This design comes from an exercise in tuning for small area and a short achievable clock period on the open sky130 flow, not from production work. At most, simulation tests tie the RTL to the original design; equivalence was not proved. The series may have gaps, and a smaller design here may also do less where the tests do not look. No functional check of the RTL was part of runs 1, 2, 8 and 12. Power figures rest on the tool's default switching activity, not on a simulated workload.

$ cat standard.sh
#!/bin/bash
# synth_recipe.tcl (not shown) runs the flow's synth.tcl, then flattens the netlist and writes it again
# the make line also repeats each setting of config.mk as NAME=value (left out here)
make -C /OpenROAD-flow-scripts/flow DESIGN_CONFIG=/design/flow/config.mk WORK_HOME=/design/flow/orfs CLKGATE_MAP_FILE= SYNTH_SCRIPT=/design/flow/synth_recipe.tcl "${@:-finish}"
$ cat config.mk
export PLATFORM = sky130hd
export DESIGN_NAME = adder
export DESIGN_NICKNAME = adder
export VERILOG_FILES = /design/flow/design.v
export SDC_FILE = /design/flow/constraint.sdc
export NUM_CORES = 4
export LEC_CHECK = 0
export ABC_AREA = 1
export CAP_MARGIN = 20
export CORE_AREA = 10 10 530 530
export CTS_CLUSTER_DIAMETER = 80
export CTS_CLUSTER_SIZE = 30
export DIE_AREA = 0 0 540 540
export SLEW_MARGIN = 20
$ cat flow/run.sh
#!/bin/bash
set -euo pipefail
MARGIN=${MARGIN:-6.5}
bash standard.sh \
  "BUFFER_PORTS_ARGS=-buffer_cell sky130_fd_sc_hd__buf_1" \
  "SETUP_SLACK_MARGIN=$MARGIN" \
  finish > standard.log 2>&1
$ cat constraint.sdc
create_clock -name core_clock -period 10.0 [get_ports {clk}]
set_input_delay 2.0000 -clock core_clock [delete_from_list [all_inputs] [get_ports {clk}]]
set_output_delay 2.0000 -clock core_clock [all_outputs]
set_load 0.01 [all_outputs]
$ cat design.v
module adder #(
    parameter N = 512,
    parameter p = 512'h65b48e8f740f89bffc8ab0d15e3e4c4ab42d083aedc88c425afbfcc69322c9cda7aac6c567f35507516730cc1f0b4f25c2721bf457aca8351b81b90533c6c87b,
    parameter word_size = 32,
    parameter chunks = N/word_size
    ) (
    input clk,
    input rst,
    input c_in,
    input wire [N-1:0] X, Y,
    output wire [N:0] Z,
    output reg done
);
reg state;
reg [511:0] bs;    
reg [127:0] bg;    
reg cr;           
reg [512:0] zr;
assign Z = zr;
always @(posedge clk) begin
    if (rst) begin
        state <= 1'b0;
        done <= 1'b0;
    end else begin
        state <= 1'b1;
        done <= state;
    end
end
integer i;
wire [511:0] ic;    
wire [511:0] isum;
wire [127:0] icout;
genvar b;
generate for (b = 0; b < 512; b = b + 1) begin : ib
    if (b % 4 == 0) begin
        assign isum[b] = X[b] ^ Y[b];
        assign ic[b] = X[b] & Y[b];
    end else begin
        assign isum[b] = X[b] ^ Y[b] ^ ic[b-1];
        assign ic[b] = (X[b] & Y[b]) | (ic[b-1] & (X[b] ^ Y[b]));
    end
    if (b % 4 == 3) assign icout[b/4] = ic[b];
end endgenerate
always @(posedge clk) begin
    cr <= c_in;
    bs <= isum;
    bg <= icout;
end
wire [127:0] bp;
genvar j;
generate for (j = 0; j < 128; j = j + 1) begin : gp
    assign bp[j] = &bs[4*j +: 4];
end endgenerate
wire g0c = bg[0] | (bp[0] & cr);
wire pg1;
wire pg2;
wire pp2;
wire pg3;
wire pp3;
wire pg4;
wire pp4;
wire pg5;
wire pp5;
wire pg6;
wire pp6;
wire pg7;
wire pp7;
wire pg8;
wire pp8;
wire pg9;
wire pp9;
wire pg10;
wire pp10;
wire pg11;
wire pp11;
wire pg12;
wire pp12;
wire pg13;
wire pp13;
wire pg14;
wire pp14;
wire pg15;
wire pp15;
wire pg16;
wire pp16;
wire pg17;
wire pp17;
wire pg18;
wire pp18;
wire pg19;
wire pp19;
wire pg20;
wire pp20;
wire pg21;
wire pp21;
wire pg22;
wire pp22;
wire pg23;
wire pp23;
wire pg24;
wire pp24;
wire pg25;
wire pp25;
wire pg26;
wire pp26;
wire pg27;
wire pp27;
wire pg28;
wire pp28;
wire pg29;
wire pp29;
wire pg30;
wire pp30;
wire pg31;
wire pp31;
wire pg32;
wire pp32;
wire pg33;
wire pp33;
wire pg34;
wire pp34;
wire pg35;
wire pp35;
wire pg36;
wire pp36;
wire pg37;
wire pp37;
wire pg38;
wire pp38;
wire pg39;
wire pp39;
wire pg40;
wire pp40;
wire pg41;
wire pp41;
wire pg42;
wire pp42;
wire pg43;
wire pp43;
wire pg44;
wire pp44;
wire pg45;
wire pp45;
wire pg46;
wire pp46;
wire pg47;
wire pp47;
wire pg48;
wire pp48;
wire pg49;
wire pp49;
wire pg50;
wire pp50;
wire pg51;
wire pp51;
wire pg52;
wire pp52;
wire pg53;
wire pp53;
wire pg54;
wire pp54;
wire pg55;
wire pp55;
wire pg56;
wire pp56;
wire pg57;
wire pp57;
wire pg58;
wire pp58;
wire pg59;
wire pp59;
wire pg60;
wire pp60;
wire pg61;
wire pp61;
wire pg62;
wire pp62;
wire pg63;
wire pp63;
wire pg64;
wire pp64;
wire pg65;
wire pg66;
wire pp66;
wire pg67;
wire pp67;
wire pg68;
wire pp68;
wire pg69;
wire pp69;
wire pg70;
wire pp70;
wire pg71;
wire pp71;
wire pg72;
wire pp72;
wire pg73;
wire pp73;
wire pg74;
wire pp74;
wire pg75;
wire pp75;
wire pg76;
wire pp76;
wire pg77;
wire pp77;
wire pg78;
wire pp78;
wire pg79;
wire pp79;
wire pg80;
wire pp80;
wire pg81;
wire pp81;
wire pg82;
wire pp82;
wire pg83;
wire pp83;
wire pg84;
wire pp84;
wire pg85;
wire pp85;
wire pg86;
wire pp86;
wire pg87;
wire pp87;
wire pg88;
wire pp88;
wire pg89;
wire pp89;
wire pg90;
wire pp90;
wire pg91;
wire pp91;
wire pg92;
wire pp92;
wire pg93;
wire pp93;
wire pg94;
wire pp94;
wire pg95;
wire pp95;
wire pg96;
wire pp96;
wire pg97;
wire pp97;
wire pg98;
wire pp98;
wire pg99;
wire pp99;
wire pg100;
wire pp100;
wire pg101;
wire pp101;
wire pg102;
wire pp102;
wire pg103;
wire pp103;
wire pg104;
wire pp104;
wire pg105;
wire pp105;
wire pg106;
wire pp106;
wire pg107;
wire pp107;
wire pg108;
wire pp108;
wire pg109;
wire pp109;
wire pg110;
wire pp110;
wire pg111;
wire pp111;
wire pg112;
wire pp112;
wire pg113;
wire pp113;
wire pg114;
wire pp114;
wire pg115;
wire pp115;
wire pg116;
wire pp116;
wire pg117;
wire pp117;
wire pg118;
wire pp118;
wire pg119;
wire pp119;
wire pg120;
wire pp120;
wire pg121;
wire pp121;
wire pg122;
wire pp122;
wire pg123;
wire pp123;
wire pg124;
wire pp124;
wire pg125;
wire pp125;
wire pg126;
wire pp126;
wire pg127;
wire pp127;
wire pg128;
wire pg129;
wire pg130;
wire pp130;
wire pg131;
wire pp131;
wire pg132;
wire pp132;
wire pg133;
wire pp133;
wire pg134;
wire pp134;
wire pg135;
wire pp135;
wire pg136;
wire pp136;
wire pg137;
wire pp137;
wire pg138;
wire pp138;
wire pg139;
wire pp139;
wire pg140;
wire pp140;
wire pg141;
wire pp141;
wire pg142;
wire pp142;
wire pg143;
wire pp143;
wire pg144;
wire pp144;
wire pg145;
wire pp145;
wire pg146;
wire pp146;
wire pg147;
wire pp147;
wire pg148;
wire pp148;
wire pg149;
wire pp149;
wire pg150;
wire pp150;
wire pg151;
wire pp151;
wire pg152;
wire pp152;
wire pg153;
wire pp153;
wire pg154;
wire pp154;
wire pg155;
wire pp155;
wire pg156;
wire pp156;
wire pg157;
wire pp157;
wire pg158;
wire pp158;
wire pg159;
wire pp159;
wire pg160;
wire pp160;
wire pg161;
wire pp161;
wire pg162;
wire pp162;
wire pg163;
wire pp163;
wire pg164;
wire pp164;
wire pg165;
wire pp165;
wire pg166;
wire pp166;
wire pg167;
wire pp167;
wire pg168;
wire pp168;
wire pg169;
wire pp169;
wire pg170;
wire pp170;
wire pg171;
wire pp171;
wire pg172;
wire pp172;
wire pg173;
wire pp173;
wire pg174;
wire pp174;
wire pg175;
wire pp175;
wire pg176;
wire pp176;
wire pg177;
wire pp177;
wire pg178;
wire pp178;
wire pg179;
wire pp179;
wire pg180;
wire pp180;
wire pg181;
wire pp181;
wire pg182;
wire pp182;
wire pg183;
wire pp183;
wire pg184;
wire pp184;
wire pg185;
wire pp185;
wire pg186;
wire pp186;
wire pg187;
wire pp187;
wire pg188;
wire pp188;
wire pg189;
wire pp189;
wire pg190;
wire pg191;
wire pg192;
wire pg193;
wire pg194;
wire pp194;
wire pg195;
wire pp195;
wire pg196;
wire pp196;
wire pg197;
wire pp197;
wire pg198;
wire pp198;
wire pg199;
wire pp199;
wire pg200;
wire pp200;
wire pg201;
wire pp201;
wire pg202;
wire pp202;
wire pg203;
wire pp203;
wire pg204;
wire pp204;
wire pg205;
wire pp205;
wire pg206;
wire pp206;
wire pg207;
wire pp207;
wire pg208;
wire pp208;
wire pg209;
wire pp209;
wire pg210;
wire pp210;
wire pg211;
wire pp211;
wire pg212;
wire pp212;
wire pg213;
wire pp213;
wire pg214;
wire pp214;
wire pg215;
wire pp215;
wire pg216;
wire pp216;
wire pg217;
wire pp217;
wire pg218;
wire pp218;
wire pg219;
wire pp219;
wire pg220;
wire pp220;
wire pg221;
wire pp221;
wire pg222;
wire pp222;
wire pg223;
wire pp223;
wire pg224;
wire pp224;
wire pg225;
wire pp225;
wire pg226;
wire pp226;
wire pg227;
wire pp227;
wire pg228;
wire pp228;
wire pg229;
wire pp229;
wire pg230;
wire pp230;
wire pg231;
wire pp231;
wire pg232;
wire pp232;
wire pg233;
wire pp233;
wire pg234;
wire pp234;
wire pg235;
wire pp235;
wire pg236;
wire pp236;
wire pg237;
wire pp237;
wire pg238;
wire pp238;
wire pg239;
wire pp239;
wire pg240;
wire pp240;
wire pg241;
wire pp241;
wire pg242;
wire pp242;
wire pg243;
wire pp243;
wire pg244;
wire pp244;
wire pg245;
wire pp245;
wire pg246;
wire pp246;
wire pg247;
wire pp247;
wire pg248;
wire pp248;
wire pg249;
wire pp249;
wire pg250;
wire pg251;
wire pg252;
wire pg253;
wire pg254;
wire pg255;
wire pg256;
wire pg257;
wire pg258;
wire pp258;
wire pg259;
wire pp259;
wire pg260;
wire pp260;
wire pg261;
wire pp261;
wire pg262;
wire pp262;
wire pg263;
wire pp263;
wire pg264;
wire pp264;
wire pg265;
wire pp265;
wire pg266;
wire pp266;
wire pg267;
wire pp267;
wire pg268;
wire pp268;
wire pg269;
wire pp269;
wire pg270;
wire pp270;
wire pg271;
wire pp271;
wire pg272;
wire pp272;
wire pg273;
wire pp273;
wire pg274;
wire pp274;
wire pg275;
wire pp275;
wire pg276;
wire pp276;
wire pg277;
wire pp277;
wire pg278;
wire pp278;
wire pg279;
wire pp279;
wire pg280;
wire pp280;
wire pg281;
wire pp281;
wire pg282;
wire pp282;
wire pg283;
wire pp283;
wire pg284;
wire pp284;
wire pg285;
wire pp285;
wire pg286;
wire pp286;
wire pg287;
wire pp287;
wire pg288;
wire pp288;
wire pg289;
wire pp289;
wire pg290;
wire pp290;
wire pg291;
wire pp291;
wire pg292;
wire pp292;
wire pg293;
wire pp293;
wire pg294;
wire pp294;
wire pg295;
wire pp295;
wire pg296;
wire pp296;
wire pg297;
wire pp297;
wire pg298;
wire pp298;
wire pg299;
wire pp299;
wire pg300;
wire pp300;
wire pg301;
wire pp301;
wire pg302;
wire pp302;
wire pg303;
wire pp303;
wire pg304;
wire pp304;
wire pg305;
wire pp305;
wire pg306;
wire pg307;
wire pg308;
wire pg309;
wire pg310;
wire pg311;
wire pg312;
wire pg313;
wire pg314;
wire pg315;
wire pg316;
wire pg317;
wire pg318;
wire pg319;
wire pg320;
wire pg321;
wire pg322;
wire pp322;
wire pg323;
wire pp323;
wire pg324;
wire pp324;
wire pg325;
wire pp325;
wire pg326;
wire pp326;
wire pg327;
wire pp327;
wire pg328;
wire pp328;
wire pg329;
wire pp329;
wire pg330;
wire pp330;
wire pg331;
wire pp331;
wire pg332;
wire pp332;
wire pg333;
wire pp333;
wire pg334;
wire pp334;
wire pg335;
wire pp335;
wire pg336;
wire pp336;
wire pg337;
wire pp337;
wire pg338;
wire pp338;
wire pg339;
wire pp339;
wire pg340;
wire pp340;
wire pg341;
wire pp341;
wire pg342;
wire pp342;
wire pg343;
wire pp343;
wire pg344;
wire pp344;
wire pg345;
wire pp345;
wire pg346;
wire pp346;
wire pg347;
wire pp347;
wire pg348;
wire pp348;
wire pg349;
wire pp349;
wire pg350;
wire pp350;
wire pg351;
wire pp351;
wire pg352;
wire pp352;
wire pg353;
wire pp353;
wire pg354;
wire pg355;
wire pg356;
wire pg357;
wire pg358;
wire pg359;
wire pg360;
wire pg361;
wire pg362;
wire pg363;
wire pg364;
wire pg365;
wire pg366;
wire pg367;
wire pg368;
wire pg369;
wire pg370;
wire pg371;
wire pg372;
wire pg373;
wire pg374;
wire pg375;
wire pg376;
wire pg377;
wire pg378;
wire pg379;
wire pg380;
wire pg381;
wire pg382;
wire pg383;
wire pg384;
wire pg385;
wire pg386;
wire pg387;
wire pg388;
wire pg389;
wire pg390;
wire pg391;
wire pg392;
wire pg393;
wire pg394;
wire pg395;
wire pg396;
wire pg397;
wire pg398;
wire pg399;
wire pg400;
wire pg401;
wire pg402;
wire pg403;
wire pg404;
wire pg405;
wire pg406;
wire pg407;
wire pg408;
wire pg409;
wire pg410;
wire pg411;
wire pg412;
wire pg413;
wire pg414;
wire pg415;
wire pg416;
wire pg417;
wire pg418;
wire pg419;
wire pg420;
wire pg421;
wire pg422;
wire pg423;
wire pg424;
wire pg425;
wire pg426;
wire pg427;
wire pg428;
wire pg429;
wire pg430;
wire pg431;
wire pg432;
wire pg433;
wire pg434;
wire pg435;
wire pg436;
wire pg437;
wire pg438;
wire pg439;
wire pg440;
wire pg441;
wire pg442;
wire pg443;
wire pg444;
wire pg445;
wire pg446;
wire pg447;
wire pg448;
assign pg1 = bg[1] | (bp[1] & g0c);
assign pg2 = bg[3] | (bp[3] & bg[2]);
assign pp2 = bp[3] & bp[2];
assign pg3 = bg[5] | (bp[5] & bg[4]);
assign pp3 = bp[5] & bp[4];
assign pg4 = bg[7] | (bp[7] & bg[6]);
assign pp4 = bp[7] & bp[6];
assign pg5 = bg[9] | (bp[9] & bg[8]);
assign pp5 = bp[9] & bp[8];
assign pg6 = bg[11] | (bp[11] & bg[10]);
assign pp6 = bp[11] & bp[10];
assign pg7 = bg[13] | (bp[13] & bg[12]);
assign pp7 = bp[13] & bp[12];
assign pg8 = bg[15] | (bp[15] & bg[14]);
assign pp8 = bp[15] & bp[14];
assign pg9 = bg[17] | (bp[17] & bg[16]);
assign pp9 = bp[17] & bp[16];
assign pg10 = bg[19] | (bp[19] & bg[18]);
assign pp10 = bp[19] & bp[18];
assign pg11 = bg[21] | (bp[21] & bg[20]);
assign pp11 = bp[21] & bp[20];
assign pg12 = bg[23] | (bp[23] & bg[22]);
assign pp12 = bp[23] & bp[22];
assign pg13 = bg[25] | (bp[25] & bg[24]);
assign pp13 = bp[25] & bp[24];
assign pg14 = bg[27] | (bp[27] & bg[26]);
assign pp14 = bp[27] & bp[26];
assign pg15 = bg[29] | (bp[29] & bg[28]);
assign pp15 = bp[29] & bp[28];
assign pg16 = bg[31] | (bp[31] & bg[30]);
assign pp16 = bp[31] & bp[30];
assign pg17 = bg[33] | (bp[33] & bg[32]);
assign pp17 = bp[33] & bp[32];
assign pg18 = bg[35] | (bp[35] & bg[34]);
assign pp18 = bp[35] & bp[34];
assign pg19 = bg[37] | (bp[37] & bg[36]);
assign pp19 = bp[37] & bp[36];
assign pg20 = bg[39] | (bp[39] & bg[38]);
assign pp20 = bp[39] & bp[38];
assign pg21 = bg[41] | (bp[41] & bg[40]);
assign pp21 = bp[41] & bp[40];
assign pg22 = bg[43] | (bp[43] & bg[42]);
assign pp22 = bp[43] & bp[42];
assign pg23 = bg[45] | (bp[45] & bg[44]);
assign pp23 = bp[45] & bp[44];
assign pg24 = bg[47] | (bp[47] & bg[46]);
assign pp24 = bp[47] & bp[46];
assign pg25 = bg[49] | (bp[49] & bg[48]);
assign pp25 = bp[49] & bp[48];
assign pg26 = bg[51] | (bp[51] & bg[50]);
assign pp26 = bp[51] & bp[50];
assign pg27 = bg[53] | (bp[53] & bg[52]);
assign pp27 = bp[53] & bp[52];
assign pg28 = bg[55] | (bp[55] & bg[54]);
assign pp28 = bp[55] & bp[54];
assign pg29 = bg[57] | (bp[57] & bg[56]);
assign pp29 = bp[57] & bp[56];
assign pg30 = bg[59] | (bp[59] & bg[58]);
assign pp30 = bp[59] & bp[58];
assign pg31 = bg[61] | (bp[61] & bg[60]);
assign pp31 = bp[61] & bp[60];
assign pg32 = bg[63] | (bp[63] & bg[62]);
assign pp32 = bp[63] & bp[62];
assign pg33 = bg[65] | (bp[65] & bg[64]);
assign pp33 = bp[65] & bp[64];
assign pg34 = bg[67] | (bp[67] & bg[66]);
assign pp34 = bp[67] & bp[66];
assign pg35 = bg[69] | (bp[69] & bg[68]);
assign pp35 = bp[69] & bp[68];
assign pg36 = bg[71] | (bp[71] & bg[70]);
assign pp36 = bp[71] & bp[70];
assign pg37 = bg[73] | (bp[73] & bg[72]);
assign pp37 = bp[73] & bp[72];
assign pg38 = bg[75] | (bp[75] & bg[74]);
assign pp38 = bp[75] & bp[74];
assign pg39 = bg[77] | (bp[77] & bg[76]);
assign pp39 = bp[77] & bp[76];
assign pg40 = bg[79] | (bp[79] & bg[78]);
assign pp40 = bp[79] & bp[78];
assign pg41 = bg[81] | (bp[81] & bg[80]);
assign pp41 = bp[81] & bp[80];
assign pg42 = bg[83] | (bp[83] & bg[82]);
assign pp42 = bp[83] & bp[82];
assign pg43 = bg[85] | (bp[85] & bg[84]);
assign pp43 = bp[85] & bp[84];
assign pg44 = bg[87] | (bp[87] & bg[86]);
assign pp44 = bp[87] & bp[86];
assign pg45 = bg[89] | (bp[89] & bg[88]);
assign pp45 = bp[89] & bp[88];
assign pg46 = bg[91] | (bp[91] & bg[90]);
assign pp46 = bp[91] & bp[90];
assign pg47 = bg[93] | (bp[93] & bg[92]);
assign pp47 = bp[93] & bp[92];
assign pg48 = bg[95] | (bp[95] & bg[94]);
assign pp48 = bp[95] & bp[94];
assign pg49 = bg[97] | (bp[97] & bg[96]);
assign pp49 = bp[97] & bp[96];
assign pg50 = bg[99] | (bp[99] & bg[98]);
assign pp50 = bp[99] & bp[98];
assign pg51 = bg[101] | (bp[101] & bg[100]);
assign pp51 = bp[101] & bp[100];
assign pg52 = bg[103] | (bp[103] & bg[102]);
assign pp52 = bp[103] & bp[102];
assign pg53 = bg[105] | (bp[105] & bg[104]);
assign pp53 = bp[105] & bp[104];
assign pg54 = bg[107] | (bp[107] & bg[106]);
assign pp54 = bp[107] & bp[106];
assign pg55 = bg[109] | (bp[109] & bg[108]);
assign pp55 = bp[109] & bp[108];
assign pg56 = bg[111] | (bp[111] & bg[110]);
assign pp56 = bp[111] & bp[110];
assign pg57 = bg[113] | (bp[113] & bg[112]);
assign pp57 = bp[113] & bp[112];
assign pg58 = bg[115] | (bp[115] & bg[114]);
assign pp58 = bp[115] & bp[114];
assign pg59 = bg[117] | (bp[117] & bg[116]);
assign pp59 = bp[117] & bp[116];
assign pg60 = bg[119] | (bp[119] & bg[118]);
assign pp60 = bp[119] & bp[118];
assign pg61 = bg[121] | (bp[121] & bg[120]);
assign pp61 = bp[121] & bp[120];
assign pg62 = bg[123] | (bp[123] & bg[122]);
assign pp62 = bp[123] & bp[122];
assign pg63 = bg[125] | (bp[125] & bg[124]);
assign pp63 = bp[125] & bp[124];
assign pg64 = bg[127] | (bp[127] & bg[126]);
assign pp64 = bp[127] & bp[126];
assign pg65 = pg2 | (pp2 & pg1);
assign pg66 = pg3 | (pp3 & pg2);
assign pp66 = pp3 & pp2;
assign pg67 = pg4 | (pp4 & pg3);
assign pp67 = pp4 & pp3;
assign pg68 = pg5 | (pp5 & pg4);
assign pp68 = pp5 & pp4;
assign pg69 = pg6 | (pp6 & pg5);
assign pp69 = pp6 & pp5;
assign pg70 = pg7 | (pp7 & pg6);
assign pp70 = pp7 & pp6;
assign pg71 = pg8 | (pp8 & pg7);
assign pp71 = pp8 & pp7;
assign pg72 = pg9 | (pp9 & pg8);
assign pp72 = pp9 & pp8;
assign pg73 = pg10 | (pp10 & pg9);
assign pp73 = pp10 & pp9;
assign pg74 = pg11 | (pp11 & pg10);
assign pp74 = pp11 & pp10;
assign pg75 = pg12 | (pp12 & pg11);
assign pp75 = pp12 & pp11;
assign pg76 = pg13 | (pp13 & pg12);
assign pp76 = pp13 & pp12;
assign pg77 = pg14 | (pp14 & pg13);
assign pp77 = pp14 & pp13;
assign pg78 = pg15 | (pp15 & pg14);
assign pp78 = pp15 & pp14;
assign pg79 = pg16 | (pp16 & pg15);
assign pp79 = pp16 & pp15;
assign pg80 = pg17 | (pp17 & pg16);
assign pp80 = pp17 & pp16;
assign pg81 = pg18 | (pp18 & pg17);
assign pp81 = pp18 & pp17;
assign pg82 = pg19 | (pp19 & pg18);
assign pp82 = pp19 & pp18;
assign pg83 = pg20 | (pp20 & pg19);
assign pp83 = pp20 & pp19;
assign pg84 = pg21 | (pp21 & pg20);
assign pp84 = pp21 & pp20;
assign pg85 = pg22 | (pp22 & pg21);
assign pp85 = pp22 & pp21;
assign pg86 = pg23 | (pp23 & pg22);
assign pp86 = pp23 & pp22;
assign pg87 = pg24 | (pp24 & pg23);
assign pp87 = pp24 & pp23;
assign pg88 = pg25 | (pp25 & pg24);
assign pp88 = pp25 & pp24;
assign pg89 = pg26 | (pp26 & pg25);
assign pp89 = pp26 & pp25;
assign pg90 = pg27 | (pp27 & pg26);
assign pp90 = pp27 & pp26;
assign pg91 = pg28 | (pp28 & pg27);
assign pp91 = pp28 & pp27;
assign pg92 = pg29 | (pp29 & pg28);
assign pp92 = pp29 & pp28;
assign pg93 = pg30 | (pp30 & pg29);
assign pp93 = pp30 & pp29;
assign pg94 = pg31 | (pp31 & pg30);
assign pp94 = pp31 & pp30;
assign pg95 = pg32 | (pp32 & pg31);
assign pp95 = pp32 & pp31;
assign pg96 = pg33 | (pp33 & pg32);
assign pp96 = pp33 & pp32;
assign pg97 = pg34 | (pp34 & pg33);
assign pp97 = pp34 & pp33;
assign pg98 = pg35 | (pp35 & pg34);
assign pp98 = pp35 & pp34;
assign pg99 = pg36 | (pp36 & pg35);
assign pp99 = pp36 & pp35;
assign pg100 = pg37 | (pp37 & pg36);
assign pp100 = pp37 & pp36;
assign pg101 = pg38 | (pp38 & pg37);
assign pp101 = pp38 & pp37;
assign pg102 = pg39 | (pp39 & pg38);
assign pp102 = pp39 & pp38;
assign pg103 = pg40 | (pp40 & pg39);
assign pp103 = pp40 & pp39;
assign pg104 = pg41 | (pp41 & pg40);
assign pp104 = pp41 & pp40;
assign pg105 = pg42 | (pp42 & pg41);
assign pp105 = pp42 & pp41;
assign pg106 = pg43 | (pp43 & pg42);
assign pp106 = pp43 & pp42;
assign pg107 = pg44 | (pp44 & pg43);
assign pp107 = pp44 & pp43;
assign pg108 = pg45 | (pp45 & pg44);
assign pp108 = pp45 & pp44;
assign pg109 = pg46 | (pp46 & pg45);
assign pp109 = pp46 & pp45;
assign pg110 = pg47 | (pp47 & pg46);
assign pp110 = pp47 & pp46;
assign pg111 = pg48 | (pp48 & pg47);
assign pp111 = pp48 & pp47;
assign pg112 = pg49 | (pp49 & pg48);
assign pp112 = pp49 & pp48;
assign pg113 = pg50 | (pp50 & pg49);
assign pp113 = pp50 & pp49;
assign pg114 = pg51 | (pp51 & pg50);
assign pp114 = pp51 & pp50;
assign pg115 = pg52 | (pp52 & pg51);
assign pp115 = pp52 & pp51;
assign pg116 = pg53 | (pp53 & pg52);
assign pp116 = pp53 & pp52;
assign pg117 = pg54 | (pp54 & pg53);
assign pp117 = pp54 & pp53;
assign pg118 = pg55 | (pp55 & pg54);
assign pp118 = pp55 & pp54;
assign pg119 = pg56 | (pp56 & pg55);
assign pp119 = pp56 & pp55;
assign pg120 = pg57 | (pp57 & pg56);
assign pp120 = pp57 & pp56;
assign pg121 = pg58 | (pp58 & pg57);
assign pp121 = pp58 & pp57;
assign pg122 = pg59 | (pp59 & pg58);
assign pp122 = pp59 & pp58;
assign pg123 = pg60 | (pp60 & pg59);
assign pp123 = pp60 & pp59;
assign pg124 = pg61 | (pp61 & pg60);
assign pp124 = pp61 & pp60;
assign pg125 = pg62 | (pp62 & pg61);
assign pp125 = pp62 & pp61;
assign pg126 = pg63 | (pp63 & pg62);
assign pp126 = pp63 & pp62;
assign pg127 = pg64 | (pp64 & pg63);
assign pp127 = pp64 & pp63;
assign pg128 = pg66 | (pp66 & pg1);
assign pg129 = pg67 | (pp67 & pg65);
assign pg130 = pg68 | (pp68 & pg66);
assign pp130 = pp68 & pp66;
assign pg131 = pg69 | (pp69 & pg67);
assign pp131 = pp69 & pp67;
assign pg132 = pg70 | (pp70 & pg68);
assign pp132 = pp70 & pp68;
assign pg133 = pg71 | (pp71 & pg69);
assign pp133 = pp71 & pp69;
assign pg134 = pg72 | (pp72 & pg70);
assign pp134 = pp72 & pp70;
assign pg135 = pg73 | (pp73 & pg71);
assign pp135 = pp73 & pp71;
assign pg136 = pg74 | (pp74 & pg72);
assign pp136 = pp74 & pp72;
assign pg137 = pg75 | (pp75 & pg73);
assign pp137 = pp75 & pp73;
assign pg138 = pg76 | (pp76 & pg74);
assign pp138 = pp76 & pp74;
assign pg139 = pg77 | (pp77 & pg75);
assign pp139 = pp77 & pp75;
assign pg140 = pg78 | (pp78 & pg76);
assign pp140 = pp78 & pp76;
assign pg141 = pg79 | (pp79 & pg77);
assign pp141 = pp79 & pp77;
assign pg142 = pg80 | (pp80 & pg78);
assign pp142 = pp80 & pp78;
assign pg143 = pg81 | (pp81 & pg79);
assign pp143 = pp81 & pp79;
assign pg144 = pg82 | (pp82 & pg80);
assign pp144 = pp82 & pp80;
assign pg145 = pg83 | (pp83 & pg81);
assign pp145 = pp83 & pp81;
assign pg146 = pg84 | (pp84 & pg82);
assign pp146 = pp84 & pp82;
assign pg147 = pg85 | (pp85 & pg83);
assign pp147 = pp85 & pp83;
assign pg148 = pg86 | (pp86 & pg84);
assign pp148 = pp86 & pp84;
assign pg149 = pg87 | (pp87 & pg85);
assign pp149 = pp87 & pp85;
assign pg150 = pg88 | (pp88 & pg86);
assign pp150 = pp88 & pp86;
assign pg151 = pg89 | (pp89 & pg87);
assign pp151 = pp89 & pp87;
assign pg152 = pg90 | (pp90 & pg88);
assign pp152 = pp90 & pp88;
assign pg153 = pg91 | (pp91 & pg89);
assign pp153 = pp91 & pp89;
assign pg154 = pg92 | (pp92 & pg90);
assign pp154 = pp92 & pp90;
assign pg155 = pg93 | (pp93 & pg91);
assign pp155 = pp93 & pp91;
assign pg156 = pg94 | (pp94 & pg92);
assign pp156 = pp94 & pp92;
assign pg157 = pg95 | (pp95 & pg93);
assign pp157 = pp95 & pp93;
assign pg158 = pg96 | (pp96 & pg94);
assign pp158 = pp96 & pp94;
assign pg159 = pg97 | (pp97 & pg95);
assign pp159 = pp97 & pp95;
assign pg160 = pg98 | (pp98 & pg96);
assign pp160 = pp98 & pp96;
assign pg161 = pg99 | (pp99 & pg97);
assign pp161 = pp99 & pp97;
assign pg162 = pg100 | (pp100 & pg98);
assign pp162 = pp100 & pp98;
assign pg163 = pg101 | (pp101 & pg99);
assign pp163 = pp101 & pp99;
assign pg164 = pg102 | (pp102 & pg100);
assign pp164 = pp102 & pp100;
assign pg165 = pg103 | (pp103 & pg101);
assign pp165 = pp103 & pp101;
assign pg166 = pg104 | (pp104 & pg102);
assign pp166 = pp104 & pp102;
assign pg167 = pg105 | (pp105 & pg103);
assign pp167 = pp105 & pp103;
assign pg168 = pg106 | (pp106 & pg104);
assign pp168 = pp106 & pp104;
assign pg169 = pg107 | (pp107 & pg105);
assign pp169 = pp107 & pp105;
assign pg170 = pg108 | (pp108 & pg106);
assign pp170 = pp108 & pp106;
assign pg171 = pg109 | (pp109 & pg107);
assign pp171 = pp109 & pp107;
assign pg172 = pg110 | (pp110 & pg108);
assign pp172 = pp110 & pp108;
assign pg173 = pg111 | (pp111 & pg109);
assign pp173 = pp111 & pp109;
assign pg174 = pg112 | (pp112 & pg110);
assign pp174 = pp112 & pp110;
assign pg175 = pg113 | (pp113 & pg111);
assign pp175 = pp113 & pp111;
assign pg176 = pg114 | (pp114 & pg112);
assign pp176 = pp114 & pp112;
assign pg177 = pg115 | (pp115 & pg113);
assign pp177 = pp115 & pp113;
assign pg178 = pg116 | (pp116 & pg114);
assign pp178 = pp116 & pp114;
assign pg179 = pg117 | (pp117 & pg115);
assign pp179 = pp117 & pp115;
assign pg180 = pg118 | (pp118 & pg116);
assign pp180 = pp118 & pp116;
assign pg181 = pg119 | (pp119 & pg117);
assign pp181 = pp119 & pp117;
assign pg182 = pg120 | (pp120 & pg118);
assign pp182 = pp120 & pp118;
assign pg183 = pg121 | (pp121 & pg119);
assign pp183 = pp121 & pp119;
assign pg184 = pg122 | (pp122 & pg120);
assign pp184 = pp122 & pp120;
assign pg185 = pg123 | (pp123 & pg121);
assign pp185 = pp123 & pp121;
assign pg186 = pg124 | (pp124 & pg122);
assign pp186 = pp124 & pp122;
assign pg187 = pg125 | (pp125 & pg123);
assign pp187 = pp125 & pp123;
assign pg188 = pg126 | (pp126 & pg124);
assign pp188 = pp126 & pp124;
assign pg189 = pg127 | (pp127 & pg125);
assign pp189 = pp127 & pp125;
assign pg190 = pg130 | (pp130 & pg1);
assign pg191 = pg131 | (pp131 & pg65);
assign pg192 = pg132 | (pp132 & pg128);
assign pg193 = pg133 | (pp133 & pg129);
assign pg194 = pg134 | (pp134 & pg130);
assign pp194 = pp134 & pp130;
assign pg195 = pg135 | (pp135 & pg131);
assign pp195 = pp135 & pp131;
assign pg196 = pg136 | (pp136 & pg132);
assign pp196 = pp136 & pp132;
assign pg197 = pg137 | (pp137 & pg133);
assign pp197 = pp137 & pp133;
assign pg198 = pg138 | (pp138 & pg134);
assign pp198 = pp138 & pp134;
assign pg199 = pg139 | (pp139 & pg135);
assign pp199 = pp139 & pp135;
assign pg200 = pg140 | (pp140 & pg136);
assign pp200 = pp140 & pp136;
assign pg201 = pg141 | (pp141 & pg137);
assign pp201 = pp141 & pp137;
assign pg202 = pg142 | (pp142 & pg138);
assign pp202 = pp142 & pp138;
assign pg203 = pg143 | (pp143 & pg139);
assign pp203 = pp143 & pp139;
assign pg204 = pg144 | (pp144 & pg140);
assign pp204 = pp144 & pp140;
assign pg205 = pg145 | (pp145 & pg141);
assign pp205 = pp145 & pp141;
assign pg206 = pg146 | (pp146 & pg142);
assign pp206 = pp146 & pp142;
assign pg207 = pg147 | (pp147 & pg143);
assign pp207 = pp147 & pp143;
assign pg208 = pg148 | (pp148 & pg144);
assign pp208 = pp148 & pp144;
assign pg209 = pg149 | (pp149 & pg145);
assign pp209 = pp149 & pp145;
assign pg210 = pg150 | (pp150 & pg146);
assign pp210 = pp150 & pp146;
assign pg211 = pg151 | (pp151 & pg147);
assign pp211 = pp151 & pp147;
assign pg212 = pg152 | (pp152 & pg148);
assign pp212 = pp152 & pp148;
assign pg213 = pg153 | (pp153 & pg149);
assign pp213 = pp153 & pp149;
assign pg214 = pg154 | (pp154 & pg150);
assign pp214 = pp154 & pp150;
assign pg215 = pg155 | (pp155 & pg151);
assign pp215 = pp155 & pp151;
assign pg216 = pg156 | (pp156 & pg152);
assign pp216 = pp156 & pp152;
assign pg217 = pg157 | (pp157 & pg153);
assign pp217 = pp157 & pp153;
assign pg218 = pg158 | (pp158 & pg154);
assign pp218 = pp158 & pp154;
assign pg219 = pg159 | (pp159 & pg155);
assign pp219 = pp159 & pp155;
assign pg220 = pg160 | (pp160 & pg156);
assign pp220 = pp160 & pp156;
assign pg221 = pg161 | (pp161 & pg157);
assign pp221 = pp161 & pp157;
assign pg222 = pg162 | (pp162 & pg158);
assign pp222 = pp162 & pp158;
assign pg223 = pg163 | (pp163 & pg159);
assign pp223 = pp163 & pp159;
assign pg224 = pg164 | (pp164 & pg160);
assign pp224 = pp164 & pp160;
assign pg225 = pg165 | (pp165 & pg161);
assign pp225 = pp165 & pp161;
assign pg226 = pg166 | (pp166 & pg162);
assign pp226 = pp166 & pp162;
assign pg227 = pg167 | (pp167 & pg163);
assign pp227 = pp167 & pp163;
assign pg228 = pg168 | (pp168 & pg164);
assign pp228 = pp168 & pp164;
assign pg229 = pg169 | (pp169 & pg165);
assign pp229 = pp169 & pp165;
assign pg230 = pg170 | (pp170 & pg166);
assign pp230 = pp170 & pp166;
assign pg231 = pg171 | (pp171 & pg167);
assign pp231 = pp171 & pp167;
assign pg232 = pg172 | (pp172 & pg168);
assign pp232 = pp172 & pp168;
assign pg233 = pg173 | (pp173 & pg169);
assign pp233 = pp173 & pp169;
assign pg234 = pg174 | (pp174 & pg170);
assign pp234 = pp174 & pp170;
assign pg235 = pg175 | (pp175 & pg171);
assign pp235 = pp175 & pp171;
assign pg236 = pg176 | (pp176 & pg172);
assign pp236 = pp176 & pp172;
assign pg237 = pg177 | (pp177 & pg173);
assign pp237 = pp177 & pp173;
assign pg238 = pg178 | (pp178 & pg174);
assign pp238 = pp178 & pp174;
assign pg239 = pg179 | (pp179 & pg175);
assign pp239 = pp179 & pp175;
assign pg240 = pg180 | (pp180 & pg176);
assign pp240 = pp180 & pp176;
assign pg241 = pg181 | (pp181 & pg177);
assign pp241 = pp181 & pp177;
assign pg242 = pg182 | (pp182 & pg178);
assign pp242 = pp182 & pp178;
assign pg243 = pg183 | (pp183 & pg179);
assign pp243 = pp183 & pp179;
assign pg244 = pg184 | (pp184 & pg180);
assign pp244 = pp184 & pp180;
assign pg245 = pg185 | (pp185 & pg181);
assign pp245 = pp185 & pp181;
assign pg246 = pg186 | (pp186 & pg182);
assign pp246 = pp186 & pp182;
assign pg247 = pg187 | (pp187 & pg183);
assign pp247 = pp187 & pp183;
assign pg248 = pg188 | (pp188 & pg184);
assign pp248 = pp188 & pp184;
assign pg249 = pg189 | (pp189 & pg185);
assign pp249 = pp189 & pp185;
assign pg250 = pg194 | (pp194 & pg1);
assign pg251 = pg195 | (pp195 & pg65);
assign pg252 = pg196 | (pp196 & pg128);
assign pg253 = pg197 | (pp197 & pg129);
assign pg254 = pg198 | (pp198 & pg190);
assign pg255 = pg199 | (pp199 & pg191);
assign pg256 = pg200 | (pp200 & pg192);
assign pg257 = pg201 | (pp201 & pg193);
assign pg258 = pg202 | (pp202 & pg194);
assign pp258 = pp202 & pp194;
assign pg259 = pg203 | (pp203 & pg195);
assign pp259 = pp203 & pp195;
assign pg260 = pg204 | (pp204 & pg196);
assign pp260 = pp204 & pp196;
assign pg261 = pg205 | (pp205 & pg197);
assign pp261 = pp205 & pp197;
assign pg262 = pg206 | (pp206 & pg198);
assign pp262 = pp206 & pp198;
assign pg263 = pg207 | (pp207 & pg199);
assign pp263 = pp207 & pp199;
assign pg264 = pg208 | (pp208 & pg200);
assign pp264 = pp208 & pp200;
assign pg265 = pg209 | (pp209 & pg201);
assign pp265 = pp209 & pp201;
assign pg266 = pg210 | (pp210 & pg202);
assign pp266 = pp210 & pp202;
assign pg267 = pg211 | (pp211 & pg203);
assign pp267 = pp211 & pp203;
assign pg268 = pg212 | (pp212 & pg204);
assign pp268 = pp212 & pp204;
assign pg269 = pg213 | (pp213 & pg205);
assign pp269 = pp213 & pp205;
assign pg270 = pg214 | (pp214 & pg206);
assign pp270 = pp214 & pp206;
assign pg271 = pg215 | (pp215 & pg207);
assign pp271 = pp215 & pp207;
assign pg272 = pg216 | (pp216 & pg208);
assign pp272 = pp216 & pp208;
assign pg273 = pg217 | (pp217 & pg209);
assign pp273 = pp217 & pp209;
assign pg274 = pg218 | (pp218 & pg210);
assign pp274 = pp218 & pp210;
assign pg275 = pg219 | (pp219 & pg211);
assign pp275 = pp219 & pp211;
assign pg276 = pg220 | (pp220 & pg212);
assign pp276 = pp220 & pp212;
assign pg277 = pg221 | (pp221 & pg213);
assign pp277 = pp221 & pp213;
assign pg278 = pg222 | (pp222 & pg214);
assign pp278 = pp222 & pp214;
assign pg279 = pg223 | (pp223 & pg215);
assign pp279 = pp223 & pp215;
assign pg280 = pg224 | (pp224 & pg216);
assign pp280 = pp224 & pp216;
assign pg281 = pg225 | (pp225 & pg217);
assign pp281 = pp225 & pp217;
assign pg282 = pg226 | (pp226 & pg218);
assign pp282 = pp226 & pp218;
assign pg283 = pg227 | (pp227 & pg219);
assign pp283 = pp227 & pp219;
assign pg284 = pg228 | (pp228 & pg220);
assign pp284 = pp228 & pp220;
assign pg285 = pg229 | (pp229 & pg221);
assign pp285 = pp229 & pp221;
assign pg286 = pg230 | (pp230 & pg222);
assign pp286 = pp230 & pp222;
assign pg287 = pg231 | (pp231 & pg223);
assign pp287 = pp231 & pp223;
assign pg288 = pg232 | (pp232 & pg224);
assign pp288 = pp232 & pp224;
assign pg289 = pg233 | (pp233 & pg225);
assign pp289 = pp233 & pp225;
assign pg290 = pg234 | (pp234 & pg226);
assign pp290 = pp234 & pp226;
assign pg291 = pg235 | (pp235 & pg227);
assign pp291 = pp235 & pp227;
assign pg292 = pg236 | (pp236 & pg228);
assign pp292 = pp236 & pp228;
assign pg293 = pg237 | (pp237 & pg229);
assign pp293 = pp237 & pp229;
assign pg294 = pg238 | (pp238 & pg230);
assign pp294 = pp238 & pp230;
assign pg295 = pg239 | (pp239 & pg231);
assign pp295 = pp239 & pp231;
assign pg296 = pg240 | (pp240 & pg232);
assign pp296 = pp240 & pp232;
assign pg297 = pg241 | (pp241 & pg233);
assign pp297 = pp241 & pp233;
assign pg298 = pg242 | (pp242 & pg234);
assign pp298 = pp242 & pp234;
assign pg299 = pg243 | (pp243 & pg235);
assign pp299 = pp243 & pp235;
assign pg300 = pg244 | (pp244 & pg236);
assign pp300 = pp244 & pp236;
assign pg301 = pg245 | (pp245 & pg237);
assign pp301 = pp245 & pp237;
assign pg302 = pg246 | (pp246 & pg238);
assign pp302 = pp246 & pp238;
assign pg303 = pg247 | (pp247 & pg239);
assign pp303 = pp247 & pp239;
assign pg304 = pg248 | (pp248 & pg240);
assign pp304 = pp248 & pp240;
assign pg305 = pg249 | (pp249 & pg241);
assign pp305 = pp249 & pp241;
assign pg306 = pg258 | (pp258 & pg1);
assign pg307 = pg259 | (pp259 & pg65);
assign pg308 = pg260 | (pp260 & pg128);
assign pg309 = pg261 | (pp261 & pg129);
assign pg310 = pg262 | (pp262 & pg190);
assign pg311 = pg263 | (pp263 & pg191);
assign pg312 = pg264 | (pp264 & pg192);
assign pg313 = pg265 | (pp265 & pg193);
assign pg314 = pg266 | (pp266 & pg250);
assign pg315 = pg267 | (pp267 & pg251);
assign pg316 = pg268 | (pp268 & pg252);
assign pg317 = pg269 | (pp269 & pg253);
assign pg318 = pg270 | (pp270 & pg254);
assign pg319 = pg271 | (pp271 & pg255);
assign pg320 = pg272 | (pp272 & pg256);
assign pg321 = pg273 | (pp273 & pg257);
assign pg322 = pg274 | (pp274 & pg258);
assign pp322 = pp274 & pp258;
assign pg323 = pg275 | (pp275 & pg259);
assign pp323 = pp275 & pp259;
assign pg324 = pg276 | (pp276 & pg260);
assign pp324 = pp276 & pp260;
assign pg325 = pg277 | (pp277 & pg261);
assign pp325 = pp277 & pp261;
assign pg326 = pg278 | (pp278 & pg262);
assign pp326 = pp278 & pp262;
assign pg327 = pg279 | (pp279 & pg263);
assign pp327 = pp279 & pp263;
assign pg328 = pg280 | (pp280 & pg264);
assign pp328 = pp280 & pp264;
assign pg329 = pg281 | (pp281 & pg265);
assign pp329 = pp281 & pp265;
assign pg330 = pg282 | (pp282 & pg266);
assign pp330 = pp282 & pp266;
assign pg331 = pg283 | (pp283 & pg267);
assign pp331 = pp283 & pp267;
assign pg332 = pg284 | (pp284 & pg268);
assign pp332 = pp284 & pp268;
assign pg333 = pg285 | (pp285 & pg269);
assign pp333 = pp285 & pp269;
assign pg334 = pg286 | (pp286 & pg270);
assign pp334 = pp286 & pp270;
assign pg335 = pg287 | (pp287 & pg271);
assign pp335 = pp287 & pp271;
assign pg336 = pg288 | (pp288 & pg272);
assign pp336 = pp288 & pp272;
assign pg337 = pg289 | (pp289 & pg273);
assign pp337 = pp289 & pp273;
assign pg338 = pg290 | (pp290 & pg274);
assign pp338 = pp290 & pp274;
assign pg339 = pg291 | (pp291 & pg275);
assign pp339 = pp291 & pp275;
assign pg340 = pg292 | (pp292 & pg276);
assign pp340 = pp292 & pp276;
assign pg341 = pg293 | (pp293 & pg277);
assign pp341 = pp293 & pp277;
assign pg342 = pg294 | (pp294 & pg278);
assign pp342 = pp294 & pp278;
assign pg343 = pg295 | (pp295 & pg279);
assign pp343 = pp295 & pp279;
assign pg344 = pg296 | (pp296 & pg280);
assign pp344 = pp296 & pp280;
assign pg345 = pg297 | (pp297 & pg281);
assign pp345 = pp297 & pp281;
assign pg346 = pg298 | (pp298 & pg282);
assign pp346 = pp298 & pp282;
assign pg347 = pg299 | (pp299 & pg283);
assign pp347 = pp299 & pp283;
assign pg348 = pg300 | (pp300 & pg284);
assign pp348 = pp300 & pp284;
assign pg349 = pg301 | (pp301 & pg285);
assign pp349 = pp301 & pp285;
assign pg350 = pg302 | (pp302 & pg286);
assign pp350 = pp302 & pp286;
assign pg351 = pg303 | (pp303 & pg287);
assign pp351 = pp303 & pp287;
assign pg352 = pg304 | (pp304 & pg288);
assign pp352 = pp304 & pp288;
assign pg353 = pg305 | (pp305 & pg289);
assign pp353 = pp305 & pp289;
assign pg354 = pg322 | (pp322 & pg1);
assign pg355 = pg323 | (pp323 & pg65);
assign pg356 = pg324 | (pp324 & pg128);
assign pg357 = pg325 | (pp325 & pg129);
assign pg358 = pg326 | (pp326 & pg190);
assign pg359 = pg327 | (pp327 & pg191);
assign pg360 = pg328 | (pp328 & pg192);
assign pg361 = pg329 | (pp329 & pg193);
assign pg362 = pg330 | (pp330 & pg250);
assign pg363 = pg331 | (pp331 & pg251);
assign pg364 = pg332 | (pp332 & pg252);
assign pg365 = pg333 | (pp333 & pg253);
assign pg366 = pg334 | (pp334 & pg254);
assign pg367 = pg335 | (pp335 & pg255);
assign pg368 = pg336 | (pp336 & pg256);
assign pg369 = pg337 | (pp337 & pg257);
assign pg370 = pg338 | (pp338 & pg306);
assign pg371 = pg339 | (pp339 & pg307);
assign pg372 = pg340 | (pp340 & pg308);
assign pg373 = pg341 | (pp341 & pg309);
assign pg374 = pg342 | (pp342 & pg310);
assign pg375 = pg343 | (pp343 & pg311);
assign pg376 = pg344 | (pp344 & pg312);
assign pg377 = pg345 | (pp345 & pg313);
assign pg378 = pg346 | (pp346 & pg314);
assign pg379 = pg347 | (pp347 & pg315);
assign pg380 = pg348 | (pp348 & pg316);
assign pg381 = pg349 | (pp349 & pg317);
assign pg382 = pg350 | (pp350 & pg318);
assign pg383 = pg351 | (pp351 & pg319);
assign pg384 = pg352 | (pp352 & pg320);
assign pg385 = pg353 | (pp353 & pg321);
assign pg386 = bg[2] | (bp[2] & pg1);
assign pg387 = bg[4] | (bp[4] & pg65);
assign pg388 = bg[6] | (bp[6] & pg128);
assign pg389 = bg[8] | (bp[8] & pg129);
assign pg390 = bg[10] | (bp[10] & pg190);
assign pg391 = bg[12] | (bp[12] & pg191);
assign pg392 = bg[14] | (bp[14] & pg192);
assign pg393 = bg[16] | (bp[16] & pg193);
assign pg394 = bg[18] | (bp[18] & pg250);
assign pg395 = bg[20] | (bp[20] & pg251);
assign pg396 = bg[22] | (bp[22] & pg252);
assign pg397 = bg[24] | (bp[24] & pg253);
assign pg398 = bg[26] | (bp[26] & pg254);
assign pg399 = bg[28] | (bp[28] & pg255);
assign pg400 = bg[30] | (bp[30] & pg256);
assign pg401 = bg[32] | (bp[32] & pg257);
assign pg402 = bg[34] | (bp[34] & pg306);
assign pg403 = bg[36] | (bp[36] & pg307);
assign pg404 = bg[38] | (bp[38] & pg308);
assign pg405 = bg[40] | (bp[40] & pg309);
assign pg406 = bg[42] | (bp[42] & pg310);
assign pg407 = bg[44] | (bp[44] & pg311);
assign pg408 = bg[46] | (bp[46] & pg312);
assign pg409 = bg[48] | (bp[48] & pg313);
assign pg410 = bg[50] | (bp[50] & pg314);
assign pg411 = bg[52] | (bp[52] & pg315);
assign pg412 = bg[54] | (bp[54] & pg316);
assign pg413 = bg[56] | (bp[56] & pg317);
assign pg414 = bg[58] | (bp[58] & pg318);
assign pg415 = bg[60] | (bp[60] & pg319);
assign pg416 = bg[62] | (bp[62] & pg320);
assign pg417 = bg[64] | (bp[64] & pg321);
assign pg418 = bg[66] | (bp[66] & pg354);
assign pg419 = bg[68] | (bp[68] & pg355);
assign pg420 = bg[70] | (bp[70] & pg356);
assign pg421 = bg[72] | (bp[72] & pg357);
assign pg422 = bg[74] | (bp[74] & pg358);
assign pg423 = bg[76] | (bp[76] & pg359);
assign pg424 = bg[78] | (bp[78] & pg360);
assign pg425 = bg[80] | (bp[80] & pg361);
assign pg426 = bg[82] | (bp[82] & pg362);
assign pg427 = bg[84] | (bp[84] & pg363);
assign pg428 = bg[86] | (bp[86] & pg364);
assign pg429 = bg[88] | (bp[88] & pg365);
assign pg430 = bg[90] | (bp[90] & pg366);
assign pg431 = bg[92] | (bp[92] & pg367);
assign pg432 = bg[94] | (bp[94] & pg368);
assign pg433 = bg[96] | (bp[96] & pg369);
assign pg434 = bg[98] | (bp[98] & pg370);
assign pg435 = bg[100] | (bp[100] & pg371);
assign pg436 = bg[102] | (bp[102] & pg372);
assign pg437 = bg[104] | (bp[104] & pg373);
assign pg438 = bg[106] | (bp[106] & pg374);
assign pg439 = bg[108] | (bp[108] & pg375);
assign pg440 = bg[110] | (bp[110] & pg376);
assign pg441 = bg[112] | (bp[112] & pg377);
assign pg442 = bg[114] | (bp[114] & pg378);
assign pg443 = bg[116] | (bp[116] & pg379);
assign pg444 = bg[118] | (bp[118] & pg380);
assign pg445 = bg[120] | (bp[120] & pg381);
assign pg446 = bg[122] | (bp[122] & pg382);
assign pg447 = bg[124] | (bp[124] & pg383);
assign pg448 = bg[126] | (bp[126] & pg384);
wire [128:0] bc;
assign bc[0] = cr;
assign bc[1] = g0c;
assign bc[2] = pg1;
assign bc[3] = pg386;
assign bc[4] = pg65;
assign bc[5] = pg387;
assign bc[6] = pg128;
assign bc[7] = pg388;
assign bc[8] = pg129;
assign bc[9] = pg389;
assign bc[10] = pg190;
assign bc[11] = pg390;
assign bc[12] = pg191;
assign bc[13] = pg391;
assign bc[14] = pg192;
assign bc[15] = pg392;
assign bc[16] = pg193;
assign bc[17] = pg393;
assign bc[18] = pg250;
assign bc[19] = pg394;
assign bc[20] = pg251;
assign bc[21] = pg395;
assign bc[22] = pg252;
assign bc[23] = pg396;
assign bc[24] = pg253;
assign bc[25] = pg397;
assign bc[26] = pg254;
assign bc[27] = pg398;
assign bc[28] = pg255;
assign bc[29] = pg399;
assign bc[30] = pg256;
assign bc[31] = pg400;
assign bc[32] = pg257;
assign bc[33] = pg401;
assign bc[34] = pg306;
assign bc[35] = pg402;
assign bc[36] = pg307;
assign bc[37] = pg403;
assign bc[38] = pg308;
assign bc[39] = pg404;
assign bc[40] = pg309;
assign bc[41] = pg405;
assign bc[42] = pg310;
assign bc[43] = pg406;
assign bc[44] = pg311;
assign bc[45] = pg407;
assign bc[46] = pg312;
assign bc[47] = pg408;
assign bc[48] = pg313;
assign bc[49] = pg409;
assign bc[50] = pg314;
assign bc[51] = pg410;
assign bc[52] = pg315;
assign bc[53] = pg411;
assign bc[54] = pg316;
assign bc[55] = pg412;
assign bc[56] = pg317;
assign bc[57] = pg413;
assign bc[58] = pg318;
assign bc[59] = pg414;
assign bc[60] = pg319;
assign bc[61] = pg415;
assign bc[62] = pg320;
assign bc[63] = pg416;
assign bc[64] = pg321;
assign bc[65] = pg417;
assign bc[66] = pg354;
assign bc[67] = pg418;
assign bc[68] = pg355;
assign bc[69] = pg419;
assign bc[70] = pg356;
assign bc[71] = pg420;
assign bc[72] = pg357;
assign bc[73] = pg421;
assign bc[74] = pg358;
assign bc[75] = pg422;
assign bc[76] = pg359;
assign bc[77] = pg423;
assign bc[78] = pg360;
assign bc[79] = pg424;
assign bc[80] = pg361;
assign bc[81] = pg425;
assign bc[82] = pg362;
assign bc[83] = pg426;
assign bc[84] = pg363;
assign bc[85] = pg427;
assign bc[86] = pg364;
assign bc[87] = pg428;
assign bc[88] = pg365;
assign bc[89] = pg429;
assign bc[90] = pg366;
assign bc[91] = pg430;
assign bc[92] = pg367;
assign bc[93] = pg431;
assign bc[94] = pg368;
assign bc[95] = pg432;
assign bc[96] = pg369;
assign bc[97] = pg433;
assign bc[98] = pg370;
assign bc[99] = pg434;
assign bc[100] = pg371;
assign bc[101] = pg435;
assign bc[102] = pg372;
assign bc[103] = pg436;
assign bc[104] = pg373;
assign bc[105] = pg437;
assign bc[106] = pg374;
assign bc[107] = pg438;
assign bc[108] = pg375;
assign bc[109] = pg439;
assign bc[110] = pg376;
assign bc[111] = pg440;
assign bc[112] = pg377;
assign bc[113] = pg441;
assign bc[114] = pg378;
assign bc[115] = pg442;
assign bc[116] = pg379;
assign bc[117] = pg443;
assign bc[118] = pg380;
assign bc[119] = pg444;
assign bc[120] = pg381;
assign bc[121] = pg445;
assign bc[122] = pg382;
assign bc[123] = pg446;
assign bc[124] = pg383;
assign bc[125] = pg447;
assign bc[126] = pg384;
assign bc[127] = pg448;
assign bc[128] = pg385;
wire [511:0] oc;
wire [511:0] zsum;
generate for (b = 0; b < 512; b = b + 1) begin : ob
    if (b % 4 == 0) begin
        assign zsum[b] = bs[b] ^ bc[b/4];
        assign oc[b] = bs[b] & bc[b/4];
    end else begin
        assign zsum[b] = bs[b] ^ oc[b-1];
        assign oc[b] = bs[b] & oc[b-1];
    end
end endgenerate
always @(posedge clk) begin
    if (!done) zr <= {bc[128], zsum};
end
endmodule
==> impl_metrics.yaml, run 1 <==
status:
  status: "timing/DRC/antenna clean"
pwr:
  pg_clk_w: 0.00397
  p_switching_w: 0.004842
  sw_frac_of_total: 0.3569
  p_leak_nw: 34.18
  power_density_nw_per_um2: 192.0
  p_clk_frac: 0.292
sta:
  setup_viol: 0
  maxSlewViolCount: 0
  whs_ps: 403.8
  min_period_over_period: 0.3485
  fmax_mhz: 286.9
  finalHoldViolCount: 0
  worst_slack_ps: 6515
worst_setup_path:
  r2r_slack_ps: 6680
  cp.arrival_ps: 1490
  end_kind: "output port"
  critPathBufInv: 1
  critPathMaxFanout: 1
  r2r_cells: 15
  crit_path_max_incr_delay_ps: 520
  worstPathCellList: "clkbuf_2"
  reg2reg_to: "zr[310]"
finish:
  nClkBuffers: 91
  stdcell_count: 10610
  nNetsFinal: 8865
  inverters: 1717
  seq_area_frac: 0.4002
  layout.nonclk_buf_frac: 0.08807
  largestRegisters: "zr (513), bs (512), bg (128)"
  layout_common_cells: "inv_1 (1648), buf_1 (1331), nand2_1 (861)"
  multiInputGateArea_um2: 21960
  nMultiInputCombCells: 2434
  clock_area_frac: 0.04526
logic_synthesis:
  synth_top_family_by_area: "adder cells"
  ys.flop_type: "dfxtp_1"
  synth_top_cell_by_area: "edfxtp_1"
  netlist_area_um2: 56340
  synth_compound_gate_area_share: 0.01124
  ys_seq_area_frac: 0.5019
  synth_top_area_share: 0.2734
  synth_nets: 7230
  synth_warnings: 1
  synth_edf_count: 513
  synth_fa_ha_area_frac: 0.2501
  synth_xor_area_frac: 0.01990
  async_reset_ff_frac: 0
floorplanning:
  well_tap_count: 3552
  die_w_um: 540
  row_count: 190
  ios: 1541
route:
  final_antenna_net_count: 0
  drt-initial-drc-count: 2606
  top_layer: "met5"
  remaining_drc_errors: 0
placement:
  dp.final_hpwl_um: 257100
  gp_congestion: 0.9717
  portBuffers: 1540
global_route:
  gr-usage-met1: 0.2161
  grt_antenna_before_repair: 102
  busiest_layer: "met2"
  grt_pass1_vias: 41770
flow_run:
  max-cap-violations: 0
clock_tree:
  ctsRootBufferMaster: "clkbuf_16"
  path_clk_slew_ps: 120
  cts_setup_buffers: 3
  htreeDepth: 3
  cts_sinks: 1156
min_path:
  hp-class: "flop to flop"
==> run_1/metal_stack.png <==
Scale: 1 px per um. Two of the layers only.
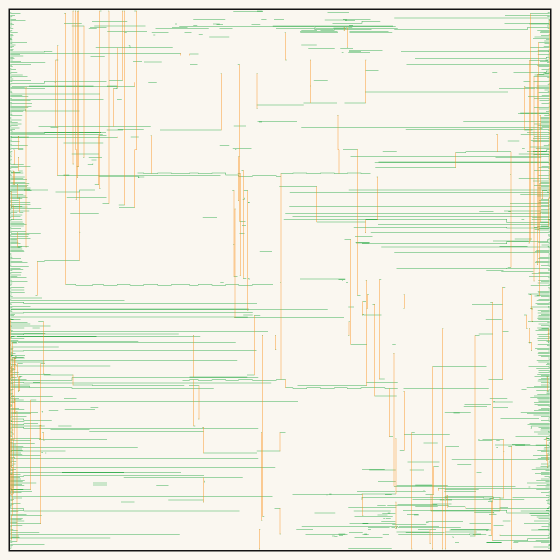
Key: green = met3 [wire length 27.0 mm]; orange = met4 [wire length 9760 um]
WL/cell: 26.81 um
final WL: 284400 um
global-route usage over all layers: 0.1878
vias: 39880

==> run_1/final_routing.png <==
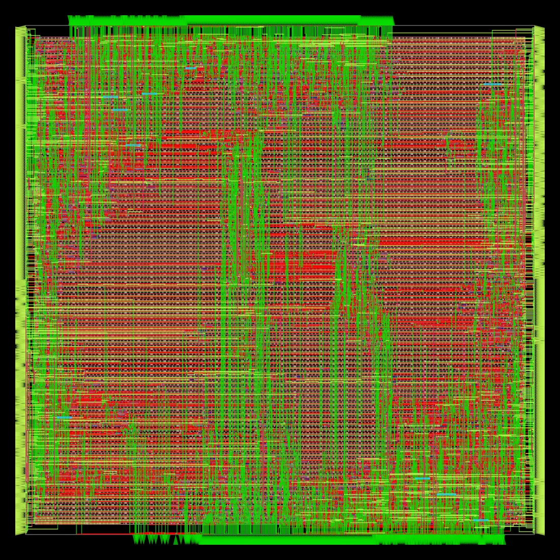
met3 WL: 26960 um
metal2 WL: 136700 um

==> run_1/density.png <==
27 x 27 tiles, from dark purple (low) to yellow (high), 0 to 100% covered.
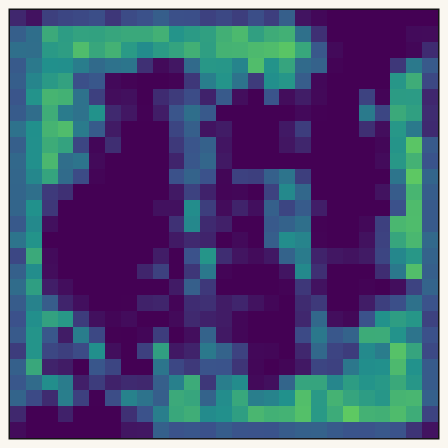
30% of the tiles are nearly empty. The mean over all tiles is 23%. The fullest tile reaches 75%.
starting density of the core: 0.2097
Core Area: 268600 um2
utilization after layout: 0.2631

==> run_1/wire_density.png <==
27 x 27 tiles, from dark purple (low) to yellow (high), scaled to the fullest tile. Values are wire area over tile area, all layers added.
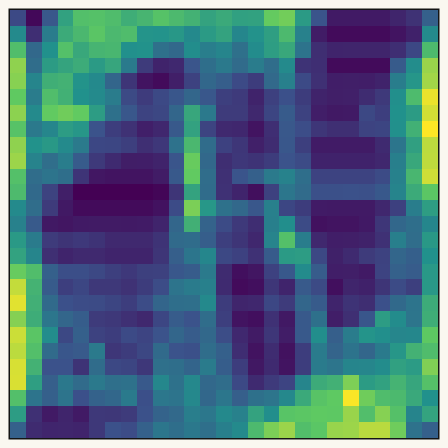

==> inputs of run 2 (changes only) <==
==> flow/run.sh (replaced) <==
#!/bin/bash
# Own layout flow: the standard flow with the standard synthesis unchanged, and
#  - port buffers made from plain buffers (buf_1, resized later as timing needs) instead of the
#    default delay buffer,
#  - pins allowed on every routing track of the die's edge, so that the die can be small,
set -euo pipefail
MARGIN=${MARGIN:-6.5}
bash standard.sh \
  "BUFFER_PORTS_ARGS=-buffer_cell sky130_fd_sc_hd__buf_1" \
  "PLACE_PINS_ARGS=-min_distance 1 -min_distance_in_tracks" \
  "SETUP_SLACK_MARGIN=$MARGIN" \
  finish > standard.log 2>&1
--- a/config.mk
+++ b/config.mk
@@ -7,8 +7,8 @@
 export LEC_CHECK = 0
 export ABC_AREA = 1
 export CAP_MARGIN = 20
-export CORE_AREA = 10 10 530 530
+export CORE_AREA = 10 10 370 370
 export CTS_CLUSTER_DIAMETER = 80
 export CTS_CLUSTER_SIZE = 30
-export DIE_AREA = 0 0 540 540
+export DIE_AREA = 0 0 380 380
 export SLEW_MARGIN = 20
==> run_2/wire_density.png <==
Scale: 1 px per um. 38 x 38 tiles, from dark purple (low) to yellow (high), scaled to the fullest tile. Values are wire area over tile area, all layers added.
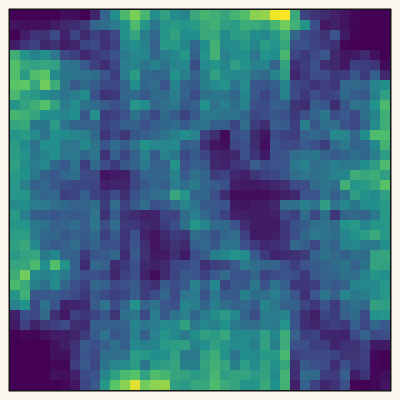
The mean over all tiles is 0.23. 3.8% of the tiles are nearly empty. 17% of the tiles are over half the peak. The fullest tile reaches 0.71.
WL/cell: 22.56 um
final WL: 196800 um
vias: 39700

==> impl_metrics.yaml, run 2 <==
pwr:
  pg_clk_w: 0.00303
  p_switching_w: 0.003986
  seq_power_w: 0.00637
  power_density_nw_per_um2: 181.9
  internal_power_w: 0.008131
  p_clk_frac: 0.250
  p_leak_nw: 33.02
  top_power_group: "sequential cells"
  powerComb_w: 0.00272
  sw_frac_of_total: 0.3289
  p_total_w: 0.01212
finish:
  inverters: 1717
  seq_area_frac: 0.4246
  multiInputGateArea_um2: 21630
  clock_area_frac: 0.03263
  nNetsFinal: 8835
  largest_register_ffs: 513
  area_growth_pct: 18.21
  antenna_cells: 18
  nNonClkBuffers: 1545
  multi_input_area_share: 0.3248
  layout_common_cells: "inv_1 (1649), buf_1 (1538), nand2_1 (900)"
  largestRegisters: "zr (513), bs (512), bg (128)"
  nClkBuffers: 75
  fin_area_um2: 66610
  nMultiInputCombCells: 2434
  stdcell_count: 8722
  layout.nonclk_buf_frac: 0.08777
route:
  wl_met3_um: 16820
  wl_met1_um: 76680
  drt-initial-drc-count: 2226
  top_layer: "met5"
  drt_first_pass_iters: 7
  wl_met2_um: 88680
  remaining_drc_errors: 0
  final_antenna_net_count: 0
global_route:
  grt_antenna_before_repair: 34
  track_usage: 0.2648
  met3_usage: 0.08260
  grt_max_degree: 166
  gr-usage-met1: 0.3113
  busiest_layer: "met2"
  grt_pass1_vias: 41850
logic_synthesis:
  avgSynthCellArea_um2: 10.62
  ys_seq_area_frac: 0.5019
  synth_compound_gate_area_share: 0.01124
  synth_top_family_by_area: "adder cells"
  netlist_area_um2: 56340
  synth_xor_area_frac: 0.01990
  synth_top_area_share: 0.2734
  synth-seq-cells: 1156
  synth_edf_count: 513
  ys.flop_type: "dfxtp_1"
  async_reset_ff_frac: 0
  synth_top_cell_by_area: "edfxtp_1"
  synth_warnings: 1
  synth_nets: 7230
  synth_fa_ha_area_frac: 0.2501
worst_setup_path:
  critPathLaunch: "zr[311]"
  r2r_cells: 4
  worstPathCellList: "buf_1"
  critPathBufInv: 1
  slowest_stage: "edfxtp_1"
  crit_path_max_incr_delay_ps: 470
  cp.arrival_ps: 1480
  end_kind: "output port"
  critPathMaxFanout: 1
  reg2reg_to: "zr[411]"
  r2r_slack_ps: 6670
  critPathKind: "flop to output port"
  path_delay_family: "flip-flops"
sta:
  maxSlewViolCount: 0
  setup_viol: 0
  min_period_over_period: 0.3479
  skew_ps: 42.80
  fmax_mhz: 287.5
  rsz0062_at_grt: "true"
  slew_headroom: 0.3259
  whs_ps: 402.3
  worst_slack_ps: 6521
  finalHoldViolCount: 0
floorplanning:
  ios: 1541
  die_w_um: 380
  row_count: 132
  well_tap_count: 1742
clock_tree:
  path_clk_slew_ps: 110
  cts.path.max_buffers: 3
  htreeDepth: 2
  cts_setup_buffers: 0
  cts_sinks: 1156
  cts_tree: "built"
  ctsRootBufferMaster: "clkbuf_16"
  clock_latency_ps: 710
  cts_inserted_buffers: 58
status:
  status: "timing/DRC/antenna clean"
placement:
  gp_congestion: 0.9908
  portBuffers: 1540
  dp.final_hpwl_um: 173800
min_path:
  hp-class: "flop to flop"
flow_run:
  max-cap-violations: 0
==> run_2/density.png <==
Scale: 1 px per um. 38 x 38 tiles, from dark purple (low) to yellow (high), 0 to 100% covered.
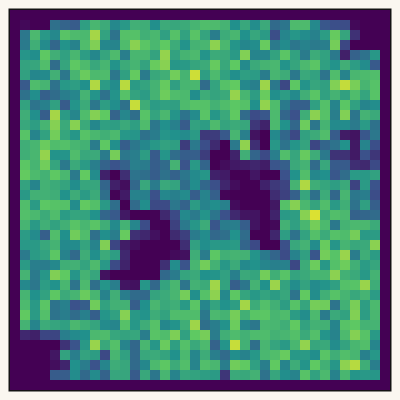
15% of the tiles are nearly empty. The fullest tile reaches 95%. 6.9% of the tiles are over 75% full. The emptiest ninth of the die: middle. The mean over all tiles is 45%.
Core Area: 129200 um2
starting density of the core: 0.4363
utilization after layout: 0.5157

==> run_2/final_routing.png <==
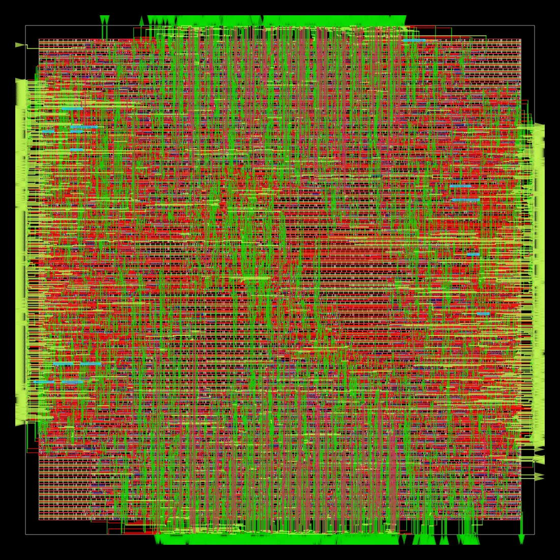

==> inputs of run 3 (changes only) <==
--- a/design.v
+++ b/design.v
@@ -36,8 +36,7 @@
         assign isum[b] = X[b] ^ Y[b];
         assign ic[b] = X[b] & Y[b];
     end else begin
-        assign isum[b] = X[b] ^ Y[b] ^ ic[b-1];
-        assign ic[b] = (X[b] & Y[b]) | (ic[b-1] & (X[b] ^ Y[b]));
+        adder_fa fa (.a(X[b]), .b(Y[b]), .ci(ic[b-1]), .s(isum[b]), .co(ic[b]));
     end
     if (b % 4 == 3) assign icout[b/4] = ic[b];
 end endgenerate
@@ -1720,18 +1719,15 @@
 assign bc[126] = pg384;
 assign bc[127] = pg448;
 assign bc[128] = pg385;
-wire [511:0] oc;
 wire [511:0] zsum;
 generate for (b = 0; b < 512; b = b + 1) begin : ob
-    if (b % 4 == 0) begin
-        assign zsum[b] = bs[b] ^ bc[b/4];
-        assign oc[b] = bs[b] & bc[b/4];
-    end else begin
-        assign zsum[b] = bs[b] ^ oc[b-1];
-        assign oc[b] = bs[b] & oc[b-1];
-    end
+    if (b % 4 == 0) assign zsum[b] = bs[b] ^ bc[b/4];
+    else assign zsum[b] = bs[b] ^ (bc[b/4] & (&bs[b-1:b-(b%4)]));
 end endgenerate
 always @(posedge clk) begin
     if (!done) zr <= {bc[128], zsum};
 end
 endmodule
+module adder_fa (input a, input b, input ci, output s, output co);
+assign {co, s} = a + b + ci;
+endmodule
--- a/flow/run.sh
+++ b/flow/run.sh
@@ -4,7 +4,7 @@
 #    default delay buffer,
 #  - pins allowed on every routing track of the die's edge, so that the die can be small,
 set -euo pipefail
-MARGIN=${MARGIN:-6.5}
+MARGIN=${MARGIN:-6.8}
 bash standard.sh \
   "BUFFER_PORTS_ARGS=-buffer_cell sky130_fd_sc_hd__buf_1" \
   "PLACE_PINS_ARGS=-min_distance 1 -min_distance_in_tracks" \
--- a/config.mk
+++ b/config.mk
@@ -12,3 +12,5 @@
 export CTS_CLUSTER_SIZE = 30
 export DIE_AREA = 0 0 380 380
 export SLEW_MARGIN = 20
+export SYNTH_HIERARCHICAL = 1
+export SYNTH_MINIMUM_KEEP_SIZE = 0
==> run_3/final_routing.png <==
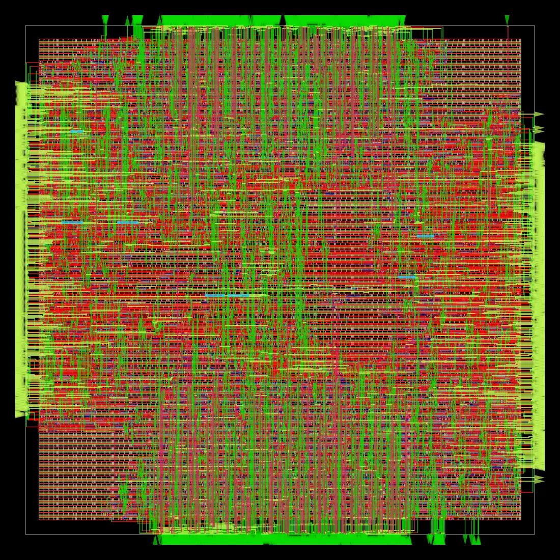
final WL: 195400 um
top routing layer in use: met5
global-route usage over all layers: 0.2632
met3 WL: 18070 um

==> run_3/wire_density.png <==
Scale: 1 px per um. 38 x 38 tiles, from dark purple (low) to yellow (high), scaled to the fullest tile. Values are wire area over tile area, all layers added.
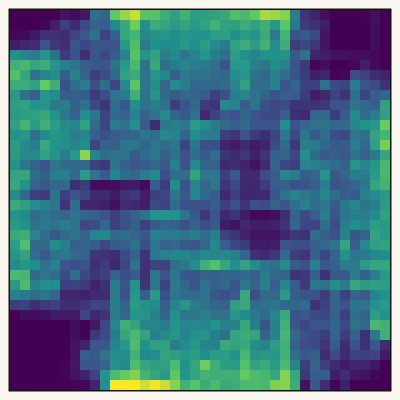
6.2% of the tiles are nearly empty. The mean over all tiles is 0.24. The densest ninth of the die: bottom middle. The fullest tile reaches 0.69. 21% of the tiles are over half the peak.
WL/cell: 23.66 um
vias: 39390

==> impl_metrics.yaml, run 3 <==
route:
  remaining_drc_errors: 0
  final_antenna_net_count: 0
  drt_first_pass_iters: 6
  drt-initial-drc-count: 2516
  wl_met1_um: 75100
  wl_met2_um: 85300
worst_setup_path:
  r2r_cells: 16
  critPathBufInv: 1
  worstPathCellList: "buf_6"
  critPathKind: "flop to output port"
  crit_path_max_incr_delay_ps: 520
  critPathLaunch: "zr[323]"
  cp.arrival_ps: 1370
  end_kind: "output port"
floorplanning:
  die_w_um: 380
  row_count: 132
  well_tap_count: 1742
  start_util: 0.4178
global_route:
  gr-usage-met1: 0.3068
  grt_antenna_before_repair: 23
  grt_pass1_vias: 41290
pwr:
  p_leak_nw: 29.83
  p_switching_w: 0.004268
  powerComb_w: 0.00323
  power_density_nw_per_um2: 192.9
  seq_power_w: 0.00640
  sw_frac_of_total: 0.3299
sta:
  setup_viol: 0
  worst_slack_ps: 6626
  skew_ps: 42.68
  finalHoldViolCount: 0
  maxSlewViolCount: 0
  rsz0062_at_grt: "true"
finish:
  antenna_cells: 13
  nClkBuffers: 69
  multiInputGateArea_um2: 23360
  largest_register_ffs: 513
  postLayoutCoreUtil: 0.5194
  nNonClkBuffers: 1544
  largestRegisters: "zr (513), bs (512), bg (128)"
  multi_input_area_share: 0.3482
  layout.nonclk_buf_frac: 0.1200
status:
  status: "timing/DRC/antenna clean"
logic_synthesis:
  synth_top_cell_by_area: "edfxtp_1"
  synth_top_family_by_area: "adder cells"
  avgSynthCellArea_um2: 11.14
  synth_edf_count: 513
  synth_top_area_share: 0.2855
  synth_nets: 6509
  async_reset_ff_frac: 0
placement:
  portBuffers: 1540
  dp.final_hpwl_um: 169000
clock_tree:
  cts.path.max_buffers: 3
  cts_tree: "built"
  clock_latency_ps: 680
flow_run:
  max-cap-violations: 0
==> run_3/density.png <==
Scale: 1 px per um. 38 x 38 tiles, from dark purple (low) to yellow (high), 0 to 100% covered.
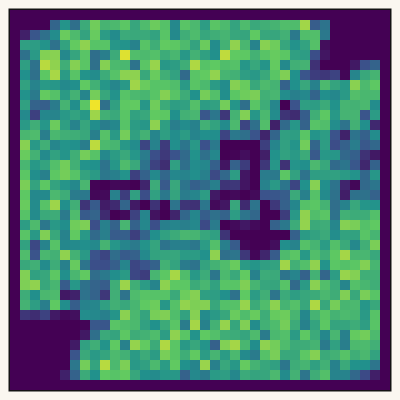

==> inputs of run 4 (changes only) <==
--- a/flow/run.sh
+++ b/flow/run.sh
@@ -4,7 +4,7 @@
 #    default delay buffer,
 #  - pins allowed on every routing track of the die's edge, so that the die can be small,
 set -euo pipefail
-MARGIN=${MARGIN:-6.8}
+MARGIN=${MARGIN:-6.5}
 bash standard.sh \
   "BUFFER_PORTS_ARGS=-buffer_cell sky130_fd_sc_hd__buf_1" \
   "PLACE_PINS_ARGS=-min_distance 1 -min_distance_in_tracks" \
==> run_4/density.png <==
Scale: 1 px per um. 38 x 38 tiles, from dark purple (low) to yellow (high), 0 to 100% covered.
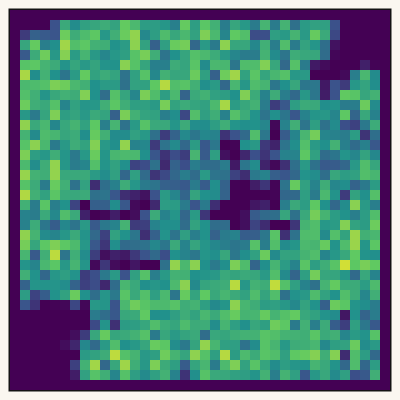
The fullest tile reaches 93%. The emptiest ninth of the die: bottom left. The mean over all tiles is 43%.
utilization after layout: 0.4983
starting density of the core: 0.4178

==> impl_metrics.yaml, run 4 <==
finish:
  largestRegisters: "zr (513), bs (512), bg (128)"
  nClkBuffers: 72
  n_sequential_cell: 1156
  antenna_cells: 8
  multiInputGateArea_um2: 22980
  largest_register_ffs: 513
  layout.nonclk_buf_frac: 0.09122
  inverters: 721
  nNonClkBuffers: 1547
route:
  avgRoutedWirePerCell_um: 23.84
  remaining_drc_errors: 0
  wl_met3_um: 19250
  drt_first_pass_iters: 6
  wl_met1_um: 73840
  wl_met2_um: 84840
  wirelength_um: 196800
  drt-initial-drc-count: 2516
  num_vias: 39150
  top_layer: "met5"
logic_synthesis:
  synth_xor_area_frac: 0.03668
  synth_top_area_share: 0.2855
  synth_nets: 6509
  synth_top_cell_by_area: "edfxtp_1"
  synth_top_family_by_area: "adder cells"
  synth_edf_count: 513
  avgSynthCellArea_um2: 11.14
  ys.flop_type: "dfxtp_1"
  async_reset_ff_frac: 0
global_route:
  busiest_layer: "met2"
  gr-usage-met1: 0.3051
  grt_antenna_before_repair: 24
  grt_pass1_vias: 40890
  track_usage: 0.2651
floorplanning:
  die_w_um: 380
  row_count: 132
  dieArea_um2: 144400
  well_tap_count: 1742
clock_tree:
  cts.path.max_buffers: 3
  cts_sinks: 1156
  cts_tree: "built"
  cts_setup_buffers: 0
sta:
  finalHoldViolCount: 0
  maxSlewViolCount: 0
  rsz0062_at_grt: "false"
  skew_ps: 42.83
  setup_viol: 0
  worst_slack_ps: 6543
status:
  status: "timing/DRC/antenna clean"
pwr:
  powerComb_w: 0.00288
  pg_clk_w: 0.00318
  power_density_nw_per_um2: 193.0
  seq_power_w: 0.00635
  p_switching_w: 0.004203
  sw_frac_of_total: 0.3384
worst_setup_path:
  cp-start-kind: "flop"
  critPathKind: "flop to output port"
  cp.arrival_ps: 1460
  r2r_cells: 3
  crit_path_max_incr_delay_ps: 410
  end_kind: "output port"
  critPathBufInv: 1
  worstPathCellList: "buf_1"
  critPathLaunch: "zr[146]"
flow_run:
  max-cap-violations: 0
placement:
  dp.final_hpwl_um: 171200
==> run_4/port_nets.png <==
Scale: 1.5 px per um.
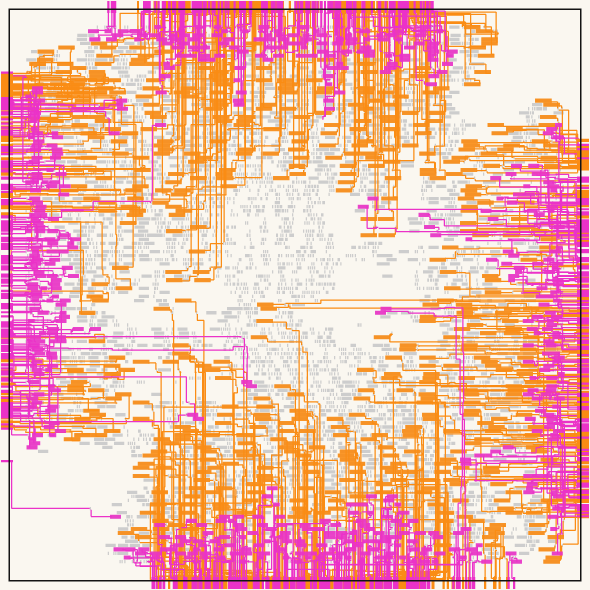
Key: magenta = X [bits 512, direction input, edge 139 bottom, 138 left, 121 top, 114 right, end cells 512, buffers 512, wire 19800 um]; orange = Z [bits 513, direction output, edge 150 top, 146 bottom, 139 right, 78 left, end cells 513, buffers 513, wire 44.9 mm]
Port Buffers: 1540
io pins: 1541

==> run_4/wire_density.png <==
Scale: 1 px per um. 38 x 38 tiles, from dark purple (low) to yellow (high), scaled to the fullest tile. Values are wire area over tile area, all layers added.
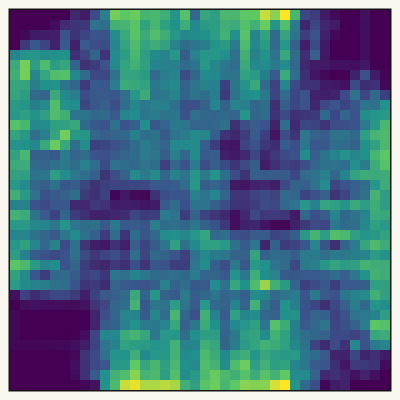

==> inputs of run 5 (changes only) <==
--- a/flow/run.sh
+++ b/flow/run.sh
@@ -4,9 +4,10 @@
 #    default delay buffer,
 #  - pins allowed on every routing track of the die's edge, so that the die can be small,
 set -euo pipefail
-MARGIN=${MARGIN:-6.5}
+MARGIN=${MARGIN:-7.0}
 bash standard.sh \
   "BUFFER_PORTS_ARGS=-buffer_cell sky130_fd_sc_hd__buf_1" \
   "PLACE_PINS_ARGS=-min_distance 1 -min_distance_in_tracks" \
   "SETUP_SLACK_MARGIN=$MARGIN" \
+  "CTS_ARGS=-sink_clustering_enable -repair_clock_nets -sink_clustering_size 30 -sink_clustering_max_diameter 80 -dont_use_dummy_load" \
   finish > standard.log 2>&1
==> run_5/wire_density.png <==
Scale: 1 px per um. 38 x 38 tiles, from dark purple (low) to yellow (high), scaled to the fullest tile. Values are wire area over tile area, all layers added.
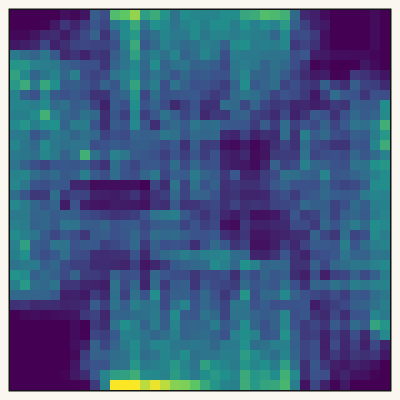
The densest ninth of the die: bottom middle. The mean over all tiles is 0.24. The fullest tile reaches 0.87. 4.9% of the tiles are over half the peak.
final WL: 196700 um
global-route usage over all layers: 0.2644

==> run_5/metal_stack.png <==
Scale: 1 px per um. Two of the layers only.
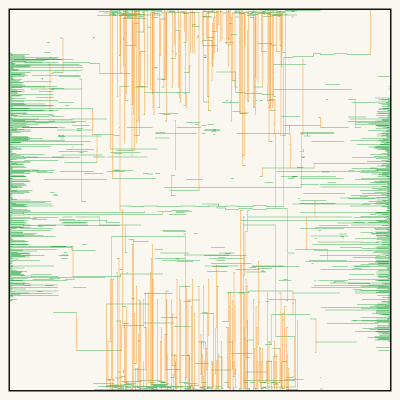
Key: green = met3 [wire length 18300 um]; orange = met4 [wire length 16700 um]
vias: 39180
WL/cell: 23.96 um

==> impl_metrics.yaml, run 5 <==
floorplanning:
  core_region_area_um2: 129200
  die_w_um: 380
  start_util: 0.4178
  dieArea_um2: 144400
  ios: 1541
  well_tap_count: 1742
  row_count: 132
pwr:
  top_power_group: "sequential cells"
  seq_power_w: 0.00640
  power_density_nw_per_um2: 185.2
  p_total_w: 0.01235
  pg_clk_w: 0.00268
  powerComb_w: 0.00327
  combPwrFrac: 0.265
  p_switching_w: 0.003937
  sw_frac_of_total: 0.3188
finish:
  area_growth_pct: 23.59
  regMostFlops: "zr"
  largest_register_ffs: 513
  layout.nonclk_buf_frac: 0.1214
  nClkBuffers: 66
  multiInputGateArea_um2: 23750
  inverters: 721
  n_sequential_cell: 1156
  nNonClkBuffers: 1549
  stdcell_count: 8209
  postLayoutCoreUtil: 0.5164
  antenna_cells: 10
  clock_area_frac: 0.02476
  largestRegisters: "zr (513), bs (512), bg (128)"
global_route:
  gr-usage-met1: 0.3112
  grt_antenna_before_repair: 25
  busiest_layer: "met2"
  grt_pass1_vias: 41080
  grt_pass1_wl_um: 276700
logic_synthesis:
  synth_nets: 6509
  synth-seq-cells: 1156
  synthDistinctLibCells: 41
  async_reset_ff_frac: 0
  synth_top_family_by_area: "adder cells"
  netlist_area_um2: 53960
  ys.flop_type: "dfxtp_1"
  synth_top_area_share: 0.2855
  avgSynthCellArea_um2: 11.14
  synth_top_cell_by_area: "edfxtp_1"
  synth_xor_area_frac: 0.03668
  synthTopCellsByCount: "nand2_1 (1146), dfxtp_1 (643), inv_1 (628), edfxtp_1 (513), fa_1 (384)"
  synth_most_common_cell: "nand2_1"
  synth_edf_count: 513
sta:
  worst_slack_ps: 6651
  skew_ps: 80.91
  fin_crit_ps: 3349
  rsz0062_at_grt: "true"
  finalHoldViolCount: 0
  maxSlewViolCount: 0
  setup_viol: 0
worst_setup_path:
  critPathLaunch: "zr[325]"
  r2r_cells: 16
  r2r_start: "bs[213]"
  cp-start-kind: "flop"
  r2r_slack_ps: 7160
  critPathBufInv: 1
  path_delay_family: "flip-flops"
  end_kind: "output port"
  crit_path_max_incr_delay_ps: 520
  worstPathCellList: "clkbuf_2"
  cp.arrival_ps: 1350
  critPathKind: "flop to output port"
clock_tree:
  cts_tree: "built"
  cts_sinks: 1156
  cts.path.max_buffers: 3
  path_clk_slew_ps: 110
  cts_setup_buffers: 0
  ctsRootBufferMaster: "clkbuf_16"
route:
  wl_met2_um: 85810
  top_layer: "met5"
  wl_met1_um: 75620
  vias_per_cell: 4.772
  drt_first_pass_iters: 5
  wl_met3_um: 18300
  drt-initial-drc-count: 2627
  remaining_drc_errors: 0
min_path:
  hold_start: "state"
  hp-class: "flop to flop"
  hold_path_end: "done"
placement:
  placed_cell_area_um2: 62330
  portBuffers: 1540
  dp.final_hpwl_um: 169000
status:
  status: "timing/DRC/antenna clean"
flow_run:
  max-cap-violations: 0
==> run_5/final_routing.png <==
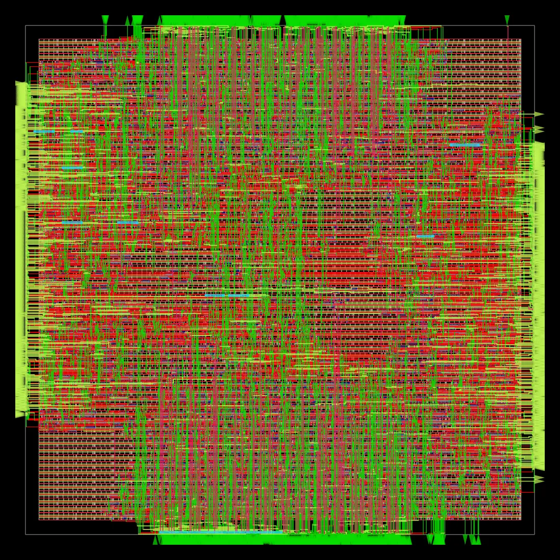

==> inputs of run 6 (changes only) <==
==> flow/run.sh (replaced) <==
#!/bin/bash
# Own layout flow: the standard flow with the standard synthesis unchanged, and
#  - port buffers made from plain buffers (buf_1, resized later as timing needs) instead of the
#    default delay buffer,
#  - pins allowed on every routing track of the die's edge, so that the die can be small,
set -euo pipefail
MARGIN=${MARGIN:-6.8}
bash standard.sh \
  "BUFFER_PORTS_ARGS=-buffer_cell sky130_fd_sc_hd__buf_1" \
  "PLACE_PINS_ARGS=-min_distance 1 -min_distance_in_tracks" \
  "SETUP_SLACK_MARGIN=$MARGIN" \
  finish > standard.log 2>&1
--- a/config.mk
+++ b/config.mk
@@ -7,10 +7,11 @@
 export LEC_CHECK = 0
 export ABC_AREA = 1
 export CAP_MARGIN = 20
-export CORE_AREA = 10 10 370 370
+export CORE_AREA = 10 10 320 320
 export CTS_CLUSTER_DIAMETER = 80
 export CTS_CLUSTER_SIZE = 30
-export DIE_AREA = 0 0 380 380
+export DIE_AREA = 0 0 330 330
+export PLACE_DENSITY = 0.75
 export SLEW_MARGIN = 20
 export SYNTH_HIERARCHICAL = 1
 export SYNTH_MINIMUM_KEEP_SIZE = 0
==> run_6/final_routing.png <==
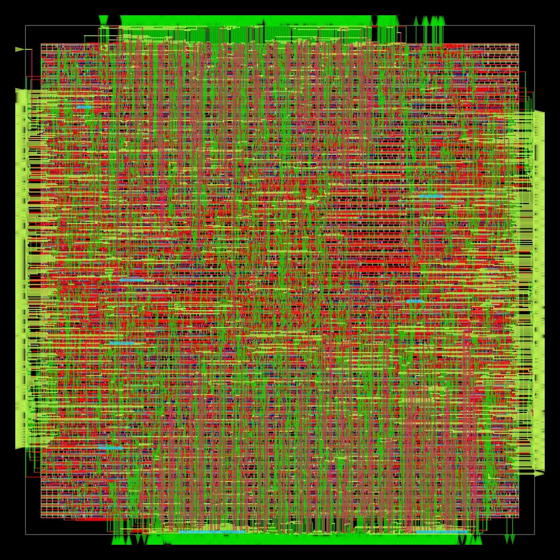
final WL: 194100 um
metal2 WL: 88780 um

==> impl_metrics.yaml, run 6 <==
worst_setup_path:
  r2r_cells: 16
  r2r_slack_ps: 6910
  critPathBufInv: 1
  critPathLaunch: "zr[324]"
  r2r_start: "bs[130]"
  cp-start-kind: "flop"
  cp.arrival_ps: 1380
  path_delay_family: "flip-flops"
  end_kind: "output port"
  critPathKind: "flop to output port"
  crit_path_max_incr_delay_ps: 520
  worstPathCellList: "clkbuf_2"
finish:
  stdcell_count: 7781
  multiInputGateArea_um2: 23310
  nClkBuffers: 72
  inverters: 721
  layout.nonclk_buf_frac: 0.1217
  clock_area_frac: 0.02519
  postLayoutCoreUtil: 0.6896
  multi_input_area_share: 0.3553
  seq_area_frac: 0.4310
  largestRegisters: "zr (513), bs (512), bg (128)"
  nFillCells: 7272
  antenna_cells: 36
  regMostFlops: "zr"
  area_growth_pct: 21.59
  nNonClkBuffers: 1545
  largest_register_ffs: 513
  fin_area_um2: 65610
  n_sequential_cell: 1156
sta:
  whs_ps: 409.2
  worst_slack_ps: 6623
  finalHoldViolCount: 0
  fin_crit_ps: 3377
  slew_headroom: 0.3119
  skew_ps: 44.14
  maxSlewViolCount: 0
  rsz0062_at_grt: "true"
  min_period_over_period: 0.3377
  setup_viol: 0
pwr:
  sw_frac_of_total: 0.3263
  p_switching_w: 0.003989
  pg_clk_w: 0.00258
  seq_power_w: 0.00642
  powerComb_w: 0.00322
  power_density_nw_per_um2: 186.3
  top_power_group: "sequential cells"
  combPwrFrac: 0.263
  p_total_w: 0.01223
placement:
  placed_cell_area_um2: 61730
  dp.final_hpwl_um: 164400
  portBuffers: 1540
logic_synthesis:
  synth_top_cell_by_area: "edfxtp_1"
  ys.flop_type: "dfxtp_1"
  synth_top_area_share: 0.2855
  avgSynthCellArea_um2: 11.14
  synth_warnings: 7
  synth_most_common_cell: "nand2_1"
  async_reset_ff_frac: 0
  synth_top_family_by_area: "adder cells"
  synthDistinctLibCells: 41
  synth_xor_area_frac: 0.03668
  synth-seq-cells: 1156
  netlist_area_um2: 53960
  synth_nets: 6509
  synthTopCellsByCount: "nand2_1 (1146), dfxtp_1 (643), inv_1 (628), edfxtp_1 (513), fa_1 (384)"
  synth_fa_ha_area_frac: 0.2018
  synth_compound_gate_area_share: 0.01938
  synth_edf_count: 513
floorplanning:
  ios: 1541
  start_util: 0.5671
  die_w_um: 330
  well_tap_count: 1265
  core_region_area_um2: 95150
  dieArea_um2: 108900
  row_count: 113
global_route:
  met2_usage: 0.5406
  grt_pass1_wl_um: 269000
  gr-usage-met1: 0.3724
  grt_antenna_before_repair: 45
  met3_usage: 0.1161
  busiest_layer: "met2"
  grt_pass1_vias: 41550
route:
  wl_met3_um: 19500
  drt-initial-drc-count: 3419
  remaining_drc_errors: 0
  top_layer: "met5"
  wl_met1_um: 66370
  final_antenna_net_count: 0
  vias_per_cell: 5.159
  drt_first_pass_iters: 6
  avgRoutedWirePerCell_um: 24.95
clock_tree:
  path_clk_slew_ps: 110
  cts_setup_buffers: 0
  cts.path.max_buffers: 3
  cts_tree: "built"
  ctsRootBufferMaster: "clkbuf_16"
  cts_sinks: 1156
min_path:
  hp-class: "flop to flop"
  hold_path_end: "done"
  hold_start: "state"
flow_run:
  max-cap-violations: 0
status:
  status: "timing/DRC/antenna clean"
==> run_6/wire_density.png <==
Scale: 1 px per um. 33 x 33 tiles, from dark purple (low) to yellow (high), scaled to the fullest tile. Values are wire area over tile area, all layers added.
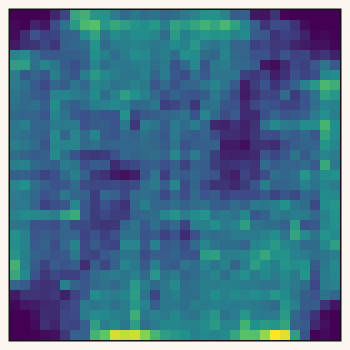
The emptiest ninth of the die: top right. The mean over all tiles is 0.32. 2.6% of the tiles are nearly empty. The fullest tile reaches 0.94.
vias: 40140
global-route usage over all layers: 0.3442

==> run_6/density.png <==
Scale: 1 px per um. 33 x 33 tiles, from dark purple (low) to yellow (high), 0 to 100% covered.
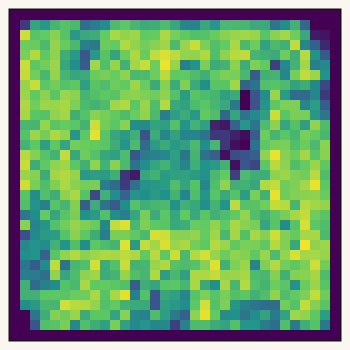

==> inputs of run 7 (changes only) <==
==> flow/run.sh (replaced) <==
#!/bin/bash
set -euo pipefail
MARGIN=${MARGIN:-6.5}
bash standard.sh \
  "BUFFER_PORTS_ARGS=-buffer_cell sky130_fd_sc_hd__buf_1" \
  "SETUP_SLACK_MARGIN=$MARGIN" \
  finish > standard.log 2>&1
--- a/config.mk
+++ b/config.mk
@@ -7,11 +7,10 @@
 export LEC_CHECK = 0
 export ABC_AREA = 1
 export CAP_MARGIN = 20
-export CORE_AREA = 10 10 320 320
+export CORE_AREA = 10 10 530 530
 export CTS_CLUSTER_DIAMETER = 80
 export CTS_CLUSTER_SIZE = 30
-export DIE_AREA = 0 0 330 330
-export PLACE_DENSITY = 0.75
+export DIE_AREA = 0 0 540 540
 export SLEW_MARGIN = 20
 export SYNTH_HIERARCHICAL = 1
 export SYNTH_MINIMUM_KEEP_SIZE = 0
==> run_7/density.png <==
27 x 27 tiles, from dark purple (low) to yellow (high), 0 to 100% covered.
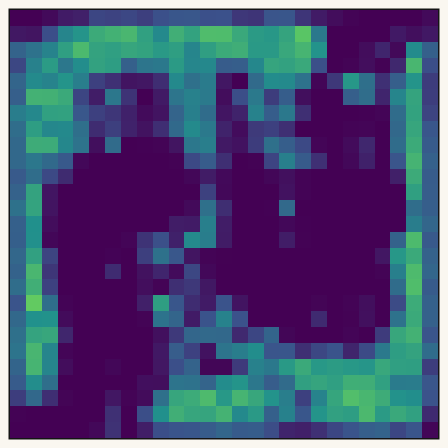
The mean over all tiles is 22%. The emptiest ninth of the die: middle. 0.10% of the tiles are over 75% full. 35% of the tiles are nearly empty. The fullest tile reaches 76%.
starting density of the core: 0.2009
utilization after layout: 0.2535

==> impl_metrics.yaml, run 7 <==
finish:
  clock_area_frac: 0.04837
  n_sequential_cell: 1156
  antenna_cells: 50
  layout.nonclk_buf_frac: 0.08966
  area_growth_pct: 26.18
  nClkBuffers: 89
  largestRegisters: "zr (513), bs (512), bg (128)"
  fin_area_um2: 68090
  inverters: 721
  nNonClkBuffers: 1547
  multi_input_area_share: 0.3397
logic_synthesis:
  synth_xor_area_frac: 0.03668
  async_reset_ff_frac: 0
  netlist_area_um2: 53960
  synth_nets: 6509
  synth_compound_gate_area_share: 0.01938
  synth_top_family_by_area: "adder cells"
  ys.flop_type: "dfxtp_1"
  synth_top_area_share: 0.2855
  synthDistinctLibCells: 41
  synth_most_common_cell: "nand2_1"
  synth_warnings: 7
  synth_edf_count: 513
  synth_top_cell_by_area: "edfxtp_1"
  synthTopCellsByCount: "nand2_1 (1146), dfxtp_1 (643), inv_1 (628), edfxtp_1 (513), fa_1 (384)"
  synth-seq-cells: 1156
global_route:
  met2_usage: 0.2950
  gr-usage-met1: 0.2271
  met3_usage: 0.07194
  grt_pass1_wl_um: 367000
  grt_pass1_vias: 40950
  grt_antenna_before_repair: 142
  busiest_layer: "met2"
pwr:
  sw_frac_of_total: 0.3610
  seqPwrFrac: 0.475
  pg_clk_w: 0.00397
  p_total_w: 0.01351
  seq_power_w: 0.00641
  combPwrFrac: 0.232
  powerComb_w: 0.00313
  power_density_nw_per_um2: 198.4
worst_setup_path:
  r2r_slack_ps: 6420
  r2r_cells: 12
  cp.arrival_ps: 4060
  cpMostUsedCell: "nand2_1"
  worstPathCellList: "nand2_1 > nor2_1 > nand2_1 > nor2_4 > nand2_2 > nor2_4 > nand2_1 > nor2_1 > nand2_2 > nand2_2 > nand2_1 > xnor2_1"
  critPathLaunch: "bs[221]"
  cp-start-kind: "flop"
  critPathKind: "flop to flop"
  end_kind: "flop"
  r2r_start: "bs[221]"
  crit_path_max_incr_delay_ps: 480
status:
  status: "timing/DRC/antenna clean"
floorplanning:
  row_count: 190
  well_tap_count: 3552
  core_region_area_um2: 268600
  die_w_um: 540
  ios: 1541
  dieArea_um2: 291600
route:
  drt-initial-drc-count: 2921
  top_layer: "met5"
  vias_per_cell: 3.945
  final_antenna_net_count: 0
  drt_first_pass_iters: 5
  wl_met1_um: 115600
sta:
  fin_crit_ps: 3582
  maxSlewViolCount: 0
  setup_viol: 0
  finalHoldViolCount: 0
  worst_slack_ps: 6418
  rsz0062_at_grt: "true"
  min_period_over_period: 0.3582
  slew_headroom: 0.3086
  whs_ps: 399.4
clock_tree:
  ctsRootBufferMaster: "clkbuf_16"
  path_clk_slew_ps: 100
  cts.path.max_buffers: 3
  cts_sinks: 1156
  cts_setup_buffers: 0
  cts_tree: "built"
placement:
  dp.final_hpwl_um: 255300
  placed_cell_area_um2: 64270
  portBuffers: 1540
flow_run:
  max-cap-violations: 0
min_path:
  hold_path_end: "done"
==> run_7/metal_stack.png <==
Scale: 1 px per um. Two of the layers only.
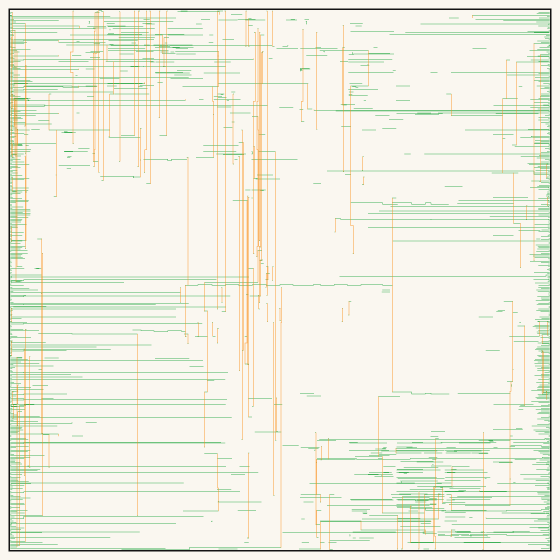
Key: green = met3 [wire length 28.6 mm]; orange = met4 [wire length 13200 um]
WL/cell: 27.95 um
vias: 40020
final WL: 283500 um
global-route usage over all layers: 0.1865

==> run_7/port_nets.png <==
Scale: 1 px per um.
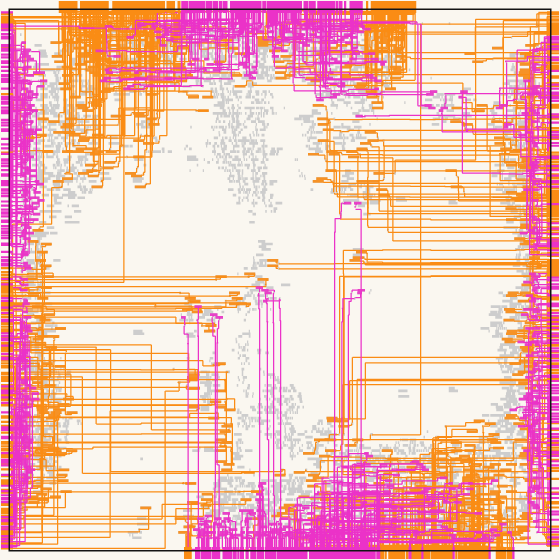

## Run 8: files that changed since run 7, shown whole
==> design.v <==
module adder #(
    parameter N = 512,
    parameter p = 512'h65b48e8f740f89bffc8ab0d15e3e4c4ab42d083aedc88c425afbfcc69322c9cda7aac6c567f35507516730cc1f0b4f25c2721bf457aca8351b81b90533c6c87b,
    parameter word_size = 32,
    parameter chunks = N/word_size
    ) (
    input clk,
    input rst,
    input c_in,
    input wire [N-1:0] X, Y,
    output wire [N:0] Z,
    output reg done
);
reg state;
reg [511:0] bs;    
reg [127:0] bg;    
reg cr;           
reg [512:0] zr;
assign Z = zr;
always @(posedge clk) begin
    if (rst) begin
        state <= 1'b0;
        done <= 1'b0;
    end else begin
        state <= 1'b1;
        done <= state;
    end
end
integer i;
wire [511:0] ic;    
wire [511:0] isum;
wire [127:0] icout;
genvar b;
generate for (b = 0; b < 512; b = b + 1) begin : ib
    if (b % 4 == 0) begin
        assign isum[b] = X[b] ^ Y[b];
        assign ic[b] = X[b] & Y[b];
    end else begin
        adder_fa fa (.a(X[b]), .b(Y[b]), .ci(ic[b-1]), .s(isum[b]), .co(ic[b]));
    end
    if (b % 4 == 3) assign icout[b/4] = ic[b];
end endgenerate
always @(posedge clk) begin
    cr <= c_in;
    bs <= isum;
    bg <= icout;
end
wire [127:0] bp;
genvar j;
generate for (j = 0; j < 128; j = j + 1) begin : gp
    assign bp[j] = &bs[4*j +: 4];
end endgenerate
wire g0c = bg[0] | (bp[0] & cr);
wire pg1;
wire pg2;
wire pp2;
wire pg3;
wire pp3;
wire pg4;
wire pp4;
wire pg5;
wire pp5;
wire pg6;
wire pp6;
wire pg7;
wire pp7;
wire pg8;
wire pp8;
wire pg9;
wire pp9;
wire pg10;
wire pp10;
wire pg11;
wire pp11;
wire pg12;
wire pp12;
wire pg13;
wire pp13;
wire pg14;
wire pp14;
wire pg15;
wire pp15;
wire pg16;
wire pp16;
wire pg17;
wire pp17;
wire pg18;
wire pp18;
wire pg19;
wire pp19;
wire pg20;
wire pp20;
wire pg21;
wire pp21;
wire pg22;
wire pp22;
wire pg23;
wire pp23;
wire pg24;
wire pp24;
wire pg25;
wire pp25;
wire pg26;
wire pp26;
wire pg27;
wire pp27;
wire pg28;
wire pp28;
wire pg29;
wire pp29;
wire pg30;
wire pp30;
wire pg31;
wire pp31;
wire pg32;
wire pp32;
wire pg33;
wire pp33;
wire pg34;
wire pp34;
wire pg35;
wire pp35;
wire pg36;
wire pp36;
wire pg37;
wire pp37;
wire pg38;
wire pp38;
wire pg39;
wire pp39;
wire pg40;
wire pp40;
wire pg41;
wire pp41;
wire pg42;
wire pp42;
wire pg43;
wire pp43;
wire pg44;
wire pp44;
wire pg45;
wire pp45;
wire pg46;
wire pp46;
wire pg47;
wire pp47;
wire pg48;
wire pp48;
wire pg49;
wire pp49;
wire pg50;
wire pp50;
wire pg51;
wire pp51;
wire pg52;
wire pp52;
wire pg53;
wire pp53;
wire pg54;
wire pp54;
wire pg55;
wire pp55;
wire pg56;
wire pp56;
wire pg57;
wire pp57;
wire pg58;
wire pp58;
wire pg59;
wire pp59;
wire pg60;
wire pp60;
wire pg61;
wire pp61;
wire pg62;
wire pp62;
wire pg63;
wire pp63;
wire pg64;
wire pp64;
wire pg65;
wire pg66;
wire pg67;
wire pp67;
wire pg68;
wire pp68;
wire pg69;
wire pp69;
wire pg70;
wire pp70;
wire pg71;
wire pp71;
wire pg72;
wire pp72;
wire pg73;
wire pp73;
wire pg74;
wire pp74;
wire pg75;
wire pp75;
wire pg76;
wire pp76;
wire pg77;
wire pp77;
wire pg78;
wire pp78;
wire pg79;
wire pp79;
wire pg80;
wire pp80;
wire pg81;
wire pp81;
wire pg82;
wire pp82;
wire pg83;
wire pp83;
wire pg84;
wire pp84;
wire pg85;
wire pp85;
wire pg86;
wire pp86;
wire pg87;
wire pp87;
wire pg88;
wire pp88;
wire pg89;
wire pp89;
wire pg90;
wire pp90;
wire pg91;
wire pp91;
wire pg92;
wire pp92;
wire pg93;
wire pp93;
wire pg94;
wire pp94;
wire pg95;
wire pp95;
wire pg96;
wire pp96;
wire pg97;
wire pp97;
wire pg98;
wire pp98;
wire pg99;
wire pp99;
wire pg100;
wire pp100;
wire pg101;
wire pp101;
wire pg102;
wire pp102;
wire pg103;
wire pp103;
wire pg104;
wire pp104;
wire pg105;
wire pp105;
wire pg106;
wire pp106;
wire pg107;
wire pp107;
wire pg108;
wire pp108;
wire pg109;
wire pp109;
wire pg110;
wire pp110;
wire pg111;
wire pp111;
wire pg112;
wire pp112;
wire pg113;
wire pp113;
wire pg114;
wire pp114;
wire pg115;
wire pp115;
wire pg116;
wire pp116;
wire pg117;
wire pp117;
wire pg118;
wire pp118;
wire pg119;
wire pp119;
wire pg120;
wire pp120;
wire pg121;
wire pp121;
wire pg122;
wire pp122;
wire pg123;
wire pp123;
wire pg124;
wire pp124;
wire pg125;
wire pp125;
wire pg126;
wire pp126;
wire pg127;
wire pp127;
wire pg128;
wire pp128;
wire pg129;
wire pg130;
wire pg131;
wire pg132;
wire pg133;
wire pp133;
wire pg134;
wire pp134;
wire pg135;
wire pp135;
wire pg136;
wire pp136;
wire pg137;
wire pp137;
wire pg138;
wire pp138;
wire pg139;
wire pp139;
wire pg140;
wire pp140;
wire pg141;
wire pp141;
wire pg142;
wire pp142;
wire pg143;
wire pp143;
wire pg144;
wire pp144;
wire pg145;
wire pp145;
wire pg146;
wire pp146;
wire pg147;
wire pp147;
wire pg148;
wire pp148;
wire pg149;
wire pp149;
wire pg150;
wire pp150;
wire pg151;
wire pp151;
wire pg152;
wire pp152;
wire pg153;
wire pp153;
wire pg154;
wire pp154;
wire pg155;
wire pp155;
wire pg156;
wire pp156;
wire pg157;
wire pp157;
wire pg158;
wire pp158;
wire pg159;
wire pp159;
wire pg160;
wire pp160;
wire pg161;
wire pp161;
wire pg162;
wire pp162;
wire pg163;
wire pp163;
wire pg164;
wire pp164;
wire pg165;
wire pp165;
wire pg166;
wire pp166;
wire pg167;
wire pp167;
wire pg168;
wire pp168;
wire pg169;
wire pp169;
wire pg170;
wire pp170;
wire pg171;
wire pp171;
wire pg172;
wire pp172;
wire pg173;
wire pp173;
wire pg174;
wire pp174;
wire pg175;
wire pp175;
wire pg176;
wire pp176;
wire pg177;
wire pp177;
wire pg178;
wire pp178;
wire pg179;
wire pp179;
wire pg180;
wire pp180;
wire pg181;
wire pp181;
wire pg182;
wire pp182;
wire pg183;
wire pp183;
wire pg184;
wire pp184;
wire pg185;
wire pp185;
wire pg186;
wire pp186;
wire pg187;
wire pp187;
wire pg188;
wire pp188;
wire pg189;
wire pp189;
wire pg190;
wire pp190;
wire pg191;
wire pp191;
wire pg192;
wire pp192;
wire pg193;
wire pg194;
wire pg195;
wire pg196;
wire pg197;
wire pg198;
wire pg199;
wire pg200;
wire pg201;
wire pp201;
wire pg202;
wire pp202;
wire pg203;
wire pp203;
wire pg204;
wire pp204;
wire pg205;
wire pp205;
wire pg206;
wire pp206;
wire pg207;
wire pp207;
wire pg208;
wire pp208;
wire pg209;
wire pp209;
wire pg210;
wire pp210;
wire pg211;
wire pp211;
wire pg212;
wire pp212;
wire pg213;
wire pp213;
wire pg214;
wire pp214;
wire pg215;
wire pp215;
wire pg216;
wire pp216;
wire pg217;
wire pp217;
wire pg218;
wire pp218;
wire pg219;
wire pp219;
wire pg220;
wire pp220;
wire pg221;
wire pp221;
wire pg222;
wire pp222;
wire pg223;
wire pp223;
wire pg224;
wire pp224;
wire pg225;
wire pp225;
wire pg226;
wire pp226;
wire pg227;
wire pp227;
wire pg228;
wire pp228;
wire pg229;
wire pp229;
wire pg230;
wire pp230;
wire pg231;
wire pp231;
wire pg232;
wire pp232;
wire pg233;
wire pp233;
wire pg234;
wire pp234;
wire pg235;
wire pp235;
wire pg236;
wire pp236;
wire pg237;
wire pp237;
wire pg238;
wire pp238;
wire pg239;
wire pp239;
wire pg240;
wire pp240;
wire pg241;
wire pp241;
wire pg242;
wire pp242;
wire pg243;
wire pp243;
wire pg244;
wire pp244;
wire pg245;
wire pp245;
wire pg246;
wire pp246;
wire pg247;
wire pp247;
wire pg248;
wire pp248;
wire pg249;
wire pp249;
wire pg250;
wire pp250;
wire pg251;
wire pp251;
wire pg252;
wire pp252;
wire pg253;
wire pp253;
wire pg254;
wire pp254;
wire pg255;
wire pp255;
wire pg256;
wire pp256;
wire pg257;
wire pg258;
wire pg259;
wire pg260;
wire pg261;
wire pg262;
wire pg263;
wire pg264;
wire pg265;
wire pg266;
wire pg267;
wire pg268;
wire pg269;
wire pg270;
wire pg271;
wire pg272;
wire pg273;
wire pp273;
wire pg274;
wire pp274;
wire pg275;
wire pp275;
wire pg276;
wire pp276;
wire pg277;
wire pp277;
wire pg278;
wire pp278;
wire pg279;
wire pp279;
wire pg280;
wire pp280;
wire pg281;
wire pp281;
wire pg282;
wire pp282;
wire pg283;
wire pp283;
wire pg284;
wire pp284;
wire pg285;
wire pp285;
wire pg286;
wire pp286;
wire pg287;
wire pp287;
wire pg288;
wire pp288;
wire pg289;
wire pp289;
wire pg290;
wire pp290;
wire pg291;
wire pp291;
wire pg292;
wire pp292;
wire pg293;
wire pp293;
wire pg294;
wire pp294;
wire pg295;
wire pp295;
wire pg296;
wire pp296;
wire pg297;
wire pp297;
wire pg298;
wire pp298;
wire pg299;
wire pp299;
wire pg300;
wire pp300;
wire pg301;
wire pp301;
wire pg302;
wire pp302;
wire pg303;
wire pp303;
wire pg304;
wire pp304;
wire pg305;
wire pp305;
wire pg306;
wire pp306;
wire pg307;
wire pp307;
wire pg308;
wire pp308;
wire pg309;
wire pp309;
wire pg310;
wire pp310;
wire pg311;
wire pp311;
wire pg312;
wire pp312;
wire pg313;
wire pp313;
wire pg314;
wire pp314;
wire pg315;
wire pp315;
wire pg316;
wire pp316;
wire pg317;
wire pp317;
wire pg318;
wire pp318;
wire pg319;
wire pp319;
wire pg320;
wire pp320;
wire pg321;
wire pg322;
wire pg323;
wire pg324;
wire pg325;
wire pg326;
wire pg327;
wire pg328;
wire pg329;
wire pg330;
wire pg331;
wire pg332;
wire pg333;
wire pg334;
wire pg335;
wire pg336;
wire pg337;
wire pg338;
wire pg339;
wire pg340;
wire pg341;
wire pg342;
wire pg343;
wire pg344;
wire pg345;
wire pg346;
wire pg347;
wire pg348;
wire pg349;
wire pg350;
wire pg351;
wire pg352;
wire pg353;
wire pp353;
wire pg354;
wire pp354;
wire pg355;
wire pp355;
wire pg356;
wire pp356;
wire pg357;
wire pp357;
wire pg358;
wire pp358;
wire pg359;
wire pp359;
wire pg360;
wire pp360;
wire pg361;
wire pp361;
wire pg362;
wire pp362;
wire pg363;
wire pp363;
wire pg364;
wire pp364;
wire pg365;
wire pp365;
wire pg366;
wire pp366;
wire pg367;
wire pp367;
wire pg368;
wire pp368;
wire pg369;
wire pp369;
wire pg370;
wire pp370;
wire pg371;
wire pp371;
wire pg372;
wire pp372;
wire pg373;
wire pp373;
wire pg374;
wire pp374;
wire pg375;
wire pp375;
wire pg376;
wire pp376;
wire pg377;
wire pp377;
wire pg378;
wire pp378;
wire pg379;
wire pp379;
wire pg380;
wire pp380;
wire pg381;
wire pp381;
wire pg382;
wire pp382;
wire pg383;
wire pp383;
wire pg384;
wire pp384;
wire pg385;
wire pg386;
wire pg387;
wire pg388;
wire pg389;
wire pg390;
wire pg391;
wire pg392;
wire pg393;
wire pg394;
wire pg395;
wire pg396;
wire pg397;
wire pg398;
wire pg399;
wire pg400;
wire pg401;
wire pg402;
wire pg403;
wire pg404;
wire pg405;
wire pg406;
wire pg407;
wire pg408;
wire pg409;
wire pg410;
wire pg411;
wire pg412;
wire pg413;
wire pg414;
wire pg415;
wire pg416;
wire pg417;
wire pg418;
wire pg419;
wire pg420;
wire pg421;
wire pg422;
wire pg423;
wire pg424;
wire pg425;
wire pg426;
wire pg427;
wire pg428;
wire pg429;
wire pg430;
wire pg431;
wire pg432;
wire pg433;
wire pg434;
wire pg435;
wire pg436;
wire pg437;
wire pg438;
wire pg439;
wire pg440;
wire pg441;
wire pg442;
wire pg443;
wire pg444;
wire pg445;
wire pg446;
wire pg447;
wire pg448;
assign pg1 = bg[1] | (bp[1] & g0c);
assign pg2 = bg[3] | (bp[3] & bg[2]);
assign pp2 = bp[3] & bp[2];
assign pg3 = bg[5] | (bp[5] & bg[4]);
assign pp3 = bp[5] & bp[4];
assign pg4 = bg[7] | (bp[7] & bg[6]);
assign pp4 = bp[7] & bp[6];
assign pg5 = bg[9] | (bp[9] & bg[8]);
assign pp5 = bp[9] & bp[8];
assign pg6 = bg[11] | (bp[11] & bg[10]);
assign pp6 = bp[11] & bp[10];
assign pg7 = bg[13] | (bp[13] & bg[12]);
assign pp7 = bp[13] & bp[12];
assign pg8 = bg[15] | (bp[15] & bg[14]);
assign pp8 = bp[15] & bp[14];
assign pg9 = bg[17] | (bp[17] & bg[16]);
assign pp9 = bp[17] & bp[16];
assign pg10 = bg[19] | (bp[19] & bg[18]);
assign pp10 = bp[19] & bp[18];
assign pg11 = bg[21] | (bp[21] & bg[20]);
assign pp11 = bp[21] & bp[20];
assign pg12 = bg[23] | (bp[23] & bg[22]);
assign pp12 = bp[23] & bp[22];
assign pg13 = bg[25] | (bp[25] & bg[24]);
assign pp13 = bp[25] & bp[24];
assign pg14 = bg[27] | (bp[27] & bg[26]);
assign pp14 = bp[27] & bp[26];
assign pg15 = bg[29] | (bp[29] & bg[28]);
assign pp15 = bp[29] & bp[28];
assign pg16 = bg[31] | (bp[31] & bg[30]);
assign pp16 = bp[31] & bp[30];
assign pg17 = bg[33] | (bp[33] & bg[32]);
assign pp17 = bp[33] & bp[32];
assign pg18 = bg[35] | (bp[35] & bg[34]);
assign pp18 = bp[35] & bp[34];
assign pg19 = bg[37] | (bp[37] & bg[36]);
assign pp19 = bp[37] & bp[36];
assign pg20 = bg[39] | (bp[39] & bg[38]);
assign pp20 = bp[39] & bp[38];
assign pg21 = bg[41] | (bp[41] & bg[40]);
assign pp21 = bp[41] & bp[40];
assign pg22 = bg[43] | (bp[43] & bg[42]);
assign pp22 = bp[43] & bp[42];
assign pg23 = bg[45] | (bp[45] & bg[44]);
assign pp23 = bp[45] & bp[44];
assign pg24 = bg[47] | (bp[47] & bg[46]);
assign pp24 = bp[47] & bp[46];
assign pg25 = bg[49] | (bp[49] & bg[48]);
assign pp25 = bp[49] & bp[48];
assign pg26 = bg[51] | (bp[51] & bg[50]);
assign pp26 = bp[51] & bp[50];
assign pg27 = bg[53] | (bp[53] & bg[52]);
assign pp27 = bp[53] & bp[52];
assign pg28 = bg[55] | (bp[55] & bg[54]);
assign pp28 = bp[55] & bp[54];
assign pg29 = bg[57] | (bp[57] & bg[56]);
assign pp29 = bp[57] & bp[56];
assign pg30 = bg[59] | (bp[59] & bg[58]);
assign pp30 = bp[59] & bp[58];
assign pg31 = bg[61] | (bp[61] & bg[60]);
assign pp31 = bp[61] & bp[60];
assign pg32 = bg[63] | (bp[63] & bg[62]);
assign pp32 = bp[63] & bp[62];
assign pg33 = bg[65] | (bp[65] & bg[64]);
assign pp33 = bp[65] & bp[64];
assign pg34 = bg[67] | (bp[67] & bg[66]);
assign pp34 = bp[67] & bp[66];
assign pg35 = bg[69] | (bp[69] & bg[68]);
assign pp35 = bp[69] & bp[68];
assign pg36 = bg[71] | (bp[71] & bg[70]);
assign pp36 = bp[71] & bp[70];
assign pg37 = bg[73] | (bp[73] & bg[72]);
assign pp37 = bp[73] & bp[72];
assign pg38 = bg[75] | (bp[75] & bg[74]);
assign pp38 = bp[75] & bp[74];
assign pg39 = bg[77] | (bp[77] & bg[76]);
assign pp39 = bp[77] & bp[76];
assign pg40 = bg[79] | (bp[79] & bg[78]);
assign pp40 = bp[79] & bp[78];
assign pg41 = bg[81] | (bp[81] & bg[80]);
assign pp41 = bp[81] & bp[80];
assign pg42 = bg[83] | (bp[83] & bg[82]);
assign pp42 = bp[83] & bp[82];
assign pg43 = bg[85] | (bp[85] & bg[84]);
assign pp43 = bp[85] & bp[84];
assign pg44 = bg[87] | (bp[87] & bg[86]);
assign pp44 = bp[87] & bp[86];
assign pg45 = bg[89] | (bp[89] & bg[88]);
assign pp45 = bp[89] & bp[88];
assign pg46 = bg[91] | (bp[91] & bg[90]);
assign pp46 = bp[91] & bp[90];
assign pg47 = bg[93] | (bp[93] & bg[92]);
assign pp47 = bp[93] & bp[92];
assign pg48 = bg[95] | (bp[95] & bg[94]);
assign pp48 = bp[95] & bp[94];
assign pg49 = bg[97] | (bp[97] & bg[96]);
assign pp49 = bp[97] & bp[96];
assign pg50 = bg[99] | (bp[99] & bg[98]);
assign pp50 = bp[99] & bp[98];
assign pg51 = bg[101] | (bp[101] & bg[100]);
assign pp51 = bp[101] & bp[100];
assign pg52 = bg[103] | (bp[103] & bg[102]);
assign pp52 = bp[103] & bp[102];
assign pg53 = bg[105] | (bp[105] & bg[104]);
assign pp53 = bp[105] & bp[104];
assign pg54 = bg[107] | (bp[107] & bg[106]);
assign pp54 = bp[107] & bp[106];
assign pg55 = bg[109] | (bp[109] & bg[108]);
assign pp55 = bp[109] & bp[108];
assign pg56 = bg[111] | (bp[111] & bg[110]);
assign pp56 = bp[111] & bp[110];
assign pg57 = bg[113] | (bp[113] & bg[112]);
assign pp57 = bp[113] & bp[112];
assign pg58 = bg[115] | (bp[115] & bg[114]);
assign pp58 = bp[115] & bp[114];
assign pg59 = bg[117] | (bp[117] & bg[116]);
assign pp59 = bp[117] & bp[116];
assign pg60 = bg[119] | (bp[119] & bg[118]);
assign pp60 = bp[119] & bp[118];
assign pg61 = bg[121] | (bp[121] & bg[120]);
assign pp61 = bp[121] & bp[120];
assign pg62 = bg[123] | (bp[123] & bg[122]);
assign pp62 = bp[123] & bp[122];
assign pg63 = bg[125] | (bp[125] & bg[124]);
assign pp63 = bp[125] & bp[124];
assign pg64 = bg[127] | (bp[127] & bg[126]);
assign pp64 = bp[127] & bp[126];
assign pg65 = bg[2] | (bp[2] & pg1);
assign pg66 = pg2 | (pp2 & pg1);
assign pg67 = bg[6] | (bp[6] & pg3);
assign pp67 = bp[6] & pp3;
assign pg68 = pg4 | (pp4 & pg3);
assign pp68 = pp4 & pp3;
assign pg69 = bg[10] | (bp[10] & pg5);
assign pp69 = bp[10] & pp5;
assign pg70 = pg6 | (pp6 & pg5);
assign pp70 = pp6 & pp5;
assign pg71 = bg[14] | (bp[14] & pg7);
assign pp71 = bp[14] & pp7;
assign pg72 = pg8 | (pp8 & pg7);
assign pp72 = pp8 & pp7;
assign pg73 = bg[18] | (bp[18] & pg9);
assign pp73 = bp[18] & pp9;
assign pg74 = pg10 | (pp10 & pg9);
assign pp74 = pp10 & pp9;
assign pg75 = bg[22] | (bp[22] & pg11);
assign pp75 = bp[22] & pp11;
assign pg76 = pg12 | (pp12 & pg11);
assign pp76 = pp12 & pp11;
assign pg77 = bg[26] | (bp[26] & pg13);
assign pp77 = bp[26] & pp13;
assign pg78 = pg14 | (pp14 & pg13);
assign pp78 = pp14 & pp13;
assign pg79 = bg[30] | (bp[30] & pg15);
assign pp79 = bp[30] & pp15;
assign pg80 = pg16 | (pp16 & pg15);
assign pp80 = pp16 & pp15;
assign pg81 = bg[34] | (bp[34] & pg17);
assign pp81 = bp[34] & pp17;
assign pg82 = pg18 | (pp18 & pg17);
assign pp82 = pp18 & pp17;
assign pg83 = bg[38] | (bp[38] & pg19);
assign pp83 = bp[38] & pp19;
assign pg84 = pg20 | (pp20 & pg19);
assign pp84 = pp20 & pp19;
assign pg85 = bg[42] | (bp[42] & pg21);
assign pp85 = bp[42] & pp21;
assign pg86 = pg22 | (pp22 & pg21);
assign pp86 = pp22 & pp21;
assign pg87 = bg[46] | (bp[46] & pg23);
assign pp87 = bp[46] & pp23;
assign pg88 = pg24 | (pp24 & pg23);
assign pp88 = pp24 & pp23;
assign pg89 = bg[50] | (bp[50] & pg25);
assign pp89 = bp[50] & pp25;
assign pg90 = pg26 | (pp26 & pg25);
assign pp90 = pp26 & pp25;
assign pg91 = bg[54] | (bp[54] & pg27);
assign pp91 = bp[54] & pp27;
assign pg92 = pg28 | (pp28 & pg27);
assign pp92 = pp28 & pp27;
assign pg93 = bg[58] | (bp[58] & pg29);
assign pp93 = bp[58] & pp29;
assign pg94 = pg30 | (pp30 & pg29);
assign pp94 = pp30 & pp29;
assign pg95 = bg[62] | (bp[62] & pg31);
assign pp95 = bp[62] & pp31;
assign pg96 = pg32 | (pp32 & pg31);
assign pp96 = pp32 & pp31;
assign pg97 = bg[66] | (bp[66] & pg33);
assign pp97 = bp[66] & pp33;
assign pg98 = pg34 | (pp34 & pg33);
assign pp98 = pp34 & pp33;
assign pg99 = bg[70] | (bp[70] & pg35);
assign pp99 = bp[70] & pp35;
assign pg100 = pg36 | (pp36 & pg35);
assign pp100 = pp36 & pp35;
assign pg101 = bg[74] | (bp[74] & pg37);
assign pp101 = bp[74] & pp37;
assign pg102 = pg38 | (pp38 & pg37);
assign pp102 = pp38 & pp37;
assign pg103 = bg[78] | (bp[78] & pg39);
assign pp103 = bp[78] & pp39;
assign pg104 = pg40 | (pp40 & pg39);
assign pp104 = pp40 & pp39;
assign pg105 = bg[82] | (bp[82] & pg41);
assign pp105 = bp[82] & pp41;
assign pg106 = pg42 | (pp42 & pg41);
assign pp106 = pp42 & pp41;
assign pg107 = bg[86] | (bp[86] & pg43);
assign pp107 = bp[86] & pp43;
assign pg108 = pg44 | (pp44 & pg43);
assign pp108 = pp44 & pp43;
assign pg109 = bg[90] | (bp[90] & pg45);
assign pp109 = bp[90] & pp45;
assign pg110 = pg46 | (pp46 & pg45);
assign pp110 = pp46 & pp45;
assign pg111 = bg[94] | (bp[94] & pg47);
assign pp111 = bp[94] & pp47;
assign pg112 = pg48 | (pp48 & pg47);
assign pp112 = pp48 & pp47;
assign pg113 = bg[98] | (bp[98] & pg49);
assign pp113 = bp[98] & pp49;
assign pg114 = pg50 | (pp50 & pg49);
assign pp114 = pp50 & pp49;
assign pg115 = bg[102] | (bp[102] & pg51);
assign pp115 = bp[102] & pp51;
assign pg116 = pg52 | (pp52 & pg51);
assign pp116 = pp52 & pp51;
assign pg117 = bg[106] | (bp[106] & pg53);
assign pp117 = bp[106] & pp53;
assign pg118 = pg54 | (pp54 & pg53);
assign pp118 = pp54 & pp53;
assign pg119 = bg[110] | (bp[110] & pg55);
assign pp119 = bp[110] & pp55;
assign pg120 = pg56 | (pp56 & pg55);
assign pp120 = pp56 & pp55;
assign pg121 = bg[114] | (bp[114] & pg57);
assign pp121 = bp[114] & pp57;
assign pg122 = pg58 | (pp58 & pg57);
assign pp122 = pp58 & pp57;
assign pg123 = bg[118] | (bp[118] & pg59);
assign pp123 = bp[118] & pp59;
assign pg124 = pg60 | (pp60 & pg59);
assign pp124 = pp60 & pp59;
assign pg125 = bg[122] | (bp[122] & pg61);
assign pp125 = bp[122] & pp61;
assign pg126 = pg62 | (pp62 & pg61);
assign pp126 = pp62 & pp61;
assign pg127 = bg[126] | (bp[126] & pg63);
assign pp127 = bp[126] & pp63;
assign pg128 = pg64 | (pp64 & pg63);
assign pp128 = pp64 & pp63;
assign pg129 = bg[4] | (bp[4] & pg66);
assign pg130 = pg3 | (pp3 & pg66);
assign pg131 = pg67 | (pp67 & pg66);
assign pg132 = pg68 | (pp68 & pg66);
assign pg133 = bg[12] | (bp[12] & pg70);
assign pp133 = bp[12] & pp70;
assign pg134 = pg7 | (pp7 & pg70);
assign pp134 = pp7 & pp70;
assign pg135 = pg71 | (pp71 & pg70);
assign pp135 = pp71 & pp70;
assign pg136 = pg72 | (pp72 & pg70);
assign pp136 = pp72 & pp70;
assign pg137 = bg[20] | (bp[20] & pg74);
assign pp137 = bp[20] & pp74;
assign pg138 = pg11 | (pp11 & pg74);
assign pp138 = pp11 & pp74;
assign pg139 = pg75 | (pp75 & pg74);
assign pp139 = pp75 & pp74;
assign pg140 = pg76 | (pp76 & pg74);
assign pp140 = pp76 & pp74;
assign pg141 = bg[28] | (bp[28] & pg78);
assign pp141 = bp[28] & pp78;
assign pg142 = pg15 | (pp15 & pg78);
assign pp142 = pp15 & pp78;
assign pg143 = pg79 | (pp79 & pg78);
assign pp143 = pp79 & pp78;
assign pg144 = pg80 | (pp80 & pg78);
assign pp144 = pp80 & pp78;
assign pg145 = bg[36] | (bp[36] & pg82);
assign pp145 = bp[36] & pp82;
assign pg146 = pg19 | (pp19 & pg82);
assign pp146 = pp19 & pp82;
assign pg147 = pg83 | (pp83 & pg82);
assign pp147 = pp83 & pp82;
assign pg148 = pg84 | (pp84 & pg82);
assign pp148 = pp84 & pp82;
assign pg149 = bg[44] | (bp[44] & pg86);
assign pp149 = bp[44] & pp86;
assign pg150 = pg23 | (pp23 & pg86);
assign pp150 = pp23 & pp86;
assign pg151 = pg87 | (pp87 & pg86);
assign pp151 = pp87 & pp86;
assign pg152 = pg88 | (pp88 & pg86);
assign pp152 = pp88 & pp86;
assign pg153 = bg[52] | (bp[52] & pg90);
assign pp153 = bp[52] & pp90;
assign pg154 = pg27 | (pp27 & pg90);
assign pp154 = pp27 & pp90;
assign pg155 = pg91 | (pp91 & pg90);
assign pp155 = pp91 & pp90;
assign pg156 = pg92 | (pp92 & pg90);
assign pp156 = pp92 & pp90;
assign pg157 = bg[60] | (bp[60] & pg94);
assign pp157 = bp[60] & pp94;
assign pg158 = pg31 | (pp31 & pg94);
assign pp158 = pp31 & pp94;
assign pg159 = pg95 | (pp95 & pg94);
assign pp159 = pp95 & pp94;
assign pg160 = pg96 | (pp96 & pg94);
assign pp160 = pp96 & pp94;
assign pg161 = bg[68] | (bp[68] & pg98);
assign pp161 = bp[68] & pp98;
assign pg162 = pg35 | (pp35 & pg98);
assign pp162 = pp35 & pp98;
assign pg163 = pg99 | (pp99 & pg98);
assign pp163 = pp99 & pp98;
assign pg164 = pg100 | (pp100 & pg98);
assign pp164 = pp100 & pp98;
assign pg165 = bg[76] | (bp[76] & pg102);
assign pp165 = bp[76] & pp102;
assign pg166 = pg39 | (pp39 & pg102);
assign pp166 = pp39 & pp102;
assign pg167 = pg103 | (pp103 & pg102);
assign pp167 = pp103 & pp102;
assign pg168 = pg104 | (pp104 & pg102);
assign pp168 = pp104 & pp102;
assign pg169 = bg[84] | (bp[84] & pg106);
assign pp169 = bp[84] & pp106;
assign pg170 = pg43 | (pp43 & pg106);
assign pp170 = pp43 & pp106;
assign pg171 = pg107 | (pp107 & pg106);
assign pp171 = pp107 & pp106;
assign pg172 = pg108 | (pp108 & pg106);
assign pp172 = pp108 & pp106;
assign pg173 = bg[92] | (bp[92] & pg110);
assign pp173 = bp[92] & pp110;
assign pg174 = pg47 | (pp47 & pg110);
assign pp174 = pp47 & pp110;
assign pg175 = pg111 | (pp111 & pg110);
assign pp175 = pp111 & pp110;
assign pg176 = pg112 | (pp112 & pg110);
assign pp176 = pp112 & pp110;
assign pg177 = bg[100] | (bp[100] & pg114);
assign pp177 = bp[100] & pp114;
assign pg178 = pg51 | (pp51 & pg114);
assign pp178 = pp51 & pp114;
assign pg179 = pg115 | (pp115 & pg114);
assign pp179 = pp115 & pp114;
assign pg180 = pg116 | (pp116 & pg114);
assign pp180 = pp116 & pp114;
assign pg181 = bg[108] | (bp[108] & pg118);
assign pp181 = bp[108] & pp118;
assign pg182 = pg55 | (pp55 & pg118);
assign pp182 = pp55 & pp118;
assign pg183 = pg119 | (pp119 & pg118);
assign pp183 = pp119 & pp118;
assign pg184 = pg120 | (pp120 & pg118);
assign pp184 = pp120 & pp118;
assign pg185 = bg[116] | (bp[116] & pg122);
assign pp185 = bp[116] & pp122;
assign pg186 = pg59 | (pp59 & pg122);
assign pp186 = pp59 & pp122;
assign pg187 = pg123 | (pp123 & pg122);
assign pp187 = pp123 & pp122;
assign pg188 = pg124 | (pp124 & pg122);
assign pp188 = pp124 & pp122;
assign pg189 = bg[124] | (bp[124] & pg126);
assign pp189 = bp[124] & pp126;
assign pg190 = pg63 | (pp63 & pg126);
assign pp190 = pp63 & pp126;
assign pg191 = pg127 | (pp127 & pg126);
assign pp191 = pp127 & pp126;
assign pg192 = pg128 | (pp128 & pg126);
assign pp192 = pp128 & pp126;
assign pg193 = bg[8] | (bp[8] & pg132);
assign pg194 = pg5 | (pp5 & pg132);
assign pg195 = pg69 | (pp69 & pg132);
assign pg196 = pg70 | (pp70 & pg132);
assign pg197 = pg133 | (pp133 & pg132);
assign pg198 = pg134 | (pp134 & pg132);
assign pg199 = pg135 | (pp135 & pg132);
assign pg200 = pg136 | (pp136 & pg132);
assign pg201 = bg[24] | (bp[24] & pg140);
assign pp201 = bp[24] & pp140;
assign pg202 = pg13 | (pp13 & pg140);
assign pp202 = pp13 & pp140;
assign pg203 = pg77 | (pp77 & pg140);
assign pp203 = pp77 & pp140;
assign pg204 = pg78 | (pp78 & pg140);
assign pp204 = pp78 & pp140;
assign pg205 = pg141 | (pp141 & pg140);
assign pp205 = pp141 & pp140;
assign pg206 = pg142 | (pp142 & pg140);
assign pp206 = pp142 & pp140;
assign pg207 = pg143 | (pp143 & pg140);
assign pp207 = pp143 & pp140;
assign pg208 = pg144 | (pp144 & pg140);
assign pp208 = pp144 & pp140;
assign pg209 = bg[40] | (bp[40] & pg148);
assign pp209 = bp[40] & pp148;
assign pg210 = pg21 | (pp21 & pg148);
assign pp210 = pp21 & pp148;
assign pg211 = pg85 | (pp85 & pg148);
assign pp211 = pp85 & pp148;
assign pg212 = pg86 | (pp86 & pg148);
assign pp212 = pp86 & pp148;
assign pg213 = pg149 | (pp149 & pg148);
assign pp213 = pp149 & pp148;
assign pg214 = pg150 | (pp150 & pg148);
assign pp214 = pp150 & pp148;
assign pg215 = pg151 | (pp151 & pg148);
assign pp215 = pp151 & pp148;
assign pg216 = pg152 | (pp152 & pg148);
assign pp216 = pp152 & pp148;
assign pg217 = bg[56] | (bp[56] & pg156);
assign pp217 = bp[56] & pp156;
assign pg218 = pg29 | (pp29 & pg156);
assign pp218 = pp29 & pp156;
assign pg219 = pg93 | (pp93 & pg156);
assign pp219 = pp93 & pp156;
assign pg220 = pg94 | (pp94 & pg156);
assign pp220 = pp94 & pp156;
assign pg221 = pg157 | (pp157 & pg156);
assign pp221 = pp157 & pp156;
assign pg222 = pg158 | (pp158 & pg156);
assign pp222 = pp158 & pp156;
assign pg223 = pg159 | (pp159 & pg156);
assign pp223 = pp159 & pp156;
assign pg224 = pg160 | (pp160 & pg156);
assign pp224 = pp160 & pp156;
assign pg225 = bg[72] | (bp[72] & pg164);
assign pp225 = bp[72] & pp164;
assign pg226 = pg37 | (pp37 & pg164);
assign pp226 = pp37 & pp164;
assign pg227 = pg101 | (pp101 & pg164);
assign pp227 = pp101 & pp164;
assign pg228 = pg102 | (pp102 & pg164);
assign pp228 = pp102 & pp164;
assign pg229 = pg165 | (pp165 & pg164);
assign pp229 = pp165 & pp164;
assign pg230 = pg166 | (pp166 & pg164);
assign pp230 = pp166 & pp164;
assign pg231 = pg167 | (pp167 & pg164);
assign pp231 = pp167 & pp164;
assign pg232 = pg168 | (pp168 & pg164);
assign pp232 = pp168 & pp164;
assign pg233 = bg[88] | (bp[88] & pg172);
assign pp233 = bp[88] & pp172;
assign pg234 = pg45 | (pp45 & pg172);
assign pp234 = pp45 & pp172;
assign pg235 = pg109 | (pp109 & pg172);
assign pp235 = pp109 & pp172;
assign pg236 = pg110 | (pp110 & pg172);
assign pp236 = pp110 & pp172;
assign pg237 = pg173 | (pp173 & pg172);
assign pp237 = pp173 & pp172;
assign pg238 = pg174 | (pp174 & pg172);
assign pp238 = pp174 & pp172;
assign pg239 = pg175 | (pp175 & pg172);
assign pp239 = pp175 & pp172;
assign pg240 = pg176 | (pp176 & pg172);
assign pp240 = pp176 & pp172;
assign pg241 = bg[104] | (bp[104] & pg180);
assign pp241 = bp[104] & pp180;
assign pg242 = pg53 | (pp53 & pg180);
assign pp242 = pp53 & pp180;
assign pg243 = pg117 | (pp117 & pg180);
assign pp243 = pp117 & pp180;
assign pg244 = pg118 | (pp118 & pg180);
assign pp244 = pp118 & pp180;
assign pg245 = pg181 | (pp181 & pg180);
assign pp245 = pp181 & pp180;
assign pg246 = pg182 | (pp182 & pg180);
assign pp246 = pp182 & pp180;
assign pg247 = pg183 | (pp183 & pg180);
assign pp247 = pp183 & pp180;
assign pg248 = pg184 | (pp184 & pg180);
assign pp248 = pp184 & pp180;
assign pg249 = bg[120] | (bp[120] & pg188);
assign pp249 = bp[120] & pp188;
assign pg250 = pg61 | (pp61 & pg188);
assign pp250 = pp61 & pp188;
assign pg251 = pg125 | (pp125 & pg188);
assign pp251 = pp125 & pp188;
assign pg252 = pg126 | (pp126 & pg188);
assign pp252 = pp126 & pp188;
assign pg253 = pg189 | (pp189 & pg188);
assign pp253 = pp189 & pp188;
assign pg254 = pg190 | (pp190 & pg188);
assign pp254 = pp190 & pp188;
assign pg255 = pg191 | (pp191 & pg188);
assign pp255 = pp191 & pp188;
assign pg256 = pg192 | (pp192 & pg188);
assign pp256 = pp192 & pp188;
assign pg257 = bg[16] | (bp[16] & pg200);
assign pg258 = pg9 | (pp9 & pg200);
assign pg259 = pg73 | (pp73 & pg200);
assign pg260 = pg74 | (pp74 & pg200);
assign pg261 = pg137 | (pp137 & pg200);
assign pg262 = pg138 | (pp138 & pg200);
assign pg263 = pg139 | (pp139 & pg200);
assign pg264 = pg140 | (pp140 & pg200);
assign pg265 = pg201 | (pp201 & pg200);
assign pg266 = pg202 | (pp202 & pg200);
assign pg267 = pg203 | (pp203 & pg200);
assign pg268 = pg204 | (pp204 & pg200);
assign pg269 = pg205 | (pp205 & pg200);
assign pg270 = pg206 | (pp206 & pg200);
assign pg271 = pg207 | (pp207 & pg200);
assign pg272 = pg208 | (pp208 & pg200);
assign pg273 = bg[48] | (bp[48] & pg216);
assign pp273 = bp[48] & pp216;
assign pg274 = pg25 | (pp25 & pg216);
assign pp274 = pp25 & pp216;
assign pg275 = pg89 | (pp89 & pg216);
assign pp275 = pp89 & pp216;
assign pg276 = pg90 | (pp90 & pg216);
assign pp276 = pp90 & pp216;
assign pg277 = pg153 | (pp153 & pg216);
assign pp277 = pp153 & pp216;
assign pg278 = pg154 | (pp154 & pg216);
assign pp278 = pp154 & pp216;
assign pg279 = pg155 | (pp155 & pg216);
assign pp279 = pp155 & pp216;
assign pg280 = pg156 | (pp156 & pg216);
assign pp280 = pp156 & pp216;
assign pg281 = pg217 | (pp217 & pg216);
assign pp281 = pp217 & pp216;
assign pg282 = pg218 | (pp218 & pg216);
assign pp282 = pp218 & pp216;
assign pg283 = pg219 | (pp219 & pg216);
assign pp283 = pp219 & pp216;
assign pg284 = pg220 | (pp220 & pg216);
assign pp284 = pp220 & pp216;
assign pg285 = pg221 | (pp221 & pg216);
assign pp285 = pp221 & pp216;
assign pg286 = pg222 | (pp222 & pg216);
assign pp286 = pp222 & pp216;
assign pg287 = pg223 | (pp223 & pg216);
assign pp287 = pp223 & pp216;
assign pg288 = pg224 | (pp224 & pg216);
assign pp288 = pp224 & pp216;
assign pg289 = bg[80] | (bp[80] & pg232);
assign pp289 = bp[80] & pp232;
assign pg290 = pg41 | (pp41 & pg232);
assign pp290 = pp41 & pp232;
assign pg291 = pg105 | (pp105 & pg232);
assign pp291 = pp105 & pp232;
assign pg292 = pg106 | (pp106 & pg232);
assign pp292 = pp106 & pp232;
assign pg293 = pg169 | (pp169 & pg232);
assign pp293 = pp169 & pp232;
assign pg294 = pg170 | (pp170 & pg232);
assign pp294 = pp170 & pp232;
assign pg295 = pg171 | (pp171 & pg232);
assign pp295 = pp171 & pp232;
assign pg296 = pg172 | (pp172 & pg232);
assign pp296 = pp172 & pp232;
assign pg297 = pg233 | (pp233 & pg232);
assign pp297 = pp233 & pp232;
assign pg298 = pg234 | (pp234 & pg232);
assign pp298 = pp234 & pp232;
assign pg299 = pg235 | (pp235 & pg232);
assign pp299 = pp235 & pp232;
assign pg300 = pg236 | (pp236 & pg232);
assign pp300 = pp236 & pp232;
assign pg301 = pg237 | (pp237 & pg232);
assign pp301 = pp237 & pp232;
assign pg302 = pg238 | (pp238 & pg232);
assign pp302 = pp238 & pp232;
assign pg303 = pg239 | (pp239 & pg232);
assign pp303 = pp239 & pp232;
assign pg304 = pg240 | (pp240 & pg232);
assign pp304 = pp240 & pp232;
assign pg305 = bg[112] | (bp[112] & pg248);
assign pp305 = bp[112] & pp248;
assign pg306 = pg57 | (pp57 & pg248);
assign pp306 = pp57 & pp248;
assign pg307 = pg121 | (pp121 & pg248);
assign pp307 = pp121 & pp248;
assign pg308 = pg122 | (pp122 & pg248);
assign pp308 = pp122 & pp248;
assign pg309 = pg185 | (pp185 & pg248);
assign pp309 = pp185 & pp248;
assign pg310 = pg186 | (pp186 & pg248);
assign pp310 = pp186 & pp248;
assign pg311 = pg187 | (pp187 & pg248);
assign pp311 = pp187 & pp248;
assign pg312 = pg188 | (pp188 & pg248);
assign pp312 = pp188 & pp248;
assign pg313 = pg249 | (pp249 & pg248);
assign pp313 = pp249 & pp248;
assign pg314 = pg250 | (pp250 & pg248);
assign pp314 = pp250 & pp248;
assign pg315 = pg251 | (pp251 & pg248);
assign pp315 = pp251 & pp248;
assign pg316 = pg252 | (pp252 & pg248);
assign pp316 = pp252 & pp248;
assign pg317 = pg253 | (pp253 & pg248);
assign pp317 = pp253 & pp248;
assign pg318 = pg254 | (pp254 & pg248);
assign pp318 = pp254 & pp248;
assign pg319 = pg255 | (pp255 & pg248);
assign pp319 = pp255 & pp248;
assign pg320 = pg256 | (pp256 & pg248);
assign pp320 = pp256 & pp248;
assign pg321 = bg[32] | (bp[32] & pg272);
assign pg322 = pg17 | (pp17 & pg272);
assign pg323 = pg81 | (pp81 & pg272);
assign pg324 = pg82 | (pp82 & pg272);
assign pg325 = pg145 | (pp145 & pg272);
assign pg326 = pg146 | (pp146 & pg272);
assign pg327 = pg147 | (pp147 & pg272);
assign pg328 = pg148 | (pp148 & pg272);
assign pg329 = pg209 | (pp209 & pg272);
assign pg330 = pg210 | (pp210 & pg272);
assign pg331 = pg211 | (pp211 & pg272);
assign pg332 = pg212 | (pp212 & pg272);
assign pg333 = pg213 | (pp213 & pg272);
assign pg334 = pg214 | (pp214 & pg272);
assign pg335 = pg215 | (pp215 & pg272);
assign pg336 = pg216 | (pp216 & pg272);
assign pg337 = pg273 | (pp273 & pg272);
assign pg338 = pg274 | (pp274 & pg272);
assign pg339 = pg275 | (pp275 & pg272);
assign pg340 = pg276 | (pp276 & pg272);
assign pg341 = pg277 | (pp277 & pg272);
assign pg342 = pg278 | (pp278 & pg272);
assign pg343 = pg279 | (pp279 & pg272);
assign pg344 = pg280 | (pp280 & pg272);
assign pg345 = pg281 | (pp281 & pg272);
assign pg346 = pg282 | (pp282 & pg272);
assign pg347 = pg283 | (pp283 & pg272);
assign pg348 = pg284 | (pp284 & pg272);
assign pg349 = pg285 | (pp285 & pg272);
assign pg350 = pg286 | (pp286 & pg272);
assign pg351 = pg287 | (pp287 & pg272);
assign pg352 = pg288 | (pp288 & pg272);
assign pg353 = bg[96] | (bp[96] & pg304);
assign pp353 = bp[96] & pp304;
assign pg354 = pg49 | (pp49 & pg304);
assign pp354 = pp49 & pp304;
assign pg355 = pg113 | (pp113 & pg304);
assign pp355 = pp113 & pp304;
assign pg356 = pg114 | (pp114 & pg304);
assign pp356 = pp114 & pp304;
assign pg357 = pg177 | (pp177 & pg304);
assign pp357 = pp177 & pp304;
assign pg358 = pg178 | (pp178 & pg304);
assign pp358 = pp178 & pp304;
assign pg359 = pg179 | (pp179 & pg304);
assign pp359 = pp179 & pp304;
assign pg360 = pg180 | (pp180 & pg304);
assign pp360 = pp180 & pp304;
assign pg361 = pg241 | (pp241 & pg304);
assign pp361 = pp241 & pp304;
assign pg362 = pg242 | (pp242 & pg304);
assign pp362 = pp242 & pp304;
assign pg363 = pg243 | (pp243 & pg304);
assign pp363 = pp243 & pp304;
assign pg364 = pg244 | (pp244 & pg304);
assign pp364 = pp244 & pp304;
assign pg365 = pg245 | (pp245 & pg304);
assign pp365 = pp245 & pp304;
assign pg366 = pg246 | (pp246 & pg304);
assign pp366 = pp246 & pp304;
assign pg367 = pg247 | (pp247 & pg304);
assign pp367 = pp247 & pp304;
assign pg368 = pg248 | (pp248 & pg304);
assign pp368 = pp248 & pp304;
assign pg369 = pg305 | (pp305 & pg304);
assign pp369 = pp305 & pp304;
assign pg370 = pg306 | (pp306 & pg304);
assign pp370 = pp306 & pp304;
assign pg371 = pg307 | (pp307 & pg304);
assign pp371 = pp307 & pp304;
assign pg372 = pg308 | (pp308 & pg304);
assign pp372 = pp308 & pp304;
assign pg373 = pg309 | (pp309 & pg304);
assign pp373 = pp309 & pp304;
assign pg374 = pg310 | (pp310 & pg304);
assign pp374 = pp310 & pp304;
assign pg375 = pg311 | (pp311 & pg304);
assign pp375 = pp311 & pp304;
assign pg376 = pg312 | (pp312 & pg304);
assign pp376 = pp312 & pp304;
assign pg377 = pg313 | (pp313 & pg304);
assign pp377 = pp313 & pp304;
assign pg378 = pg314 | (pp314 & pg304);
assign pp378 = pp314 & pp304;
assign pg379 = pg315 | (pp315 & pg304);
assign pp379 = pp315 & pp304;
assign pg380 = pg316 | (pp316 & pg304);
assign pp380 = pp316 & pp304;
assign pg381 = pg317 | (pp317 & pg304);
assign pp381 = pp317 & pp304;
assign pg382 = pg318 | (pp318 & pg304);
assign pp382 = pp318 & pp304;
assign pg383 = pg319 | (pp319 & pg304);
assign pp383 = pp319 & pp304;
assign pg384 = pg320 | (pp320 & pg304);
assign pp384 = pp320 & pp304;
assign pg385 = bg[64] | (bp[64] & pg352);
assign pg386 = pg33 | (pp33 & pg352);
assign pg387 = pg97 | (pp97 & pg352);
assign pg388 = pg98 | (pp98 & pg352);
assign pg389 = pg161 | (pp161 & pg352);
assign pg390 = pg162 | (pp162 & pg352);
assign pg391 = pg163 | (pp163 & pg352);
assign pg392 = pg164 | (pp164 & pg352);
assign pg393 = pg225 | (pp225 & pg352);
assign pg394 = pg226 | (pp226 & pg352);
assign pg395 = pg227 | (pp227 & pg352);
assign pg396 = pg228 | (pp228 & pg352);
assign pg397 = pg229 | (pp229 & pg352);
assign pg398 = pg230 | (pp230 & pg352);
assign pg399 = pg231 | (pp231 & pg352);
assign pg400 = pg232 | (pp232 & pg352);
assign pg401 = pg289 | (pp289 & pg352);
assign pg402 = pg290 | (pp290 & pg352);
assign pg403 = pg291 | (pp291 & pg352);
assign pg404 = pg292 | (pp292 & pg352);
assign pg405 = pg293 | (pp293 & pg352);
assign pg406 = pg294 | (pp294 & pg352);
assign pg407 = pg295 | (pp295 & pg352);
assign pg408 = pg296 | (pp296 & pg352);
assign pg409 = pg297 | (pp297 & pg352);
assign pg410 = pg298 | (pp298 & pg352);
assign pg411 = pg299 | (pp299 & pg352);
assign pg412 = pg300 | (pp300 & pg352);
assign pg413 = pg301 | (pp301 & pg352);
assign pg414 = pg302 | (pp302 & pg352);
assign pg415 = pg303 | (pp303 & pg352);
assign pg416 = pg304 | (pp304 & pg352);
assign pg417 = pg353 | (pp353 & pg352);
assign pg418 = pg354 | (pp354 & pg352);
assign pg419 = pg355 | (pp355 & pg352);
assign pg420 = pg356 | (pp356 & pg352);
assign pg421 = pg357 | (pp357 & pg352);
assign pg422 = pg358 | (pp358 & pg352);
assign pg423 = pg359 | (pp359 & pg352);
assign pg424 = pg360 | (pp360 & pg352);
assign pg425 = pg361 | (pp361 & pg352);
assign pg426 = pg362 | (pp362 & pg352);
assign pg427 = pg363 | (pp363 & pg352);
assign pg428 = pg364 | (pp364 & pg352);
assign pg429 = pg365 | (pp365 & pg352);
assign pg430 = pg366 | (pp366 & pg352);
assign pg431 = pg367 | (pp367 & pg352);
assign pg432 = pg368 | (pp368 & pg352);
assign pg433 = pg369 | (pp369 & pg352);
assign pg434 = pg370 | (pp370 & pg352);
assign pg435 = pg371 | (pp371 & pg352);
assign pg436 = pg372 | (pp372 & pg352);
assign pg437 = pg373 | (pp373 & pg352);
assign pg438 = pg374 | (pp374 & pg352);
assign pg439 = pg375 | (pp375 & pg352);
assign pg440 = pg376 | (pp376 & pg352);
assign pg441 = pg377 | (pp377 & pg352);
assign pg442 = pg378 | (pp378 & pg352);
assign pg443 = pg379 | (pp379 & pg352);
assign pg444 = pg380 | (pp380 & pg352);
assign pg445 = pg381 | (pp381 & pg352);
assign pg446 = pg382 | (pp382 & pg352);
assign pg447 = pg383 | (pp383 & pg352);
assign pg448 = pg384 | (pp384 & pg352);
wire [128:0] bc;
assign bc[0] = cr;
assign bc[1] = g0c;
assign bc[2] = pg1;
assign bc[3] = pg65;
assign bc[4] = pg66;
assign bc[5] = pg129;
assign bc[6] = pg130;
assign bc[7] = pg131;
assign bc[8] = pg132;
assign bc[9] = pg193;
assign bc[10] = pg194;
assign bc[11] = pg195;
assign bc[12] = pg196;
assign bc[13] = pg197;
assign bc[14] = pg198;
assign bc[15] = pg199;
assign bc[16] = pg200;
assign bc[17] = pg257;
assign bc[18] = pg258;
assign bc[19] = pg259;
assign bc[20] = pg260;
assign bc[21] = pg261;
assign bc[22] = pg262;
assign bc[23] = pg263;
assign bc[24] = pg264;
assign bc[25] = pg265;
assign bc[26] = pg266;
assign bc[27] = pg267;
assign bc[28] = pg268;
assign bc[29] = pg269;
assign bc[30] = pg270;
assign bc[31] = pg271;
assign bc[32] = pg272;
assign bc[33] = pg321;
assign bc[34] = pg322;
assign bc[35] = pg323;
assign bc[36] = pg324;
assign bc[37] = pg325;
assign bc[38] = pg326;
assign bc[39] = pg327;
assign bc[40] = pg328;
assign bc[41] = pg329;
assign bc[42] = pg330;
assign bc[43] = pg331;
assign bc[44] = pg332;
assign bc[45] = pg333;
assign bc[46] = pg334;
assign bc[47] = pg335;
assign bc[48] = pg336;
assign bc[49] = pg337;
assign bc[50] = pg338;
assign bc[51] = pg339;
assign bc[52] = pg340;
assign bc[53] = pg341;
assign bc[54] = pg342;
assign bc[55] = pg343;
assign bc[56] = pg344;
assign bc[57] = pg345;
assign bc[58] = pg346;
assign bc[59] = pg347;
assign bc[60] = pg348;
assign bc[61] = pg349;
assign bc[62] = pg350;
assign bc[63] = pg351;
assign bc[64] = pg352;
assign bc[65] = pg385;
assign bc[66] = pg386;
assign bc[67] = pg387;
assign bc[68] = pg388;
assign bc[69] = pg389;
assign bc[70] = pg390;
assign bc[71] = pg391;
assign bc[72] = pg392;
assign bc[73] = pg393;
assign bc[74] = pg394;
assign bc[75] = pg395;
assign bc[76] = pg396;
assign bc[77] = pg397;
assign bc[78] = pg398;
assign bc[79] = pg399;
assign bc[80] = pg400;
assign bc[81] = pg401;
assign bc[82] = pg402;
assign bc[83] = pg403;
assign bc[84] = pg404;
assign bc[85] = pg405;
assign bc[86] = pg406;
assign bc[87] = pg407;
assign bc[88] = pg408;
assign bc[89] = pg409;
assign bc[90] = pg410;
assign bc[91] = pg411;
assign bc[92] = pg412;
assign bc[93] = pg413;
assign bc[94] = pg414;
assign bc[95] = pg415;
assign bc[96] = pg416;
assign bc[97] = pg417;
assign bc[98] = pg418;
assign bc[99] = pg419;
assign bc[100] = pg420;
assign bc[101] = pg421;
assign bc[102] = pg422;
assign bc[103] = pg423;
assign bc[104] = pg424;
assign bc[105] = pg425;
assign bc[106] = pg426;
assign bc[107] = pg427;
assign bc[108] = pg428;
assign bc[109] = pg429;
assign bc[110] = pg430;
assign bc[111] = pg431;
assign bc[112] = pg432;
assign bc[113] = pg433;
assign bc[114] = pg434;
assign bc[115] = pg435;
assign bc[116] = pg436;
assign bc[117] = pg437;
assign bc[118] = pg438;
assign bc[119] = pg439;
assign bc[120] = pg440;
assign bc[121] = pg441;
assign bc[122] = pg442;
assign bc[123] = pg443;
assign bc[124] = pg444;
assign bc[125] = pg445;
assign bc[126] = pg446;
assign bc[127] = pg447;
assign bc[128] = pg448;
wire [511:0] zsum;
generate for (b = 0; b < 512; b = b + 1) begin : ob
    if (b % 4 == 0) assign zsum[b] = bs[b] ^ bc[b/4];
    else assign zsum[b] = bs[b] ^ (bc[b/4] & (&bs[b-1:b-(b%4)]));
end endgenerate
always @(posedge clk) begin
    if (!done) zr <= {bc[128], zsum};
end
endmodule
module adder_fa (input a, input b, input ci, output s, output co);
assign {co, s} = a + b + ci;
endmodule
==> flow/run.sh <==
#!/bin/bash
# Own layout flow: the standard flow with the standard synthesis unchanged, and
#  - port buffers made from plain buffers (buf_1, resized later as timing needs) instead of the
#    default delay buffer,
#  - pins allowed on every routing track of the die's edge, so that the die can be small,
set -euo pipefail
MARGIN=${MARGIN:-6.8}
bash standard.sh \
  "BUFFER_PORTS_ARGS=-buffer_cell sky130_fd_sc_hd__buf_1" \
  "PLACE_PINS_ARGS=-min_distance 1 -min_distance_in_tracks" \
  "SETUP_SLACK_MARGIN=$MARGIN" \
  finish > standard.log 2>&1
==> config.mk <==
export PLATFORM = sky130hd
export DESIGN_NAME = adder
export DESIGN_NICKNAME = adder
export VERILOG_FILES = /design/flow/design.v
export SDC_FILE = /design/flow/constraint.sdc
export NUM_CORES = 4
export LEC_CHECK = 0
export CAP_MARGIN = 20
export CORE_AREA = 10 10 370 370
export CTS_CLUSTER_DIAMETER = 80
export CTS_CLUSTER_SIZE = 30
export DIE_AREA = 0 0 380 380
export SLEW_MARGIN = 20
export SYNTH_HIERARCHICAL = 1
export SYNTH_MINIMUM_KEEP_SIZE = 0
==> run_8/port_nets.png <==
Scale: 1.5 px per um.
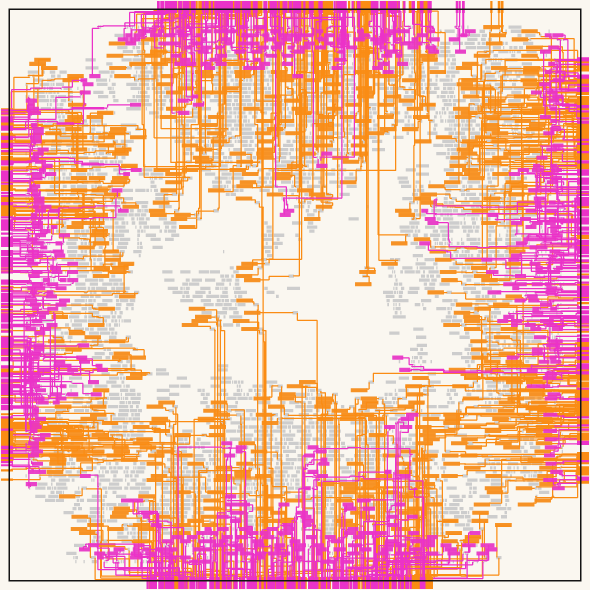
Key: magenta = X [bits 512, direction input, edge 143 bottom, 127 left, 122 right, 120 top, end cells 512, buffers 512, wire 20.9 mm]; orange = Z [bits 513, direction output, edge 154 right, 136 top, 126 bottom, 97 left, end cells 513, buffers 513, wire 45.6 mm]

==> run_8/final_routing.png <==
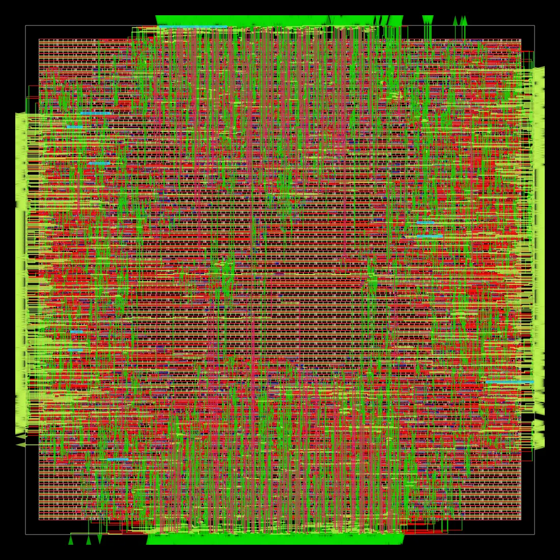
metal2 WL: 79290 um
global-route usage over all layers: 0.2445
final WL: 184400 um
met3 WL: 19210 um

==> impl_metrics.yaml, run 8 <==
logic_synthesis:
  synth_nets: 4826
  synth_compound_gate_area_share: 0.03888
  synth_warnings: 7
  ys.flop_type: "dfxtp_1"
  synth_top_family_by_area: "adder cells"
  synth-seq-cells: 1156
  netlist_area_um2: 48300
  synth_edf_count: 513
  synthTopCellsByCount: "dfxtp_1 (643), edfxtp_1 (513), fa_1 (384), ha_1 (256), xor2_1 (220)"
  synth_top_cell_by_area: "edfxtp_1"
  synthDistinctLibCells: 81
  synth_top_area_share: 0.3189
  synth_most_common_cell: "dfxtp_1"
  synth_xor_area_frac: 0.06836
  synth_fa_ha_area_frac: 0.2255
  async_reset_ff_frac: 0
sta:
  setup_viol: 0
  worstMarginPinSlew_ps: 1124
  worst_slack_ps: 6118
  slew_headroom: 0.2506
  whs_ps: 447.9
  min_period_over_period: 0.3882
  fin_crit_ps: 3882
  maxSlewViolCount: 0
  rsz0062_at_grt: "true"
  finalHoldViolCount: 0
global_route:
  grt_max_degree: 167
  met3_usage: 0.09495
  busiest_layer: "met2"
  grt_antenna_before_repair: 52
  grt_remaining_overflow: 0
  met2_usage: 0.3615
  gr-usage-met1: 0.2830
  grt_pass1_wl_um: 257200
  grt_pass1_vias: 36620
worst_setup_path:
  end_kind: "flop"
  r2r_slack_ps: 6120
  worstPathCellList: "nand4_1 > buf_4 > nor2_1 > a221o_1 > a22o_1 > o311a_1 > a211oi_4 > buf_6 > a211oi_4 > buf_12 > nor2_8 > o22ai_4 > buf_12 > buf_6 > or4_4 > and2_4 > ha_4 > xor2_1"
  critPathBufInv: 5
  crit_path_max_incr_delay_ps: 420
  critPathKind: "flop to flop"
  r2r_cells: 18
  cp-start-kind: "flop"
  slowest_stage: "or4_4"
  critPathMaxFanout: 4
  reg2reg_to: "zr[493]"
  cp-endpoint: "zr[493]"
  r2r_start: "bs[215]"
  critPathLaunch: "bs[215]"
  cp.arrival_ps: 4340
clock_tree:
  cts.path.max_buffers: 3
  cts_inserted_buffers: 58
  ctsRootBufferMaster: "clkbuf_16"
  cts_setup_buffers: 189
  cts_sinks: 1156
  path_clk_slew_ps: 110
  cts_tree: "built"
route:
  final_antenna_net_count: 0
  top_layer: "met5"
  drt-initial-drc-count: 2399
  wl_met1_um: 68690
  vias_per_cell: 5.008
  avgRoutedWirePerCell_um: 26.94
  drt_first_pass_iters: 8
  num_vias: 34270
status:
  status: "timing/DRC/antenna clean"
floorplanning:
  ios: 1541
  row_count: 132
  start_util: 0.3740
  die_w_um: 380
  core_region_area_um2: 129200
  well_tap_count: 1742
  dieArea_um2: 144400
finish:
  postLayoutCoreUtil: 0.5167
  fin_area_um2: 66740
  layout.nonclk_buf_frac: 0.1615
  multi_input_area_share: 0.3418
  inverters: 93
  antenna_cells: 33
  dominant-cell-class: "flip-flops and latches"
  nClkBuffers: 74
  layout_common_cells: "buf_1 (1030), dfxtp_1 (587), edfxtp_1 (513)"
  clock_area_frac: 0.03241
  largestRegisters: "zr (513), bs (512), bg (128)"
  nNonClkBuffers: 1799
  nMultiInputCombCells: 1910
  n_sequential_cell: 1156
  area_growth_pct: 38.18
pwr:
  p_total_w: 0.01304
  powerComb_w: 0.00346
  pg_clk_w: 0.00302
  sw_frac_of_total: 0.3206
  power_density_nw_per_um2: 195.4
  combPwrFrac: 0.265
  seqPwrFrac: 0.503
  seq_power_w: 0.00656
  p_leak_nw: 26.26
flow_run:
  max-cap-violations: 0
min_path:
  hold_path_end: "done"
placement:
  dp.final_hpwl_um: 151700
  portBuffers: 1540
  placed_cell_area_um2: 56690
==> run_8/metal_stack.png <==
Scale: 1 px per um. Two of the layers only.
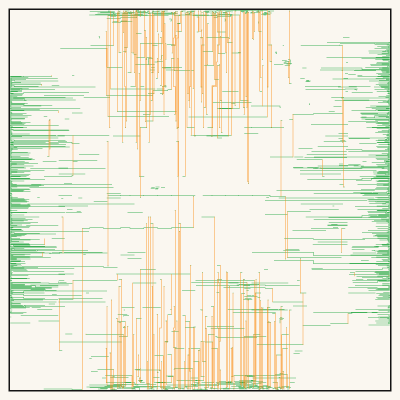

==> inputs of run 9 (changes only) <==
--- a/design.v
+++ b/design.v
@@ -1719,15 +1719,24 @@
 assign bc[126] = pg446;
 assign bc[127] = pg447;
 assign bc[128] = pg448;
+wire [511:0] oc;
 wire [511:0] zsum;
 generate for (b = 0; b < 512; b = b + 1) begin : ob
-    if (b % 4 == 0) assign zsum[b] = bs[b] ^ bc[b/4];
-    else assign zsum[b] = bs[b] ^ (bc[b/4] & (&bs[b-1:b-(b%4)]));
+    if (b % 4 == 3) begin
+        assign zsum[b] = bs[b] ^ oc[b-1];
+    end else if (b % 4 == 0) begin
+        adder_ha ha (.a(bs[b]), .b(bc[b/4]), .s(zsum[b]), .co(oc[b]));
+    end else begin
+        adder_ha ha (.a(bs[b]), .b(oc[b-1]), .s(zsum[b]), .co(oc[b]));
+    end
 end endgenerate
 always @(posedge clk) begin
     if (!done) zr <= {bc[128], zsum};
 end
 endmodule
+module adder_ha (input a, input b, output s, output co);
+assign {co, s} = a + b;
+endmodule
 module adder_fa (input a, input b, input ci, output s, output co);
 assign {co, s} = a + b + ci;
 endmodule
--- a/flow/run.sh
+++ b/flow/run.sh
@@ -4,7 +4,7 @@
 #    default delay buffer,
 #  - pins allowed on every routing track of the die's edge, so that the die can be small,
 set -euo pipefail
-MARGIN=${MARGIN:-6.8}
+MARGIN=${MARGIN:-6.5}
 bash standard.sh \
   "BUFFER_PORTS_ARGS=-buffer_cell sky130_fd_sc_hd__buf_1" \
   "PLACE_PINS_ARGS=-min_distance 1 -min_distance_in_tracks" \
--- a/config.mk
+++ b/config.mk
@@ -5,6 +5,7 @@
 export SDC_FILE = /design/flow/constraint.sdc
 export NUM_CORES = 4
 export LEC_CHECK = 0
+export ABC_AREA = 1
 export CAP_MARGIN = 20
 export CORE_AREA = 10 10 370 370
 export CTS_CLUSTER_DIAMETER = 80
==> run_9/metal_stack.png <==
Scale: 1 px per um. Two of the layers only.
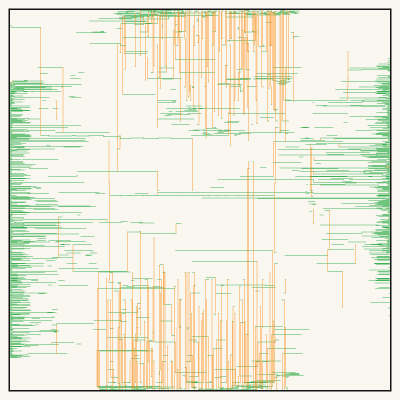
Key: orange = met4 [wire length 15700 um]; green = met3 [wire length 18000 um]
WL/cell: 25.28 um
global-route usage over all layers: 0.2313
vias: 33360
final WL: 173500 um

==> run_9/density.png <==
Scale: 1 px per um. 38 x 38 tiles, from dark purple (low) to yellow (high), 0 to 100% covered.
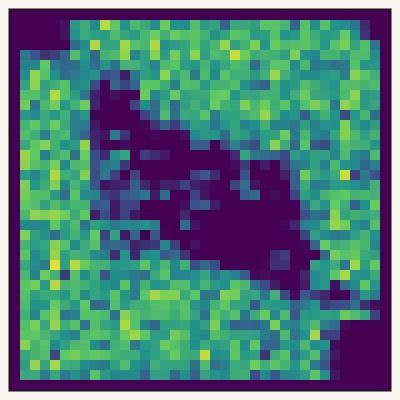
7.8% of the tiles are over 75% full. The emptiest ninth of the die: middle. The fullest tile reaches 95%.
starting density of the core: 0.3819
utilization after layout: 0.4622

==> impl_metrics.yaml, run 9 <==
logic_synthesis:
  synth_edf_count: 513
  netlist_area_um2: 49330
  synth_compound_gate_area_share: 0.02628
  synth_top_cell_by_area: "edfxtp_1"
  ys.flop_type: "dfxtp_1"
  synthTopCellsByCount: "dfxtp_1 (643), edfxtp_1 (513), ha_1 (512), fa_1 (384), nand2_1 (375)"
  synth_top_family_by_area: "adder cells"
  synth_most_common_cell: "dfxtp_1"
  async_reset_ff_frac: 0
  synth-seq-cells: 1156
finish:
  nClkBuffers: 71
  dominant-cell-class: "flip-flops and latches"
  inverters: 215
  clock_area_frac: 0.03532
  layout.nonclk_buf_frac: 0.1005
  nMultiInputCombCells: 2066
  nNonClkBuffers: 1555
  multi_input_area_share: 0.3394
  n_sequential_cell: 1156
  area_growth_pct: 21.02
  layout_common_cells: "buf_1 (1520), dfxtp_1 (642), edfxtp_1 (513)"
  largestRegisters: "zr (513), bs (512), bg (128)"
min_path:
  hold_path_end: "done"
clock_tree:
  cts_sinks: 1156
  cts_tree: "built"
  path_clk_slew_ps: 110
  cts.path.max_buffers: 3
  cts_setup_buffers: 1
  cts_inserted_buffers: 57
worst_setup_path:
  critPathMaxFanout: 1
  r2r_slack_ps: 6720
  end_kind: "output port"
  r2r_start: "bs[166]"
  reg2reg_to: "zr[427]"
  cp.arrival_ps: 1430
  r2r_cells: 17
  critPathBufInv: 1
global_route:
  busiest_layer: "met2"
  met3_usage: 0.08774
  grt_pass1_wl_um: 244300
  gr-usage-met1: 0.2651
  grt_pass1_vias: 35950
pwr:
  powerComb_w: 0.00244
  p_leak_nw: 24.34
  pg_clk_w: 0.00295
  power_density_nw_per_um2: 196.5
  sw_frac_of_total: 0.3163
route:
  drt-initial-drc-count: 2414
  wl_met1_um: 63840
  final_antenna_net_count: 0
  top_layer: "met5"
floorplanning:
  core_region_area_um2: 129200
  well_tap_count: 1742
  dieArea_um2: 144400
sta:
  worstMarginPinSlew_ps: 1001
  slew_headroom: 0.3327
  rsz0062_at_grt: "false"
  maxSlewViolCount: 0
  whs_ps: 408.5
  finalHoldViolCount: 0
  worst_slack_ps: 6571
placement:
  portBuffers: 1540
  placed_cell_area_um2: 57240
status:
  status: "timing/DRC/antenna clean"
==> run_9/final_routing.png <==
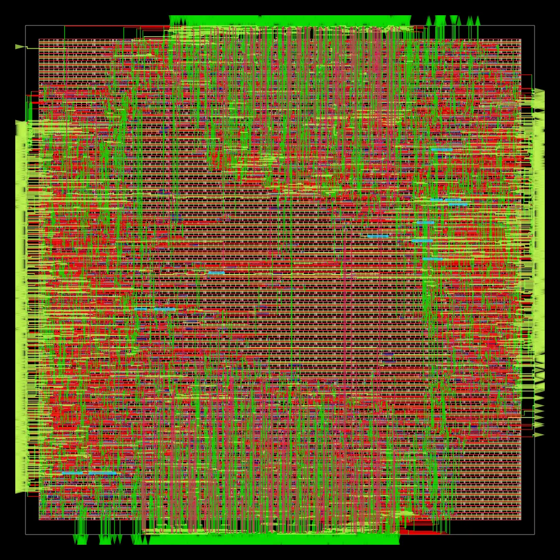

==> inputs of run 10 (changes only) <==
--- a/config.mk
+++ b/config.mk
@@ -7,10 +7,11 @@
 export LEC_CHECK = 0
 export ABC_AREA = 1
 export CAP_MARGIN = 20
-export CORE_AREA = 10 10 370 370
+export CORE_AREA = 10 10 320 320
 export CTS_CLUSTER_DIAMETER = 80
 export CTS_CLUSTER_SIZE = 30
-export DIE_AREA = 0 0 380 380
+export DIE_AREA = 0 0 330 330
+export PLACE_DENSITY = 0.75
 export SLEW_MARGIN = 20
 export SYNTH_HIERARCHICAL = 1
 export SYNTH_MINIMUM_KEEP_SIZE = 0
==> run_10/final_routing.png <==
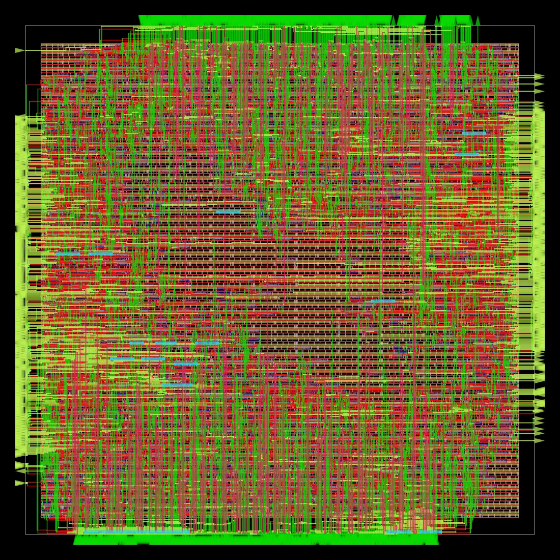
final WL: 170500 um
vias: 33960
global-route usage over all layers: 0.3035
WL met1: 56080 um

==> run_10/density.png <==
Scale: 1 px per um. 33 x 33 tiles, from dark purple (low) to yellow (high), 0 to 100% covered.
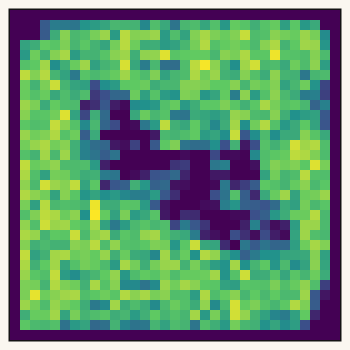
The emptiest ninth of the die: middle. The fullest tile reaches 100%. 17% of the tiles are nearly empty. 27% of the tiles are over 75% full. The mean over all tiles is 52%.
utilization after layout: 0.6148
Core Area: 95150 um2
starting density of the core: 0.5184

==> impl_metrics.yaml, run 10 <==
logic_synthesis:
  async_reset_ff_frac: 0
  synth-seq-cells: 1156
  synth_top_cell_by_area: "edfxtp_1"
  synth_edf_count: 513
  synth_most_common_cell: "dfxtp_1"
  ys.flop_type: "dfxtp_1"
  synthTopCellsByCount: "dfxtp_1 (643), edfxtp_1 (513), ha_1 (512), fa_1 (384), nand2_1 (375)"
  synth_compound_gate_area_share: 0.02628
worst_setup_path:
  r2r_start: "bs[3]"
  critPathMaxFanout: 1
  cp.arrival_ps: 1450
  reg2reg_to: "zr[403]"
  cp-start-kind: "flop"
  end_kind: "output port"
  r2r_cells: 22
route:
  final_antenna_net_count: 0
  avgRoutedWirePerCell_um: 26.75
  top_layer: "met5"
  drt-initial-drc-count: 2861
placement:
  portBuffers: 1540
  placed_cell_area_um2: 56630
clock_tree:
  path_clk_slew_ps: 120
  cts.path.max_buffers: 3
  cts_sinks: 1156
  cts_tree: "built"
  cts_inserted_buffers: 50
  cts_setup_buffers: 0
min_path:
  hold_path_end: "done"
sta:
  min_period_over_period: 0.3450
  finalHoldViolCount: 0
  worst_slack_ps: 6550
  setup_viol: 0
  slew_headroom: 0.2462
  maxSlewViolCount: 0
  worstMarginPinSlew_ps: 1131
  whs_ps: 415.8
finish:
  dominant-cell-class: "flip-flops and latches"
  nMultiInputCombCells: 2062
  n_sequential_cell: 1156
  nClkBuffers: 75
  area_growth_pct: 18.60
  inverters: 215
  layout.nonclk_buf_frac: 0.1015
global_route:
  grt_pass1_vias: 36200
  busiest_layer: "met2"
  grt_pass1_wl_um: 237800
  met3_usage: 0.1305
  gr-usage-met1: 0.3149
pwr:
  pg_clk_w: 0.00258
  p_leak_nw: 24.11
status:
  status: "timing/DRC/antenna clean"
floorplanning:
  well_tap_count: 1265
  dieArea_um2: 108900
==> run_10/metal_stack.png <==
Scale: 1.5 px per um. Two of the layers only.
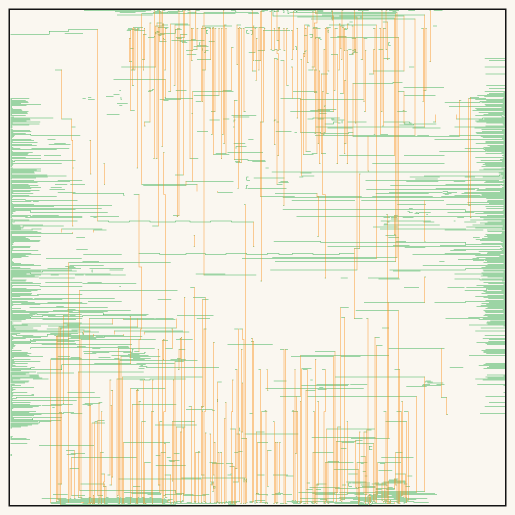

--- run 11: outline of the changes from run 10 ---
design.v: 1742 -> 3256 lines; modules unchanged: 2
  adder: edited, 1736 -> 3250 lines
--- a/config.mk
+++ b/config.mk
@@ -8,9 +8,8 @@
 export ABC_AREA = 1
 export CAP_MARGIN = 20
-export CORE_AREA = 10 10 320 320
+export CORE_AREA = 10 10 370 370
 export CTS_CLUSTER_DIAMETER = 80
 export CTS_CLUSTER_SIZE = 30
-export DIE_AREA = 0 0 330 330
-export PLACE_DENSITY = 0.75
+export DIE_AREA = 0 0 380 380
 export SLEW_MARGIN = 20
 export SYNTH_HIERARCHICAL = 1
==> run_11/metal_stack.png <==
Scale: 1 px per um. Two of the layers only.
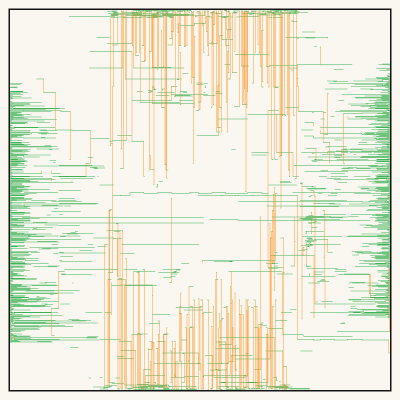
Key: orange = met4 [wire length 18500 um]; green = met3 [wire length 19500 um]
WL/cell: 25.38 um
global-route usage over all layers: 0.2618

==> run_11/final_routing.png <==
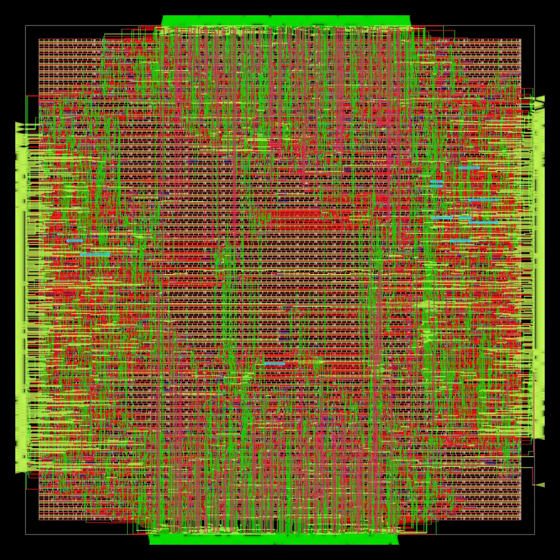
WL met1: 74950 um
metal2 WL: 85170 um
final WL: 198300 um
met3 WL: 19510 um
vias: 39500

==> impl_metrics.yaml, run 11 <==
finish:
  regMostFlops: "bs"
  area_growth_pct: 24.09
  seq_area_frac: 0.3231
  layout.nonclk_buf_frac: 0.1190
  n_sequential_cell: 644
  postLayoutCoreUtil: 0.4322
  nMultiInputCombCells: 3480
  nClkBuffers: 51
  inverters: 211
  dominant-cell-class: "multi-input gates"
  fin_area_um2: 55810
  multiInputGateArea_um2: 26230
  multi_input_area_share: 0.4699
  nNonClkBuffers: 1623
  nNetsFinal: 7931
clock_tree:
  cts.path.max_buffers: 3
  ctsRootBufferMaster: "clkbuf_16"
  cts_resized: 73
  clock_latency_ps: 690
  htreeDepth: 2
  path_clk_slew_ps: 90
  cts_inserted_buffers: 48
  cts_setup_buffers: 15
  cts_tree: "built"
  cts_sinks: 644
worst_setup_path:
  critPathLaunch: "X[428]"
  r2r_cells: 17
  cp-start-kind: "input pin"
  cpMostUsedCell: "fa_1"
  crit_path_max_incr_delay_ps: 510
  cp.arrival_ps: 3860
  end_kind: "flop"
  worstPathCellList: "buf_1 > ha_1 > fa_1 > fa_1 > fa_1 > nand2_1 > o21ai_0"
  critPathBufInv: 1
  critPathMaxFanout: 1
  r2r_start: "bs[434]"
  reg2reg_to: "bs[483]"
logic_synthesis:
  synthTopCellsByCount: "nand2_1 (1658), edfxtp_1 (513), ha_1 (512), fa_1 (384), nor2_1 (209)"
  synth_nets: 6387
  async_reset_ff_frac: 0
  ys.flop_type: "edfxtp_1"
  synth_warnings: 7
  synth_most_common_cell: "nand2_1"
  synth_area_leaders: "edfxtp_1 (34%), fa_1 (17%), ha_1 (14%), nand2_1 (14%), dfxtp_1 (5.8%)"
  synth-seq-cells: 644
  synth_top_cell_by_area: "edfxtp_1"
  avgSynthCellArea_um2: 10.08
  synth_edf_count: 513
  synth_top_family_by_area: "adder cells"
  synth_compound_gate_area_share: 0.04309
  synth_top_area_share: 0.3425
placement:
  place_ws_ps: 5801
  placed_cell_area_um2: 52620
  portBuffers: 1540
sta:
  maxSlewViolCount: 0
  skew_ps: 41.82
  fmax_mhz: 286.4
  worst_slack_ps: 6509
  setup_viol: 0
  fin_tns_setup_ps: 0
  worstMarginPinSlew_ps: 1223
  finalHoldViolCount: 0
  slew_headroom: 0.1849
  whs_ps: 692.7
  min_period_over_period: 0.3491
global_route:
  gr-usage-met1: 0.3040
  busiest_layer: "met2"
  met2_usage: 0.3915
  grt_max_degree: 209
  met3_usage: 0.09106
  grt_pass1_wl_um: 281500
  grt_pass1_vias: 40870
route:
  top_layer: "met5"
  drt-initial-drc-count: 2944
  final_antenna_net_count: 0
  drt_first_pass_iters: 6
  remaining_drc_errors: 0
floorplanning:
  die_w_um: 380
  well_tap_count: 1742
  start_util: 0.3483
  row_count: 132
  core_region_area_um2: 129200
  dieArea_um2: 144400
pwr:
  p_leak_nw: 23.88
  seqPwrFrac: 0.425
  combPwrFrac: 0.319
  p_clk_frac: 0.255
  pg_clk_w: 0.00233
  p_switching_w: 0.003569
  sw_frac_of_total: 0.3910
min_path:
  hold_path_end: "bs[279]"
  min_path_cells: 2
status:
  status: "timing/DRC/antenna clean"
==> run_11/wire_density.png <==
Scale: 1 px per um. 38 x 38 tiles, from dark purple (low) to yellow (high), scaled to the fullest tile. Values are wire area over tile area, all layers added.
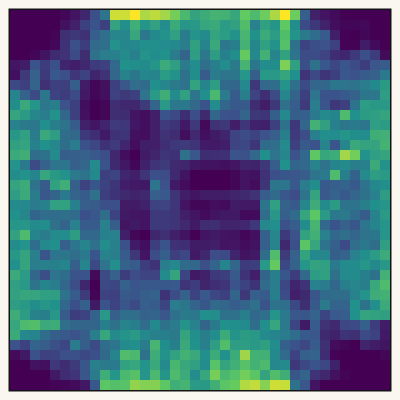

--- run 12: outline of the changes from run 11 ---
design.v: 3256 -> 3987 lines; modules unchanged: 2
  adder: edited, 3250 -> 3981 lines
==> run_12/wire_density.png <==
Scale: 1 px per um. 38 x 38 tiles, from dark purple (low) to yellow (high), scaled to the fullest tile. Values are wire area over tile area, all layers added.
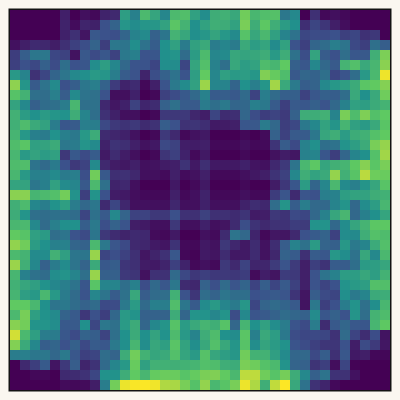
The mean over all tiles is 0.21. 5.1% of the tiles are nearly empty. The densest ninth of the die: bottom middle. The emptiest ninth of the die: middle. The fullest tile reaches 0.59.
vias: 34480
WL/cell: 24.36 um

==> run_12/metal_stack.png <==
Scale: 1 px per um. Two of the layers only.
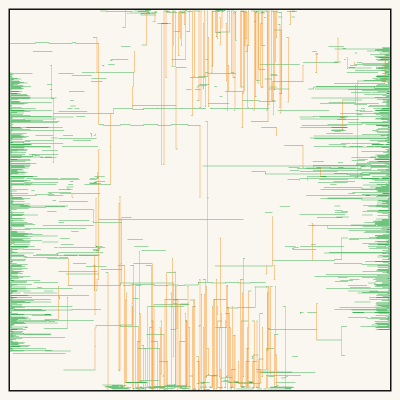
Key: green = met3 [wire length 18100 um]; orange = met4 [wire length 13300 um]
global-route usage over all layers: 0.2299
final WL: 172800 um

==> impl_metrics.yaml, run 12 <==
worst_setup_path:
  reg2reg_to: "zr[488]"
  critPathBufInv: 1
  critPathKind: "flop to output port"
  critPathLaunch: "zr[307]"
  critPathMaxFanout: 1
  r2r_start: "bs[86]"
  cp.arrival_ps: 1470
  r2r_cells: 15
  worstPathCellList: "buf_6"
  end_kind: "output port"
  slowest_stage: "edfxtp_1"
  path_depth: 1
  cp-start-kind: "flop"
  crit_path_max_incr_delay_ps: 560
route:
  drt-initial-drc-count: 2349
  top_layer: "met5"
  wl_met1_um: 66900
  remaining_drc_errors: 0
  final_antenna_net_count: 0
  wl_met3_um: 18130
  drt_first_pass_iters: 7
pwr:
  seqPwrFrac: 0.537
  p_clk_frac: 0.260
  top_power_group: "sequential cells"
  p_leak_nw: 25.05
  powerComb_w: 0.00247
  p_switching_w: 0.003862
  sw_frac_of_total: 0.3177
  combPwrFrac: 0.203
  pg_clk_w: 0.00316
clock_tree:
  cts_resized: 21
  clock_latency_ps: 710
  cts_sinks: 1199
  cts_inserted_buffers: 61
  htreeDepth: 2
  cts_setup_buffers: 3
  ctsRootBufferMaster: "clkbuf_16"
  path_clk_slew_ps: 110
  cts.path.max_buffers: 3
  cts_tree: "built"
finish:
  inverters: 272
  n_sequential_cell: 1199
  antenna_cells: 8
  regMostFlops: "zr"
  dominant-cell-class: "flip-flops and latches"
  nNonClkBuffers: 1556
  multiInputGateArea_um2: 20430
  postLayoutCoreUtil: 0.4731
  layout_common_cells: "buf_1 (1524), dfxtp_1 (685), edfxtp_1 (513)"
  seq_area_frac: 0.4769
  layout.nonclk_buf_frac: 0.09763
  fin_area_um2: 61100
  multi_input_area_share: 0.3344
  nMultiInputCombCells: 2203
  nClkBuffers: 76
global_route:
  grt_pass1_vias: 36860
  busiest_layer: "met2"
  met3_usage: 0.08358
  grt_max_degree: 152
  gr-usage-met1: 0.2749
  met2_usage: 0.3488
sta:
  whs_ps: 393.5
  setup_viol: 0
  fin_tns_setup_ps: 0
  finalHoldViolCount: 0
  min_period_over_period: 0.3469
  worst_slack_ps: 6531
  fmax_mhz: 288.3
  slew_headroom: 0.3219
  maxSlewViolCount: 0
  skew_ps: 33.91
  worstMarginPinSlew_ps: 1017
min_path:
  hold_path_end: "done"
  min_path_cells: 2
placement:
  portBuffers: 1540
  place_ws_ps: 6000
  post-place-cells: 6960
  gp_congestion: 0.9670
  placed_cell_area_um2: 58470
logic_synthesis:
  synth_most_common_cell: "dfxtp_1"
  synth_top_area_share: 0.3048
  synth_top_cell_by_area: "edfxtp_1"
  synth_warnings: 7
  avgSynthCellArea_um2: 13.70
  synth_compound_gate_area_share: 0.02973
  synthTopCellsByCount: "dfxtp_1 (686), edfxtp_1 (513), ha_1 (512), fa_1 (341), nand2_1 (321)"
  synth-seq-cells: 1199
  synth_area_leaders: "edfxtp_1 (30%), dfxtp_1 (27%), fa_1 (14%), ha_1 (13%), xor2_1 (3.0%)"
  synth_nets: 5569
  async_reset_ff_frac: 0
  synth_edf_count: 513
  ys.flop_type: "dfxtp_1"
  netlist_area_um2: 50550
  synth_top_family_by_area: "adder cells"
floorplanning:
  row_count: 132
  start_util: 0.3914
  core_region_area_um2: 129200
  well_tap_count: 1742
  die_w_um: 380
  die_h_um: 380
  dieArea_um2: 144400
status:
  status: "timing/DRC/antenna clean"
==> run_12/density.png <==
Scale: 1 px per um. 38 x 38 tiles, from dark purple (low) to yellow (high), 0 to 100% covered.
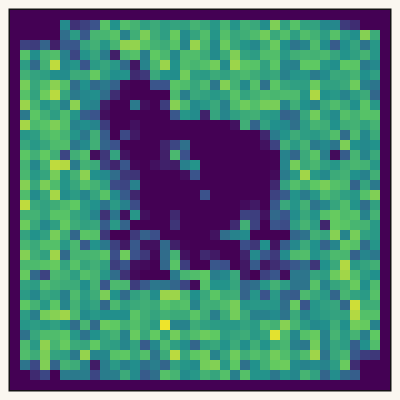

==> inputs of run 13 (changes only) <==
--- a/design.v
+++ b/design.v
@@ -15,8 +15,8 @@
 reg [511:0] bs;    
 reg [170:0] bg;    
 reg cr;           
-reg [512:0] zr;    
-assign Z = zr;
+reg zc;           
+assign Z = {zc, bs};    
 always @(posedge clk) begin
     if (rst) begin
         state <= 1'b0;
@@ -885,7 +885,6 @@
 assign icout[170] = ic[511];
 always @(posedge clk) begin
     cr <= c_in;
-    bs <= isum;
     bg <= icout;
 end
 wire [170:0] bp;
@@ -3976,7 +3975,10 @@
 assign zsum[511] = bs[511] ^ oc[510];
 assign oc[511] = bs[511] & oc[510];
 always @(posedge clk) begin
-    if (!done) zr <= {bc[171], zsum};
+    if (!done) begin
+        bs <= state ? zsum : isum;
+        zc <= bc[171];
+    end
 end
 endmodule
 module adder_fa (input a, input b, input ci, output s, output co);
--- a/flow/run.sh
+++ b/flow/run.sh
@@ -9,4 +9,5 @@
   "BUFFER_PORTS_ARGS=-buffer_cell sky130_fd_sc_hd__buf_1" \
   "PLACE_PINS_ARGS=-min_distance 1 -min_distance_in_tracks" \
   "SETUP_SLACK_MARGIN=$MARGIN" \
+  "CTS_ARGS=-sink_clustering_enable -repair_clock_nets -sink_clustering_size 30 -sink_clustering_max_diameter 80 -dont_use_dummy_load" \
   finish > standard.log 2>&1
==> run_13/density.png <==
Scale: 1 px per um. 38 x 38 tiles, from dark purple (low) to yellow (high), 0 to 100% covered.
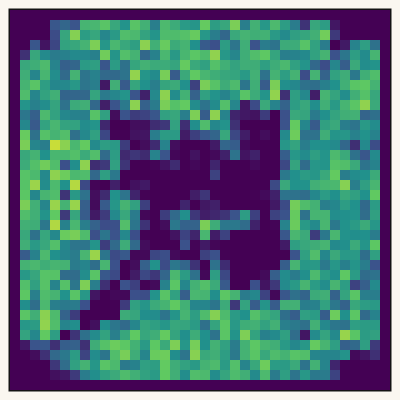
22% of the tiles are nearly empty. The fullest tile reaches 92%. 5.1% of the tiles are over 75% full.
starting density of the core: 0.3567
Core Area: 129200 um2
utilization after layout: 0.4346

==> impl_metrics.yaml, run 13 <==
pwr:
  top_power_group: "sequential cells"
  pg_clk_w: 0.00198
  seqPwrFrac: 0.446
  p_leak_nw: 23.94
  combPwrFrac: 0.336
  powerComb_w: 0.00307
  sw_frac_of_total: 0.3754
  p_clk_frac: 0.217
logic_synthesis:
  ys.flop_type: "edfxtp_1"
  netlist_area_um2: 46070
  avgSynthCellArea_um2: 9.901
  synth_most_common_cell: "nand2_1"
  synth_top_cell_by_area: "edfxtp_1"
  synth_edf_count: 513
  synth-seq-cells: 687
  async_reset_ff_frac: 0
  synth_warnings: 7
placement:
  post-place-cells: 7822
  gp_congestion: 0.9701
  portBuffers: 1540
finish:
  nNonClkBuffers: 1618
  multi_input_area_share: 0.4645
  layout_common_cells: "nand2_1 (1508), buf_1 (1475), edfxtp_1 (513)"
  n_sequential_cell: 687
  layout.nonclk_buf_frac: 0.1177
  inverters: 271
  seq_area_frac: 0.3366
route:
  drt-initial-drc-count: 3250
  wl_met3_um: 21410
  remaining_drc_errors: 0
  drt_first_pass_iters: 6
  top_layer: "met5"
clock_tree:
  cts_setup_buffers: 4
  path_clk_slew_ps: 110
  htreeDepth: 2
  cts_tree: "built"
  clock_latency_ps: 680
  cts_inserted_buffers: 53
  cts_sinks: 687
  cts_resized: 59
  ctsRootBufferMaster: "clkbuf_16"
floorplanning:
  dieArea_um2: 144400
  row_count: 132
  well_tap_count: 1742
worst_setup_path:
  slowest_stage: "edfxtp_1"
  worstPathCellList: "buf_4 > buf_1"
  reg2reg_to: "bs[434]"
  r2r_cells: 21
  critPathLaunch: "bs[225]"
  cp-start-kind: "flop"
  crit_path_max_incr_delay_ps: 410
  critPathKind: "flop to output port"
  critPathMaxFanout: 3
  cp.arrival_ps: 1530
sta:
  setup_viol: 0
  fmax_mhz: 283.3
  whs_ps: 601.0
  worstMarginPinSlew_ps: 1125
  maxSlewViolCount: 0
  finalHoldViolCount: 0
  worst_slack_ps: 6470
  skew_ps: 78.58
  min_period_over_period: 0.3530
  fin_tns_setup_ps: 0
  slew_headroom: 0.2499
global_route:
  busiest_layer: "met2"
  grt_max_degree: 162
  grt_pass1_vias: 41580
status:
  status: "timing/DRC/antenna clean"
min_path:
  min_path_cells: 4
==> run_13/wire_density.png <==
Scale: 1 px per um. 38 x 38 tiles, from dark purple (low) to yellow (high), scaled to the fullest tile. Values are wire area over tile area, all layers added.
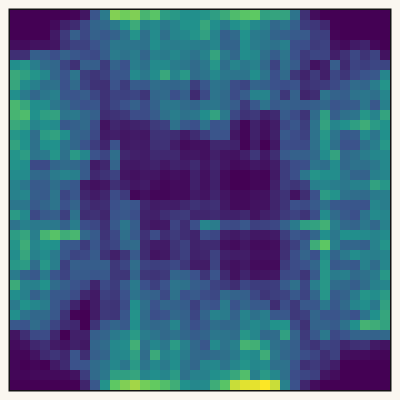
10% of the tiles are over half the peak. The mean over all tiles is 0.25. 6.2% of the tiles are nearly empty. The fullest tile reaches 0.87.
global-route usage over all layers: 0.2645
vias: 40570
WL/cell: 25.35 um
final WL: 201500 um

==> run_13/final_routing.png <==
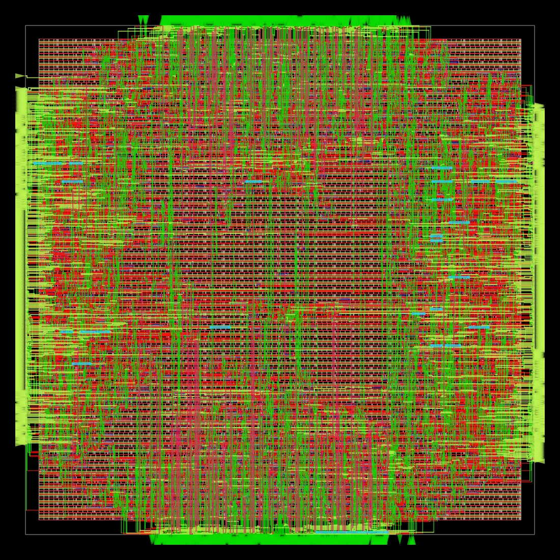

==> inputs of run 14 (changes only) <==
==> flow/run.sh (replaced) <==
#!/bin/bash
# Own layout flow: the standard flow with the standard synthesis unchanged, and
#  - port buffers made from plain buffers (buf_1, resized later as timing needs) instead of the
#    default delay buffer,
#  - pins allowed on every routing track of the die's edge, so that the die can be small,
#  - after global placement, each output buffer moved next to the register that drives it
#    (move_outbufs.tcl); detailed placement legalizes it,
#  - clock tree sinks clustered in groups of up to 30 within 80 um, without dummy loads.
# Each tool's full output stays in orfs/logs/; make's output goes to standard.log and
# move_outbufs.log here.
set -euo pipefail
MARGIN=${MARGIN:-6.65}
HERE=$(pwd)
ARGS=(
  "BUFFER_PORTS_ARGS=-buffer_cell sky130_fd_sc_hd__buf_1"
  "PLACE_PINS_ARGS=-min_distance 1 -min_distance_in_tracks"
  "SETUP_SLACK_MARGIN=$MARGIN"
  "CTS_ARGS=-sink_clustering_enable -repair_clock_nets -sink_clustering_size 30 -sink_clustering_max_diameter 80 -dont_use_dummy_load"
)
RES=$HERE/orfs/results/sky130hd/adder/base
bash standard.sh "${ARGS[@]}" "$RES/3_3_place_gp.odb" > standard.log 2>&1
ODB_FILE=$RES/3_3_place_gp.odb openroad -no_init -exit "$HERE/flow/move_outbufs.tcl" > move_outbufs.log 2>&1
bash standard.sh "${ARGS[@]}" finish >> standard.log 2>&1
==> flow/move_outbufs.tcl (new file) <==
# Moves each output port's buffer next to the register that drives it, so that the register
# drives a short wire and the (resizable) buffer drives the wire to the pin.
read_db $::env(ODB_FILE)
set block [ord::get_db_block]
set moved 0
foreach bterm [$block getBTerms] {
  if {[$bterm getIoType] ne "OUTPUT"} continue
  set net [$bterm getNet]
  if {$net eq "NULL"} continue
  set buf ""
  foreach it [$net getITerms] { if {[$it isOutputSignal]} { set buf [$it getInst] } }
  if {$buf eq ""} continue
  set drv ""
  foreach it [$buf getITerms] {
    if {[$it isInputSignal]} {
      set innet [$it getNet]
      if {$innet eq "NULL"} continue
      foreach jt [$innet getITerms] { if {[$jt isOutputSignal]} { set drv [$jt getInst] } }
    }
  }
  if {$drv eq ""} continue
  set loc [$drv getLocation]
  $buf setLocation [lindex $loc 0] [lindex $loc 1]
  incr moved
}
puts "moved $moved output buffers"
write_db $::env(ODB_FILE)
==> run_14/final_routing.png <==
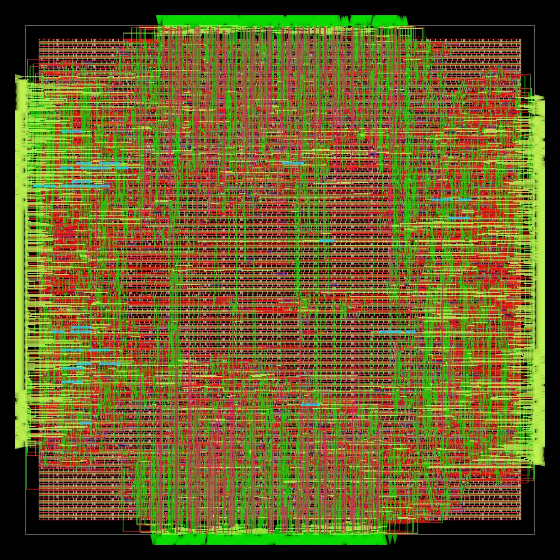
WL met1: 77650 um
met3 WL: 22590 um
global-route usage over all layers: 0.2738
vias: 41080
metal2 WL: 90630 um

==> impl_metrics.yaml, run 14 <==
status:
  status: "timing/DRC/antenna clean"
worst_setup_path:
  crit_path_max_incr_delay_ps: 460
  r2r_cells: 20
  critPathKind: "flop to output port"
  critPathLaunch: "bs[223]"
  cp.arrival_ps: 1420
  worst-endpoint-required_ps: 8000
  slowest_stage: "edfxtp_1"
  reg2reg_to: "bs[425]"
  worstPathCellList: "buf_6 > buf_6"
route:
  drt-initial-drc-count: 3383
  top_layer: "met5"
  remaining_drc_errors: 0
  avgRoutedWirePerCell_um: 25.82
  wirelength_um: 209000
clock_tree:
  cts-hold-fix-buffers: 0
  cts.path.max_buffers: 3
  cts_resized: 451
  path_clk_slew_ps: 120
  htreeDepth: 2
  cts_sinks: 687
  cts_tree: "built"
  clock_latency_ps: 690
  ctsRootBufferMaster: "clkbuf_16"
logic_synthesis:
  async_reset_ff_frac: 0
  synth_edf_count: 513
  netlist_area_um2: 46070
  synth_most_common_cell: "nand2_1"
  ys.flop_type: "edfxtp_1"
  synthDistinctLibCells: 49
  synth_top_cell_by_area: "edfxtp_1"
  synth-seq-cells: 687
  synth_warnings: 7
pwr:
  powerComb_w: 0.00345
  top_power_group: "sequential cells"
  combPwrFrac: 0.368
  pg_clk_w: 0.00192
  p_leak_nw: 25.60
  sw_frac_of_total: 0.3728
  p_clk_frac: 0.204
floorplanning:
  row_count: 132
  well_tap_count: 1742
  core_region_area_um2: 129200
  dieArea_um2: 144400
  start_util: 0.3567
sta:
  fin_tns_setup_ps: 0
  setup_viol: 0
  finalHoldViolCount: 0
  slew_headroom: 0.2885
  worstMarginPinSlew_ps: 1067
  min_period_over_period: 0.3420
  skew_ps: 70.83
global_route:
  grt_max_degree: 163
finish:
  multi_input_area_share: 0.4546
  seqCellArea_um2: 18890
  layout_common_cells: "nand2_1 (1494), buf_1 (1175), edfxtp_1 (513)"
  n_sequential_cell: 687
  seq_area_frac: 0.3236
  inverters: 271
  stdcell_count: 8093
  nNonClkBuffers: 1761
placement:
  portBuffers: 1540
  gp_congestion: 1.021
min_path:
  min_path_cells: 4
flow_run:
  max-cap-violations: 0
==> run_14/density.png <==
Scale: 1 px per um. 38 x 38 tiles, from dark purple (low) to yellow (high), 0 to 100% covered.
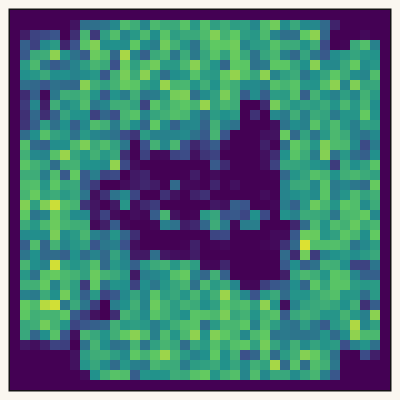
The mean over all tiles is 39%. The fullest tile reaches 95%. 5.9% of the tiles are over 75% full. 22% of the tiles are nearly empty.
utilization after layout: 0.4520

==> run_14/metal_stack.png <==
Scale: 1 px per um. Two of the layers only.
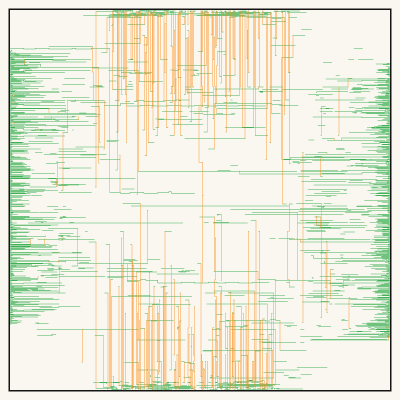

==> inputs of run 15 (changes only) <==
--- a/flow/run.sh
+++ b/flow/run.sh
@@ -9,7 +9,7 @@
 # Each tool's full output stays in orfs/logs/; make's output goes to standard.log and
 # move_outbufs.log here.
 set -euo pipefail
-MARGIN=${MARGIN:-6.65}
+MARGIN=${MARGIN:-6.5}
 HERE=$(pwd)
 ARGS=(
   "BUFFER_PORTS_ARGS=-buffer_cell sky130_fd_sc_hd__buf_1"
==> run_15/metal_stack.png <==
Scale: 1 px per um. Two of the layers only.
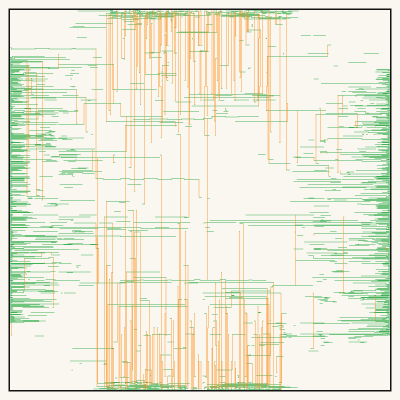
Key: orange = met4 [wire length 16900 um]; green = met3 [wire length 21.5 mm]
global-route usage over all layers: 0.2661
vias: 40390
WL/cell: 25.52 um
final WL: 202100 um

==> impl_metrics.yaml, run 15 <==
finish:
  seqCellArea_um2: 18890
  n_sequential_cell: 687
  dominant-cell-class: "multi-input gates"
  multi_input_area_share: 0.4660
  stdcell_count: 7918
  layout_common_cells: "nand2_1 (1507), buf_1 (1488), edfxtp_1 (513)"
  area_growth_pct: 21.41
  inverters: 271
  seq_area_frac: 0.3378
worst_setup_path:
  critPathLaunch: "bs[99]"
  r2r_cells: 20
  crit_path_max_incr_delay_ps: 390
  cp-endpoint: "Z[99]"
  reg2reg_to: "bs[491]"
  worstPathCellList: "buf_4 > buf_1"
  cp.arrival_ps: 1490
  worst-endpoint-required_ps: 8000
  r2r_slack_ps: 6670
  slowest_stage: "edfxtp_1"
clock_tree:
  cts_sinks: 687
  path_clk_slew_ps: 100
  ctsRootBufferMaster: "clkbuf_16"
  cts.path.max_buffers: 3
  cts-hold-fix-buffers: 0
  cts_tree: "built"
  cts_resized: 58
  htreeDepth: 2
pwr:
  combPwrFrac: 0.340
  top_power_group: "sequential cells"
  seqPwrFrac: 0.446
  powerComb_w: 0.00308
  pg_clk_w: 0.00194
  p_leak_nw: 23.79
logic_synthesis:
  synth_warnings: 7
  netlist_area_um2: 46070
  ys.flop_type: "edfxtp_1"
  synthDistinctLibCells: 49
  synth-seq-cells: 687
  synth_most_common_cell: "nand2_1"
  synth_fa_ha_area_frac: 0.2872
  async_reset_ff_frac: 0
  synth_edf_count: 513
  synth_top_cell_by_area: "edfxtp_1"
  synth_xor_area_frac: 0.03251
sta:
  worstMarginPinSlew_ps: 1151
  finalHoldViolCount: 0
  skew_ps: 79.99
  fin_tns_setup_ps: 0
  slew_headroom: 0.2330
  setup_viol: 0
route:
  wl_met1_um: 76120
  drt-initial-drc-count: 3296
  top_layer: "met5"
  remaining_drc_errors: 0
floorplanning:
  dieArea_um2: 144400
  core_region_area_um2: 129200
  start_util: 0.3567
status:
  status: "timing/DRC/antenna clean"
global_route:
  grt_pass1_vias: 41220
  grt_antenna_before_repair: 33
flow_run:
  max-cap-violations: 0
placement:
  portBuffers: 1540
  gp_congestion: 0.9701
  post-place-cells: 7822
==> run_15/density.png <==
Scale: 1 px per um. 38 x 38 tiles, from dark purple (low) to yellow (high), 0 to 100% covered.
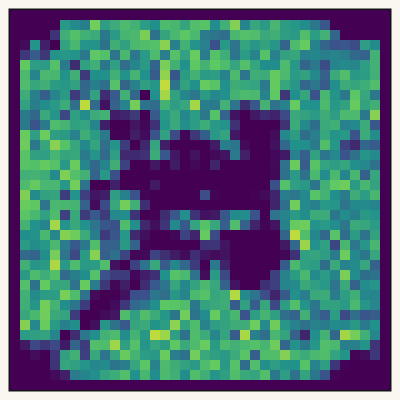
The fullest tile reaches 91%. The mean over all tiles is 37%. 23% of the tiles are nearly empty. The emptiest ninth of the die: middle. 5.3% of the tiles are over 75% full.
utilization after layout: 0.4331

==> run_15/final_routing.png <==
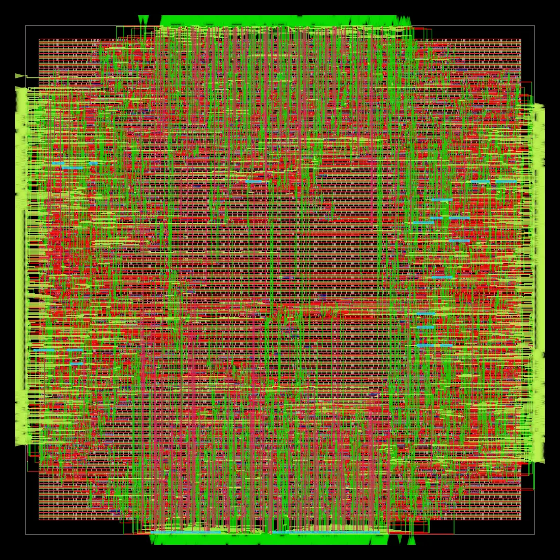

==> inputs of run 16 (changes only) <==
--- a/flow/run.sh
+++ b/flow/run.sh
@@ -5,7 +5,7 @@
 #  - pins allowed on every routing track of the die's edge, so that the die can be small,
 #  - after global placement, each output buffer moved next to the register that drives it
 #    (move_outbufs.tcl); detailed placement legalizes it,
-#  - clock tree sinks clustered in groups of up to 30 within 80 um, without dummy loads.
+#  - clock tree sinks clustered in groups of up to 20 within 50 um, without dummy loads.
 # Each tool's full output stays in orfs/logs/; make's output goes to standard.log and
 # move_outbufs.log here.
 set -euo pipefail
@@ -15,7 +15,7 @@
   "BUFFER_PORTS_ARGS=-buffer_cell sky130_fd_sc_hd__buf_1"
   "PLACE_PINS_ARGS=-min_distance 1 -min_distance_in_tracks"
   "SETUP_SLACK_MARGIN=$MARGIN"
-  "CTS_ARGS=-sink_clustering_enable -repair_clock_nets -sink_clustering_size 30 -sink_clustering_max_diameter 80 -dont_use_dummy_load"
+  "CTS_ARGS=-sink_clustering_enable -repair_clock_nets -sink_clustering_size 20 -sink_clustering_max_diameter 50 -dont_use_dummy_load"
 )
 RES=$HERE/orfs/results/sky130hd/adder/base
 bash standard.sh "${ARGS[@]}" "$RES/3_3_place_gp.odb" > standard.log 2>&1
==> run_16/final_routing.png <==
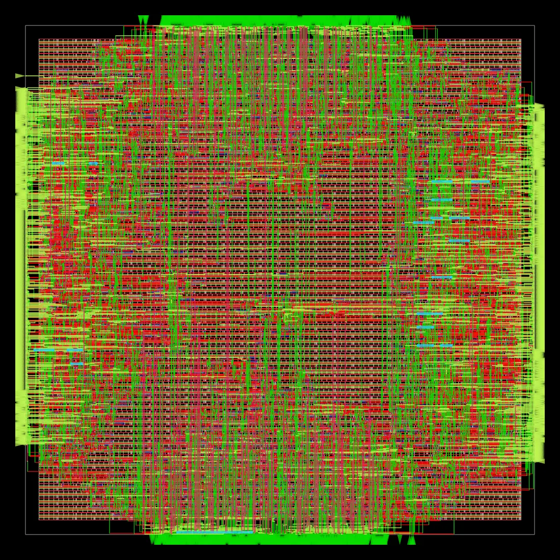
metal2 WL: 88350 um
global-route usage over all layers: 0.2691
final WL: 203700 um

==> run_16/metal_stack.png <==
Scale: 1 px per um. Two of the layers only.
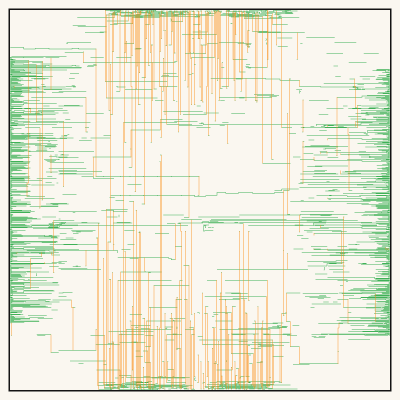
Key: green = met3 [wire length 22.8 mm]; orange = met4 [wire length 16900 um]
vias: 40650
WL/cell: 25.55 um

==> impl_metrics.yaml, run 16 <==
status:
  status: "timing/DRC/antenna clean"
floorplanning:
  row_count: 132
  start_util: 0.3567
  core_region_area_um2: 129200
  dieArea_um2: 144400
  well_tap_count: 1742
global_route:
  grt_pass1_vias: 41690
  grt_pass1_wl_um: 288400
  gr-usage-met1: 0.3109
  met3_usage: 0.1054
  grt_antenna_before_repair: 30
  met2_usage: 0.4056
  busiest_layer: "met2"
worst_setup_path:
  critPathLaunch: "bs[174]"
  crit_path_max_incr_delay_ps: 390
  worst-endpoint-required_ps: 8000
  cp-endpoint: "Z[174]"
  slowest_stage: "buf_1"
  cp-start-kind: "flop"
  r2r_slack_ps: 6650
  cp.arrival_ps: 1460
  worstPathCellList: "buf_1"
  critPathKind: "flop to output port"
  r2r_start: "bs[279]"
  r2r_cells: 18
  path_delay_family: "buffers and inverters"
  reg2reg_to: "bs[446]"
logic_synthesis:
  netlist_area_um2: 46070
  synth_fa_ha_area_frac: 0.2872
  synth_edf_count: 513
  async_reset_ff_frac: 0
  synth_nets: 6533
  synth_warnings: 7
  synth-simple-area-share: 0.1844
  synth_top_cell_by_area: "edfxtp_1"
  synth-seq-cells: 687
  synth_area_leaders: "edfxtp_1 (33%), fa_1 (15%), ha_1 (14%), nand2_1 (12%), dfxtp_1 (7.6%)"
  ys.flop_type: "edfxtp_1"
  synthDistinctLibCells: 49
  avgSynthCellArea_um2: 9.901
  synth_most_common_cell: "nand2_1"
  synth_xor_area_frac: 0.03251
pwr:
  powerComb_w: 0.00308
  sw_frac_of_total: 0.3533
  internal_power_w: 0.006642
  seqPwrFrac: 0.396
  seq_power_w: 0.00406
  irDropWorstVdd_mv: 0.1482
  pg_clk_w: 0.00312
  p_leak_nw: 24.50
  top_power_group: "sequential cells"
  combPwrFrac: 0.300
clock_tree:
  path_clk_slew_ps: 60
  cts-hold-fix-buffers: 0
  ctsRootBufferMaster: "clkbuf_16"
  cts_sinks: 687
  cts_resized: 80
  htreeDepth: 3
  cts.path.max_buffers: 3
  cts_tree: "built"
placement:
  post-place-cells: 7822
  place_ws_ps: 5701
  gp_congestion: 0.9701
  portBuffers: 1540
sta:
  setup_viol: 0
  fin_tns_setup_ps: 0
  min_period_over_period: 0.3465
  slew_headroom: 0.2509
  finalHoldViolCount: 0
  worst_slack_ps: 6535
  worstMarginPinSlew_ps: 1124
  skew_ps: 73.09
finish:
  multiInputGateArea_um2: 26010
  stdcell_count: 7973
  inverters: 271
  n_sequential_cell: 687
  dominant-cell-class: "multi-input gates"
  fin_area_um2: 57300
  nMultiInputCombCells: 3567
  seq_area_frac: 0.3297
  postLayoutCoreUtil: 0.4436
  nNonClkBuffers: 1588
  layout_common_cells: "nand2_1 (1507), buf_1 (1463), edfxtp_1 (513)"
  antenna_cells: 9
  area_growth_pct: 24.38
  seqCellArea_um2: 18890
  largest_register_ffs: 512
  largestRegisters: "bs (512), bg (171)"
  multi_input_area_share: 0.4539
  nNetsFinal: 8104
min_path:
  hp-class: "flop to flop"
route:
  wl_met1_um: 75480
  remaining_drc_errors: 0
  wl_met3_um: 22760
  drt-initial-drc-count: 3251
  top_layer: "met5"
flow_run:
  max-cap-violations: 0
==> run_16/port_nets.png <==
Scale: 1.5 px per um.
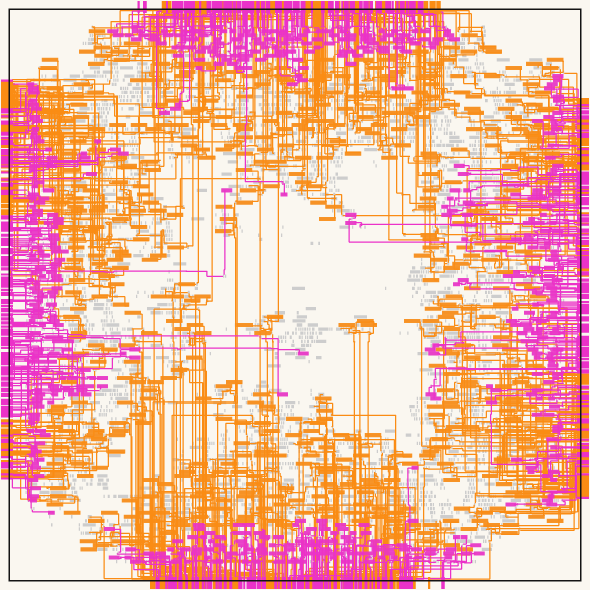

==> inputs of run 17 (changes only) <==
--- a/flow/run.sh
+++ b/flow/run.sh
@@ -4,8 +4,8 @@
 #    default delay buffer,
 #  - pins allowed on every routing track of the die's edge, so that the die can be small,
 #  - after global placement, each output buffer moved next to the register that drives it
-#    (move_outbufs.tcl); detailed placement legalizes it,
-#  - clock tree sinks clustered in groups of up to 20 within 50 um, without dummy loads.
+#    and made a buf_2 (move_outbufs.tcl); detailed placement legalizes it,
+#  - clock tree sinks clustered in groups of up to 30 within 80 um, without dummy loads.
 # Each tool's full output stays in orfs/logs/; make's output goes to standard.log and
 # move_outbufs.log here.
 set -euo pipefail
@@ -15,7 +15,7 @@
   "BUFFER_PORTS_ARGS=-buffer_cell sky130_fd_sc_hd__buf_1"
   "PLACE_PINS_ARGS=-min_distance 1 -min_distance_in_tracks"
   "SETUP_SLACK_MARGIN=$MARGIN"
-  "CTS_ARGS=-sink_clustering_enable -repair_clock_nets -sink_clustering_size 20 -sink_clustering_max_diameter 50 -dont_use_dummy_load"
+  "CTS_ARGS=-sink_clustering_enable -repair_clock_nets -sink_clustering_size 30 -sink_clustering_max_diameter 80 -dont_use_dummy_load"
 )
 RES=$HERE/orfs/results/sky130hd/adder/base
 bash standard.sh "${ARGS[@]}" "$RES/3_3_place_gp.odb" > standard.log 2>&1
--- a/flow/move_outbufs.tcl
+++ b/flow/move_outbufs.tcl
@@ -1,8 +1,9 @@
 # Moves each output port's buffer next to the register that drives it, so that the register
-# drives a short wire and the (resizable) buffer drives the wire to the pin.
+# drives a short wire and the (resizable) buffer, made a buf_2, drives the wire to the pin.
 read_db $::env(ODB_FILE)
 set block [ord::get_db_block]
 set moved 0
+set buf2 [[ord::get_db] findMaster sky130_fd_sc_hd__buf_2]
 foreach bterm [$block getBTerms] {
   if {[$bterm getIoType] ne "OUTPUT"} continue
   set net [$bterm getNet]
@@ -21,6 +22,7 @@
   if {$drv eq ""} continue
   set loc [$drv getLocation]
   $buf setLocation [lindex $loc 0] [lindex $loc 1]
+  if {[[$buf getMaster] getName] eq "sky130_fd_sc_hd__buf_1"} { $buf swapMaster $buf2 }
   incr moved
 }
 puts "moved $moved output buffers"
--- a/config.mk
+++ b/config.mk
@@ -11,6 +11,7 @@
 export CTS_CLUSTER_DIAMETER = 80
 export CTS_CLUSTER_SIZE = 30
 export DIE_AREA = 0 0 380 380
+export PLACE_DENSITY = 0.7
 export SLEW_MARGIN = 20
 export SYNTH_HIERARCHICAL = 1
 export SYNTH_MINIMUM_KEEP_SIZE = 0
==> run_17/port_nets.png <==
Scale: 1.5 px per um.
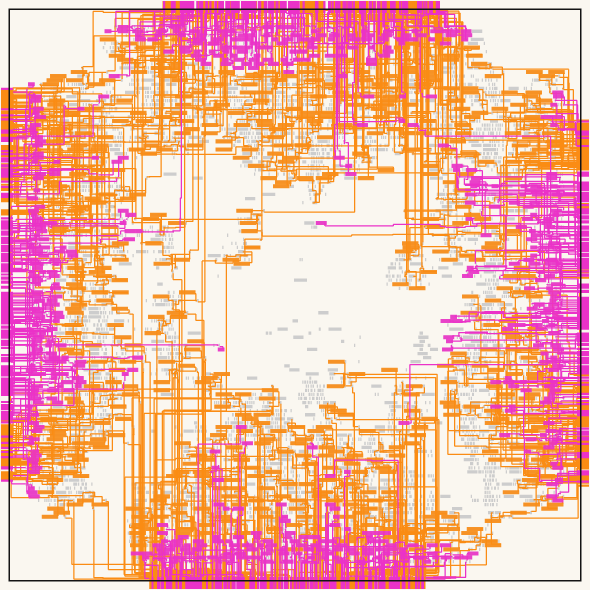
Key: orange = Z [bits 513, direction output, edge 161 bottom, 152 top, 101 right, 99 left, end cells 513, buffers 516, wire 60.5 mm]; magenta = X [bits 512, direction input, edge 143 left, 129 right, 123 top, 117 bottom, end cells 512, buffers 512, wire 20.9 mm]

==> run_17/final_routing.png <==
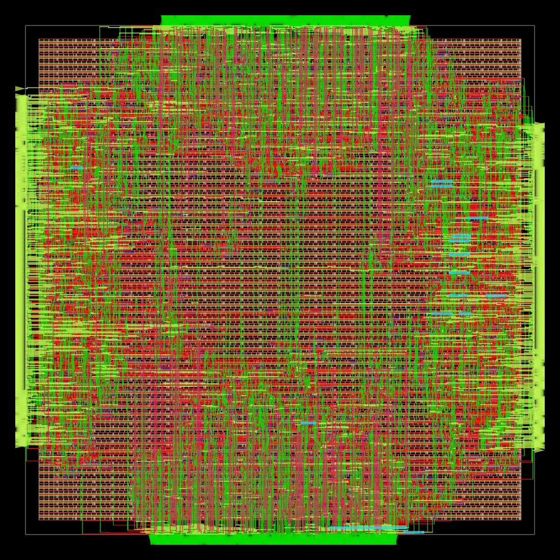
WL/cell: 26.06 um
global-route usage over all layers: 0.2708
vias: 40860
metal2 WL: 90960 um
WL met1: 74620 um

==> impl_metrics.yaml, run 17 <==
logic_synthesis:
  synth-seq-cells: 687
  synth_xor_area_frac: 0.03251
  synth_area_leaders: "edfxtp_1 (33%), fa_1 (15%), ha_1 (14%), nand2_1 (12%), dfxtp_1 (7.6%)"
  netlist_area_um2: 46070
  ys.flop_type: "edfxtp_1"
  synth_edf_count: 513
  synthDistinctLibCells: 49
  async_reset_ff_frac: 0
  synth_nets: 6533
  synth-simple-area-share: 0.1844
  avgSynthCellArea_um2: 9.901
finish:
  largestRegisters: "bs (512), bg (171)"
  n_sequential_cell: 687
  nNetsFinal: 8043
  postLayoutCoreUtil: 0.4367
  fin_area_um2: 56400
  antenna_cells: 33
  layout_common_cells: "nand2_1 (1506), buf_1 (1026), buf_2 (514)"
  multiInputGateArea_um2: 26030
  seqCellArea_um2: 18890
  inverters: 271
  area_growth_pct: 22.42
floorplanning:
  core_region_area_um2: 129200
  dieArea_um2: 144400
  row_count: 132
clock_tree:
  cts_tree: "built"
  path_clk_slew_ps: 100
  htreeDepth: 2
  cts-hold-fix-buffers: 0
  cts_sinks: 687
  cts.path.max_buffers: 3
  ctsRootBufferMaster: "clkbuf_16"
worst_setup_path:
  worstPathCellList: "buf_4 > buf_2"
  reg2reg_to: "bs[461]"
  cp-endpoint: "Z[207]"
  worst-endpoint-required_ps: 8000
  cp-start-kind: "flop"
  critPathLaunch: "bs[207]"
  path_delay_family: "flip-flops"
sta:
  slew_headroom: 0.2979
  worst_slack_ps: 6587
  fin_tns_setup_ps: 0
  min_period_over_period: 0.3413
placement:
  portBuffers: 1540
  place_ws_ps: 5608
  post-place-cells: 7819
pwr:
  pg_clk_w: 0.00194
  p_leak_nw: 25.02
  seq_power_w: 0.00405
  sw_frac_of_total: 0.3740
  powerComb_w: 0.00316
  irDropWorstVdd_mv: 0.1199
global_route:
  grt_pass1_wl_um: 289300
  grt_antenna_before_repair: 49
  gr-usage-met1: 0.3044
  met2_usage: 0.4146
route:
  drt-initial-drc-count: 3553
  wl_met3_um: 21970
status:
  status: "timing/DRC/antenna clean"
==> run_17/metal_stack.png <==
Scale: 1 px per um. Two of the layers only.
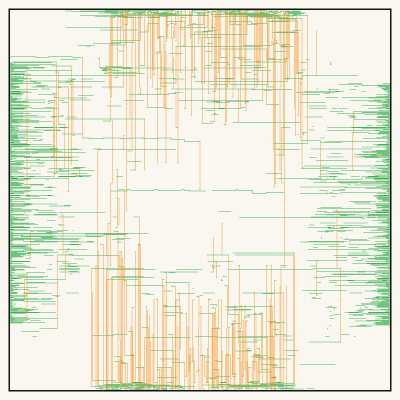

==> inputs of run 18 (changes only) <==
--- a/config.mk
+++ b/config.mk
@@ -11,7 +11,6 @@
 export CTS_CLUSTER_DIAMETER = 80
 export CTS_CLUSTER_SIZE = 30
 export DIE_AREA = 0 0 380 380
-export PLACE_DENSITY = 0.7
 export SLEW_MARGIN = 20
 export SYNTH_HIERARCHICAL = 1
 export SYNTH_MINIMUM_KEEP_SIZE = 0
==> run_18/metal_stack.png <==
Scale: 1 px per um. Two of the layers only.
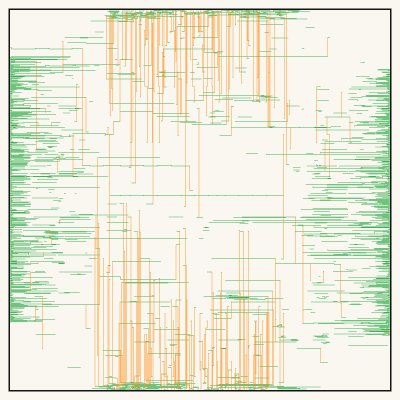
Key: green = met3 [wire length 21.9 mm]; orange = met4 [wire length 16200 um]
WL/cell: 25.58 um
final WL: 202400 um
vias: 40360

==> impl_metrics.yaml, run 18 <==
logic_synthesis:
  synth_nets: 6533
  synth_xor_area_frac: 0.03251
  avgSynthCellArea_um2: 9.901
  synth-seq-cells: 687
  synthDistinctLibCells: 49
  synth-simple-area-share: 0.1844
  netlist_area_um2: 46070
  synth_area_leaders: "edfxtp_1 (33%), fa_1 (15%), ha_1 (14%), nand2_1 (12%), dfxtp_1 (7.6%)"
  async_reset_ff_frac: 0
  ys.flop_type: "edfxtp_1"
  synth_edf_count: 513
worst_setup_path:
  worst-endpoint-required_ps: 8000
  worstPathCellList: "buf_4 > buf_2"
  reg2reg_to: "bs[485]"
  cp-start-kind: "flop"
  cp-endpoint: "Z[196]"
  critPathLaunch: "bs[196]"
status:
  status: "timing/DRC/antenna clean"
route:
  wl_met2_um: 88460
  drt-initial-drc-count: 3268
global_route:
  grt_pass1_wl_um: 285100
  met2_usage: 0.4056
  gr-usage-met1: 0.3064
  grt_antenna_before_repair: 34
clock_tree:
  ctsRootBufferMaster: "clkbuf_16"
  htreeDepth: 2
  cts_sinks: 687
  cts-hold-fix-buffers: 0
  cts_tree: "built"
  cts.path.max_buffers: 3
  path_clk_slew_ps: 90
finish:
  largestRegisters: "bs (512), bg (171)"
  stdcell_count: 7912
  n_sequential_cell: 687
  postLayoutCoreUtil: 0.4365
  fin_area_um2: 56370
  seqCellArea_um2: 18890
  antenna_cells: 12
  multiInputGateArea_um2: 26050
  area_growth_pct: 22.37
  layout_common_cells: "nand2_1 (1508), buf_1 (1026), buf_2 (514)"
  inverters: 271
floorplanning:
  dieArea_um2: 144400
  row_count: 132
placement:
  portBuffers: 1540
  place_ws_ps: 5732
sta:
  min_period_over_period: 0.3398
  slew_headroom: 0.2570
  worst_slack_ps: 6602
  whs_ps: 599.7
  fin_tns_setup_ps: 0
pwr:
  pg_clk_w: 0.00196
  seq_power_w: 0.00404
  powerComb_w: 0.00316
  p_clk_frac: 0.214
  p_leak_nw: 25.09
  sw_frac_of_total: 0.3730
  irDropWorstVdd_mv: 0.1131
min_path:
  hold_start: "bg[170]"
==> run_18/final_routing.png <==
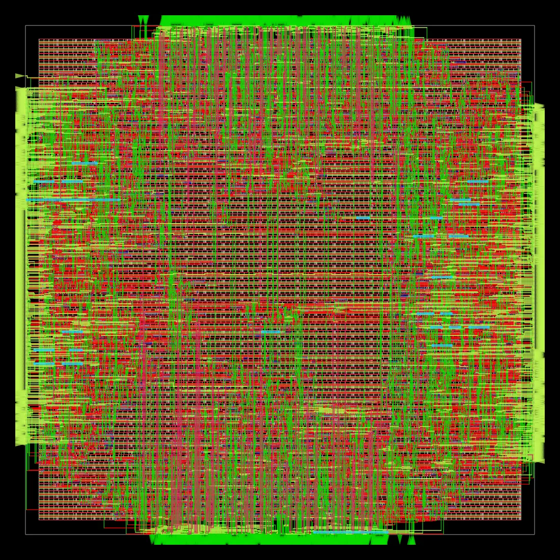
WL met1: 75360 um
met3 WL: 21940 um


==> layout pictures side by side <==
Local utilization.
Scale: 1 px per um. 38 x 38 tiles, from dark purple (low) to yellow (high), 0 to 100% covered.
shot_01.png
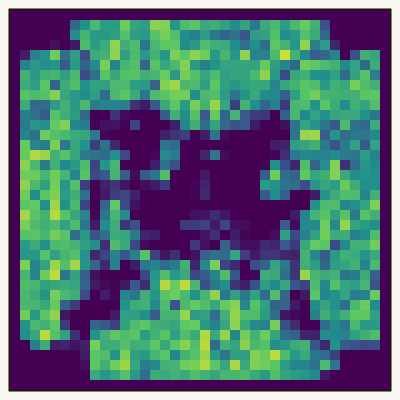
shot_02.png
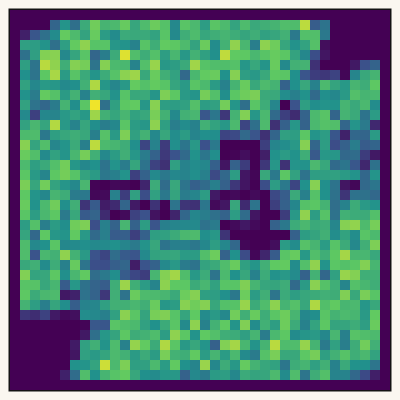
shot_03.png
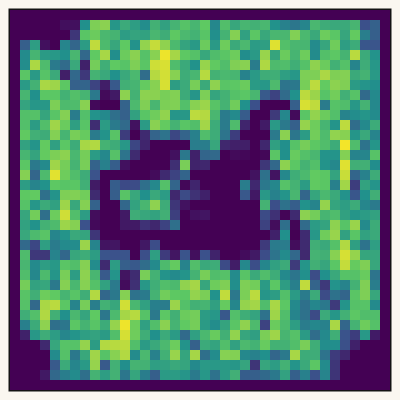
shot_04.png
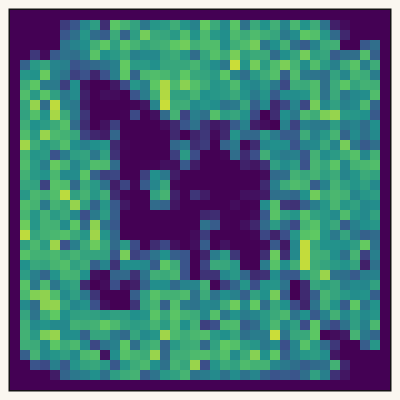
| picture | from |
|---|---|
| shot_01.png | run 17 |
| shot_04.png | run 11 |
| shot_02.png | run 5 |
| shot_03.png | run 8 |

Key to shot_02.png:
17% of the tiles are nearly empty. 9.5% of the tiles are over 75% full. The fullest tile reaches 98%. The mean over all tiles is 45%.


==> layout pictures side by side <==
Wire density map.
(a)
Scale: 1 px per um. 38 x 38 tiles, from dark purple (low) to yellow (high), scaled to the fullest tile. Values are wire area over tile area, all layers added.
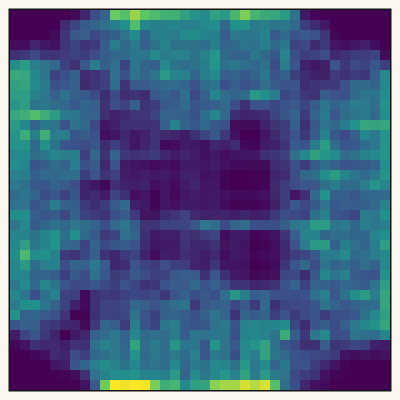
(b)
Scale: 1 px per um. 33 x 33 tiles, from dark purple (low) to yellow (high), scaled to the fullest tile. Values are wire area over tile area, all layers added.
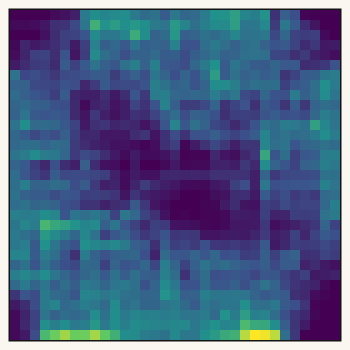
(c)
Scale: 1 px per um. 38 x 38 tiles, from dark purple (low) to yellow (high), scaled to the fullest tile. Values are wire area over tile area, all layers added.
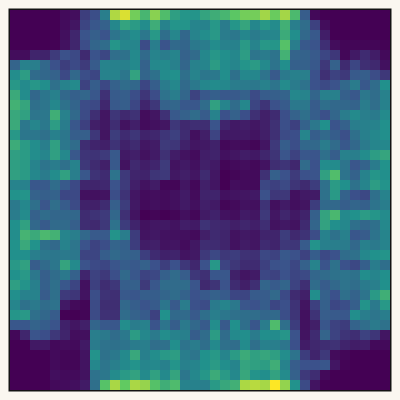
(d)
Scale: 1 px per um. 38 x 38 tiles, from dark purple (low) to yellow (high), scaled to the fullest tile. Values are wire area over tile area, all layers added.
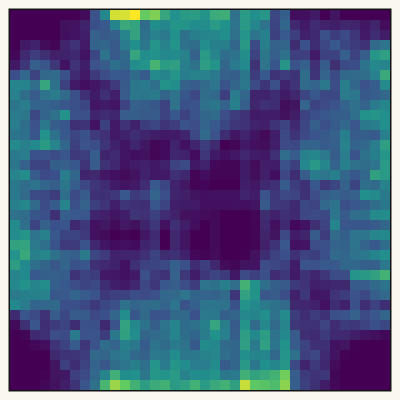
(e)
Scale: 1 px per um. 38 x 38 tiles, from dark purple (low) to yellow (high), scaled to the fullest tile. Values are wire area over tile area, all layers added.
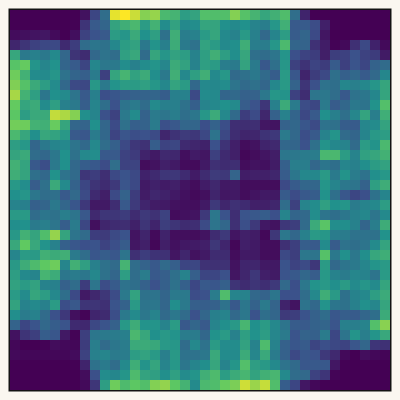
(f)
Scale: 1 px per um. 38 x 38 tiles, from dark purple (low) to yellow (high), scaled to the fullest tile. Values are wire area over tile area, all layers added.
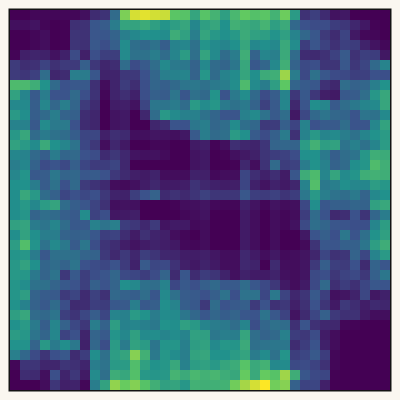
(a): run 15
(f): run 9
(b): run 10
(e): run 14
(c): run 17
(d): run 8
Of these, smallest die: (b)

Key to (c):
The emptiest ninth of the die: middle. 11% of the tiles are over half the peak. The fullest tile reaches 0.90. The mean over all tiles is 0.26. 7.4% of the tiles are nearly empty.

-- separate check: timing with driven ports --
The results above use ideal ports. As a check the final layouts listed here were re-extracted and re-timed, cells and wires unchanged.
Step 1: set_driving_cell puts a clkbuf_16 on clk and a buf_2 on each other input, an assumption about the parent block.
Step 2 moves the port delays by t, midway between the first and last clock arrival at a register: inputs arrive t later, outputs are due t later. That takes back most of the time a late clock gives input paths.
Three values: ideal, step 1, step 2; two values: the first two.
| run | t, ns | setup WS [ns] | hold slack, ns | worst data-port slew with drivers (ns) |
|---|---|---|---|---|
| run 1 | 0.845 | 6.515 / 6.411 / 6.110 | 0.404 / 0.404 / 0.404 | 0.25 |
| run 2 | 0.774 | 6.521 / 6.438 / 6.256 | 0.402 / 0.402 / 0.402 | 0.18 |
| run 3 | 0.733 | 6.626 / 6.548 / 6.198 | 0.402 / 0.402 / 0.402 | 0.21 |
| run 4 | 0.772 | 6.543 / 6.468 / 6.209 | 0.403 / 0.403 / 0.403 | 0.17 |
| run 5 | 0.706 | 6.651 / 6.574 / 6.297 | 0.396 / 0.396 / 0.396 | 0.23 |
| run 6 | 0.733 | 6.623 / 6.548 / 6.161 | 0.409 / 0.409 / 0.409 | 0.25 |
| run 7 | 0.823 | 6.418 / 6.418 / 6.115 | 0.399 / 0.399 / 0.399 | 0.29 |
| run 8 | 0.752 | 6.118 / 6.118 / 6.118 | 0.448 / 0.448 / 0.448 | 0.20 |
| run 9 | 0.760 | 6.571 / 6.496 / 6.154 | 0.409 / 0.409 / 0.409 | 0.20 |
| run 10 | 0.722 | 6.550 / 6.479 / 6.129 | 0.416 / 0.416 / 0.416 | 0.33 |
| run 11 | 0.739 | 6.509 / 6.444 / 5.815 | 0.693 / 0.693 / 0.693 | 0.21 |
| run 12 | 0.769 | 6.531 / 6.460 / 6.566 | 0.394 / 0.394 / 0.394 | 0.13 |
| run 13 | 0.721 | 6.470 / 6.394 / 6.198 | 0.601 / 0.601 / 0.601 | 0.23 |
| run 14 | 0.727 | 6.580 / 6.504 / 6.071 | 0.596 / 0.596 / 0.596 | 0.27 |
| run 15 | 0.708 | 6.507 / 6.434 / 6.195 | 0.648 / 0.648 / 0.648 | 0.25 |
| run 16 | 0.742 | 6.535 / 6.460 / 6.188 | 0.617 / 0.617 / 0.617 | 0.23 |
| run 17 | 0.710 | 6.587 / 6.515 / 6.203 | 0.597 / 0.597 / 0.597 | 0.22 |
| run 18 | 0.711 | 6.602 / 6.530 / 6.197 | 0.600 / 0.600 / 0.600 | 0.18 |
After both steps every run listed still meets setup and hold. For run 11, which loses most, drivers alone change the setup slack by -0.065 ns; drivers and shift together by -0.694 ns.
